This design comes from an exercise in tuning for small area on the open sky130 flow, not from production work. In this exercise RTL edits were held to simulation tests only and were not proved equivalent to the original. No activity file was given, so power comes from the tool's default toggle rates.

route_heat.png
The bar under the picture is 50 microns long. 23 x 23 tiles, from dark purple (low) to yellow (high), scaled to the fullest tile. Values are wire area over tile area, all layers added.
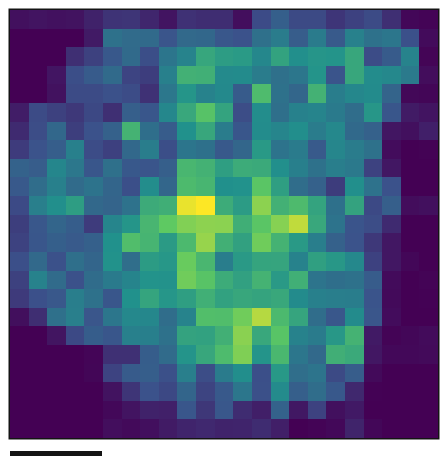
m3.png
The bar under the picture is 50 microns long.
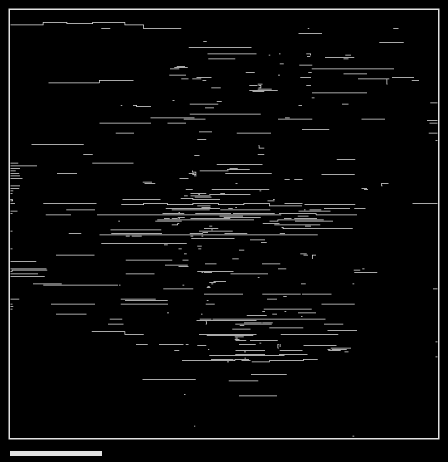
top_view.png
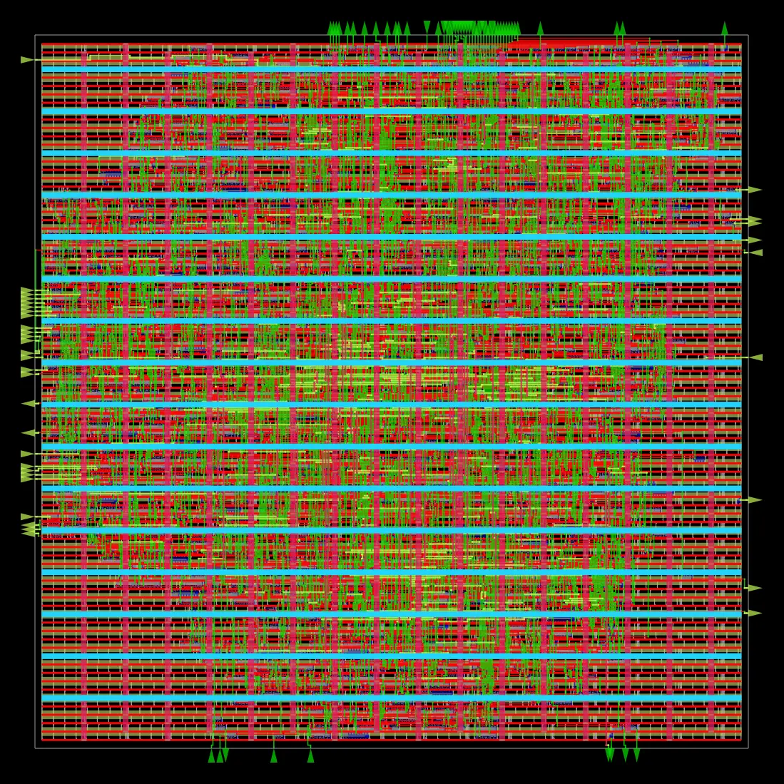
class_map.png
Fill, decap, tap and diode cells in grey.
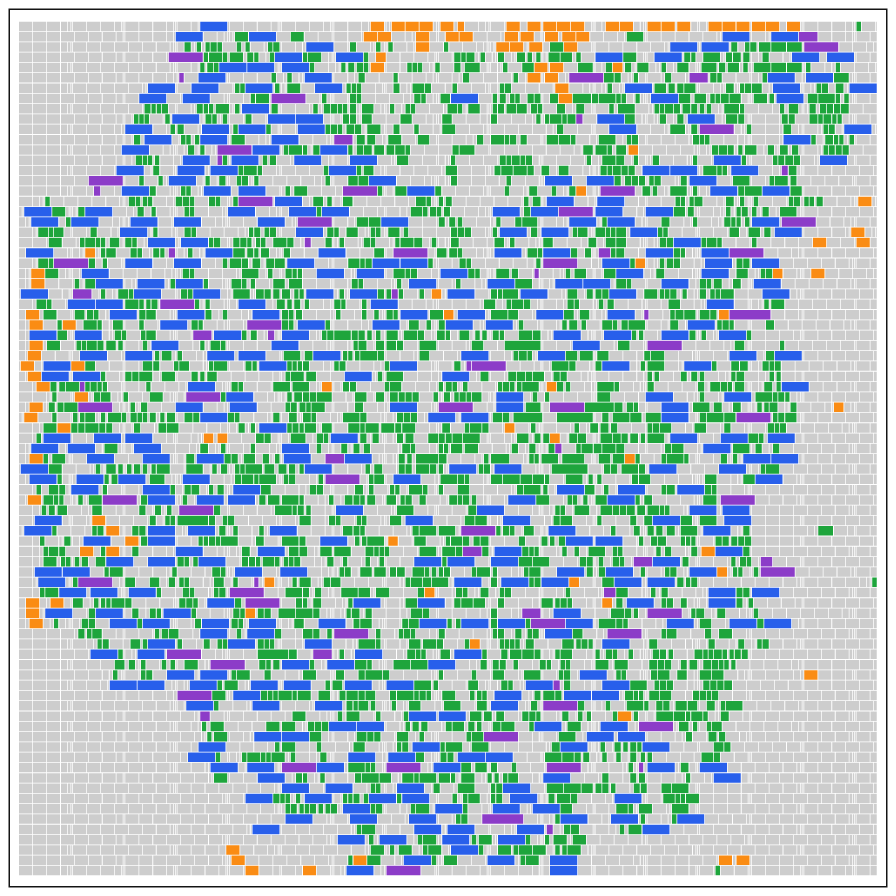
**design/flow/design.v**
```verilog
module ASYNCDL
(
    input   wire            i_CLK,
    input   wire            i_MRST_n,
    input   wire            i_SET,
    input   wire            i_EN,
    input   wire            i_D,
    output  reg             o_Q
);
reg             q_r;
always @(*) o_Q = i_SET ? 1'b1 : (i_EN ? i_D : q_r);
always @(posedge i_CLK) begin
        q_r <= o_Q;
    if(!i_MRST_n) q_r <= 0;  
end
endmodule
module DL #(parameter dw=1)
(
    input   wire                i_CLK,
    input   wire            i_MRST_n,
    input   wire                i_CEN_n,
    input   wire                i_EN,
    input   wire    [dw-1:0]    i_D,
    output  wire    [dw-1:0]    o_Q,
    output  wire    [dw-1:0]    o_Q_n
);
reg     [dw-1:0]    DFF;
wire    [dw-1:0]    OUTPUT = (i_EN == 1'b0) ? DFF : i_D;
assign  o_Q = OUTPUT;
assign  o_Q_n = ~OUTPUT;
always @(posedge i_CLK) begin
    if(!i_CEN_n) begin
        if(i_EN) begin
            DFF <= i_D;
        end
    end
    if(!i_MRST_n) DFF <= 0;  
end
endmodule
module FA
(
    input   wire            i_A,
    input   wire            i_B,
    input   wire            i_CIN,
    output  wire            o_S,
    output  wire            o_COUT
);
assign  o_S = (i_CIN == 1'b0) ? (i_A ^ i_B) : ~(i_A ^ i_B);
assign  o_COUT = (i_CIN == 1'b0) ? (i_A & i_B) : (i_A | i_B);
endmodule
module SRNAND
(
    input   wire            i_CLK,
    input   wire            i_MRST_n,
    input   wire            i_CEN_n,
    input   wire            i_S_n,
    input   wire            i_R_n,
    output  wire            o_Q,
    output  wire            o_Q_n
);
reg             DFF;
reg             Q;
assign  o_Q = Q;
assign  o_Q_n = ~Q;
always @(posedge i_CLK) begin
    if(!i_CEN_n) begin
        case({i_S_n, i_R_n})
            2'b00: DFF <= DFF;  
            2'b01: DFF <= 1'b1;  
            2'b10: DFF <= 1'b0;  
            2'b11: DFF <= DFF;  
        endcase
    end
    if(!i_MRST_n) DFF <= 1'b1;  
end
always @(*) begin
    case({i_S_n, i_R_n, DFF})
        3'b000: Q <= DFF;  
        3'b001: Q <= DFF;  
        3'b010: Q <= 1'b1;  
        3'b011: Q <= DFF;  
        3'b100: Q <= DFF;  
        3'b101: Q <= 1'b0;  
        3'b110: Q <= DFF;  
        3'b111: Q <= DFF;  
    endcase
end
endmodule
module SRNOR
(
    input   wire            i_CLK,
    input   wire            i_MRST_n,
    input   wire            i_CEN_n,
    input   wire            i_S,
    input   wire            i_R,
    output  wire            o_Q,
    output  wire            o_Q_n
);
reg             DFF;
reg             Q;
assign  o_Q = Q;
assign  o_Q_n = ~Q;
always @(posedge i_CLK) begin
    if(!i_CEN_n) begin
        case({i_S, i_R})
            2'b00: DFF <= DFF;  
            2'b01: DFF <= 1'b0;  
            2'b10: DFF <= 1'b1;  
            2'b11: DFF <= DFF;  
        endcase
    end
    if(!i_MRST_n) DFF <= 1'b1;  
end
always @(*) begin
    case({i_S, i_R, DFF})
        3'b000: Q <= DFF;  
        3'b001: Q <= DFF;  
        3'b010: Q <= DFF;  
        3'b011: Q <= 1'b0;  
        3'b100: Q <= 1'b1;  
        3'b101: Q <= DFF;  
        3'b110: Q <= DFF;  
        3'b111: Q <= DFF;  
    endcase
end
endmodule
module K005297_abspgcntr
(
    input   wire            i_MCLK,
    input   wire            i_MRST_n,
    input   wire            i_CLK4M_PCEN_n,
    input   wire            i_CLK2M_PCEN_n,
    input   wire    [19:0]  i_ROT20_n,
    input   wire            i_ABSPGCNTR_CNT_STOP,
    input   wire            i_ABSPGCNTR_CNT_START,
    input   wire            i_ALD_nB_U,
    output  wire            o_ABSPGCNTR_LSB
);
wire            abspgcntr_shift;  
SRNAND I24 (.i_CLK(i_MCLK), .i_MRST_n(i_MRST_n), .i_CEN_n(i_CLK2M_PCEN_n), .i_S_n(i_ROT20_n[12]), .i_R_n(i_ROT20_n[0]), .o_Q(), .o_Q_n(abspgcntr_shift));
wire            abspgcntr_add_en;
SRNOR I34 (.i_CLK(i_MCLK), .i_MRST_n(i_MRST_n), .i_CEN_n(i_CLK2M_PCEN_n), .i_S(i_ABSPGCNTR_CNT_STOP), .i_R(i_ABSPGCNTR_CNT_START), .o_Q(), .o_Q_n(abspgcntr_add_en));
reg     [11:0]  abspgcntr;  
wire            abspgcntr_const, abspgcntr_fa_sum, abspgcntr_fa_cout;  
reg             abspgcntr_fa_cflag;  
assign  o_ABSPGCNTR_LSB = abspgcntr_fa_sum & i_ALD_nB_U;
always @(posedge i_MCLK) begin
    if(!i_CLK2M_PCEN_n) begin
        if(abspgcntr_shift == 1'b1) begin
            abspgcntr[11] <= o_ABSPGCNTR_LSB;
            abspgcntr[10:0] <= abspgcntr[11:1];
        end
        else begin
            abspgcntr <= abspgcntr;
        end
    end
    if(!i_MRST_n) abspgcntr <= 12'd0;  
end
wire            constP522 = ~&{i_ROT20_n[9], i_ROT20_n[3], i_ROT20_n[1]};
wire            constN1531 = ~&{i_ROT20_n[11], i_ROT20_n[9], i_ROT20_n[2], i_ROT20_n[0]};
reg             gte1531_evalreg;
reg             gte1531_flag;
assign  abspgcntr_const = (gte1531_flag == 1'b0) ? constP522 : constN1531;
always @(posedge i_MCLK) begin
    if(!i_CLK2M_PCEN_n) begin
        gte1531_evalreg <= ((abspgcntr_fa_sum & ~&{i_ROT20_n[11], i_ROT20_n[9], i_ROT20_n[2], i_ROT20_n[0]}) | 
                           ((o_ABSPGCNTR_LSB | ~&{i_ROT20_n[11], i_ROT20_n[9], i_ROT20_n[2], i_ROT20_n[0]}) & gte1531_evalreg)) &
                           i_ROT20_n[19];
        gte1531_flag <= (i_ROT20_n[12] == 1'b0) ? gte1531_evalreg : gte1531_flag;
    end
    if(!i_MRST_n) gte1531_evalreg <= 1'b0;  
    if(!i_MRST_n) gte1531_flag <= 1'b0;  
end
FA J30 (.i_A(abspgcntr_add_en & abspgcntr_const), .i_B(abspgcntr_fa_cflag), .i_CIN(abspgcntr[0]), .o_S(abspgcntr_fa_sum), .o_COUT(abspgcntr_fa_cout));
always @(posedge i_MCLK) begin
    if(!i_CLK2M_PCEN_n) begin
        abspgcntr_fa_cflag <= abspgcntr_fa_cout & i_ROT20_n[19];
    end
    if(!i_MRST_n) abspgcntr_fa_cflag <= 1'b0;  
end
endmodule
module K005297_accmodeflag
(
    input   wire            i_MCLK,
    input   wire            i_MRST_n,
    input   wire            i_CLK4M_PCEN_n,
    input   wire            i_CLK2M_PCEN_n,
    input   wire    [19:0]  i_ROT20_n,
    input   wire            i_SYS_RST_n,
    input   wire            i_SYS_RUN_FLAG,
    input   wire            i_CMDREG_RST_n,
    input   wire            i_BDI_EN_SET_n,
    input   wire            i_SYNCED_FLAG_SET_n,
    output  wire            o_BMODE_n,  
    output  wire            o_UMODE_n,  
    output  wire            o_ALD_nB_U,  
    output  wire            o_UMODE_SET_n
);
assign  o_UMODE_SET_n = i_CMDREG_RST_n | i_BDI_EN_SET_n;
SRNAND C21 (.i_CLK(i_MCLK), .i_MRST_n(i_MRST_n), .i_CEN_n(i_CLK2M_PCEN_n), .i_S_n(o_UMODE_SET_n), .i_R_n(i_SYS_RST_n), .o_Q(o_BMODE_n), .o_Q_n());
SRNAND C54 (.i_CLK(i_MCLK), .i_MRST_n(i_MRST_n), .i_CEN_n(i_CLK2M_PCEN_n), .i_S_n(o_UMODE_SET_n), .i_R_n(i_SYS_RUN_FLAG), .o_Q(), .o_Q_n(o_UMODE_n));
SRNAND C19 (.i_CLK(i_MCLK), .i_MRST_n(i_MRST_n), .i_CEN_n(i_CLK2M_PCEN_n), .i_S_n(o_UMODE_SET_n & i_SYS_RUN_FLAG), .i_R_n(i_SYNCED_FLAG_SET_n), .o_Q(o_ALD_nB_U), .o_Q_n());
endmodule
module K005297_bubctrlfe
(
    input   wire            i_MCLK,
    input   wire            i_MRST_n,
    input   wire            i_CLK4M_PCEN_n,
    input   wire            i_CLK2M_PCEN_n,
    input   wire    [19:0]  i_ROT20_n,
    input   wire            i_SYS_RST_n,
    input   wire            i_SYS_RUN_FLAG_SET_n,
    input   wire            i_ABSPGCNTR_CNT_START,
    input   wire            i_ABSPGCNTR_CNT_STOP,
    input   wire            i_VALPG_ACC_FLAG,
    input   wire            i_BMODE_n,
    input   wire            i_REP_START,
    input   wire            i_SWAP_START,
    output   wire           o_BOOTEN_n,
    output   wire           o_BSS_n,
    output   wire           o_BSEN_n,
    output   wire           o_REPEN_n,
    output   wire           o_SWAPEN_n
);
SRNAND T6 (.i_CLK(i_MCLK), .i_MRST_n(i_MRST_n), .i_CEN_n(i_CLK2M_PCEN_n), .i_S_n(~(i_ABSPGCNTR_CNT_START & ~i_ROT20_n[17])), .i_R_n(i_SYS_RUN_FLAG_SET_n & i_SYS_RST_n), .o_Q(), .o_Q_n(o_BSS_n));
SRNAND H22 (.i_CLK(i_MCLK), .i_MRST_n(i_MRST_n), .i_CEN_n(i_CLK2M_PCEN_n), .i_S_n(~i_ABSPGCNTR_CNT_STOP & i_SYS_RST_n), .i_R_n(~(i_ABSPGCNTR_CNT_START & ~i_ROT20_n[1])), .o_Q(o_BSEN_n), .o_Q_n());
reg             bootloop_rep_pulse;
always @(posedge i_MCLK) begin
    if(!i_CLK2M_PCEN_n) begin
        if(o_BOOTEN_n | o_BSEN_n == 1'b1) begin  
            bootloop_rep_pulse <= 1'b1;
        end
        else begin
            if(i_ROT20_n[1] == 1'b0) begin
                bootloop_rep_pulse <= ~bootloop_rep_pulse;
            end
            else begin
                bootloop_rep_pulse <= bootloop_rep_pulse;
            end
        end
    end
    if(!i_MRST_n) bootloop_rep_pulse <= 1'b1;  
end
wire            replicator_on = ~((~bootloop_rep_pulse | i_REP_START) & ~i_ROT20_n[2]);
SRNAND K24 (.i_CLK(i_MCLK), .i_MRST_n(i_MRST_n), .i_CEN_n(i_CLK2M_PCEN_n), .i_S_n(i_SYS_RST_n & i_ROT20_n[16]), .i_R_n(replicator_on), .o_Q(o_REPEN_n), .o_Q_n());
SRNAND T15 (.i_CLK(i_MCLK), .i_MRST_n(i_MRST_n), .i_CEN_n(i_CLK2M_PCEN_n), .i_S_n(i_SYS_RST_n & i_ROT20_n[17]), .i_R_n(~((i_VALPG_ACC_FLAG & i_SWAP_START) & ~i_ROT20_n[3])), .o_Q(o_SWAPEN_n), .o_Q_n());
SRNAND C27 (.i_CLK(i_MCLK), .i_MRST_n(i_MRST_n), .i_CEN_n(i_CLK2M_PCEN_n), .i_S_n(i_SYS_RST_n), .i_R_n(~(i_BMODE_n & ~i_ROT20_n[0])), .o_Q(), .o_Q_n(o_BOOTEN_n));
endmodule
module K005297_bubrdfe
(
    input   wire            i_MCLK,
    input   wire            i_MRST_n,
    input   wire            i_CLK4M_PCEN_n,
    input   wire            i_CLK2M_PCEN_n,
    input   wire    [19:0]  i_ROT20_n,
    input   wire            i_SYS_RST_n,
    input   wire            i_4BEN_n,
    input   wire            i_BDI_EN_SET_n,
    input   wire            i_BDI_EN_RST_n,
    input   wire    [3:0]   i_BDIN_n,
    output  wire            o_BDI,
    output  wire            o_BDI_EN
);
SRNAND F32 (.i_CLK(i_MCLK), .i_MRST_n(i_MRST_n), .i_CEN_n(i_CLK2M_PCEN_n), .i_S_n((i_BDI_EN_SET_n & i_SYS_RST_n)), .i_R_n(i_BDI_EN_RST_n), .o_Q(o_BDI_EN), .o_Q_n());
reg     [1:0]   mux_cntr;
always @(posedge i_MCLK) begin
    if(!i_CLK2M_PCEN_n) begin
        if(i_ROT20_n[0] == 1'b0) begin
            mux_cntr <= 2'd0;
        end 
        else begin
            if(~(i_ROT20_n[3] & i_ROT20_n[8] & ~(~(i_ROT20_n[13] & i_ROT20_n[18]) & ~i_4BEN_n)) == 1'b1) begin  
                if(mux_cntr == 2'd3) begin
                    mux_cntr <= 2'd0;
                end
                else begin
                    mux_cntr <= mux_cntr + 2'd1;
                end
            end
            else begin
                mux_cntr <= mux_cntr;
            end
        end
    end
    if(!i_MRST_n) mux_cntr <= 2'd0;  
end
reg     [3:0]   bubble_inlatch;
always @(posedge i_MCLK) begin
    if(!i_CLK2M_PCEN_n) begin
        if(i_ROT20_n[18] == 1'b0) begin  
            bubble_inlatch <= i_BDIN_n;
        end
    end
    if(!i_MRST_n) bubble_inlatch <= 0;  
end
reg             bubble_stream;
wire    [1:0]   mux_select = {(mux_cntr[1] & ~i_4BEN_n), mux_cntr[0]};
always @(*) begin
    case(mux_select)  
        2'd0: bubble_stream <= bubble_inlatch[3];
        2'd1: bubble_stream <= bubble_inlatch[2];
        2'd2: bubble_stream <= bubble_inlatch[1];
        2'd3: bubble_stream <= bubble_inlatch[0];
    endcase
end
assign  o_BDI = ~bubble_stream & o_BDI_EN;
endmodule
module K005297_bubwrfe
(
    input   wire            i_MCLK,
    input   wire            i_MRST_n,
    input   wire            i_CLK4M_PCEN_n,
    input   wire            i_CLK2M_PCEN_n,
    input   wire    [19:0]  i_ROT20_n,
    input   wire            i_TST,  
    input   wire            i_4BEN_n,
    input   wire            i_MUXED_BDO,
    input   wire            i_MUXED_BDO_EN,
    input   wire            i_SUPBD_END_n,
    output  wire    [3:0]   o_BDOUT_n,
    input   wire            i_ABSPGCNTR_LSB,
    input   wire            i_PGREG_SR_LSB,
    input   wire            i_DLCNTR_LSB,
    input   wire            i_CYCLECNTR_LSB
);
wire            bubble_output_en;
SRNAND K22 (.i_CLK(i_MCLK), .i_MRST_n(i_MRST_n), .i_CEN_n(i_CLK2M_PCEN_n), .i_S_n(i_SUPBD_END_n), .i_R_n(~(i_MUXED_BDO_EN & ~i_ROT20_n[17])), .o_Q(), .o_Q_n(bubble_output_en));
reg     [3:0]   bubble_sr;
always @(posedge i_MCLK) begin
    if(!i_CLK2M_PCEN_n) begin
        if(~(i_ROT20_n[3] & i_ROT20_n[8] & ~(~(i_ROT20_n[13] & i_ROT20_n[18]) & ~i_4BEN_n)) == 1'b1) begin  
            bubble_sr[0] <= i_MUXED_BDO;
            bubble_sr[3:1] <= bubble_sr[2:0];
        end
        else begin
            bubble_sr <= bubble_sr;
        end
    end
    if(!i_MRST_n) bubble_sr <= 0;  
end
reg     [3:0]   bubble_outlatch;
always @(posedge i_MCLK) begin
    if(!i_CLK2M_PCEN_n) begin
        if(i_ROT20_n[0] == 1'b0) begin  
            if(i_4BEN_n == 1'b1) begin  
                bubble_outlatch <= {bubble_sr[3:2], 2'b00};
            end
            else begin  
                bubble_outlatch <= bubble_sr;
            end
        end
    end
    if(!i_MRST_n) bubble_outlatch <= 0;  
end
assign  o_BDOUT_n = (i_TST == 1'b1) ? ~(bubble_outlatch & {4{bubble_output_en}}) :
                                      {i_CYCLECNTR_LSB, i_DLCNTR_LSB, i_PGREG_SR_LSB, i_ABSPGCNTR_LSB};
endmodule
module K005297_busctrlfe
(
    input   wire            i_MCLK,
    input   wire            i_MRST_n,
    input   wire            i_CLK4M_PCEN_n,
    input   wire            i_CLK2M_PCEN_n,
    input   wire    [7:0]   i_ROT8,
    input   wire            i_DMA_ACT,
    input   wire            i_DMA_WR_ACT_n,
    output  wire            o_DMA_R_nW,
    output  wire            o_UDS_n,
    output  wire            o_LDS_n,
    output  wire            o_AS_n,
    output  wire            o_R_nW
);
assign          o_DMA_R_nW = (i_DMA_WR_ACT_n == 1'b0) ? 1'b0 : 1'b1;  
wire            data_strobe_set_n = (i_DMA_WR_ACT_n == 1'b0) ? ~i_ROT8[4] : ~i_ROT8[2];  
wire            data_strobe_reset_n = (i_DMA_WR_ACT_n == 1'b0) ? (~i_ROT8[6] & i_DMA_ACT) : (~i_ROT8[7] & i_DMA_ACT);  
wire            data_strobe_n;
assign          o_UDS_n = data_strobe_n;
assign          o_LDS_n = data_strobe_n;
SRNAND C43 (.i_CLK(i_MCLK), .i_MRST_n(i_MRST_n), .i_CEN_n(i_CLK4M_PCEN_n), .i_S_n(data_strobe_set_n), .i_R_n(data_strobe_reset_n), .o_Q(), .o_Q_n(data_strobe_n));
wire            addr_strobe_set_n = ~i_ROT8[2];
wire            addr_strobe_reset_n = ~i_ROT8[7] & i_DMA_ACT;
SRNAND C68 (.i_CLK(i_MCLK), .i_MRST_n(i_MRST_n), .i_CEN_n(i_CLK4M_PCEN_n), .i_S_n(addr_strobe_set_n), .i_R_n(addr_strobe_reset_n), .o_Q(), .o_Q_n(o_AS_n));
wire            bus_read_n = (~i_ROT8[7] & i_DMA_ACT) & ~(i_ROT8[2] & o_DMA_R_nW);
wire            bus_write_n = ~i_ROT8[2] | ~(~o_DMA_R_nW & i_DMA_ACT);
SRNAND C53 (.i_CLK(i_MCLK), .i_MRST_n(i_MRST_n), .i_CEN_n(i_CLK4M_PCEN_n), .i_S_n(bus_write_n), .i_R_n(bus_read_n), .o_Q(), .o_Q_n(o_R_nW));
endmodule
module K005297_byteacqcntr
(
    input   wire            i_MCLK,
    input   wire            i_MRST_n,
    input   wire            i_CLK4M_PCEN_n,
    input   wire            i_CLK2M_PCEN_n,
    input   wire    [19:0]  i_ROT20_n,
    input   wire            i_4BEN_n,
    input   wire            i_GLCNT_RD,
    input   wire            i_NEWBYTE,
    input   wire            i_ACC_ACT_n,
    input   wire            i_BUBWR_WAIT,
    output  reg             o_BYTEACQ_DONE
);
reg     [2:0]   byte_acq_cntr;
always @(posedge i_MCLK) begin
    if(!i_CLK2M_PCEN_n) begin
        if((i_NEWBYTE | i_ACC_ACT_n) == 1'b1) begin  
            byte_acq_cntr <= 3'h7;
        end
        else begin
            if(i_GLCNT_RD == 1'b1) begin
                if(byte_acq_cntr == 3'h0) begin
                    byte_acq_cntr <= 3'h7;
                end
                else begin
                    byte_acq_cntr <= byte_acq_cntr - 3'h1;
                end
            end
            else begin
                byte_acq_cntr <= byte_acq_cntr;
            end
        end
    end
    if(!i_MRST_n) byte_acq_cntr <= 3'h7;  
end
wire            eq7 = (byte_acq_cntr == 3'h0) ? 1'b1 : 1'b0;
always @(posedge i_MCLK) begin
    if(!i_CLK2M_PCEN_n) begin
        if(~(i_ROT20_n[3] & i_ROT20_n[8] & ~(~(i_ROT20_n[13] & i_ROT20_n[18]) & ~i_4BEN_n)) == 1'b1) begin  
            o_BYTEACQ_DONE <= eq7 | i_BUBWR_WAIT;
        end
        else begin
            o_BYTEACQ_DONE <= o_BYTEACQ_DONE;
        end
    end
    if(!i_MRST_n) o_BYTEACQ_DONE <= 1'b0;  
end
endmodule
module K005297_cyclecntr
(
    input   wire            i_MCLK,
    input   wire            i_MRST_n,
    input   wire            i_CLK4M_PCEN_n,
    input   wire            i_CLK2M_PCEN_n,
    input   wire    [19:0]  i_ROT20_n,
    input   wire            i_CYCLECNTR_EN,
    output  wire            o_CYCLECNTR_LSB
);
wire            cyclecntr_shift; 
SRNAND Q67 (.i_CLK(i_MCLK), .i_MRST_n(i_MRST_n), .i_CEN_n(i_CLK2M_PCEN_n), .i_S_n(i_ROT20_n[10]), .i_R_n(i_ROT20_n[0]), .o_Q(), .o_Q_n(cyclecntr_shift));
reg     [9:0]   cyclecntr;  
wire            cyclecntr_fa_sum;  
wire            cyclecntr_fa_cout;  
reg             cyclecntr_fa_cflag;  
assign  o_CYCLECNTR_LSB = cyclecntr[0];
FA K20 (.i_A(~i_ROT20_n[0]), .i_B(cyclecntr[0]), .i_CIN(cyclecntr_fa_cflag), .o_S(cyclecntr_fa_sum), .o_COUT(cyclecntr_fa_cout));
always @(posedge i_MCLK) begin
    if(!i_CLK2M_PCEN_n) begin
        cyclecntr_fa_cflag <= cyclecntr_fa_cout & i_ROT20_n[19];
    end
    if(!i_MRST_n) cyclecntr_fa_cflag <= 1'b0;  
end
always @(posedge i_MCLK) begin
    if(!i_CLK2M_PCEN_n) begin
        if(cyclecntr_shift == 1'b1) begin
            cyclecntr[9] <= cyclecntr_fa_sum & i_CYCLECNTR_EN;
            cyclecntr[8:0] <= cyclecntr[9:1];
        end
        else begin
            cyclecntr <= cyclecntr;
        end
    end
    if(!i_MRST_n) cyclecntr <= 10'd0;  
end
endmodule
module K005297_dlcntr
(
    input   wire            i_MCLK,
    input   wire            i_MRST_n,
    input   wire            i_CLK4M_PCEN_n,
    input   wire            i_CLK2M_PCEN_n,
    input   wire    [19:0]  i_ROT20_n,
    input   wire            i_DLCNT_START_n,  
    input   wire            i_SUPBD_START_n,  
    input   wire            i_DLCNT_EN,  
    output  wire            o_DLCNTR_LSB,  
    output  wire            o_DLCNTR_CFLAG  
);
wire            dlcntr_rst_n; 
SRNAND I46 (.i_CLK(i_MCLK), .i_MRST_n(i_MRST_n), .i_CEN_n(i_CLK2M_PCEN_n), .i_S_n(i_SUPBD_START_n), .i_R_n(i_DLCNT_START_n), .o_Q(), .o_Q_n(dlcntr_rst_n));
wire            dlcntr_shift; 
SRNAND J67 (.i_CLK(i_MCLK), .i_MRST_n(i_MRST_n), .i_CEN_n(i_CLK2M_PCEN_n), .i_S_n(i_ROT20_n[10]), .i_R_n(i_ROT20_n[0]), .o_Q(), .o_Q_n(dlcntr_shift));
reg     [9:0]   dlcntr;  
wire            dlcntr_fa_sum;  
wire            dlcntr_fa_cout;  
reg             dlcntr_fa_cflag;  
assign          o_DLCNTR_LSB = dlcntr[0];
assign          o_DLCNTR_CFLAG = dlcntr_fa_cflag;
FA I61 (.i_A(dlcntr[0]), .i_B(dlcntr_fa_cflag), .i_CIN(i_DLCNT_EN), .o_S(dlcntr_fa_sum), .o_COUT(dlcntr_fa_cout));
always @(posedge i_MCLK) begin
    if(!i_CLK2M_PCEN_n) begin
        dlcntr_fa_cflag <= dlcntr_fa_cout & i_ROT20_n[19];
    end
    if(!i_MRST_n) dlcntr_fa_cflag <= 1'b0;  
end
always @(posedge i_MCLK) begin
    if(!i_CLK2M_PCEN_n) begin
        if(dlcntr_shift == 1'b1) begin
            dlcntr[9] <= dlcntr_fa_sum & dlcntr_rst_n;
            dlcntr[8:0] <= dlcntr[9:1];
        end
        else begin
            dlcntr <= dlcntr;
        end
    end
    if(!i_MRST_n) dlcntr <= 10'd0;  
end
endmodule
module K005297_dleval
(
    input   wire            i_MCLK,
    input   wire            i_MRST_n,
    input   wire            i_CLK4M_PCEN_n,
    input   wire            i_CLK2M_PCEN_n,
    input   wire    [19:0]  i_ROT20_n,
    input   wire            i_TST,
    input   wire            i_SYS_RST_n,
    input   wire            i_4BEN_n,
    input   wire            i_UMODE_n,
    input   wire            i_DLCNTR_LSB,
    input   wire            i_DLCNTR_CFLAG,
    input   wire            i_BYTEACQ_DONE,
    input   wire            i_SUPBD_END_n,
    output  wire            o_SUPBD_START_n
);
wire            const480 = ~&{i_ROT20_n[8], i_ROT20_n[7], i_ROT20_n[6], i_ROT20_n[5]};
reg             eq480_flag_n;
always @(posedge i_MCLK) begin
    if(!i_CLK2M_PCEN_n) begin
        eq480_flag_n <= (((i_DLCNTR_LSB ^ const480) | eq480_flag_n) & i_ROT20_n[19]);
    end
    if(!i_MRST_n) eq480_flag_n <= 1'b0;  
end
reg             boot_done;
always @(posedge i_MCLK) begin
    if(!i_CLK2M_PCEN_n) begin
        boot_done <= (i_ROT20_n[9] == 1'b0) ? (~eq480_flag_n | i_TST) & i_UMODE_n :
                                              boot_done & i_UMODE_n;
    end
    if(!i_MRST_n) boot_done <= 1'b0;  
end
reg             pg_done;
always @(posedge i_MCLK) begin
    if(!i_CLK2M_PCEN_n) begin
        if(i_4BEN_n == 1'b1) begin  
            pg_done <= (i_ROT20_n[7] == 1'b0) ? ((i_TST | i_DLCNTR_CFLAG) & ~i_UMODE_n) : pg_done;
        end
        else begin  
            pg_done <= (i_ROT20_n[8] == 1'b0) ? ((i_TST | i_DLCNTR_CFLAG) & ~i_UMODE_n) : pg_done;
        end
    end
    if(!i_MRST_n) pg_done <= 1'b0;  
end
wire            effbd_done = ~((boot_done | pg_done) & ~i_ROT20_n[10]);
wire            supbd_rdy;
assign          o_SUPBD_START_n = ~&{supbd_rdy, i_BYTEACQ_DONE, ~(i_ROT20_n[0] & i_ROT20_n[5] & ~(~(i_ROT20_n[10] & i_ROT20_n[15]) & ~i_4BEN_n))} & i_SYS_RST_n;
SRNAND K23 (.i_CLK(i_MCLK), .i_MRST_n(i_MRST_n), .i_CEN_n(i_CLK2M_PCEN_n), .i_S_n(i_SUPBD_END_n), .i_R_n(effbd_done), .o_Q(), .o_Q_n(supbd_rdy));
endmodule
module K005297_dmaaddrcntr
(
    input   wire            i_MCLK,
    input   wire            i_MRST_n,
    input   wire            i_CLK4M_PCEN_n,
    input   wire            i_CLK2M_PCEN_n,
    input   wire    [7:0]   i_ROT8,
    input   wire            i_ALD_nB_U,
    input   wire            i_ADDR_RST,
    input   wire            i_BDRWADDR_INC,
    input   wire            i_MSKADDR_INC,
    output  wire    [6:0]   o_AOUT,  
    output  wire    [3:0]   o_ALD_DMABD,  
    output  wire            o_ALD_DMAMSK  
);
reg     [10:0]  dmabd_addr_cntr;
always @(posedge i_MCLK) begin
    if(!i_CLK4M_PCEN_n) begin
        if(i_ADDR_RST == 1'b1) begin
            dmabd_addr_cntr <= 11'h000;
        end
        else begin
            if((i_BDRWADDR_INC & i_ROT8[1]) == 1'b1) begin  
                if(i_ALD_nB_U == 1'b0) begin  
                    if(dmabd_addr_cntr == 11'h7FF) begin
                        dmabd_addr_cntr <= 11'h000;
                    end
                    else begin
                        dmabd_addr_cntr <= dmabd_addr_cntr + 11'h001;
                    end
                end
                else begin  
                    if(dmabd_addr_cntr == 11'h0FF) begin
                        dmabd_addr_cntr <= 11'h000;
                    end
                    else begin
                        dmabd_addr_cntr <= dmabd_addr_cntr + 11'h001;
                    end
                end
            end
            else begin
                dmabd_addr_cntr <= dmabd_addr_cntr;
            end
        end
    end
    if(!i_MRST_n) dmabd_addr_cntr <= 11'h000;  
end
reg             mskaddr_inc_latched;
always @(posedge i_MCLK) begin
    if(!i_CLK4M_PCEN_n) begin
        if(i_ROT8[1] == 1'b1) begin  
            mskaddr_inc_latched <= i_MSKADDR_INC;
        end
    end
    if(!i_MRST_n) mskaddr_inc_latched <= 0;  
end
reg     [7:0]  dmamsk_addr_cntr;
always @(posedge i_MCLK) begin
    if(!i_CLK4M_PCEN_n) begin
        if(i_ADDR_RST == 1'b1) begin
            dmamsk_addr_cntr <= 8'h00;
        end
        else begin
            if((mskaddr_inc_latched & i_ROT8[1]) == 1'b1) begin  
                if(dmamsk_addr_cntr == 8'hFF) begin
                    dmamsk_addr_cntr <= 8'h00;
                end
                else begin
                    dmamsk_addr_cntr <= dmamsk_addr_cntr + 8'h01;
                end
            end
            else begin
                dmamsk_addr_cntr <= dmamsk_addr_cntr;
            end
        end
    end
    if(!i_MRST_n) dmamsk_addr_cntr <= 8'h00;  
end
assign  o_AOUT = (i_MSKADDR_INC == 1'b0) ? dmabd_addr_cntr[6:0] : dmamsk_addr_cntr[6:0];
assign  o_ALD_DMABD = dmabd_addr_cntr[10:7];
assign  o_ALD_DMAMSK = dmamsk_addr_cntr[7];
endmodule
module K005297_dmadreg
(
    input   wire            i_MCLK,
    input   wire            i_MRST_n,
    input   wire            i_CLK4M_PCEN_n,
    input   wire            i_CLK2M_PCEN_n,
    input   wire    [7:0]   i_ROT8,
    input   wire            i_DMADREG_SHIFT,
    input   wire            i_DMADREG_BDLD_EN,
    input   wire            i_DMADREG_BDHI_LD,
    input   wire            i_DMADREG_BDLO_LD,
    input   wire            i_DMADREG_BDHILO_LD,
    input   wire            i_DMA_ACT,
    input   wire            i_BDI_EN,
    input   wire            i_GLCNT_RD,
    output  wire            o_BDRWADDR_INC,
    input   wire            i_MUXED_BDI,  
    output  wire    [15:0]  o_DMATXREG,  
    output  wire            o_EFF_BDO,  
    input   wire    [15:0]  i_DIN  
);
reg             txreg_word_ld_rq;
wire            txreg_word_ld = txreg_word_ld_rq & i_DMA_ACT & i_ROT8[6];
assign  o_BDRWADDR_INC = txreg_word_ld_rq;
always @(posedge i_MCLK) begin
    if(!i_CLK4M_PCEN_n) begin
        if(i_ROT8[1] == 1'b1) begin
            txreg_word_ld_rq <= i_DMADREG_BDHILO_LD;  
        end
    end
    if(!i_MRST_n) txreg_word_ld_rq <= 1'b0;  
end
reg     [7:0]   bytesr;
assign          o_EFF_BDO = bytesr[7];
always @(posedge i_MCLK) begin
    if(!i_CLK2M_PCEN_n) begin
        case({i_GLCNT_RD, i_DMADREG_SHIFT})
            2'b00: bytesr <= bytesr;  
            2'b01: bytesr <= bytesr;
            2'b10: bytesr <= (i_DMADREG_BDHI_LD == 1'b0) ? o_DMATXREG[7:0] : o_DMATXREG[15:8];  
            2'b11: begin bytesr[0] <= i_MUXED_BDI; bytesr[7:1] <= bytesr[6:0]; end  
        endcase
    end
    if(!i_MRST_n) bytesr <= 0;  
end
wire            txreg_hi_ld = (i_BDI_EN == 1'b1) ? (i_DMADREG_BDHI_LD & i_DMADREG_BDLD_EN) : txreg_word_ld;
wire            txreg_lo_ld = (i_BDI_EN == 1'b1) ? (i_DMADREG_BDLO_LD & i_DMADREG_BDLD_EN) : txreg_word_ld;
wire    [7:0]   txreg_hi_data = (i_BDI_EN == 1'b1) ? bytesr: i_DIN[15:8];
wire    [7:0]   txreg_lo_data = (i_BDI_EN == 1'b1) ? bytesr: i_DIN[7:0];
DL #(.dw(8)) DMATXREGHI (.i_CLK(i_MCLK), .i_MRST_n(i_MRST_n), .i_CEN_n(i_CLK4M_PCEN_n), .i_EN(txreg_hi_ld), .i_D(txreg_hi_data), .o_Q(o_DMATXREG[15:8]), .o_Q_n());
DL #(.dw(8)) DMATXREGLO (.i_CLK(i_MCLK), .i_MRST_n(i_MRST_n), .i_CEN_n(i_CLK4M_PCEN_n), .i_EN(txreg_lo_ld), .i_D(txreg_lo_data), .o_Q(o_DMATXREG[7:0]), .o_Q_n());
endmodule
module K005297_dmadregldctrl
(
    input   wire            i_MCLK,
    input   wire            i_MRST_n,
    input   wire            i_CLK4M_PCEN_n,
    input   wire            i_CLK2M_PCEN_n,
    input   wire    [19:0]  i_ROT20_n,
    input   wire            i_SYS_RST_n,
    input   wire            i_4BEN_n,
    input   wire            i_BDI_EN,
    input   wire            i_UMODE_n,
    input   wire            i_ACQ_MSK_LD,
    input   wire            i_MSKREG_SR_LD,
    input   wire            i_BYTEACQ_DONE,
    input   wire            i_GLCNT_RD,
    input   wire            i_ACQ_START,
    input   wire            i_SUPBD_START_n,
    input   wire            i_VALPG_FLAG_SET_n,
    input   wire            i_PGREG_SR_LSB,
    input   wire            i_DLCNTR_LSB,
    input   wire            i_DMA_WORD_END,
    output  wire            o_NEWBYTE,
    output  wire            o_DLCNT_EN,
    output  reg             o_DMADREG_BDHI_LD,
    output  wire            o_DMADREG_BDLO_LD
);
reg             initial_newbyte;  
assign          o_NEWBYTE = initial_newbyte | i_BYTEACQ_DONE & i_GLCNT_RD;
always @(posedge i_MCLK) begin
    if(!i_CLK2M_PCEN_n) begin
        initial_newbyte <= i_ACQ_MSK_LD & (i_MSKREG_SR_LD & ~i_ROT20_n[1]) & i_BDI_EN;
    end
    if(!i_MRST_n) initial_newbyte <= 0;  
end
wire            newbyte_dlyd;
assign          o_DLCNT_EN = newbyte_dlyd & ~i_ROT20_n[0];
SRNAND K33 (.i_CLK(i_MCLK), .i_MRST_n(i_MRST_n), .i_CEN_n(i_CLK2M_PCEN_n), .i_S_n(i_ROT20_n[1]), .i_R_n(~o_NEWBYTE), .o_Q(), .o_Q_n(newbyte_dlyd));
wire            valpg_dma_req;
SRNAND J38 (.i_CLK(i_MCLK), .i_MRST_n(i_MRST_n), .i_CEN_n(i_CLK2M_PCEN_n), .i_S_n(i_SUPBD_START_n), .i_R_n(i_VALPG_FLAG_SET_n), .o_Q(), .o_Q_n(valpg_dma_req));
reg             dlcntr_cmp, dlcntr_zero_n;
always @(posedge i_MCLK) begin
    if(!i_CLK2M_PCEN_n) begin
        dlcntr_cmp <= (((i_DLCNTR_LSB ^ (i_PGREG_SR_LSB | valpg_dma_req)) | dlcntr_cmp) & i_ROT20_n[19]) | i_UMODE_n;
        dlcntr_zero_n <= (i_4BEN_n == 1'b1) ? ((i_ROT20_n[7] == 1'b0) ? dlcntr_cmp : dlcntr_zero_n) :
                                              ((i_ROT20_n[8] == 1'b0) ? dlcntr_cmp : dlcntr_zero_n);  
    end
    if(!i_MRST_n) dlcntr_cmp <= 0;  
    if(!i_MRST_n) dlcntr_zero_n <= 0;  
end
reg             init_dma_req;  
always @(posedge i_MCLK) begin
    if(i_SYS_RST_n == 1'b0) begin  
        init_dma_req <= 1'b0;
    end
    else begin
        if(!i_CLK2M_PCEN_n) begin
            if(i_ROT20_n[19] == 1'b0) begin  
                if(i_ACQ_START == 1'b1) begin
                    init_dma_req <= 1'b1;
                end
            end
            else if(i_ROT20_n[3] == 1'b0) begin
                if(init_dma_req & ~i_ACQ_MSK_LD == 1'b1) begin
                    init_dma_req <= 1'b0;
                end
            end
            else begin
                init_dma_req <= init_dma_req;
            end
        end
    end
    if(!i_MRST_n) init_dma_req <= 1'b0;  
end
wire            bootloader_dma_req;
SRNAND K38 (.i_CLK(i_MCLK), .i_MRST_n(i_MRST_n), .i_CEN_n(i_CLK2M_PCEN_n), .i_S_n(~(o_NEWBYTE & dlcntr_zero_n)), .i_R_n(~(o_DLCNT_EN & ~dlcntr_zero_n)), .o_Q(bootloader_dma_req), .o_Q_n());
wire            dmadreg_toggle_hilo = ~(init_dma_req & i_BDI_EN) & (~valpg_dma_req | bootloader_dma_req) & o_NEWBYTE;
assign          o_DMADREG_BDLO_LD = ~o_DMADREG_BDHI_LD;
always @(posedge i_MCLK) begin
    if(!i_CLK2M_PCEN_n) begin
        if(i_DMA_WORD_END == 1'b1) begin  
            o_DMADREG_BDHI_LD <= 1'b1; 
        end
        else begin
            if(dmadreg_toggle_hilo == 1'b1) begin
                o_DMADREG_BDHI_LD <= ~o_DMADREG_BDHI_LD;
            end
            else begin
                o_DMADREG_BDHI_LD <= o_DMADREG_BDHI_LD;
            end
        end
    end
    if(!i_MRST_n) o_DMADREG_BDHI_LD <= 1'b1;  
end
endmodule
module K005297_dmafe
(
    input   wire            i_MCLK,
    input   wire            i_MRST_n,
    input   wire            i_CLK4M_PCEN_n,
    input   wire            i_CLK2M_PCEN_n,
    input   wire    [7:0]   i_ROT8,
    input   wire            i_SYS_RST_n,
    input   wire            i_CPURST_n,
    input   wire            i_AS_n,
    input   wire            i_BG_n,
    output  wire            o_BR_n,
    output  wire            o_BGACK_n,
    input   wire            i_BR_START_n,
    input   wire            i_DMA_END,
    output  wire            o_ALD_EN,
    output  wire            o_DMA_ACT
);
reg             dma_act_set_n;
always @(posedge i_MCLK) begin
    if(!i_CLK4M_PCEN_n) begin
        if(i_ROT8[6] == 1'b1) begin  
            dma_act_set_n <= ~(~o_BR_n & (i_AS_n | ~i_CPURST_n) & ~(i_BG_n & i_CPURST_n));  
        end
        else if(i_ROT8[7] == 1'b1) begin  
            dma_act_set_n <= ~(~o_BR_n & (i_AS_n | ~i_CPURST_n) & ~(i_BG_n & i_CPURST_n));  
        end
        else begin  
            dma_act_set_n <= 1'b1;
        end
    end
    if(!i_MRST_n) dma_act_set_n <= 0;  
end
reg             dma_act_reset_n;
reg             dma_end_dlyd;
always @(posedge i_MCLK) begin
    if(!i_CLK4M_PCEN_n) begin
        dma_end_dlyd <= i_DMA_END;
        dma_act_reset_n <= ~((i_DMA_END & ~dma_end_dlyd) | ~i_SYS_RST_n);
    end
    if(!i_MRST_n) dma_end_dlyd <= 0;  
    if(!i_MRST_n) dma_act_reset_n <= 0;  
end
SRNAND C83 (.i_CLK(i_MCLK), .i_MRST_n(i_MRST_n), .i_CEN_n(i_CLK4M_PCEN_n), .i_S_n(dma_act_set_n), .i_R_n(dma_act_reset_n), .o_Q(o_DMA_ACT), .o_Q_n());
SRNAND C86 (.i_CLK(i_MCLK), .i_MRST_n(i_MRST_n), .i_CEN_n(i_CLK4M_PCEN_n), .i_S_n(dma_act_reset_n | o_DMA_ACT), .i_R_n(dma_act_set_n), .o_Q(o_BGACK_n), .o_Q_n());  
reg             br_start_dlyd;
always @(posedge i_MCLK) begin
    if(!i_CLK4M_PCEN_n) begin
        br_start_dlyd <= ~i_BR_START_n;
    end
    if(!i_MRST_n) br_start_dlyd <= 0;  
end
wire            br_set_n = i_BR_START_n | br_start_dlyd;
wire            br_reset_n = ~((o_DMA_ACT & i_ROT8[1]) | ~i_SYS_RST_n);
SRNAND C88 (.i_CLK(i_MCLK), .i_MRST_n(i_MRST_n), .i_CEN_n(i_CLK4M_PCEN_n), .i_S_n(br_reset_n), .i_R_n(br_set_n), .o_Q(o_BR_n), .o_Q_n());  
wire            ald_en_set_n = ~(o_DMA_ACT & i_ROT8[0]);
wire            ald_en_reset_n = ~((o_DMA_ACT & i_ROT8[2]) | ~i_SYS_RST_n);
SRNAND C70 (.i_CLK(i_MCLK), .i_MRST_n(i_MRST_n), .i_CEN_n(i_CLK4M_PCEN_n), .i_S_n(ald_en_reset_n), .i_R_n(ald_en_set_n), .o_Q(), .o_Q_n(o_ALD_EN));
endmodule
module K005297_dmatiming
(
    input   wire            i_MCLK,
    input   wire            i_MRST_n,
    input   wire            i_CLK4M_PCEN_n,
    input   wire            i_CLK2M_PCEN_n,
    input   wire    [7:0]   i_ROT8,
    input   wire    [19:0]  i_ROT20_n,
    input   wire            i_SYS_RST_n,
    input   wire            i_UMODE_n,
    input   wire            i_ACC_ACT_n,
    input   wire            i_DMA_ACT,
    input   wire            i_BDI_EN,
    input   wire            i_MSKREG_SR_LD,
    input   wire            i_ACQ_MSK_LD,
    input   wire            i_ACQ_START,
    input   wire            i_SUPBDO_EN_n,
    input   wire            i_DMADREG_BDLO_LD,
    output  reg             o_BR_START_n,
    output  wire            o_DMA_END,
    output  wire            o_DMA_WORD_END,
    output  wire            o_MSKREG_LD,
    output  wire            o_MSKADDR_INC,
    output  wire            o_DMADREG_BDHILO_LD,
    output  wire            o_DMA_WR_ACT_n
);
reg             dmareg_bdlo_ld_dlyd;
wire            dmareg_bdlo_ld_negedge = dmareg_bdlo_ld_dlyd & ~i_DMADREG_BDLO_LD;
always @(posedge i_MCLK) begin
    if(!i_CLK2M_PCEN_n) begin
        dmareg_bdlo_ld_dlyd <= i_DMADREG_BDLO_LD;
    end
    if(!i_MRST_n) dmareg_bdlo_ld_dlyd <= 0;  
end
wire            dma_command_d1_set = o_MSKREG_LD | ~i_SYS_RST_n;
wire            dma_command_d1_reset = ~(i_UMODE_n | ~((i_MSKREG_SR_LD & ~i_ROT20_n[1]) | (i_ACQ_MSK_LD & ~i_ROT20_n[3])));
wire            dma_command_d0_set_n = ~(~(~(o_DMADREG_BDHILO_LD & i_ROT8[3]) & ~(i_ACQ_START & ~i_ROT20_n[0]) & i_SUPBDO_EN_n) | ~i_SYS_RST_n);
wire            dma_command_d0_reset_n = ~(((i_ACQ_MSK_LD & ~i_ROT20_n[3]) & ~i_BDI_EN) | dmareg_bdlo_ld_negedge);
assign  o_DMA_WORD_END = ~dma_command_d0_set_n;
wire    [1:0]   dma_command_input;  
SRNOR G5 (.i_CLK(i_MCLK), .i_MRST_n(i_MRST_n), .i_CEN_n(i_CLK4M_PCEN_n), .i_S(dma_command_d1_set), .i_R(dma_command_d1_reset), .o_Q(), .o_Q_n(dma_command_input[1]));
SRNAND F50 (.i_CLK(i_MCLK), .i_MRST_n(i_MRST_n), .i_CEN_n(i_CLK4M_PCEN_n), .i_S_n(dma_command_d0_set_n), .i_R_n(dma_command_d0_reset_n), .o_Q(), .o_Q_n(dma_command_input[0]));
reg             dma_command_lock_n;  
always @(posedge i_MCLK) begin
    if(!i_CLK4M_PCEN_n) begin
        if(i_ROT8[3] == 1'b1) begin
            if(dma_command_lock_n == 1'b0) begin
                if(i_ACC_ACT_n == 1'b0) begin
                    dma_command_lock_n <= 1'b1;  
                end
                else begin
                    dma_command_lock_n <= 1'b0;  
                end
            end
            else begin
                if(i_ACC_ACT_n & ~|{dma_command_input} == 1'b1) begin
                    dma_command_lock_n <= 1'b0;  
                end
                else begin
                    dma_command_lock_n <= 1'b1;  
                end
            end
            if(dma_command_lock_n == 1'b0) begin
                if(i_ACC_ACT_n == 1'b0) begin  
                    o_BR_START_n <= ~|{dma_command_input}; 
                end
                else begin
                    o_BR_START_n <= 1'b1;  
                end
            end
            else begin
                if(i_ACC_ACT_n == 1'b0) begin  
                    o_BR_START_n <= ~|{dma_command_input};
                end
                else begin
                    o_BR_START_n <= ~|{dma_command_input};  
                end
            end
        end
    end
    if(!i_MRST_n) dma_command_lock_n <= 1'b0;  
    if(!i_MRST_n) o_BR_START_n <= 0;  
end
reg     [1:0]   dma_command_0;  
always @(posedge i_MCLK) begin
    if(!i_CLK4M_PCEN_n) begin
        if(i_ROT8[4] == 1'b1) begin
            dma_command_0 <= dma_command_input & {2{(dma_command_lock_n & i_SYS_RST_n)}};
        end
    end
    if(!i_MRST_n) dma_command_0 <= 0;  
end
reg     [1:0]   dma_command_1;  
always @(posedge i_MCLK) begin
    if(!i_CLK4M_PCEN_n) begin
        if(i_ROT8[6] == 1'b1) begin
            dma_command_1 <= dma_command_0 & {2{(dma_command_lock_n)}};
        end
    end
    if(!i_MRST_n) dma_command_1 <= 0;  
end
assign  o_DMA_END           = ~( dma_command_1[1] |  dma_command_1[0]);
assign  o_MSKADDR_INC       =  ( dma_command_1[1] & ~dma_command_1[0] & i_DMA_ACT);
assign  o_MSKREG_LD         =  o_MSKADDR_INC & i_ROT8[3];
assign  o_DMADREG_BDHILO_LD =  ( dma_command_1[1] &  dma_command_1[0] & i_DMA_ACT) |
                              (~dma_command_1[1] &  dma_command_1[0] & i_DMA_ACT);
assign  o_DMA_WR_ACT_n      = o_MSKADDR_INC | ~o_DMADREG_BDHILO_LD | ~i_BDI_EN;
endmodule
module K005297_fsm
(
    input   wire            i_MCLK,
    input   wire            i_MRST_n,
    input   wire            i_CLK4M_PCEN_n,
    input   wire            i_CLK2M_PCEN_n,
    input   wire    [19:0]  i_ROT20_n,
    input   wire            i_CMDREG_RDREQ,
    input   wire            i_CMDREG_WRREQ,
    output  wire            o_CMDREG_RST_n,
    input   wire            i_SYS_RUN_FLAG,
    input   wire            i_SYS_ERR_FLAG,
    output  wire            o_FSMERR_RESTART_n,
    input   wire            i_SUPBD_ACT_n,
    input   wire            i_PGCMP_EQ,
    input   wire            i_VALPG_ACC_FLAG,
    input   wire            i_PGREG_SR_SHIFT,
    input   wire            i_SUMEQ_n,
    input   wire            i_MUXED_BDO_EN_DLYD,
    input   wire            i_OP_DONE,  
    output  wire            o_BDI_EN_SET_n,
    output  wire            o_BDI_EN_RST_n,
    output  wire            o_PGREG_SRLD_EN,
    output  wire            o_ACC_START,
    output  wire            o_REP_START,
    output  wire            o_CMD_ACCEPTED_n  
);
reg     [2:0]   fsmstat_sr;  
wire            fsmstat_shift;  
SRNAND Q38 (.i_CLK(i_MCLK), .i_MRST_n(i_MRST_n), .i_CEN_n(i_CLK2M_PCEN_n), .i_S_n(i_ROT20_n[7]), .i_R_n(i_ROT20_n[4]), .o_Q(), .o_Q_n(fsmstat_shift));
reg     [1:0]   fsmstat_nxtstat;  
reg             fsmstat_var;
always @(*) begin
    case(fsmstat_nxtstat)
        2'd0: fsmstat_var <= ~(i_ROT20_n[4] & i_ROT20_n[5]);
        2'd1: fsmstat_var <= ~i_ROT20_n[4];
        2'd2: fsmstat_var <= ~i_ROT20_n[5];
        2'd3: fsmstat_var <= 1'b0;
    endcase
end
wire            fsmstat_fa_sum, fsmstat_fa_cout;
reg             fsmstat_fa_cflag;
FA P56 (.i_A(fsmstat_var), .i_B(fsmstat_sr[0]), .i_CIN(fsmstat_fa_cflag), .o_S(fsmstat_fa_sum), .o_COUT(fsmstat_fa_cout));
always @(posedge i_MCLK) begin
    if(!i_CLK2M_PCEN_n) begin
        fsmstat_fa_cflag <= fsmstat_fa_cout & i_ROT20_n[19];
    end
    if(!i_MRST_n) fsmstat_fa_cflag <= 0;  
end
always @(posedge i_MCLK) begin
    if(!i_CLK2M_PCEN_n) begin
        if(fsmstat_shift == 1'b1) begin  
            fsmstat_sr[2] <= fsmstat_fa_sum & i_SYS_RUN_FLAG;
            fsmstat_sr[1:0] <= fsmstat_sr[2:1];
        end
        else begin  
            fsmstat_sr[2] <= fsmstat_sr[2] & i_SYS_RUN_FLAG;
            fsmstat_sr[1:0] <= fsmstat_sr[1:0];
        end
    end
    if(!i_MRST_n) fsmstat_sr <= 3'b000;  
end
reg     [2:0]   fsmstat_parallel;
always @(posedge i_MCLK) begin
    if(!i_CLK2M_PCEN_n) begin
        if(i_ROT20_n[7] == 1'b0) begin  
            fsmstat_parallel <= fsmstat_sr;
        end
        else begin
            fsmstat_parallel <= fsmstat_parallel;
        end
    end
    if(!i_MRST_n) fsmstat_parallel <= 3'b000;  
end
reg             fsmflag;
always @(*) begin
    case(fsmstat_parallel)
        3'd0: fsmflag <= ~i_SUPBD_ACT_n;
        3'd1: fsmflag <= i_OP_DONE;
        3'd2: fsmflag <= 1'b0;
        3'd3: fsmflag <= 1'b0;
        3'd4: fsmflag <= i_PGCMP_EQ;
        3'd5: fsmflag <= i_PGCMP_EQ;
        3'd6: fsmflag <= 1'b0;
        3'd7: fsmflag <= &{~i_ROT20_n[8], ~i_SUPBD_ACT_n, ~i_VALPG_ACC_FLAG, (i_PGREG_SR_SHIFT & i_MUXED_BDO_EN_DLYD), i_SUMEQ_n};
    endcase
end
wire    [7:0]   pla_output;
reg     [1:0]   command_a_en;  
reg     [1:0]   command_b_en;
reg     [1:0]   command_a_0;  
reg     [1:0]   command_b_0;
reg     [1:0]   command_a_1;
reg     [1:0]   command_b_1;
K005297_fsm_pla pla_main
(
    .i_A                        (i_CMDREG_RDREQ             ),  
    .i_B                        (i_CMDREG_WRREQ             ),  
    .i_C                        (fsmstat_parallel[0]        ),  
    .i_D                        (fsmstat_parallel[1]        ),  
    .i_E                        (fsmstat_parallel[2]        ),  
    .i_F                        (i_OP_DONE                  ),  
    .i_G                        (fsmflag                    ),  
    .i_H                        (i_SYS_ERR_FLAG             ),  
    .o_S                        (pla_output[5]               ),
    .o_T                        (pla_output[4]               ),
    .o_U                        (pla_output[3]               ),
    .o_V                        (pla_output[2]               ),
    .o_W                        (pla_output[1]               ),
    .o_X                        (pla_output[0]               ),
    .o_Y                        (pla_output[7]               ),
    .o_Z                        (pla_output[6]               )
);
always @(posedge i_MCLK) begin
    if(!i_CLK2M_PCEN_n) begin
        if(i_ROT20_n[9] == 1'b0) begin  
            fsmstat_nxtstat <= pla_output[7:6];
        end
    end
    if(!i_MRST_n) fsmstat_nxtstat <= 2'd3;  
end
wire            r59 = pla_output[5] & ~pla_output[4] & ~pla_output[3];
always @(posedge i_MCLK) begin
    if(!i_CLK2M_PCEN_n) begin
        if(i_ROT20_n[9] == 1'b0) begin  
            command_a_en[0] <= pla_output[5];
            command_a_en[1] <= 1'b0;
            command_b_en[0] <= pla_output[2];
            command_b_en[1] <= 1'b0;
        end
        else if(i_ROT20_n[10] == 1'b0) begin
            command_a_en[1] <= command_a_en[0];
            command_b_en[1] <= command_b_en[0];
        end
    end
    if(!i_MRST_n) command_a_en <= 2'b00;  
    if(!i_MRST_n) command_b_en <= 2'b00;  
end
always @(posedge i_MCLK) begin
    if(!i_CLK2M_PCEN_n) begin
        if(i_ROT20_n[9] == 1'b0) begin  
            command_a_0 <= pla_output[4:3];
            command_b_0 <= pla_output[1:0];
        end
        else if(i_ROT20_n[10] == 1'b0) begin
            command_a_1 <= command_a_0;
            command_b_1 <= command_b_0;
        end
    end
    if(!i_MRST_n) command_a_0 <= 2'b00;  
    if(!i_MRST_n) command_b_0 <= 2'b00;  
    if(!i_MRST_n) command_a_1 <= 2'b00;  
    if(!i_MRST_n) command_b_1 <= 2'b00;  
end
assign  o_CMDREG_RST_n =      ~&{ command_a_1[1],  command_a_1[0], command_a_en[1]};  
assign  o_FSMERR_RESTART_n =  ~&{~command_a_1[1],  command_a_1[0], command_a_en[1]};  
assign  o_BDI_EN_SET_n =      ~&{ command_b_1[1],  command_b_1[0], command_b_en[1]};  
assign  o_BDI_EN_RST_n =      ~&{~command_b_1[1],  command_b_1[0], command_b_en[1]};  
assign  o_PGREG_SRLD_EN =      &{ command_a_1[1], ~command_a_1[0], command_a_en[1]};  
assign  o_ACC_START =          &{ command_b_1[1], ~command_b_1[0], command_b_en[1]};  
assign  o_REP_START =          &{~command_b_1[1], ~command_b_1[0], command_b_en[1]};  
assign  o_CMD_ACCEPTED_n =    ~&{~command_a_1[1], ~command_a_1[0], command_a_en[1]};  
endmodule
module K005297_fsm_pla
(
    input   wire            i_A,
    input   wire            i_B,
    input   wire            i_C,
    input   wire            i_D,
    input   wire            i_E,
    input   wire            i_F,
    input   wire            i_G,
    input   wire            i_H,
    output  wire            o_S,
    output  wire            o_T,
    output  wire            o_U,
    output  wire            o_V,
    output  wire            o_W,
    output  wire            o_X,
    output  wire            o_Y,
    output  wire            o_Z
);
wire    A = i_A;  
wire    B = i_B;  
wire    C = i_C;  
wire    D = i_D;  
wire    E = i_E;  
wire    F = i_F;  
wire    G = i_G;  
wire    H = i_H;  
wire    S36 =   &{    A, ~B,  C, ~D,  E, ~F,     ~H   };
wire    S44 =   &{   ~A,  B,             ~F, ~G       };
wire    S43 =   &{   ~A,  B, ~C, ~D,  E, ~F,     ~H   };
wire    R49 =   &{           ~C,  D, ~E,         ~H   };
wire    S42 =   &{   ~A,  B, ~C,  D,  E, ~F,     ~H   };
wire    R50 =   &{            C,  D, ~E,         ~H   };
wire    S41 =   &{    A, ~B,             ~F, ~G       };
wire    S29 =   &{   ~A, ~B,             ~F, ~G       };
wire    R36 =   &{            C,  D,  E,         ~H   };
wire    S37 =   &{   ~A, ~B,              F,  G       };
wire    S45 = S44 | S37;  
wire    R33 = A ^ B;
wire    R35 =   &{               ~D, ~E,         ~H   } & S29;
wire    R32 =   &{   ~A,  B                           } & R36;
wire    S31 =   &{                           ~G       } & S43;
wire    R29 =   &{    A, ~B,             ~F           } & R36;
wire    S30 =   &{                           ~G       } & S36;
wire    S27 =                                             R49 & S29;
wire    S50 =   &{   ~A, ~B, ~C, ~D, ~E,          H   };
wire    S49 =   &{   ~A, ~B, ~C, ~D, ~E, ~F,  G, ~H   };
wire    S46 =                                             S44 & R50;
wire    S38 =   &{                            G       } & S36;
wire    T42 =   &{                           ~G       } & S42;
wire    T40 =   &{                            G       } & S43;
wire    S48 =                                             R49 & S41;
wire    S47 =                                             S44 & R49;
wire    R52 =                                             R50 & S41;
wire    S51 =   &{            C, ~D, ~E,         ~H   } & S45;
wire    T41 =   &{                            G       } & S42;
wire    R34 =                                             S29 & R36;
wire    R37 =   &{            C,  D,  E,          H   } & R33;
wire    R30 =   &{    A, ~B,              F           } & R36;
wire    S40 =   &{            C, ~D, ~E,          H   } & S29;
wire    S28 = |{R35, R32, S31, R29, S30, S27};
assign  o_S  = ~(|{S50, S49, S46, S38, T42, T40, R52, T41, R34} | S28);
assign  o_T  = ~ S40;
assign  o_U  = ~|{S48, S47};
assign  o_V  = ~(|{S49, T42, T40, T41, R34, S40} | S28);
assign  o_W  = ~|{S38, S47};
assign  o_X  = ~|{S46, S38, R52};
assign  o_Y  = ~|{S49, S46, T42, S48, S47, S51, T41, R34, R37, R30};
assign  o_Z  = ~|{S38, T40, R52, T41, R34, R37, R30, S40};
endmodule
module K005297_functrig
(
    input   wire            i_MCLK,
    input   wire            i_MRST_n,
    input   wire            i_CLK4M_PCEN_n,
    input   wire            i_CLK2M_PCEN_n,
    input   wire    [19:0]  i_ROT20_n,
    input   wire            i_HALT,  
    input   wire            i_SYS_RST_n,
    input   wire            i_UMODE_n,
    input   wire            i_CYCLECNTR_LSB,
    input   wire            i_ACC_INVAL_n,
    input   wire            i_PGCMP_EQ,
    input   wire            i_SYNCTIP_n,
    input   wire            i_BDI_EN,
    output  wire            o_ACC_END,
    output  wire            o_SWAP_START,
    output  wire            o_ACQ_START,
    output  wire            o_ADDR_RST
);
wire            const702 = ~&{i_ROT20_n[9], i_ROT20_n[7], i_ROT20_n[5], i_ROT20_n[4], i_ROT20_n[3], i_ROT20_n[2], i_ROT20_n[1]};
reg             eq702_flag_n;
reg             acc_end_flag_n;
assign  o_ACC_END = ~acc_end_flag_n;
always @(posedge i_MCLK) begin
    if(!i_CLK2M_PCEN_n) begin
        eq702_flag_n <= (((i_CYCLECNTR_LSB | i_HALT) ^ const702) | eq702_flag_n | i_UMODE_n) & i_ROT20_n[19];
    end
    if(!i_MRST_n) eq702_flag_n <= 1'b1;  
end
always @(posedge i_MCLK) begin
    if(!i_CLK2M_PCEN_n) begin
        acc_end_flag_n <= (i_SYS_RST_n == 1'b0) ? 1'b1 : 
                                                  (i_ROT20_n[10] == 1'b0) ? eq702_flag_n : acc_end_flag_n;
    end
    if(!i_MRST_n) acc_end_flag_n <= 1'b1;  
end
wire            const623 = ~&{i_ROT20_n[9], i_ROT20_n[6], i_ROT20_n[5], i_ROT20_n[3], i_ROT20_n[2], i_ROT20_n[1], i_ROT20_n[0]};
reg             eq623_flag_n;
reg             swap_start_flag_n;
assign  o_SWAP_START = ~swap_start_flag_n;
always @(posedge i_MCLK) begin
    if(!i_CLK2M_PCEN_n) begin
        eq623_flag_n <= (((i_CYCLECNTR_LSB | i_HALT) ^ const623) | eq623_flag_n) & i_ROT20_n[19];
    end
    if(!i_MRST_n) eq623_flag_n <= 1'b1;  
end
always @(posedge i_MCLK) begin
    if(!i_CLK2M_PCEN_n) begin
        swap_start_flag_n <= (i_BDI_EN == 1'b1) ? 1'b1 : 
                                               (i_ROT20_n[10] == 1'b0) ? eq623_flag_n : swap_start_flag_n;
    end
    if(!i_MRST_n) swap_start_flag_n <= 1'b1;  
end
wire            const97 = ~&{i_ROT20_n[6], i_ROT20_n[5], i_ROT20_n[0]};
reg             eq97_flag_n;
reg             acq_start_flag_n;
wire            acq_start_flag_feedback = (i_SYS_RST_n == 1'b0) ? 1'b1 : 
                                                                  (i_ROT20_n[10] == 1'b0) ? (eq97_flag_n | ~i_BDI_EN) : acq_start_flag_n;
assign  o_ACQ_START = ~acq_start_flag_n;
always @(posedge i_MCLK) begin
    if(!i_CLK2M_PCEN_n) begin
        eq97_flag_n <= (((i_CYCLECNTR_LSB | i_HALT) ^ const97) | eq97_flag_n | i_UMODE_n) & i_ROT20_n[19];
    end
    if(!i_MRST_n) eq97_flag_n <= 1'b1;  
end
always @(posedge i_MCLK) begin
    if(!i_CLK2M_PCEN_n) begin
        acq_start_flag_n <= (|{~i_ACC_INVAL_n, i_BDI_EN, ~i_PGCMP_EQ, i_ROT20_n[14]} & i_SYNCTIP_n) & acq_start_flag_feedback;
    end
    if(!i_MRST_n) acq_start_flag_n <= 1'b1;  
end
reg             rot20_d18_dlyd;
always @(posedge i_MCLK) begin
    if(!i_CLK2M_PCEN_n) begin
        rot20_d18_dlyd <= ~i_ROT20_n[18];
    end
    if(!i_MRST_n) rot20_d18_dlyd <= 0;  
end
assign  o_ADDR_RST = o_ACQ_START & rot20_d18_dlyd;
endmodule
module K005297_invalpgdet
(
    input   wire            i_MCLK,
    input   wire            i_MRST_n,
    input   wire            i_CLK4M_PCEN_n,
    input   wire            i_CLK2M_PCEN_n,
    input   wire    [19:0]  i_ROT20_n,
    input   wire            i_TST,  
    input   wire            i_PGREG_SR_LSB,  
    input   wire            i_INVALPG_LSB,  
    input   wire            i_UMODE_n,
    input   wire            i_PGCMP_EQ,
    output  wire            o_ACC_INVAL_n,
    output  wire            o_VALPG_FLAG_SET_n
);
reg             invalid_page;
reg             access_invalid_n;
always @(posedge i_MCLK) begin
    if(!i_CLK2M_PCEN_n) begin
        invalid_page <= ~(~(((i_TST | i_INVALPG_LSB) & i_PGREG_SR_LSB) | ((i_TST | i_INVALPG_LSB | i_PGREG_SR_LSB) & invalid_page)) | ~i_ROT20_n[19]);
        access_invalid_n <= (i_ROT20_n[12] == 1'b0) ? (invalid_page & ~i_UMODE_n) : (access_invalid_n & ~i_UMODE_n);
    end
    if(!i_MRST_n) invalid_page <= 1'b0;  
    if(!i_MRST_n) access_invalid_n <= 1'b1;  
end
assign  o_ACC_INVAL_n = access_invalid_n & i_PGCMP_EQ;
assign  o_VALPG_FLAG_SET_n = ~(o_ACC_INVAL_n & ~i_ROT20_n[14]);
endmodule
module K005297_invalpgdgen
(
    input   wire            i_MCLK,
    input   wire            i_MRST_n,
    input   wire            i_CLK4M_PCEN_n,
    input   wire            i_CLK2M_PCEN_n,
    input   wire    [19:0]  i_ROT20_n,
    input   wire            i_SYS_RST_n,
    input   wire            i_PGREG_D2,
    input   wire            i_PGREG_D8,
    input   wire            i_EFFBDO_EN,
    input   wire            i_BDO_EN_n,
    input   wire            i_GLCNT_RD,
    input   wire            i_VALPG_ACC_FLAG,
    input   wire            i_UMODE_n,
    input   wire            i_SUPBD_ACT_n,
    input   wire            i_SYNCED_FLAG,
    input   wire            i_ALD_nB_U,
    input   wire            i_BDI,
    output  wire            o_MUXED_BDI,
    output  wire            o_EFF_MUXED_BDI
);
assign  o_EFF_MUXED_BDI = o_MUXED_BDI & i_SUPBD_ACT_n;
wire            sr8_last_shift;  
wire            sr8_shift = (i_EFFBDO_EN & i_GLCNT_RD) | (i_BDO_EN_n & sr8_last_shift);  
SRNAND F37 (.i_CLK(i_MCLK), .i_MRST_n(i_MRST_n), .i_CEN_n(i_CLK2M_PCEN_n), .i_S_n(i_ROT20_n[8]), .i_R_n(i_ROT20_n[0]), .o_Q(), .o_Q_n(sr8_last_shift));
reg     [7:0]   sr8;
wire            sr8_msb;
wire            sr8_lsb = sr8[0];
always @(posedge i_MCLK) begin
    if(!i_CLK2M_PCEN_n) begin
        if(sr8_shift == 1'b1) begin
            sr8[7] <= sr8_msb;
            sr8[6:0] <= sr8[7:1];
        end
        else begin
            sr8 <= sr8;
        end
    end
    if(!i_MRST_n) sr8 <= 0;  
end
wire            sr8_const, sr8_fa_sum, sr8_fa_cout;  
reg             sr8_fa_cflag;  
assign          sr8_msb = (i_ALD_nB_U == 1'b0) ? sr8_fa_sum & i_SYNCED_FLAG : sr8_lsb & i_SYNCED_FLAG;  
FA Q59 (.i_A(o_EFF_MUXED_BDI), .i_B(sr8_lsb), .i_CIN(sr8_fa_cflag), .o_S(sr8_fa_sum), .o_COUT(sr8_fa_cout));
always @(posedge i_MCLK) begin
    if(!i_CLK2M_PCEN_n) begin
        if(sr8_shift == 1'b1) begin
            sr8_fa_cflag <= sr8_fa_cout & (i_SUPBD_ACT_n & ~i_ALD_nB_U);
        end
        else begin
            sr8_fa_cflag <= sr8_fa_cflag & (i_SUPBD_ACT_n & ~i_ALD_nB_U);
        end
    end
    if(!i_MRST_n) sr8_fa_cflag <= 1'b0;  
end
reg     [1:0]   sr8_bitmux_sel_0;
reg     [1:0]   sr8_bitmux_sel_1;
always @(posedge i_MCLK) begin
    if(!i_CLK2M_PCEN_n) begin
        sr8_bitmux_sel_0 <= {i_PGREG_D8, i_PGREG_D2};
        sr8_bitmux_sel_1 <= sr8_bitmux_sel_0;
    end
    if(!i_MRST_n) sr8_bitmux_sel_0 <= 0;  
    if(!i_MRST_n) sr8_bitmux_sel_1 <= 0;  
end
reg             sr8_bitmux;
always @(*) begin
    case(sr8_bitmux_sel_1)
        2'b00: sr8_bitmux <= sr8[7];
        2'b01: sr8_bitmux <= sr8[6];
        2'b10: sr8_bitmux <= sr8[5];
        2'b11: sr8_bitmux <= sr8[4];
    endcase
end
assign          o_MUXED_BDI = i_BDI ^ (sr8_bitmux & ~(i_VALPG_ACC_FLAG | i_UMODE_n | ~i_SUPBD_ACT_n));
endmodule
module K005297_mskldtimer
(
    input   wire            i_MCLK,
    input   wire            i_MRST_n,
    input   wire            i_CLK4M_PCEN_n,
    input   wire            i_CLK2M_PCEN_n,
    input   wire    [19:0]  i_ROT20_n,
    input   wire            i_4BEN_n,
    input   wire            i_ACC_ACT_n,
    input   wire            i_ACQ_MSK_LD,
    output  reg             o_MSKREG_SR_LD
);
reg     [3:0]   mask_load_timer;
always @(posedge i_MCLK) begin
    if(!i_CLK2M_PCEN_n) begin
        if((i_ACC_ACT_n | (o_MSKREG_SR_LD & ~i_ROT20_n[1])) == 1'b1) begin  
            mask_load_timer <= 4'hF;
        end
        else begin
            if(~(i_ROT20_n[0] & i_ROT20_n[5] & ~(~(i_ROT20_n[10] & i_ROT20_n[15]) & ~i_4BEN_n)) == 1'b1) begin  
                if(mask_load_timer == 4'h0) begin
                    mask_load_timer <= 4'hF;
                end
                else begin
                    mask_load_timer <= mask_load_timer - 4'h1;
                end
            end
            else begin
                mask_load_timer <= mask_load_timer;
            end
        end
    end
    if(!i_MRST_n) mask_load_timer <= 4'hF;  
end
always @(posedge i_MCLK) begin
    if(!i_CLK2M_PCEN_n) begin
        o_MSKREG_SR_LD <= ((i_ROT20_n[3] & i_ROT20_n[18]) == 1'b0) ? (&{~mask_load_timer} | i_ACQ_MSK_LD) : o_MSKREG_SR_LD;
    end
    if(!i_MRST_n) o_MSKREG_SR_LD <= 1'b0;  
end
endmodule
module K005297_mskreg
(
    input   wire            i_MCLK,
    input   wire            i_MRST_n,
    input   wire            i_CLK4M_PCEN_n,
    input   wire            i_CLK2M_PCEN_n,
    input   wire    [19:0]  i_ROT20_n,
    input   wire            i_4BEN_n,
    input   wire            i_MSKREG_LD,
    input   wire            i_MSKREG_SR_LD,
    input   wire            i_BOOTEN_n,
    input   wire    [15:0]  i_DIN,
    output  wire            o_MSKREG_SR_LSB
);
wire    [15:0]  mskreg_q;
DL #(.dw(16)) MSKREG (.i_CLK(i_MCLK), .i_MRST_n(i_MRST_n), .i_CEN_n(i_CLK4M_PCEN_n), .i_EN(i_MSKREG_LD), .i_D(i_DIN), .o_Q(mskreg_q), .o_Q_n());
wire    [1:0]   mskreg_sr_ctrl;  
assign  mskreg_sr_ctrl[1] = ~(i_ROT20_n[0] & i_ROT20_n[5] & ~(~(i_ROT20_n[10] & i_ROT20_n[15]) & ~i_4BEN_n)) & (i_MSKREG_SR_LD & i_BOOTEN_n);  
assign  mskreg_sr_ctrl[0] = ~(i_ROT20_n[0] & i_ROT20_n[5] & ~(~(i_ROT20_n[10] & i_ROT20_n[15]) & ~i_4BEN_n)) & ~(i_MSKREG_SR_LD & i_BOOTEN_n);
reg     [15:0]  mskreg_sr;
assign  o_MSKREG_SR_LSB = mskreg_sr[0];
always @(posedge i_MCLK) begin
    if(!i_CLK2M_PCEN_n) begin
        case(mskreg_sr_ctrl)
            2'b11: begin
                mskreg_sr <= mskreg_sr;
            end
            2'b10: begin  
                mskreg_sr <= mskreg_q;
            end
            2'b01: begin  
                mskreg_sr[15] <= ~i_BOOTEN_n;
                mskreg_sr[14:0] <= mskreg_sr[15:1];
            end
            2'b00: begin
                mskreg_sr <= mskreg_sr;
            end
        endcase
    end
    if(!i_MRST_n) mskreg_sr <= 0;  
end
endmodule
module K005297_pgcmp
(
    input   wire            i_MCLK,
    input   wire            i_MRST_n,
    input   wire            i_CLK4M_PCEN_n,
    input   wire            i_CLK2M_PCEN_n,
    input   wire    [19:0]  i_ROT20_n,
    input   wire            i_BDI_EN,  
    input   wire            i_PGREG_SR_LSB,  
    input   wire            i_ABSPGCNTR_LSB,  
    input   wire            i_UMODE_n,  
    output  wire            o_PGCMP_EQ
);
wire            const2797 = ~&{i_ROT20_n[11], i_ROT20_n[9], i_ROT20_n[7], i_ROT20_n[6],
                               i_ROT20_n[5], i_ROT20_n[3], i_ROT20_n[2], i_ROT20_n[0]};  
wire            sub1299_cout, sub1299_sum;
reg             sub1299_cflag;
reg             gte1299_flag;
FA O28 (.i_A(i_PGREG_SR_LSB), .i_B(const2797), .i_CIN(sub1299_cflag), .o_S(sub1299_sum), .o_COUT(sub1299_cout));
always @(posedge i_MCLK) begin
    if(!i_CLK2M_PCEN_n) begin
        sub1299_cflag <= sub1299_cout & i_ROT20_n[19];
    end
    if(!i_MRST_n) sub1299_cflag <= 1'b0;  
end
always @(posedge i_MCLK) begin
    if(!i_CLK2M_PCEN_n) begin
        gte1299_flag <= (i_ROT20_n[12] == 1'b0) ?  sub1299_cflag : gte1299_flag;  
    end
    if(!i_MRST_n) gte1299_flag <= 1'b0;  
end
wire            const754 = ~&{i_ROT20_n[9], i_ROT20_n[7], i_ROT20_n[6],
                               i_ROT20_n[5], i_ROT20_n[4], i_ROT20_n[1]};  
wire            add754_cout, add754_sum;
reg             add754_cflag;
FA O29 (.i_A(const754), .i_B(add754_cflag), .i_CIN(i_PGREG_SR_LSB), .o_S(add754_sum), .o_COUT(add754_cout));
always @(posedge i_MCLK) begin
    if(!i_CLK2M_PCEN_n) begin
        add754_cflag <= add754_cout & i_ROT20_n[19];
    end
    if(!i_MRST_n) add754_cflag <= 1'b0;  
end
wire            target_abspg =  (i_BDI_EN == 1'b0) ? i_PGREG_SR_LSB :
                                                     (gte1299_flag == 1'b0) ? add754_sum : sub1299_sum;
wire            abspg_comparator = target_abspg ^ i_ABSPGCNTR_LSB;  
reg             delay0_n, pgcmp_eq_n;
assign  o_PGCMP_EQ = ~pgcmp_eq_n;
always @(posedge i_MCLK) begin
    if(!i_CLK2M_PCEN_n) begin
        delay0_n <= (delay0_n | abspg_comparator) & i_ROT20_n[19];
        pgcmp_eq_n <= (i_UMODE_n == 1'b1) ? 1'b1 :
                                           (i_ROT20_n[12] == 1'b0) ? delay0_n : pgcmp_eq_n;
    end
    if(!i_MRST_n) delay0_n <= 0;  
    if(!i_MRST_n) pgcmp_eq_n <= 0;  
end
endmodule
module K005297_pgreg
(
    input   wire            i_MCLK,
    input   wire            i_MRST_n,
    input   wire            i_CLK4M_PCEN_n,
    input   wire            i_CLK2M_PCEN_n,
    input   wire    [19:0]  i_ROT20_n,
    input   wire            i_SYS_RST_n,
    input   wire            i_PGREG_LD,  
    input   wire            i_PGREG_SR_LD_EN,
    output  wire            o_PGREG_SR_SHIFT,
    input   wire    [15:0]  i_DIN,
    output  wire            o_PGREG_D2,
    output  wire            o_PGREG_D8,
    output  wire            o_PGREG_SR_LSB
);
reg     [11:0]  pgreg_r;
wire    [11:0]  pgreg_q = i_PGREG_LD ? i_DIN[11:0] : pgreg_r;
always @(posedge i_MCLK) begin
    pgreg_r <= pgreg_q;
    if(!i_MRST_n) pgreg_r <= 0;  
end
assign          o_PGREG_D2 = pgreg_q[2];
assign          o_PGREG_D8 = pgreg_q[8];
SRNAND N28 (.i_CLK(i_MCLK), .i_MRST_n(i_MRST_n), .i_CEN_n(i_CLK2M_PCEN_n), .i_S_n(i_ROT20_n[12]), .i_R_n(i_ROT20_n[0]), .o_Q(), .o_Q_n(o_PGREG_SR_SHIFT));
reg     [11:0]  pgsr;
assign          o_PGREG_SR_LSB = pgsr[0];
always @(posedge i_MCLK) begin
    if(!i_CLK2M_PCEN_n) begin
        case({(i_PGREG_SR_LD_EN & ~i_ROT20_n[19]), o_PGREG_SR_SHIFT})
            2'b00: pgsr <= pgsr;  
            2'b01: begin pgsr[10:0] <= pgsr[11:1]; pgsr[11] <= o_PGREG_SR_LSB & i_SYS_RST_n; end  
            2'b10: pgsr <= pgreg_q;  
            2'b11: pgsr <= pgsr;  
        endcase
    end
    if(!i_MRST_n) pgsr <= 12'h000;  
end
endmodule
module K005297_relpgcntr
(
    input   wire            i_MCLK,
    input   wire            i_MRST_n,
    input   wire            i_CLK4M_PCEN_n,
    input   wire            i_CLK2M_PCEN_n,
    input   wire    [19:0]  i_ROT20_n,
    input   wire            i_RELPGCNTR_CNT_STOP,
    input   wire            i_RELPGCNTR_CNT_START,
    input   wire            i_ALD_nB_U,
    output  wire            o_RELPGCNTR_LSB
);
wire            relpgcntr_shift;  
SRNAND I24 (.i_CLK(i_MCLK), .i_MRST_n(i_MRST_n), .i_CEN_n(i_CLK2M_PCEN_n), .i_S_n(i_ROT20_n[12]), .i_R_n(i_ROT20_n[0]), .o_Q(), .o_Q_n(relpgcntr_shift));
wire            relpgcntr_add_en;
SRNOR I34 (.i_CLK(i_MCLK), .i_MRST_n(i_MRST_n), .i_CEN_n(i_CLK2M_PCEN_n), .i_S(i_RELPGCNTR_CNT_STOP), .i_R(i_RELPGCNTR_CNT_START), .o_Q(), .o_Q_n(relpgcntr_add_en));
reg     [11:0]  relpgcntr;  
wire            relpgcntr_const, relpgcntr_fa_sum, relpgcntr_fa_cout;  
reg             relpgcntr_fa_cflag;  
assign  o_RELPGCNTR_LSB = relpgcntr_fa_sum & i_ALD_nB_U;
always @(posedge i_MCLK) begin
    if(!i_CLK2M_PCEN_n) begin
        if(relpgcntr_shift == 1'b1) begin
            relpgcntr[11] <= o_RELPGCNTR_LSB;
            relpgcntr[10:0] <= relpgcntr[11:1];
        end
        else begin
            relpgcntr <= relpgcntr;
        end
    end
    if(!i_MRST_n) relpgcntr <= 12'd0;  
end
wire            constP522 = ~&{i_ROT20_n[9], i_ROT20_n[3], i_ROT20_n[1]};
wire            constN1531 = ~&{i_ROT20_n[11], i_ROT20_n[9], i_ROT20_n[2], i_ROT20_n[0]};
reg             gte1531_evalreg;
reg             gte1531_flag;
assign  relpgcntr_const = (gte1531_flag == 1'b0) ? constP522 : constN1531;
always @(posedge i_MCLK) begin
    if(!i_CLK2M_PCEN_n) begin
        gte1531_evalreg <= ((relpgcntr_fa_sum & ~&{i_ROT20_n[11], i_ROT20_n[9], i_ROT20_n[2], i_ROT20_n[0]}) | 
                           ((o_RELPGCNTR_LSB | ~&{i_ROT20_n[11], i_ROT20_n[9], i_ROT20_n[2], i_ROT20_n[0]}) & gte1531_evalreg)) &
                           i_ROT20_n[19];
        gte1531_flag <= (i_ROT20_n[12] == 1'b0) ? gte1531_evalreg : gte1531_flag;
    end
    if(!i_MRST_n) gte1531_evalreg <= 1'b0;  
    if(!i_MRST_n) gte1531_flag <= 1'b0;  
end
FA J30 (.i_A(relpgcntr_add_en & relpgcntr_const), .i_B(relpgcntr_fa_cflag), .i_CIN(relpgcntr[0]), .o_S(relpgcntr_fa_sum), .o_COUT(relpgcntr_fa_cout));
always @(posedge i_MCLK) begin
    if(!i_CLK2M_PCEN_n) begin
        relpgcntr_fa_cflag <= relpgcntr_fa_cout & i_ROT20_n[19];
    end
    if(!i_MRST_n) relpgcntr_fa_cflag <= 1'b0;  
end
endmodule
module K005297_spdet
(
    input   wire            i_MCLK,
    input   wire            i_MRST_n,
    input   wire            i_CLK4M_PCEN_n,
    input   wire            i_CLK2M_PCEN_n,
    input   wire    [19:0]  i_ROT20_n,
    input   wire            i_SYS_RST_n,
    input   wire            i_BDI,  
    input   wire            i_GLCNT_RD,  
    input   wire            i_BOOTEN_n,  
    input   wire            i_BSEN_n,  
    input   wire            i_4BEN_n,
    output  wire            o_SYNCTIP_n,
    output  wire            o_SYNCED_FLAG,
    output  wire            o_SYNCED_FLAG_SET_n
);
reg     [7:0]   zerobit_cntr;
wire            zerobit_cntr_rst;
always @(posedge i_MCLK) begin
    if(!i_CLK2M_PCEN_n) begin
        if(zerobit_cntr_rst == 1'b1) begin
            zerobit_cntr <= 8'd255;
        end
        else begin
            if(i_GLCNT_RD == 1'b1) begin
                if(zerobit_cntr == 8'd0) begin  
                    zerobit_cntr <= 8'd255;
                end
                else begin
                    zerobit_cntr <= zerobit_cntr - 8'd1;
                end
            end
            else begin  
                zerobit_cntr <= zerobit_cntr;
            end
        end
    end
    if(!i_MRST_n) zerobit_cntr <= 8'd255;  
end
reg             invalid_pattern;
always @(posedge i_MCLK) begin
    if(!i_CLK2M_PCEN_n) begin
        invalid_pattern <= (i_GLCNT_RD == 1'b0) ? invalid_pattern : i_BDI;  
    end
    if(!i_MRST_n) invalid_pattern <= 1'b1;  
end
wire            synced_flag;
assign  o_SYNCED_FLAG_SET_n = i_BOOTEN_n | o_SYNCTIP_n;
assign  zerobit_cntr_rst = i_BSEN_n | synced_flag | invalid_pattern;  
assign  o_SYNCED_FLAG = synced_flag;
SRNAND D60 (.i_CLK(i_MCLK), .i_MRST_n(i_MRST_n), .i_CEN_n(i_CLK2M_PCEN_n), .i_S_n(o_SYNCED_FLAG_SET_n), .i_R_n(i_SYS_RST_n), .o_Q(synced_flag), .o_Q_n());
wire            synctip_en = (i_4BEN_n == 1'b0) ? ~i_ROT20_n[18] : ~i_ROT20_n[8];  
wire            synctip_4b = ~&{synctip_en, i_BDI, ~zerobit_cntr[7]};  
reg     [7:0]   synctip_2b_dlyd;
always @(posedge i_MCLK) begin
    if(!i_CLK2M_PCEN_n) begin
        synctip_2b_dlyd[7] <= synctip_4b;
        synctip_2b_dlyd[6:0] <= synctip_2b_dlyd[7:1];
    end
    if(!i_MRST_n) synctip_2b_dlyd <= 0;  
end
assign  o_SYNCTIP_n = (i_4BEN_n == 1'b0) ? synctip_4b : synctip_2b_dlyd[0];  
endmodule
module K005297_sumcmp
(
    input   wire            i_MCLK,
    input   wire            i_MRST_n,
    input   wire            i_CLK4M_PCEN_n,
    input   wire            i_CLK2M_PCEN_n,
    input   wire    [19:0]  i_ROT20_n,
    input   wire            i_EFF_MUXED_BDI,
    input   wire            i_UMODE_n,
    input   wire            i_BDO_EN_n,
    input   wire            i_EFFBDO_EN,
    input   wire            i_GLCNT_RD,
    input   wire            i_PGREG_SR_SHIFT,
    input   wire            i_DMADREG_BDLD_EN,
    input   wire            i_MUXED_BDO_EN_DLYD,
    input   wire            i_SUPBD_ACT_n,
    input   wire            i_ALD_nB_U,
    output  wire            o_INVALPG_LSB,
    output  reg             o_SUMEQ_n
);
reg     [11:0]  sr_var;
wire            sr_var_shift = (i_EFFBDO_EN & i_GLCNT_RD) | (i_BDO_EN_n & i_PGREG_SR_SHIFT);
wire            sr_var_fa_sum, sr_var_fa_cout;  
reg             sr_var_fa_cflag;  
wire            sr_var_msb = sr_var_fa_sum & i_MUXED_BDO_EN_DLYD;
wire            sr_var_lsb = (i_UMODE_n == 1'b1) ? sr_var[0] : sr_var[4];  
FA N48 (.i_A(i_EFF_MUXED_BDI), .i_B(sr_var_fa_cflag), .i_CIN(sr_var_lsb), .o_S(sr_var_fa_sum), .o_COUT(sr_var_fa_cout));
always @(posedge i_MCLK) begin
    if(!i_CLK2M_PCEN_n) begin
        sr_var_fa_cflag <= (sr_var_shift == 1'b1) ? (sr_var_fa_cout & ~i_DMADREG_BDLD_EN) : (sr_var_fa_cflag & ~i_DMADREG_BDLD_EN);  
    end
    if(!i_MRST_n) sr_var_fa_cflag <= 1'b0;  
end
always @(posedge i_MCLK) begin
    if(!i_CLK2M_PCEN_n) begin
        if(sr_var_shift == 1'b1) begin
            sr_var[11] <= sr_var_msb;
            sr_var[10:0] <= sr_var[11:1];
        end
        else begin
            sr_var <= sr_var;
        end
    end
    if(!i_MRST_n) sr_var <= 12'h000;  
end
reg     [11:0]  sr_const;
wire            sr_const_shift;
wire            sr_const_msb = (&{i_MUXED_BDO_EN_DLYD, i_PGREG_SR_SHIFT, ~i_SUPBD_ACT_n, ~i_ALD_nB_U} == 1'b1) ? sr_var_lsb : sr_const[0];  
wire            sr_const_lsb = sr_const[0];
assign          o_INVALPG_LSB = sr_const_lsb;
SRNAND O35 (.i_CLK(i_MCLK), .i_MRST_n(i_MRST_n), .i_CEN_n(i_CLK2M_PCEN_n), .i_S_n(i_ROT20_n[12]), .i_R_n(i_ROT20_n[0]), .o_Q(), .o_Q_n(sr_const_shift));
always @(posedge i_MCLK) begin
    if(!i_CLK2M_PCEN_n) begin
        if(sr_const_shift == 1'b1) begin
            sr_const[11] <= sr_const_msb;
            sr_const[10:0] <= sr_const[11:1];
        end
        else begin
            sr_const <= sr_const;
        end
    end
    if(!i_MRST_n) sr_const <= 12'h000;  
end
always @(posedge i_MCLK) begin
    if(!i_CLK2M_PCEN_n) begin
        o_SUMEQ_n <= ((sr_var_lsb ^ sr_const_lsb) | o_SUMEQ_n) & i_ROT20_n[19];
    end
    if(!i_MRST_n) o_SUMEQ_n <= 0;  
end
endmodule
module K005297_supbdlcntr
(
    input   wire            i_MCLK,
    input   wire            i_MRST_n,
    input   wire            i_CLK4M_PCEN_n,
    input   wire            i_CLK2M_PCEN_n,
    input   wire    [19:0]  i_ROT20_n,
    input   wire            i_SYS_RUN_FLAG,
    input   wire            i_4BEN_n,
    input   wire            i_BDI_EN,
    input   wire            i_SUPBD_START_n,
    input   wire            i_MSKREG_SR_LSB,
    input   wire            i_GLCNT_RD,
    output  wire            o_SUPBDLCNTR_CNT,
    output  wire            o_SUPBD_ACT_n,
    output  wire            o_SUPBD_END_n
);
SRNAND J34 (.i_CLK(i_MCLK), .i_MRST_n(i_MRST_n), .i_CEN_n(i_CLK2M_PCEN_n), .i_S_n(o_SUPBD_END_n), .i_R_n(i_SUPBD_START_n), .o_Q(o_SUPBD_ACT_n), .o_Q_n());
reg             supbd_act_n_dlyd;
always @(posedge i_MCLK) begin
    if(!i_CLK2M_PCEN_n) begin
        if(~(i_ROT20_n[0] & i_ROT20_n[5] & ~(~(i_ROT20_n[10] & i_ROT20_n[15]) & ~i_4BEN_n)) == 1'b1) begin  
            supbd_act_n_dlyd <= o_SUPBD_ACT_n;
        end
        else begin
            supbd_act_n_dlyd <= supbd_act_n_dlyd;
        end
    end
    if(!i_MRST_n) supbd_act_n_dlyd <= 1'b1;  
end
wire            glcnt_wr = ((~supbd_act_n_dlyd | o_SUPBD_ACT_n) & ~(i_ROT20_n[3] & i_ROT20_n[8] & ~(~(i_ROT20_n[13] & i_ROT20_n[18]) & ~i_4BEN_n)) & i_MSKREG_SR_LSB);
assign          o_SUPBDLCNTR_CNT = (i_BDI_EN == 1'b0) ? glcnt_wr : i_GLCNT_RD;
reg     [3:0]   supbd_length_cntr;
always @(posedge i_MCLK) begin
    if(!i_CLK2M_PCEN_n) begin
        if(o_SUPBD_ACT_n == 1'b1) begin  
            supbd_length_cntr <= 4'hF;
        end
        else begin
            if(o_SUPBDLCNTR_CNT == 1'b1) begin
                if(supbd_length_cntr == 4'h0) begin
                    supbd_length_cntr <= 4'hF;
                end
                else begin
                    supbd_length_cntr <= supbd_length_cntr - 4'h1;
                end
            end
            else begin
                supbd_length_cntr <= supbd_length_cntr;
            end
        end
    end
    if(!i_MRST_n) supbd_length_cntr <= 4'hF;  
end
wire            eq14 = (supbd_length_cntr == 4'h1) ? 1'b1 : 1'b0;  
assign  o_SUPBD_END_n = (~(eq14 & ~(i_ROT20_n[0] & i_ROT20_n[5] & ~(~(i_ROT20_n[10] & i_ROT20_n[15]) & ~i_4BEN_n))) & i_SYS_RUN_FLAG);  
endmodule
module K005297_supervisor
(
    input   wire            i_MCLK,
    input   wire            i_CLK4M_PCEN_n,
    input   wire            i_MRST_n,
    input   wire            i_HALT_n,
    input   wire            i_CLK2M_STOPRQ0_n,
    input   wire            i_CLK2M_STOPRQ1_n,
    output  wire            o_CLK2M_STOP_n,
    output  wire            o_CLK2M_STOP_DLYD_n,
    output  wire            o_CLK2M_PCEN_n,
    output  wire    [7:0]   o_ROT8,
    output  wire    [19:0]  o_ROT20_n,
    output  wire            o_SYS_RST_n,
    output  wire            o_SYS_RUN_FLAG,
    output  wire            o_SYS_RUN_FLAG_SET_n
);
wire            CLK4P_n = i_CLK4M_PCEN_n;    
wire            CLK2P_n;                     
K005297_supervisor_rot8 rot8_main (.i_CLK(i_MCLK), .i_MRST_n(i_MRST_n), .i_CEN_n(CLK4P_n), .i_STOP_n(i_HALT_n), .o_ROT8(o_ROT8));  
wire            clk2m_ctrl = &{i_MRST_n, i_CLK2M_STOPRQ0_n, i_CLK2M_STOPRQ1_n} | ~o_SYS_RUN_FLAG;  
reg             A41;
wire            clk2m_stop_n = i_MRST_n & A41;
wire            clk2m_stop_dlyd_n;
assign  o_CLK2M_STOP_n = clk2m_stop_n;
assign  o_CLK2M_STOP_DLYD_n = clk2m_stop_dlyd_n;
always @(posedge i_MCLK) begin
    if(!CLK4P_n) begin
        A41 <= (o_ROT8[5] == 1'b0) ? A41 : clk2m_ctrl;  
    end
    if(!i_MRST_n) A41 <= 1'b0;  
end
DL A42 (.i_CLK(i_MCLK), .i_MRST_n(i_MRST_n), .i_CEN_n(CLK4P_n), .i_EN(o_ROT8[0]), .i_D(clk2m_stop_n), .o_Q(clk2m_stop_dlyd_n), .o_Q_n());
reg             A59;
always @(posedge i_MCLK) begin
    if(!CLK4P_n) begin
        A59 <= ~(A59 & clk2m_stop_dlyd_n);  
    end
    if(!i_MRST_n) A59 <= 1'b0;  
end
assign  CLK2P_n = (A59 | CLK4P_n);
assign  o_CLK2M_PCEN_n = CLK2P_n;
reg     [3:0]   por_cntr;  
always @(posedge i_MCLK) begin
    if(!CLK4P_n) begin
        if(~clk2m_stop_dlyd_n == 1'b1) begin  
            por_cntr <= 4'b1111;
        end
        else begin
            if(~o_ROT8[1] == 1'b0) begin  
                if(por_cntr == 4'b0000) begin
                    por_cntr <= 4'b1111;  
                end
                else begin
                    por_cntr <= por_cntr - 4'b1;
                end
            end
            else begin
                por_cntr <= por_cntr;  
            end
        end
    end
    if(!i_MRST_n) por_cntr <= 4'b1111;  
end
wire            op_start_n = ~&{o_ROT8[0], por_cntr[3:1], ~por_cntr[0]};  
wire            op_stop;
wire            clk2m_ready_n = ~&{~por_cntr[3], ~por_cntr[0]};  
wire            A30Q;
assign  op_stop = ~A30Q;
SRNAND A30 (.i_CLK(i_MCLK), .i_MRST_n(i_MRST_n), .i_CEN_n(CLK4P_n), .i_S_n(clk2m_ready_n), .i_R_n(clk2m_stop_n), .o_Q(A30Q), .o_Q_n());
SRNAND A21 (.i_CLK(i_MCLK), .i_MRST_n(i_MRST_n), .i_CEN_n(CLK4P_n), .i_S_n(op_start_n), .i_R_n(A30Q), .o_Q(o_SYS_RST_n), .o_Q_n());
K005297_supervisor_rot20 rot20_main (.i_CLK(i_MCLK), .i_MRST_n(i_MRST_n), .i_CEN_n(CLK2P_n), .i_STOP(op_stop), .o_ROT20_n(o_ROT20_n));  
assign  o_SYS_RUN_FLAG_SET_n = ~(o_SYS_RST_n & ~o_ROT20_n[19]);
SRNAND C30 (.i_CLK(i_MCLK), .i_MRST_n(i_MRST_n), .i_CEN_n(CLK4P_n), .i_S_n(o_SYS_RST_n), .i_R_n(o_SYS_RUN_FLAG_SET_n), .o_Q(), .o_Q_n(o_SYS_RUN_FLAG));
endmodule
module K005297_supervisor_rot8
(
    input   wire            i_CLK,
    input   wire            i_MRST_n,
    input   wire            i_CEN_n,
    input   wire            i_STOP_n,
    output  wire    [7:0]   o_ROT8
);
reg     [7:0]   SR8;
assign  o_ROT8 = SR8;
always @(posedge i_CLK) begin
    if(~i_CEN_n) begin
        SR8[7:1] <= SR8[6:0];
        SR8[0] <= ~|{SR8[6:0], ~i_STOP_n};  
    end
    if(!i_MRST_n) SR8 <= 8'b0;  
end
endmodule
module K005297_supervisor_rot20
(
    input   wire            i_CLK,
    input   wire            i_MRST_n,
    input   wire            i_CEN_n,
    input   wire            i_STOP,
    output  wire    [19:0]  o_ROT20_n
);
reg     [19:0]  SR20;
assign  o_ROT20_n = ~SR20;
always @(posedge i_CLK) begin
    if(~i_CEN_n) begin
        SR20[19:1] <= SR20[18:0];
        SR20[0] <= ~|{SR20[18:0], i_STOP};
    end
    if(!i_MRST_n) SR20 <= 20'b0000_0001_0000_0010_0000;  
end
endmodule
module K005297_tempdet
(
    input   wire            i_MCLK,
    input   wire            i_MRST_n,
    input   wire            i_CLK4M_PCEN_n,
    input   wire            i_CLK2M_PCEN_n,
    input   wire            i_TEMPLO_n,
    input   wire            i_CLK2M_STOP_n,
    input   wire            i_CLK2M_STOP_DLYD_n,
    output  wire            o_TEMPDROP_SET_n,
    output  wire            o_HEATEN_n
);
reg             edgedet_0, edgedet_1;
always @(posedge i_MCLK) begin
    if(!i_CLK4M_PCEN_n) begin
        edgedet_0 <= i_CLK2M_STOP_n & i_TEMPLO_n;
        edgedet_1 <= i_CLK2M_STOP_DLYD_n;
    end
    if(!i_MRST_n) edgedet_0 <= 0;  
    if(!i_MRST_n) edgedet_1 <= 0;  
end
assign          o_TEMPDROP_SET_n = ~(edgedet_0 & ~(i_CLK2M_STOP_n & i_TEMPLO_n));  
wire            heaten_clr_n = ~(~edgedet_0 & (i_CLK2M_STOP_n & i_TEMPLO_n)) & i_CLK2M_STOP_n;  
wire            heaten_set_n = ~((~edgedet_1 & i_CLK2M_STOP_DLYD_n & ~i_TEMPLO_n) & heaten_clr_n);
reg     [1:0]   heaten_ctrl_n;
always @(posedge i_MCLK) begin
    if(!i_CLK4M_PCEN_n) begin
        heaten_ctrl_n[1] <= heaten_clr_n;
        heaten_ctrl_n[0] <= heaten_set_n;
    end
    if(!i_MRST_n) heaten_ctrl_n <= 0;  
end
SRNAND C20 (.i_CLK(i_MCLK), .i_MRST_n(i_MRST_n), .i_CEN_n(i_CLK4M_PCEN_n), .i_S_n(heaten_ctrl_n[1]), .i_R_n(heaten_ctrl_n[0]), .o_Q(o_HEATEN_n), .o_Q_n());
endmodule
module K005297_timer25k
(
    input   wire            i_MCLK,
    input   wire            i_MRST_n,
    input   wire            i_CLK4M_PCEN_n,
    input   wire            i_CLK2M_PCEN_n,
    input   wire    [19:0]  i_ROT20_n,
    input   wire            i_TIMER25K_CNT,
    input   wire            i_TIMER25K_OUTLATCH_LD_n,
    output  wire            o_TIMER25K_TIMEOVER_n,
    output  reg     [11:0]  o_TIMERREG_LSBS
);
wire            timer25k_shift; 
SRNAND K3 (.i_CLK(i_MCLK), .i_MRST_n(i_MRST_n), .i_CEN_n(i_CLK2M_PCEN_n), .i_S_n(i_ROT20_n[12]), .i_R_n(i_ROT20_n[0]), .o_Q(), .o_Q_n(timer25k_shift));
reg     [11:0]  timer25k;  
wire            timer25k_fa_sum;  
wire            timer25k_fa_cout;  
reg             timer25k_fa_cflag;  
FA K4 (.i_A(timer25k[0]), .i_B(timer25k_fa_cflag), .i_CIN((i_TIMER25K_CNT & ~i_ROT20_n[0])), .o_S(timer25k_fa_sum), .o_COUT(timer25k_fa_cout));
always @(posedge i_MCLK) begin
    if(!i_CLK2M_PCEN_n) begin
        timer25k_fa_cflag <= timer25k_fa_cout & i_ROT20_n[19];
    end
    if(!i_MRST_n) timer25k_fa_cflag <= 1'b0;  
end
always @(posedge i_MCLK) begin
    if(!i_CLK2M_PCEN_n) begin
        if(timer25k_shift == 1'b1) begin
            timer25k[11] <= timer25k_fa_sum & i_TIMER25K_CNT;
            timer25k[10:0] <= timer25k[11:1];
        end
        else begin
            timer25k <= timer25k;
        end
    end
    if(!i_MRST_n) timer25k <= 12'd0;  
end
wire            const2555 = ~&{i_ROT20_n[11], i_ROT20_n[8], i_ROT20_n[7], i_ROT20_n[6], i_ROT20_n[5], i_ROT20_n[4], i_ROT20_n[3], i_ROT20_n[1], i_ROT20_n[0]};
reg             eq2555_flag_n;
reg             timeover_flag_n;
assign  o_TIMER25K_TIMEOVER_n = ~(~timeover_flag_n & ~i_ROT20_n[13]);
always @(posedge i_MCLK) begin
    if(!i_CLK2M_PCEN_n) begin
        eq2555_flag_n <= ((timer25k_fa_sum ^ const2555) | eq2555_flag_n) & i_ROT20_n[19];
    end
    if(!i_MRST_n) eq2555_flag_n <= 1'b1;  
end
always @(posedge i_MCLK) begin
    if(!i_CLK2M_PCEN_n) begin
        timeover_flag_n <= (i_ROT20_n[12] == 1'b0) ? eq2555_flag_n : timeover_flag_n;
    end
    if(!i_MRST_n) timeover_flag_n <= 1'b1;  
end
always @(posedge i_MCLK) begin
    if(!i_CLK2M_PCEN_n) begin
        if(i_TIMER25K_OUTLATCH_LD_n == 1'b0) begin
            o_TIMERREG_LSBS <= timer25k;
        end
    end
    if(!i_MRST_n) o_TIMERREG_LSBS <= 12'd0;  
end
endmodule
module K005297_z14eval
(
    input   wire            i_MCLK,
    input   wire            i_MRST_n,
    input   wire            i_CLK4M_PCEN_n,
    input   wire            i_CLK2M_PCEN_n,
    input   wire    [19:0]  i_ROT20_n,
    input   wire            i_SYS_RST_n,
    input   wire            i_TIMER25K_TIMEOVER_n,
    input   wire            i_Z14_ERR_n,
    output  wire            o_Z14_UNLOCK_n,
    output  wire            o_Z14_LOCKED_n,
    input   wire            i_BDI_EN,
    input   wire            i_SUPBD_ACT_n,
    input   wire            i_SUPBD_END_n,
    input   wire            i_DLCNT_START_n,
    input   wire            i_SUPBDLCNTR_CNT,
    input   wire            i_ACQ_START,
    input   wire            i_MSKREG_SR_LSB,
    input   wire            i_BDI,
    input   wire            i_EFF_BDO,
    output  wire            o_MUXED_BDO,
    output  wire            o_TIMER25K_CNT,
    output  wire            o_TIMER25K_OUTLATCH_LD_n,
    output  wire            o_Z14_n,
    output  wire            o_Z11_d13_n,
    output  wire    [3:0]   o_TIMERREG_MSBS
);
reg             rot20_d18_dlyd1, rot20_d18_dlyd2;
always @(posedge i_MCLK) begin
    if(!i_CLK2M_PCEN_n) begin
        rot20_d18_dlyd1 <= ~i_ROT20_n[18];
        rot20_d18_dlyd2 <= rot20_d18_dlyd1;
    end
    if(!i_MRST_n) rot20_d18_dlyd1 <= 0;  
    if(!i_MRST_n) rot20_d18_dlyd2 <= 0;  
end
assign  o_Z14_UNLOCK_n = i_TIMER25K_TIMEOVER_n & o_Z11_d13_n;
assign  o_TIMER25K_OUTLATCH_LD_n = o_Z14_LOCKED_n | o_Z11_d13_n;
SRNAND I7 (.i_CLK(i_MCLK), .i_MRST_n(i_MRST_n), .i_CEN_n(i_CLK2M_PCEN_n), .i_S_n(o_Z14_UNLOCK_n), .i_R_n(i_Z14_ERR_n), .o_Q(o_Z14_LOCKED_n), .o_Q_n(o_TIMER25K_CNT));
wire            bdi_act, srctrl_en_n;
wire            srctrl_shift = (bdi_act == 1'b1) ? i_SUPBDLCNTR_CNT : rot20_d18_dlyd2;  
SRNAND J48 (.i_CLK(i_MCLK), .i_MRST_n(i_MRST_n), .i_CEN_n(i_CLK2M_PCEN_n), .i_S_n(i_SUPBD_END_n), .i_R_n(i_DLCNT_START_n), .o_Q(), .o_Q_n(bdi_act));
SRNAND F47 (.i_CLK(i_MCLK), .i_MRST_n(i_MRST_n), .i_CEN_n(i_CLK2M_PCEN_n), .i_S_n(~(i_ACQ_START & ~i_ROT20_n[0]) & i_SYS_RST_n), .i_R_n(i_DLCNT_START_n), .o_Q(srctrl_en_n), .o_Q_n());
wire            output_data_n = ~((~i_BDI_EN & i_EFF_BDO) | i_BDI);  
wire            output_data_n_gated = ~(output_data_n | ~o_Z14_LOCKED_n);  
wire            sr14_msb;
wire            sr14_lsb = (sr14_msb ^ output_data_n_gated) & ~(~i_BDI_EN & ~i_SUPBD_ACT_n);
reg     [3:0]   sr14_4;
reg             sr14_1;
reg     [8:0]   sr14_9;
wire    [13:0]  sr14 = {sr14_9, sr14_1, sr14_4};
wire    [15:0]  __DEBUG_CRC12_VAL = {sr14, 2'b00};
assign  sr14_msb = sr14[13];
assign  o_Z11_d13_n = |{sr14[13:3]} | i_ROT20_n[13];
assign  o_Z14_n = |{sr14};
assign  o_TIMERREG_MSBS = sr14[13:10];
always @(posedge i_MCLK) begin
    if(!i_CLK2M_PCEN_n) begin
        if(srctrl_en_n == 1'b1) begin  
            sr14_4 <= 4'b0000;
            sr14_1 <= 1'b0;
            sr14_9 <= 9'b0_0000_0000;
        end
        else begin
            if(srctrl_shift == 1'b1) begin  
                sr14_4[0] <= sr14_lsb;
                sr14_4[3:1] <= sr14_4[2:0];
                sr14_1 <= sr14_4[3] ^ sr14_lsb;
                sr14_9[0] <= sr14_1 ^ sr14_lsb;
                sr14_9[8:1] <= sr14_9[7:0];
            end 
            else begin  
                sr14_4 <= sr14_4;
                sr14_1 <= sr14_1;
                sr14_9 <= sr14_9;
            end
        end
    end
    if(!i_MRST_n) sr14_4 <= 0;  
    if(!i_MRST_n) sr14_1 <= 0;  
    if(!i_MRST_n) sr14_9 <= 0;  
end
assign  o_MUXED_BDO = ((~i_BDI_EN & ~i_SUPBD_ACT_n) == 1'b0) ? output_data_n_gated & i_MSKREG_SR_LSB : sr14_msb & i_MSKREG_SR_LSB;
endmodule
module K005297 (
    input   wire            i_MCLK,
    input   wire            i_CLK4M_PCEN_n,
    input   wire            i_MRST_n,
    input   wire            i_REGCS_n,
    input   wire    [15:0]  i_DIN,
    input   wire    [2:0]   i_AIN,  
    input   wire            i_R_nW,
    input   wire            i_UDS_n,
    input   wire            i_LDS_n,
    input   wire            i_AS_n,
    output  reg     [15:0]  o_DOUT,
    output  wire    [6:0]   o_AOUT,  
    output  wire            o_R_nW,
    output  wire            o_UDS_n,
    output  wire            o_LDS_n,
    output  wire            o_AS_n,
    output  wire            o_ALE,
    output  wire            o_BR_n,
    input   wire            i_BG_n,
    output  wire            o_BGACK_n,
    output  wire            o_CPURST_n,
    output  wire            o_IRQ_n,
    output  wire    [2:0]   o_FCOUT,
    input   wire    [2:0]   i_FCIN,
    output  wire    [3:0]   o_BDOUT_n,
    input   wire    [3:0]   i_BDIN_n,
    output  wire            o_BOOTEN_n,
    output  wire            o_BSS_n,
    output  wire            o_BSEN_n,
    output  wire            o_REPEN_n,
    output  wire            o_SWAPEN_n,
    input   wire            i_TEMPLO_n,
    output  wire            o_HEATEN_n,
    input   wire            i_4BEN_n,
    output  wire            o_INT1_ACK_n,  
    input   wire            i_TST1,  
    input   wire            i_TST2,  
    input   wire            i_TST3,  
    input   wire            i_TST4,  
    input   wire            i_TST5,  
    output  wire            o_CTRL_DMAIO_OE_n,
    output  wire            o_CTRL_DATA_OE_n
);
wire            CLK4P_n = i_CLK4M_PCEN_n;    
wire            CLK2P_n;                     
wire            SYS_RST_n;
wire            SYS_RUN_FLAG, SYS_RUN_FLAG_SET_n;
wire    [7:0]   ROT8;
wire    [19:0]  ROT20_n;
assign  o_FCOUT = 3'b101;  
assign  o_CPURST_n = o_BOOTEN_n;  
wire            SYS_RUN_FLAG_RST_n;
wire            FSMERR_RESTART_n, BOOTERR_RESTART_n;
wire            CLK2M_STOP_n, CLK2M_STOP_DLYD_n;  
K005297_supervisor supervisor_main (
    .i_MCLK                      (i_MCLK                     ),
    .i_CLK4M_PCEN_n             (CLK4P_n                    ),
    .i_MRST_n                   (i_MRST_n                   ),
    .i_HALT_n                   (i_TST1                     ),
    .i_CLK2M_STOPRQ0_n          (FSMERR_RESTART_n           ),
    .i_CLK2M_STOPRQ1_n          (BOOTERR_RESTART_n          ),
    .o_CLK2M_STOP_n             (CLK2M_STOP_n               ),
    .o_CLK2M_STOP_DLYD_n        (CLK2M_STOP_DLYD_n          ),
    .o_CLK2M_PCEN_n             (CLK2P_n                    ),
    .o_ROT8                     (ROT8                       ),
    .o_ROT20_n                  (ROT20_n                    ),
    .o_SYS_RST_n                (SYS_RST_n                  ),
    .o_SYS_RUN_FLAG             (SYS_RUN_FLAG               ),
    .o_SYS_RUN_FLAG_SET_n       (SYS_RUN_FLAG_SET_n         )       
);
reg             rot20_d18_dlyd1, rot20_d18_dlyd2;
always @(posedge i_MCLK) begin
    if(!CLK2P_n) begin
        rot20_d18_dlyd1 <= ~ROT20_n[18];
        rot20_d18_dlyd2 <= rot20_d18_dlyd1;
    end
    if(!i_MRST_n) rot20_d18_dlyd1 <= 0;  
    if(!i_MRST_n) rot20_d18_dlyd2 <= 0;  
end
wire            BDI_EN_SET_n, BDI_EN_RST_n;
wire            CMDREG_RST_n;
wire            ACC_START;
wire            PGREG_SR_LD_EN;
wire            CMD_ACCEPTED_n;
wire            BDI, BDI_EN;  
wire            SYNCTIP_n, SYNCED_FLAG, SYNCED_FLAG_SET_n;
wire            CYCLECNTR_LSB;
wire            ACC_END, REP_START, SWAP_START, ACQ_START, ADDR_RST;  
wire            MSKREG_LD, MSKREG_SR_LD, MSKREG_SR_LSB;
wire            SUPBD_START_n, SUPBD_END_n, SUPBD_ACT_n, SUPBDLCNTR_CNT;
wire            DLCNTR_LSB, DLCNTR_CFLAG;
wire            NEWBYTE, BYTEACQ_DONE;
wire            ABSPGCNTR_CNT_START, ABSPGCNTR_CNT_STOP, ABSPGCNTR_LSB;
wire            PGCMP_EQ;
wire            ACC_INVAL_n, VALPG_FLAG_SET_n;
wire            PGREG_SR_SHIFT, PGREG_SR_LSB, PGREG_D2, PGREG_D8;
wire            MUXED_BDI, EFF_MUXED_BDI;
wire            DMADREG_BDHI_LD, DMADREG_BDLO_LD;
wire            BR_START_n, DMA_END, DMA_WORD_END, DMA_WR_ACT_n, MSKADDR_INC, DMADREG_BDHILO_LD;
wire            DMA_ACT;
assign          o_CTRL_DMAIO_OE_n = ~DMA_ACT;
wire            DMA_R_nW;  
wire            BDRWADDR_INC, EFF_BDO;
wire            MUXED_BDO, Z14_UNLOCK_n, Z14_LOCKED_n;
wire            TIMER25K_CNT, TIMER25K_OUTLATCH_LD_n, TIMER25K_TIMEOVER_n;
wire            SUMEQ_n, INVALPG_LSB;
wire            TEMPDROP_SET_n;
wire    [15:0]  DMATXREG;       
wire    [3:0]   TIMERREG_MSBS;
wire    [11:0]  TIMERREG_LSBS;  
wire    [15:0]  STFLAG;         
wire            ASYNC_LATCH_EN__PGREG_LD, ASYNC_LATCH_EN__CMDREG_WR_EN, ASYNC_LATCH_EN__STFLAG_CLR;
wire            ALD_EN;  
wire    [3:0]   ALD_DMABD;  
wire            ALD_DMAMSK;  
reg     [15:0]  INTLBUS;        
wire            UMODE_SET_n;
wire            UMODE_n, BMODE_n;
wire            ALD_nB_U;
K005297_accmodeflag accmodeflag_main (
    .i_MCLK                     (i_MCLK                     ),
    .i_MRST_n                   (i_MRST_n                   ),
    .i_CLK4M_PCEN_n             (CLK4P_n                    ),
    .i_CLK2M_PCEN_n             (CLK2P_n                    ),
    .i_ROT20_n                  (ROT20_n                    ),
    .i_SYS_RST_n                (SYS_RST_n                  ),
    .i_SYS_RUN_FLAG             (SYS_RUN_FLAG               ),
    .i_CMDREG_RST_n             (CMDREG_RST_n               ),
    .i_BDI_EN_SET_n             (BDI_EN_SET_n               ),
    .i_SYNCED_FLAG_SET_n        (SYNCED_FLAG_SET_n          ),
    .o_BMODE_n                  (BMODE_n                    ),
    .o_UMODE_n                  (UMODE_n                    ),
    .o_ALD_nB_U                 (ALD_nB_U                   ),
    .o_UMODE_SET_n              (UMODE_SET_n                )
);
reg             abspgcntr_ctrl_0, abspgcntr_ctrl_1;
always @(posedge i_MCLK) begin
    if(!CLK2P_n) begin  
        abspgcntr_ctrl_0 <= (ROT20_n[16] == 1'b0) ? (((o_HEATEN_n & UMODE_n) | ACC_START) & SYS_RST_n) : (abspgcntr_ctrl_0 & SYS_RST_n);
        abspgcntr_ctrl_1 <= (ROT20_n[4] == 1'b0) ? (abspgcntr_ctrl_0 & SYS_RST_n) : (abspgcntr_ctrl_1 & SYS_RST_n);
    end
    if(!i_MRST_n) abspgcntr_ctrl_0 <= 0;  
    if(!i_MRST_n) abspgcntr_ctrl_1 <= 0;  
end
assign          ABSPGCNTR_CNT_START = abspgcntr_ctrl_0 & ~abspgcntr_ctrl_1;
assign          ABSPGCNTR_CNT_STOP = ~(~(ACC_END & ~ROT20_n[17]) & (o_CPURST_n | UMODE_SET_n));
wire            ACC_ACT_n;
SRNAND primitive_E24 (.i_CLK(i_MCLK), .i_MRST_n(i_MRST_n), .i_CEN_n(CLK2P_n), .i_S_n(SUPBD_END_n), .i_R_n(~(ACQ_START & rot20_d18_dlyd2)), .o_Q(ACC_ACT_n), .o_Q_n());
reg             ACQ_MSK_LD;  
always @(posedge i_MCLK) begin
    if(SYS_RST_n == 1'b0) begin  
        ACQ_MSK_LD <= 1'b0;
    end
    else begin
        if(!CLK2P_n) begin
            if(ROT20_n[19] == 1'b0) begin  
                if(ACQ_START == 1'b1) begin
                    ACQ_MSK_LD <= 1'b1;
                end
            end
            else if(ROT20_n[1] == 1'b0) begin  
                if(ACQ_MSK_LD & MSKREG_SR_LD == 1'b1) begin
                    ACQ_MSK_LD <= 1'b0;
                end
            end
            else begin
                ACQ_MSK_LD <= ACQ_MSK_LD;
            end
        end
    end
    if(!i_MRST_n) ACQ_MSK_LD <= 1'b0;  
end
reg             acq_msk_ld_dlyd;
always @(posedge i_MCLK) begin
    if(SYS_RST_n == 1'b0) begin  
        acq_msk_ld_dlyd <= 1'b0;
    end
    else begin
        if(!CLK2P_n) begin
            if(ROT20_n[15] == 1'b0) begin
                if(ACQ_MSK_LD == 1'b1) begin
                    acq_msk_ld_dlyd <= 1'b1;
                end
            end
            else if(ROT20_n[1] == 1'b0) begin
                if(ACQ_MSK_LD & MSKREG_SR_LD == 1'b1) begin
                    acq_msk_ld_dlyd <= 1'b0;
                end
            end
            else begin
                acq_msk_ld_dlyd <= acq_msk_ld_dlyd;
            end
        end
    end
    if(!i_MRST_n) acq_msk_ld_dlyd <= 1'b0;  
end
wire            BUBWR_WAIT = acq_msk_ld_dlyd & ~BDI_EN;
wire            GLCNT_RD =  (BUBWR_WAIT | MSKREG_SR_LSB | ~o_BOOTEN_n) &
                           ~(ROT20_n[2] & ROT20_n[7] & ~(~(ROT20_n[12] & ROT20_n[17]) & ~i_4BEN_n));  
wire            DLCNT_EN;
wire            DLCNT_START_n = ~(ACQ_MSK_LD & rot20_d18_dlyd1);
wire            Z14_n;
wire            Z14_ERR_n = ~Z14_n | SUPBD_END_n | ~BDI_EN;
reg             supbd_act_n_dlyd;
assign          BOOTERR_RESTART_n = BMODE_n | supbd_act_n_dlyd | Z14_ERR_n;
always @(posedge i_MCLK) begin
    if(!CLK2P_n) begin
        supbd_act_n_dlyd <= SUPBD_ACT_n;
    end
    if(!i_MRST_n) supbd_act_n_dlyd <= 0;  
end
wire            OP_DONE_SET_n = ((BDI_EN | SUPBD_END_n) & BOOTERR_RESTART_n) & (Z14_n | SUPBD_END_n | ~BDI_EN);
wire            OP_DONE;
SRNAND primitive_F25 (.i_CLK(i_MCLK), .i_MRST_n(i_MRST_n), .i_CEN_n(CLK2P_n), .i_S_n(BDI_EN_SET_n & SYS_RUN_FLAG), .i_R_n(OP_DONE_SET_n), .o_Q(), .o_Q_n(OP_DONE));
wire            SYS_ERR_FLAG;
SRNAND primitive_I31 (.i_CLK(i_MCLK), .i_MRST_n(i_MRST_n), .i_CEN_n(CLK2P_n), .i_S_n(BDI_EN_SET_n), .i_R_n(~(ABSPGCNTR_CNT_STOP & ~BDI_EN) & Z14_ERR_n & SYS_RUN_FLAG), .o_Q(), .o_Q_n(SYS_ERR_FLAG));
reg             supbd_act_dlyd;
always @(posedge i_MCLK) begin
    if(!CLK2P_n) begin
        supbd_act_dlyd <= ~SUPBD_ACT_n;
    end
    if(!i_MRST_n) supbd_act_dlyd <= 0;  
end
wire            bdo_en_reset_n = ~((supbd_act_dlyd & rot20_d18_dlyd1) | ~SYS_RST_n);
wire            BDO_EN_n, MUXED_BDO_EN;
wire            EFFBDO_EN = MUXED_BDO_EN & SUPBD_ACT_n;
SRNAND primitive_J43 (.i_CLK(i_MCLK), .i_MRST_n(i_MRST_n), .i_CEN_n(CLK2P_n), .i_S_n(bdo_en_reset_n), .i_R_n(DLCNT_START_n), .o_Q(BDO_EN_n), .o_Q_n(MUXED_BDO_EN));
wire            MUXED_BDO_EN_DLYD;
wire            SUPBDO_EN_n = MUXED_BDO_EN_DLYD | SUPBD_ACT_n;  
SRNAND primitive_J36 (.i_CLK(i_MCLK), .i_MRST_n(i_MRST_n), .i_CEN_n(CLK2P_n), .i_S_n(~((BDO_EN_n & ~ROT20_n[14]) | ~SYS_RST_n)), .i_R_n(DLCNT_START_n), .o_Q(), .o_Q_n(MUXED_BDO_EN_DLYD));
wire            DMADREG_SHIFT = ~(~(~BYTEACQ_DONE | BDI_EN) | BUBWR_WAIT);
wire            DMADREG_BDLD_EN = ~(ROT20_n[0] & ROT20_n[5] & ~(~(ROT20_n[10] & ROT20_n[15]) & ~i_4BEN_n)) & BYTEACQ_DONE;
wire            VALPG_ACC_FLAG;
SRNAND primitive_H32 (.i_CLK(i_MCLK), .i_MRST_n(i_MRST_n), .i_CEN_n(CLK2P_n), .i_S_n(~((ACC_END | ~SYS_RUN_FLAG) & ~ROT20_n[1])), .i_R_n(VALPG_FLAG_SET_n), .o_Q(), .o_Q_n(VALPG_ACC_FLAG));
wire            CYCLECNTR_EN;
SRNAND primitive_H30 (.i_CLK(i_MCLK), .i_MRST_n(i_MRST_n), .i_CEN_n(CLK2P_n), .i_S_n(~((ACC_END | ~SYS_RUN_FLAG) & ~ROT20_n[1])), .i_R_n(~(~o_BSEN_n & PGCMP_EQ & ~ROT20_n[7])), .o_Q(), .o_Q_n(CYCLECNTR_EN));
K005297_bubctrlfe bubctrlfe_main (
    .i_MCLK                     (i_MCLK                     ),
    .i_MRST_n                   (i_MRST_n                   ),
    .i_CLK4M_PCEN_n             (CLK4P_n                    ),
    .i_CLK2M_PCEN_n             (CLK2P_n                    ),
    .i_ROT20_n                  (ROT20_n                    ),
    .i_SYS_RST_n                (SYS_RST_n                  ),
    .i_SYS_RUN_FLAG_SET_n       (SYS_RUN_FLAG_SET_n         ),
    .i_ABSPGCNTR_CNT_START      (ABSPGCNTR_CNT_START        ),
    .i_ABSPGCNTR_CNT_STOP       (ABSPGCNTR_CNT_STOP         ),
    .i_VALPG_ACC_FLAG           (VALPG_ACC_FLAG             ),
    .i_BMODE_n                  (BMODE_n                    ),
    .i_REP_START                (REP_START                  ),
    .i_SWAP_START               (SWAP_START                 ),
    .o_BOOTEN_n                 (o_BOOTEN_n                 ),
    .o_BSS_n                    (o_BSS_n                    ),
    .o_BSEN_n                   (o_BSEN_n                   ),
    .o_REPEN_n                  (o_REPEN_n                  ),
    .o_SWAPEN_n                 (o_SWAPEN_n                 )
);
K005297_bubrdfe bubrdfe_main (
    .i_MCLK                     (i_MCLK                     ),
    .i_MRST_n                   (i_MRST_n                   ),
    .i_CLK4M_PCEN_n             (CLK4P_n                    ),
    .i_CLK2M_PCEN_n             (CLK2P_n                    ),
    .i_ROT20_n                  (ROT20_n                    ),
    .i_SYS_RST_n                (SYS_RST_n                  ),
    .i_4BEN_n                   (i_4BEN_n                   ),
    .i_BDI_EN_SET_n             (BDI_EN_SET_n               ),
    .i_BDI_EN_RST_n             (BDI_EN_RST_n               ),
    .i_BDIN_n                   (i_BDIN_n                   ),
    .o_BDI                      (BDI                        ),
    .o_BDI_EN                   (BDI_EN                     )
);
K005297_bubwrfe bubwrfe_main (
    .i_MCLK                     (i_MCLK                     ),
    .i_MRST_n                   (i_MRST_n                   ),
    .i_CLK4M_PCEN_n             (CLK4P_n                    ),
    .i_CLK2M_PCEN_n             (CLK2P_n                    ),
    .i_ROT20_n                  (ROT20_n                    ),
    .i_TST                      (i_TST5                     ),
    .i_4BEN_n                   (i_4BEN_n                   ),
    .i_MUXED_BDO                (MUXED_BDO                  ),
    .i_MUXED_BDO_EN             (MUXED_BDO_EN               ),
    .i_SUPBD_END_n              (SUPBD_END_n                ),
    .o_BDOUT_n                  (o_BDOUT_n                  ),
    .i_ABSPGCNTR_LSB            (ABSPGCNTR_LSB              ),
    .i_PGREG_SR_LSB             (PGREG_SR_LSB               ),
    .i_DLCNTR_LSB               (DLCNTR_LSB                 ),
    .i_CYCLECNTR_LSB            (CYCLECNTR_LSB              )
);
K005297_spdet spdet_main (
    .i_MCLK                     (i_MCLK                     ),
    .i_MRST_n                   (i_MRST_n                   ),
    .i_CLK4M_PCEN_n             (CLK4P_n                    ),
    .i_CLK2M_PCEN_n             (CLK2P_n                    ),
    .i_ROT20_n                  (ROT20_n                    ),
    .i_SYS_RST_n                (SYS_RST_n                  ),
    .i_BDI                      (BDI                        ),
    .i_GLCNT_RD                 (GLCNT_RD                   ),
    .i_BOOTEN_n                 (o_BOOTEN_n                 ),
    .i_BSEN_n                   (o_BSEN_n                   ),
    .i_4BEN_n                   (i_4BEN_n                   ),
    .o_SYNCTIP_n                (SYNCTIP_n                  ),
    .o_SYNCED_FLAG              (SYNCED_FLAG                ),
    .o_SYNCED_FLAG_SET_n        (SYNCED_FLAG_SET_n          )
);
K005297_cyclecntr cyclecntr_main (
    .i_MCLK                     (i_MCLK                     ),
    .i_MRST_n                   (i_MRST_n                   ),
    .i_CLK4M_PCEN_n             (CLK4P_n                    ),
    .i_CLK2M_PCEN_n             (CLK2P_n                    ),
    .i_ROT20_n                  (ROT20_n                    ),
    .i_CYCLECNTR_EN             (CYCLECNTR_EN               ),
    .o_CYCLECNTR_LSB            (CYCLECNTR_LSB              )
);
K005297_functrig functrig_main (
    .i_MCLK                     (i_MCLK                     ),
    .i_MRST_n                   (i_MRST_n                   ),
    .i_CLK4M_PCEN_n             (CLK4P_n                    ),
    .i_CLK2M_PCEN_n             (CLK2P_n                    ),
    .i_ROT20_n                  (ROT20_n                    ),
    .i_HALT                     (i_TST4                     ),
    .i_SYS_RST_n                (SYS_RST_n                  ),
    .i_UMODE_n                  (UMODE_n                    ),
    .i_CYCLECNTR_LSB            (CYCLECNTR_LSB              ),
    .i_ACC_INVAL_n              (ACC_INVAL_n                ),
    .i_PGCMP_EQ                 (PGCMP_EQ                   ),
    .i_SYNCTIP_n                (SYNCTIP_n                  ),
    .i_BDI_EN                   (BDI_EN                     ),
    .o_ACC_END                  (ACC_END                    ),
    .o_SWAP_START               (SWAP_START                 ),
    .o_ACQ_START                (ACQ_START                  ),
    .o_ADDR_RST                 (ADDR_RST                   )
);
K005297_mskldtimer mskldtimer_main (
    .i_MCLK                     (i_MCLK                     ),
    .i_MRST_n                   (i_MRST_n                   ),
    .i_CLK4M_PCEN_n             (CLK4P_n                    ),
    .i_CLK2M_PCEN_n             (CLK2P_n                    ),
    .i_ROT20_n                  (ROT20_n                    ),
    .i_4BEN_n                   (i_4BEN_n                   ),
    .i_ACC_ACT_n                (ACC_ACT_n                  ),
    .i_ACQ_MSK_LD               (ACQ_MSK_LD                 ),
    .o_MSKREG_SR_LD             (MSKREG_SR_LD               )
);
K005297_mskreg mskreg_main (
    .i_MCLK                     (i_MCLK                     ),
    .i_MRST_n                   (i_MRST_n                   ),
    .i_CLK4M_PCEN_n             (CLK4P_n                    ),
    .i_CLK2M_PCEN_n             (CLK2P_n                    ),
    .i_ROT20_n                  (ROT20_n                    ),
    .i_4BEN_n                   (i_4BEN_n                   ),
    .i_MSKREG_LD                (MSKREG_LD                  ),
    .i_MSKREG_SR_LD             (MSKREG_SR_LD               ),
    .i_BOOTEN_n                 (o_BOOTEN_n                 ),
    .i_DIN                      (i_DIN                      ),
    .o_MSKREG_SR_LSB            (MSKREG_SR_LSB              )
);
K005297_dlcntr dlcntr_main (
    .i_MCLK                     (i_MCLK                     ),
    .i_MRST_n                   (i_MRST_n                   ),
    .i_CLK4M_PCEN_n             (CLK4P_n                    ),
    .i_CLK2M_PCEN_n             (CLK2P_n                    ),
    .i_ROT20_n                  (ROT20_n                    ),
    .i_DLCNT_START_n            (DLCNT_START_n              ),
    .i_SUPBD_START_n            (SUPBD_START_n              ),
    .i_DLCNT_EN                 (DLCNT_EN                   ),
    .o_DLCNTR_LSB               (DLCNTR_LSB                 ),
    .o_DLCNTR_CFLAG             (DLCNTR_CFLAG               )
);
K005297_byteacqcntr byteacqcntr_main (
    .i_MCLK                     (i_MCLK                     ),
    .i_MRST_n                   (i_MRST_n                   ),
    .i_CLK4M_PCEN_n             (CLK4P_n                    ),
    .i_CLK2M_PCEN_n             (CLK2P_n                    ),
    .i_ROT20_n                  (ROT20_n                    ),
    .i_4BEN_n                   (i_4BEN_n                   ),
    .i_ACC_ACT_n                (ACC_ACT_n                  ),
    .i_GLCNT_RD                 (GLCNT_RD                   ),
    .i_NEWBYTE                  (NEWBYTE                    ),
    .i_BUBWR_WAIT               (BUBWR_WAIT                 ),
    .o_BYTEACQ_DONE             (BYTEACQ_DONE               )
);
K005297_dleval dleval_main (
    .i_MCLK                     (i_MCLK                     ),
    .i_MRST_n                   (i_MRST_n                   ),
    .i_CLK4M_PCEN_n             (CLK4P_n                    ),
    .i_CLK2M_PCEN_n             (CLK2P_n                    ),
    .i_ROT20_n                  (ROT20_n                    ),
    .i_TST                      (i_TST2                     ),
    .i_SYS_RST_n                (SYS_RST_n                  ),
    .i_4BEN_n                   (i_4BEN_n                   ),
    .i_UMODE_n                  (UMODE_n                    ),
    .i_DLCNTR_LSB               (DLCNTR_LSB                 ),
    .i_DLCNTR_CFLAG             (DLCNTR_CFLAG               ),
    .i_BYTEACQ_DONE             (BYTEACQ_DONE               ),
    .i_SUPBD_END_n              (SUPBD_END_n                ),
    .o_SUPBD_START_n            (SUPBD_START_n              )
);
K005297_supbdlcntr supbdlcntr_main (
    .i_MCLK                     (i_MCLK                     ),
    .i_MRST_n                   (i_MRST_n                   ),
    .i_CLK4M_PCEN_n             (CLK4P_n                    ),
    .i_CLK2M_PCEN_n             (CLK2P_n                    ),
    .i_ROT20_n                  (ROT20_n                    ),
    .i_SYS_RUN_FLAG             (SYS_RUN_FLAG               ),
    .i_4BEN_n                   (i_4BEN_n                   ),
    .i_BDI_EN                   (BDI_EN                     ),
    .i_SUPBD_START_n            (SUPBD_START_n              ),
    .i_MSKREG_SR_LSB            (MSKREG_SR_LSB              ),
    .i_GLCNT_RD                 (GLCNT_RD                   ),
    .o_SUPBDLCNTR_CNT           (SUPBDLCNTR_CNT             ),
    .o_SUPBD_ACT_n              (SUPBD_ACT_n                ),
    .o_SUPBD_END_n              (SUPBD_END_n                )
);
K005297_pgreg pgreg_main (
    .i_MCLK                     (i_MCLK                     ),
    .i_MRST_n                   (i_MRST_n                   ),
    .i_CLK4M_PCEN_n             (CLK4P_n                    ),
    .i_CLK2M_PCEN_n             (CLK2P_n                    ),
    .i_ROT20_n                  (ROT20_n                    ),
    .i_SYS_RST_n                (SYS_RST_n                  ),
    .i_PGREG_LD                 (ASYNC_LATCH_EN__PGREG_LD   ),
    .i_PGREG_SR_LD_EN           (PGREG_SR_LD_EN             ),
    .o_PGREG_SR_SHIFT           (PGREG_SR_SHIFT             ),
    .i_DIN                      (i_DIN                      ),
    .o_PGREG_D2                 (PGREG_D2                   ),
    .o_PGREG_D8                 (PGREG_D8                   ),
    .o_PGREG_SR_LSB             (PGREG_SR_LSB               )
);
K005297_abspgcntr abspgcntr_main (
    .i_MCLK                     (i_MCLK                     ),
    .i_MRST_n                   (i_MRST_n                   ),
    .i_CLK4M_PCEN_n             (CLK4P_n                    ),
    .i_CLK2M_PCEN_n             (CLK2P_n                    ),
    .i_ROT20_n                  (ROT20_n                    ),
    .i_ABSPGCNTR_CNT_STOP       (ABSPGCNTR_CNT_STOP         ),
    .i_ABSPGCNTR_CNT_START      (ABSPGCNTR_CNT_START        ),
    .i_ALD_nB_U                 (ALD_nB_U                   ),
    .o_ABSPGCNTR_LSB            (ABSPGCNTR_LSB              )
);
K005297_pgcmp pgcmp_main (
    .i_MCLK                     (i_MCLK                     ),
    .i_MRST_n                   (i_MRST_n                   ),
    .i_CLK4M_PCEN_n             (CLK4P_n                    ),
    .i_CLK2M_PCEN_n             (CLK2P_n                    ),
    .i_ROT20_n                  (ROT20_n                    ),
    .i_BDI_EN                   (BDI_EN                     ),
    .i_PGREG_SR_LSB             (PGREG_SR_LSB               ),
    .i_ABSPGCNTR_LSB            (ABSPGCNTR_LSB              ),
    .i_UMODE_n                  (UMODE_n                    ),
    .o_PGCMP_EQ                 (PGCMP_EQ                   )
);
K005297_invalpgdet invalpgdet_main (
    .i_MCLK                     (i_MCLK                     ),
    .i_MRST_n                   (i_MRST_n                   ),
    .i_CLK4M_PCEN_n             (CLK4P_n                    ),
    .i_CLK2M_PCEN_n             (CLK2P_n                    ),
    .i_ROT20_n                  (ROT20_n                    ),
    .i_TST                      (i_TST3                     ),
    .i_PGREG_SR_LSB             (PGREG_SR_LSB               ),
    .i_INVALPG_LSB              (INVALPG_LSB                ),
    .i_UMODE_n                  (UMODE_n                    ),
    .i_PGCMP_EQ                 (PGCMP_EQ                   ),
    .o_ACC_INVAL_n              (ACC_INVAL_n                ),
    .o_VALPG_FLAG_SET_n         (VALPG_FLAG_SET_n           )
);
K005297_dmadregldctrl dmadregldctrl_main (
    .i_MCLK                     (i_MCLK                     ),
    .i_MRST_n                   (i_MRST_n                   ),
    .i_CLK4M_PCEN_n             (CLK4P_n                    ),
    .i_CLK2M_PCEN_n             (CLK2P_n                    ),
    .i_ROT20_n                  (ROT20_n                    ),
    .i_SYS_RST_n                (SYS_RST_n                  ),
    .i_4BEN_n                   (i_4BEN_n                   ),
    .i_BDI_EN                   (BDI_EN                     ),
    .i_UMODE_n                  (UMODE_n                    ),
    .i_ACQ_MSK_LD               (ACQ_MSK_LD                 ),
    .i_MSKREG_SR_LD             (MSKREG_SR_LD               ),
    .i_BYTEACQ_DONE             (BYTEACQ_DONE               ),
    .i_GLCNT_RD                 (GLCNT_RD                   ),
    .i_ACQ_START                (ACQ_START                  ),
    .i_SUPBD_START_n            (SUPBD_START_n              ),
    .i_VALPG_FLAG_SET_n         (VALPG_FLAG_SET_n           ),
    .i_PGREG_SR_LSB             (PGREG_SR_LSB               ),
    .i_DLCNTR_LSB               (DLCNTR_LSB                 ),
    .i_DMA_WORD_END             (DMA_WORD_END               ),
    .o_NEWBYTE                  (NEWBYTE                    ),
    .o_DLCNT_EN                 (DLCNT_EN                   ),
    .o_DMADREG_BDHI_LD          (DMADREG_BDHI_LD            ),
    .o_DMADREG_BDLO_LD          (DMADREG_BDLO_LD            )
);
K005297_dmatiming dmatiming_main (
    .i_MCLK                     (i_MCLK                     ),
    .i_MRST_n                   (i_MRST_n                   ),
    .i_CLK4M_PCEN_n             (CLK4P_n                    ),
    .i_CLK2M_PCEN_n             (CLK2P_n                    ),
    .i_ROT8                     (ROT8                       ),
    .i_ROT20_n                  (ROT20_n                    ),
    .i_SYS_RST_n                (SYS_RST_n                  ),
    .i_UMODE_n                  (UMODE_n                    ),
    .i_ACC_ACT_n                (ACC_ACT_n                  ),
    .i_DMA_ACT                  (DMA_ACT                    ),
    .i_BDI_EN                   (BDI_EN                     ),
    .i_MSKREG_SR_LD             (MSKREG_SR_LD               ),
    .i_ACQ_MSK_LD               (ACQ_MSK_LD                 ),
    .i_ACQ_START                (ACQ_START                  ),
    .i_SUPBDO_EN_n              (SUPBDO_EN_n                ),
    .i_DMADREG_BDLO_LD          (DMADREG_BDLO_LD            ),
    .o_BR_START_n               (BR_START_n                 ),
    .o_DMA_END                  (DMA_END                    ),
    .o_DMA_WORD_END             (DMA_WORD_END               ),
    .o_MSKREG_LD                (MSKREG_LD                  ),
    .o_MSKADDR_INC              (MSKADDR_INC                ),
    .o_DMADREG_BDHILO_LD        (DMADREG_BDHILO_LD          ),
    .o_DMA_WR_ACT_n             (DMA_WR_ACT_n               )
);
K005297_dmafe dmafe_main (
    .i_MCLK                     (i_MCLK                     ),
    .i_MRST_n                   (i_MRST_n                   ),
    .i_CLK4M_PCEN_n             (CLK4P_n                    ),
    .i_CLK2M_PCEN_n             (CLK2P_n                    ),
    .i_ROT8                     (ROT8                       ),
    .i_SYS_RST_n                (SYS_RST_n                  ),
    .i_CPURST_n                 (o_CPURST_n                 ),
    .i_AS_n                     (i_AS_n                     ),
    .i_BG_n                     (i_BG_n                     ),
    .o_BR_n                     (o_BR_n                     ),
    .o_BGACK_n                  (o_BGACK_n                  ),
    .i_BR_START_n               (BR_START_n                 ),
    .i_DMA_END                  (DMA_END                    ),
    .o_ALD_EN                   (ALD_EN                     ),
    .o_DMA_ACT                  (DMA_ACT                    )
);
assign          o_ALE = DMA_ACT & ROT8[1];
K005297_busctrlfe busctrlfe_main (
    .i_MCLK                     (i_MCLK                     ),
    .i_MRST_n                   (i_MRST_n                   ),
    .i_CLK4M_PCEN_n             (CLK4P_n                    ),
    .i_CLK2M_PCEN_n             (CLK2P_n                    ),
    .i_ROT8                     (ROT8                       ),
    .i_DMA_ACT                  (DMA_ACT                    ),
    .i_DMA_WR_ACT_n             (DMA_WR_ACT_n               ),
    .o_DMA_R_nW                 (DMA_R_nW                   ),
    .o_UDS_n                    (o_UDS_n                    ),
    .o_LDS_n                    (o_LDS_n                    ),
    .o_AS_n                     (o_AS_n                     ),
    .o_R_nW                     (o_R_nW                     )
);
K005297_invalpgdgen invalpgdgen_main (
    .i_MCLK                     (i_MCLK                     ),
    .i_MRST_n                   (i_MRST_n                   ),
    .i_CLK4M_PCEN_n             (CLK4P_n                    ),
    .i_CLK2M_PCEN_n             (CLK2P_n                    ),
    .i_ROT20_n                  (ROT20_n                    ),
    .i_SYS_RST_n                (SYS_RST_n                  ),
    .i_PGREG_D2                 (PGREG_D2                   ),
    .i_PGREG_D8                 (PGREG_D8                   ),
    .i_EFFBDO_EN                (EFFBDO_EN                  ),
    .i_BDO_EN_n                 (BDO_EN_n                   ),
    .i_GLCNT_RD                 (GLCNT_RD                   ),
    .i_VALPG_ACC_FLAG           (VALPG_ACC_FLAG             ),
    .i_UMODE_n                  (UMODE_n                    ),
    .i_SUPBD_ACT_n              (SUPBD_ACT_n                ),
    .i_SYNCED_FLAG              (SYNCED_FLAG                ),
    .i_ALD_nB_U                 (ALD_nB_U                   ),
    .i_BDI                      (BDI                        ),
    .o_MUXED_BDI                (MUXED_BDI                  ),
    .o_EFF_MUXED_BDI            (EFF_MUXED_BDI              )
);
K005297_dmadreg dmadreg_main (
    .i_MCLK                     (i_MCLK                     ),
    .i_MRST_n                   (i_MRST_n                   ),
    .i_CLK4M_PCEN_n             (CLK4P_n                    ),
    .i_CLK2M_PCEN_n             (CLK2P_n                    ),
    .i_ROT8                     (ROT8                       ),
    .i_DMADREG_SHIFT            (DMADREG_SHIFT              ),
    .i_DMADREG_BDLD_EN          (DMADREG_BDLD_EN            ),
    .i_DMADREG_BDHI_LD          (DMADREG_BDHI_LD            ),
    .i_DMADREG_BDLO_LD          (DMADREG_BDLO_LD            ),
    .i_DMADREG_BDHILO_LD        (DMADREG_BDHILO_LD          ),
    .i_DMA_ACT                  (DMA_ACT                    ),
    .i_BDI_EN                   (BDI_EN                     ),
    .i_GLCNT_RD                 (GLCNT_RD                   ),
    .o_BDRWADDR_INC             (BDRWADDR_INC               ),
    .i_MUXED_BDI                (BDI                        ),
    .o_DMATXREG                 (DMATXREG                   ),
    .o_EFF_BDO                  (EFF_BDO                    ),
    .i_DIN                      (16'h0AF5                   )
);
K005297_dmaaddrcntr dmaaddrcntr_main (
    .i_MCLK                     (i_MCLK                     ),
    .i_MRST_n                   (i_MRST_n                   ),
    .i_CLK4M_PCEN_n             (CLK4P_n                    ),
    .i_CLK2M_PCEN_n             (CLK2P_n                    ),
    .i_ROT8                     (ROT8                       ),
    .i_ALD_nB_U                 (ALD_nB_U                   ),
    .i_ADDR_RST                 (ADDR_RST                   ),
    .i_BDRWADDR_INC             (BDRWADDR_INC               ),
    .i_MSKADDR_INC              (MSKADDR_INC                ),
    .o_AOUT                     (o_AOUT                     ),
    .o_ALD_DMABD                (ALD_DMABD                  ),
    .o_ALD_DMAMSK               (ALD_DMAMSK                 )
);
K005297_z14eval z14eval_main (
    .i_MCLK                     (i_MCLK                     ),
    .i_MRST_n                   (i_MRST_n                   ),
    .i_CLK4M_PCEN_n             (CLK4P_n                    ),
    .i_CLK2M_PCEN_n             (CLK2P_n                    ),
    .i_ROT20_n                  (ROT20_n                    ),
    .i_SYS_RST_n                (SYS_RST_n                  ),
    .i_TIMER25K_TIMEOVER_n      (TIMER25K_TIMEOVER_n        ),
    .i_Z14_ERR_n                (Z14_ERR_n                  ),
    .o_Z14_UNLOCK_n             (Z14_UNLOCK_n               ),
    .o_Z14_LOCKED_n             (Z14_LOCKED_n               ),
    .i_BDI_EN                   (BDI_EN                     ),
    .i_SUPBD_ACT_n              (SUPBD_ACT_n                ),
    .i_SUPBD_END_n              (SUPBD_END_n                ),
    .i_DLCNT_START_n            (DLCNT_START_n              ),
    .i_SUPBDLCNTR_CNT           (SUPBDLCNTR_CNT             ),
    .i_ACQ_START                (ACQ_START                  ),
    .i_MSKREG_SR_LSB            (MSKREG_SR_LSB              ),
    .i_BDI                      (BDI                        ),
    .i_EFF_BDO                  (EFF_BDO                    ),
    .o_MUXED_BDO                (MUXED_BDO                  ),
    .o_TIMER25K_CNT             (TIMER25K_CNT               ),
    .o_TIMER25K_OUTLATCH_LD_n   (TIMER25K_OUTLATCH_LD_n     ),
    .o_Z14_n                    (Z14_n                      ),
    .o_Z11_d13_n                (                           ),
    .o_TIMERREG_MSBS            (TIMERREG_MSBS              )
);
K005297_timer25k timer25k_main (
    .i_MCLK                     (i_MCLK                     ),
    .i_MRST_n                   (i_MRST_n                   ),
    .i_CLK4M_PCEN_n             (CLK4P_n                    ),
    .i_CLK2M_PCEN_n             (CLK2P_n                    ),
    .i_ROT20_n                  (ROT20_n                    ),
    .i_TIMER25K_CNT             (TIMER25K_CNT               ),
    .i_TIMER25K_OUTLATCH_LD_n   (TIMER25K_OUTLATCH_LD_n     ),
    .o_TIMER25K_TIMEOVER_n      (TIMER25K_TIMEOVER_n        ),
    .o_TIMERREG_LSBS            (TIMERREG_LSBS              )
);
K005297_sumcmp sumcmp_main (
    .i_MCLK                     (i_MCLK                     ),
    .i_MRST_n                   (i_MRST_n                   ),
    .i_CLK4M_PCEN_n             (CLK4P_n                    ),
    .i_CLK2M_PCEN_n             (CLK2P_n                    ),
    .i_ROT20_n                  (ROT20_n                    ),
    .i_EFF_MUXED_BDI            (EFF_MUXED_BDI              ),
    .i_UMODE_n                  (UMODE_n                    ),
    .i_BDO_EN_n                 (BDO_EN_n                   ),
    .i_EFFBDO_EN                (EFFBDO_EN                  ),
    .i_GLCNT_RD                 (GLCNT_RD                   ),
    .i_PGREG_SR_SHIFT           (PGREG_SR_SHIFT             ),
    .i_DMADREG_BDLD_EN          (DMADREG_BDLD_EN            ),
    .i_MUXED_BDO_EN_DLYD        (MUXED_BDO_EN_DLYD          ),
    .i_SUPBD_ACT_n              (SUPBD_ACT_n                ),
    .i_ALD_nB_U                 (ALD_nB_U                   ),
    .o_INVALPG_LSB              (INVALPG_LSB                ),
    .o_SUMEQ_n                  (SUMEQ_n                    )
);
K005297_tempdet tempdet_main (
    .i_MCLK                     (i_MCLK                     ),
    .i_MRST_n                   (i_MRST_n                   ),
    .i_CLK4M_PCEN_n             (CLK4P_n                    ),
    .i_CLK2M_PCEN_n             (CLK2P_n                    ),
    .i_TEMPLO_n                 (i_TEMPLO_n                 ),
    .i_CLK2M_STOP_n             (CLK2M_STOP_n               ),
    .i_CLK2M_STOP_DLYD_n        (CLK2M_STOP_DLYD_n          ),
    .o_TEMPDROP_SET_n           (TEMPDROP_SET_n             ),
    .o_HEATEN_n                 (o_HEATEN_n                 )
);
wire            CMDREG_RDREQ_n, CMDREG_WRREQ_n;
ASYNCDL primitive_N33 (.i_CLK(i_MCLK), .i_MRST_n(i_MRST_n), .i_SET(~(CMDREG_RST_n & SYS_RUN_FLAG)), .i_EN(ASYNC_LATCH_EN__CMDREG_WR_EN), .i_D(~i_DIN[0]), .o_Q(CMDREG_RDREQ_n));
ASYNCDL primitive_N31 (.i_CLK(i_MCLK), .i_MRST_n(i_MRST_n), .i_SET(~(CMDREG_RST_n & SYS_RUN_FLAG)), .i_EN(ASYNC_LATCH_EN__CMDREG_WR_EN), .i_D(~i_DIN[1]), .o_Q(CMDREG_WRREQ_n));
K005297_fsm fsm_main (
    .i_MCLK                     (i_MCLK                     ),
    .i_MRST_n                   (i_MRST_n                   ),
    .i_CLK4M_PCEN_n             (CLK4P_n                    ),
    .i_CLK2M_PCEN_n             (CLK2P_n                    ),
    .i_ROT20_n                  (ROT20_n                    ),
    .i_CMDREG_RDREQ             (~CMDREG_RDREQ_n            ),
    .i_CMDREG_WRREQ             (~CMDREG_WRREQ_n            ),
    .o_CMDREG_RST_n             (CMDREG_RST_n               ),
    .i_SYS_RUN_FLAG             (SYS_RUN_FLAG               ),
    .i_SYS_ERR_FLAG             (SYS_ERR_FLAG               ),
    .o_FSMERR_RESTART_n         (FSMERR_RESTART_n           ),
    .i_SUPBD_ACT_n              (SUPBD_ACT_n                ),
    .i_PGCMP_EQ                 (PGCMP_EQ                   ),
    .i_VALPG_ACC_FLAG           (VALPG_ACC_FLAG             ),
    .i_PGREG_SR_SHIFT           (PGREG_SR_SHIFT             ),
    .i_SUMEQ_n                  (SUMEQ_n                    ),
    .i_MUXED_BDO_EN_DLYD        (MUXED_BDO_EN_DLYD          ),
    .i_OP_DONE                  (OP_DONE                    ),
    .o_BDI_EN_SET_n             (BDI_EN_SET_n               ),
    .o_BDI_EN_RST_n             (BDI_EN_RST_n               ),
    .o_PGREG_SRLD_EN            (PGREG_SR_LD_EN             ),
    .o_ACC_START                (ACC_START                  ),
    .o_REP_START                (REP_START                  ),
    .o_CMD_ACCEPTED_n           (CMD_ACCEPTED_n             )  
);
reg             z14_locked_dlyd_n;
always @(posedge i_MCLK) begin
    if(!CLK2P_n) begin
        z14_locked_dlyd_n <= Z14_LOCKED_n;
    end
    if(!i_MRST_n) z14_locked_dlyd_n <= 1'b1;  
end
wire            z14_unlock_valid_n = (ROT20_n[13] == 1'b0) ? (Z14_UNLOCK_n | z14_locked_dlyd_n) : 1'b1;
wire            STFLAG_USER_Z14_ERR_n;
SRNAND primitive_D14 (.i_CLK(i_MCLK), .i_MRST_n(i_MRST_n), .i_CEN_n(CLK2P_n), .i_S_n(~(ACQ_START & rot20_d18_dlyd2)), .i_R_n(~(~(z14_unlock_valid_n & OP_DONE_SET_n) | ~SYS_RST_n)), .o_Q(), .o_Q_n(STFLAG_USER_Z14_ERR_n));
wire            STFLAG_OP_DONE_n;
ASYNCDL primitive_D17 (.i_CLK(i_MCLK), .i_MRST_n(i_MRST_n), .i_SET(ASYNC_LATCH_EN__STFLAG_CLR), .i_EN(~OP_DONE_SET_n),           .i_D(1'b0), .o_Q(STFLAG_OP_DONE_n));
wire            STFLAG_Z14_ERR_n;
ASYNCDL primitive_D18 (.i_CLK(i_MCLK), .i_MRST_n(i_MRST_n), .i_SET(ASYNC_LATCH_EN__STFLAG_CLR), .i_EN(~Z14_ERR_n),               .i_D(1'b0), .o_Q(STFLAG_Z14_ERR_n));
wire            STFLAG_TIMER25K_LATCHED_n;
ASYNCDL primitive_D19 (.i_CLK(i_MCLK), .i_MRST_n(i_MRST_n), .i_SET(ASYNC_LATCH_EN__STFLAG_CLR), .i_EN(~TIMER25K_OUTLATCH_LD_n),  .i_D(1'b0), .o_Q(STFLAG_TIMER25K_LATCHED_n));
wire            STFLAG_TIMER25K_TIMEOVER_n;
ASYNCDL primitive_D20 (.i_CLK(i_MCLK), .i_MRST_n(i_MRST_n), .i_SET(ASYNC_LATCH_EN__STFLAG_CLR), .i_EN(~TIMER25K_TIMEOVER_n),     .i_D(1'b0), .o_Q(STFLAG_TIMER25K_TIMEOVER_n));
wire            STFLAG_CMD_ACCEPTED_n;
ASYNCDL primitive_D21 (.i_CLK(i_MCLK), .i_MRST_n(i_MRST_n), .i_SET(ASYNC_LATCH_EN__STFLAG_CLR), .i_EN(~CMD_ACCEPTED_n),          .i_D(1'b0), .o_Q(STFLAG_CMD_ACCEPTED_n));
wire            STFLAG_TEMPDROP_n;
ASYNCDL primitive_C20 (.i_CLK(i_MCLK), .i_MRST_n(i_MRST_n), .i_SET(ASYNC_LATCH_EN__STFLAG_CLR), .i_EN(~TEMPDROP_SET_n),           .i_D(1'b0), .o_Q(STFLAG_TEMPDROP_n));
assign          STFLAG[15] = ~STFLAG_TIMER25K_LATCHED_n;
assign          STFLAG[14] = ~STFLAG_Z14_ERR_n;
assign          STFLAG[13] = ~STFLAG_TIMER25K_TIMEOVER_n;
assign          STFLAG[12] = ~CMD_ACCEPTED_n;
assign          STFLAG[11] = ~STFLAG_OP_DONE_n;
assign          STFLAG[10] = ~1'b1;
assign          STFLAG[9]  = i_TEMPLO_n;
assign          STFLAG[8]  = ~STFLAG_USER_Z14_ERR_n;
assign          STFLAG[7]  = ~1'b1;
assign          STFLAG[6]  = ~1'b0;
assign          STFLAG[5]  = ~1'b1;
assign          STFLAG[4]  = ~1'b1;
assign          STFLAG[3]  = ~1'b1;
assign          STFLAG[2]  = ~STFLAG_TIMER25K_LATCHED_n;
assign          STFLAG[1]  = (STFLAG_TIMER25K_LATCHED_n & ~STFLAG_TIMER25K_TIMEOVER_n) | (STFLAG_TIMER25K_LATCHED_n & ~STFLAG_Z14_ERR_n);
assign          STFLAG[0]  = (STFLAG_TIMER25K_LATCHED_n & STFLAG_TIMER25K_TIMEOVER_n & ~STFLAG_CMD_ACCEPTED_n) |
                             (STFLAG_TIMER25K_LATCHED_n & ~STFLAG_Z14_ERR_n);
assign          o_IRQ_n = &{STFLAG_OP_DONE_n,
                            STFLAG_CMD_ACCEPTED_n,
                            STFLAG_Z14_ERR_n,
                            STFLAG_TIMER25K_LATCHED_n,
                            STFLAG_TIMER25K_TIMEOVER_n,
                            ~(STFLAG_USER_Z14_ERR_n & ~STFLAG_TEMPDROP_n)};
wire            dma_tx_n = (DMA_R_nW & ~ALD_EN) | ~DMA_ACT;          
wire            cpu_reg_read_n = ~(i_FCIN[2] & i_R_nW) | i_REGCS_n;  
wire            cpu_interrupted_n = ~&{i_FCIN} | i_AS_n;             
wire            int1_vector_req_n = ~|{cpu_interrupted_n, i_LDS_n, i_AIN[0], ~&{i_AIN[1], i_AIN[2], i_R_nW}};
assign          o_INT1_ACK_n = cpu_interrupted_n | int1_vector_req_n;
wire    [1:0]   internal_bus_addr = (i_AIN[1:0] | {2{int1_vector_req_n}}) & {2{~DMA_ACT}};
always @(*) begin
    case(internal_bus_addr)
        2'b00: INTLBUS <= DMATXREG;
        2'b01: INTLBUS <= {TIMERREG_MSBS, TIMERREG_LSBS};
        2'b10: INTLBUS <= 16'h0000;
        2'b11: INTLBUS <= STFLAG;
    endcase
end
assign          o_CTRL_DATA_OE_n = &{dma_tx_n, cpu_reg_read_n, cpu_interrupted_n};
wire            write_enable = &{i_FCIN[2], ~DMA_ACT, ~|{i_REGCS_n, i_UDS_n, i_LDS_n, i_R_nW}};
assign          ASYNC_LATCH_EN__PGREG_LD        = &{~i_AIN[1], ~i_AIN[0], write_enable};
assign          ASYNC_LATCH_EN__CMDREG_WR_EN    = &{~i_AIN[1],  i_AIN[0], write_enable};
assign          ASYNC_LATCH_EN__STFLAG_CLR      = &{ i_AIN[1], ~i_AIN[0], write_enable};
wire    [1:0]   doutmux_sel = {~((MSKADDR_INC | DMADREG_BDHILO_LD) & ALD_EN), (MSKADDR_INC & ALD_EN)};
always @(*) begin
    case(doutmux_sel)
        2'b00: o_DOUT <= {12'h000, ALD_DMABD | {4{ALD_nB_U}}};       
        2'b01: o_DOUT <= {12'h000, 2'b11, ALD_DMAMSK, ~ALD_DMAMSK};  
        2'b10: o_DOUT <= INTLBUS;                                    
        2'b11: o_DOUT <= 16'h0000;                                   
    endcase
end
endmodule
```
**design/flow/config.mk**
```make
export PLATFORM = sky130hd
export DESIGN_NAME = K005297
export DESIGN_NICKNAME = K005297
export VERILOG_FILES = /design/flow/design.v
export SDC_FILE = /design/flow/constraint.sdc
export NUM_CORES = 4
export LEC_CHECK = 0
export CAP_MARGIN = 20
export CORE_MARGIN = 2
export CORE_UTILIZATION = 40
export SLEW_MARGIN = 20
```
**design/flow/constraint.sdc**
```tcl
create_clock -name core_clock -period 10.0 [get_ports {i_MCLK}]
set_input_delay 2.0000 -clock core_clock [delete_from_list [all_inputs] [get_ports {i_MCLK}]]
set_output_delay 2.0000 -clock core_clock [all_outputs]
set_load 0.01 [all_outputs]
```
**design/flow/run.sh**
```bash
#!/bin/bash
# synth_recipe.tcl (not shown) runs the flow's synth.tcl, then flattens the netlist and writes it again
# the make line also repeats each setting of config.mk as NAME=value (left out here)
make -C /OpenROAD-flow-scripts/flow DESIGN_CONFIG=/design/flow/config.mk WORK_HOME=/design/flow/orfs CLKGATE_MAP_FILE= SYNTH_SCRIPT=/design/flow/synth_recipe.tcl finish
```
==> parameters.txt <==
Parameter                              Value

Yosys
  Compound-Gate Fraction of Synth Area ... 21.52%
  Mean area per synthesized cell ... 7.993 sq um
  Synthesized-area fraction occupied by adder cells ... 5.974%
  Top cells by instance count after synthesis ... 417 x sky130_fd_sc_hd__dfxtp_1, 355 x sky130_fd_sc_hd__nand2_1, 332 x sky130_fd_sc_hd__nor2_1
  Total of warnings raised by yosys ... 37
  Area fraction in and, or, nand and nor cells after synthesis ... 20.67%
  Mapped Area ... 20,690 sq um

Global route
  Most utilized layer in the global route result ... met2
  Pin count of the biggest net entering global routing ... 131
  Vias in the first global route ... 17,899

Final layout
  Number of combinational gates with multiple inputs ... 1,910
  Nets ... 2,718
  Fill cells ... 5,024
  Clock-cell share of area ... 6.546%
  Top library cells by usage in the layout, fill and taps aside ... 417 x sky130_fd_sc_hd__dfxtp_1, 355 x sky130_fd_sc_hd__nand2_1, 330 x sky130_fd_sc_hd__nor2_1
  Signed area change from the synthesized netlist to the final layout ... 13.53%
  Number of inserted diodes ... 0
  Total of plain and repair buffers excluding clock buffers ... 111
  Number of sequential cells in the layout ... 417

Place
  Placer Congestion ... 0.8696
  Post-detail-place hpwl ... 45,370 microns
  I/O Buffers ... 86

Critical path
  Path length in cells of the critical path ... 10
  Master of the slowest instance on the critical path ... sky130_fd_sc_hd__or2_1
  WP buf/inv ... 2
  CP cell instances ... buf_4 -> a31oi_1 -> or3_1 -> a21oi_1 -> or2_1 -> a41oi_1 -> a22o_1 -> a221oi_1 -> nor2_1 -> clkdlybuf4s50_1
  Capture point of the critical path ... o_DOUT[14]
  Setup crit end kind ... output pin
  Setup slack, reg-to-reg ... 5.53 ns
  Worst endpoint data arrival time ... 6.33 ns
  Crit path launch type ... input pin
  Worst Path Max Fanout ... 59

Pwr
  Switching fraction of total power ... 24.39%
  Top Consumer ... clock
  Sequential share of power ... 46.5%
  Total design power ... 3.697 mW
  Combinational share of power ... 6.7%

Timing
  Setup TNS Final ... 0 ns
  Fin. max-slew vios ... 0
  Count of endpoints failing hold in the final timing report ... 0
  Fin Clk Skew ... 0.01570 ns

Floorplanning
  Boundary pin count ... 90
  Total die area ... 53,570 sq um
  Number of tap instances ... 680
  Std-Cell Core Area ... 51,200 sq um
  Initial Utilization ... 40.42%
  X dimension of the die ... 231.5 microns

Detailed routing
  DR WL/cell ... 19.34 microns
  First-iteration detailed-routing DRC count ... 1,673
  Uppermost layer routed ... met4
  DR WL met3 ... 3640 microns
  Number of remaining DRC errors ... 0

Clocking
  TritonCTS clock tree ... yes
  Clk root buf ... sky130_fd_sc_hd__clkbuf_16
  CTS Hold Buffers Added ... 0
  Deepest level of the CTS H-tree ... 2
  Number of cells upsized or downsized after cts ... 0
  Clock input transition at the sequential cells of the worst setup and hold paths ... 0.06 ns

Status
  Result of the run ... timing/DRC/antenna clean
-- route_heat.png (at the start) --
fullest tile: 0.61
mean over tiles: 0.19
densest ninth of the die: middle
emptiest ninth of the die: bottom left
nearly empty tiles: 15%
tiles over half the peak: 22%

-- m3.png (at the start) --
wire length on this layer: 3,640 microns
nets with wire on the layer: 204
longest straight run: 118 microns
share of all routed wire: 5.7%
main direction: horizontal
Routed WL: 63,940 microns
total number of vias: 18,945
global routing usage on met3: 3.580%

-- top_view.png (at the start) --
# rows: 83
final instance area: 23,490 sq um

-- class_map.png (at the start) --
| colour | class | cells |
|---|---|---|
| orange | remaining buffers and delay cells | 111 |
| blue | registers | 417 |
| green | remaining logic cells | 2,015 |
| purple | clock drivers and dummy loads | 83 |

## separate check: timing with driven ports
In the flow no input, the clock included, has a driving cell. The finished layout below was timed again as built, in two steps. Step 1 assumes that a clkbuf_16 drives the clock port and a buf_2 every other input. Step 2 also shifts input and output timing later by t, the mid clock arrival at the registers, as if the neighbouring blocks saw the same clock. Three values: no drivers, after step 1, after step 2; two values: the first two.
t (ns): 0.649
setup WS [ns]: 1.666 / 1.636 / 1.636
clock arrival spread, ns: 0.017 / 0.017
worst slew at a driven data input, ns: 0.05
After both steps this run still meets setup and hold. The setup slack of this run moves by -0.030 ns with the drivers and by -0.030 ns with both steps.
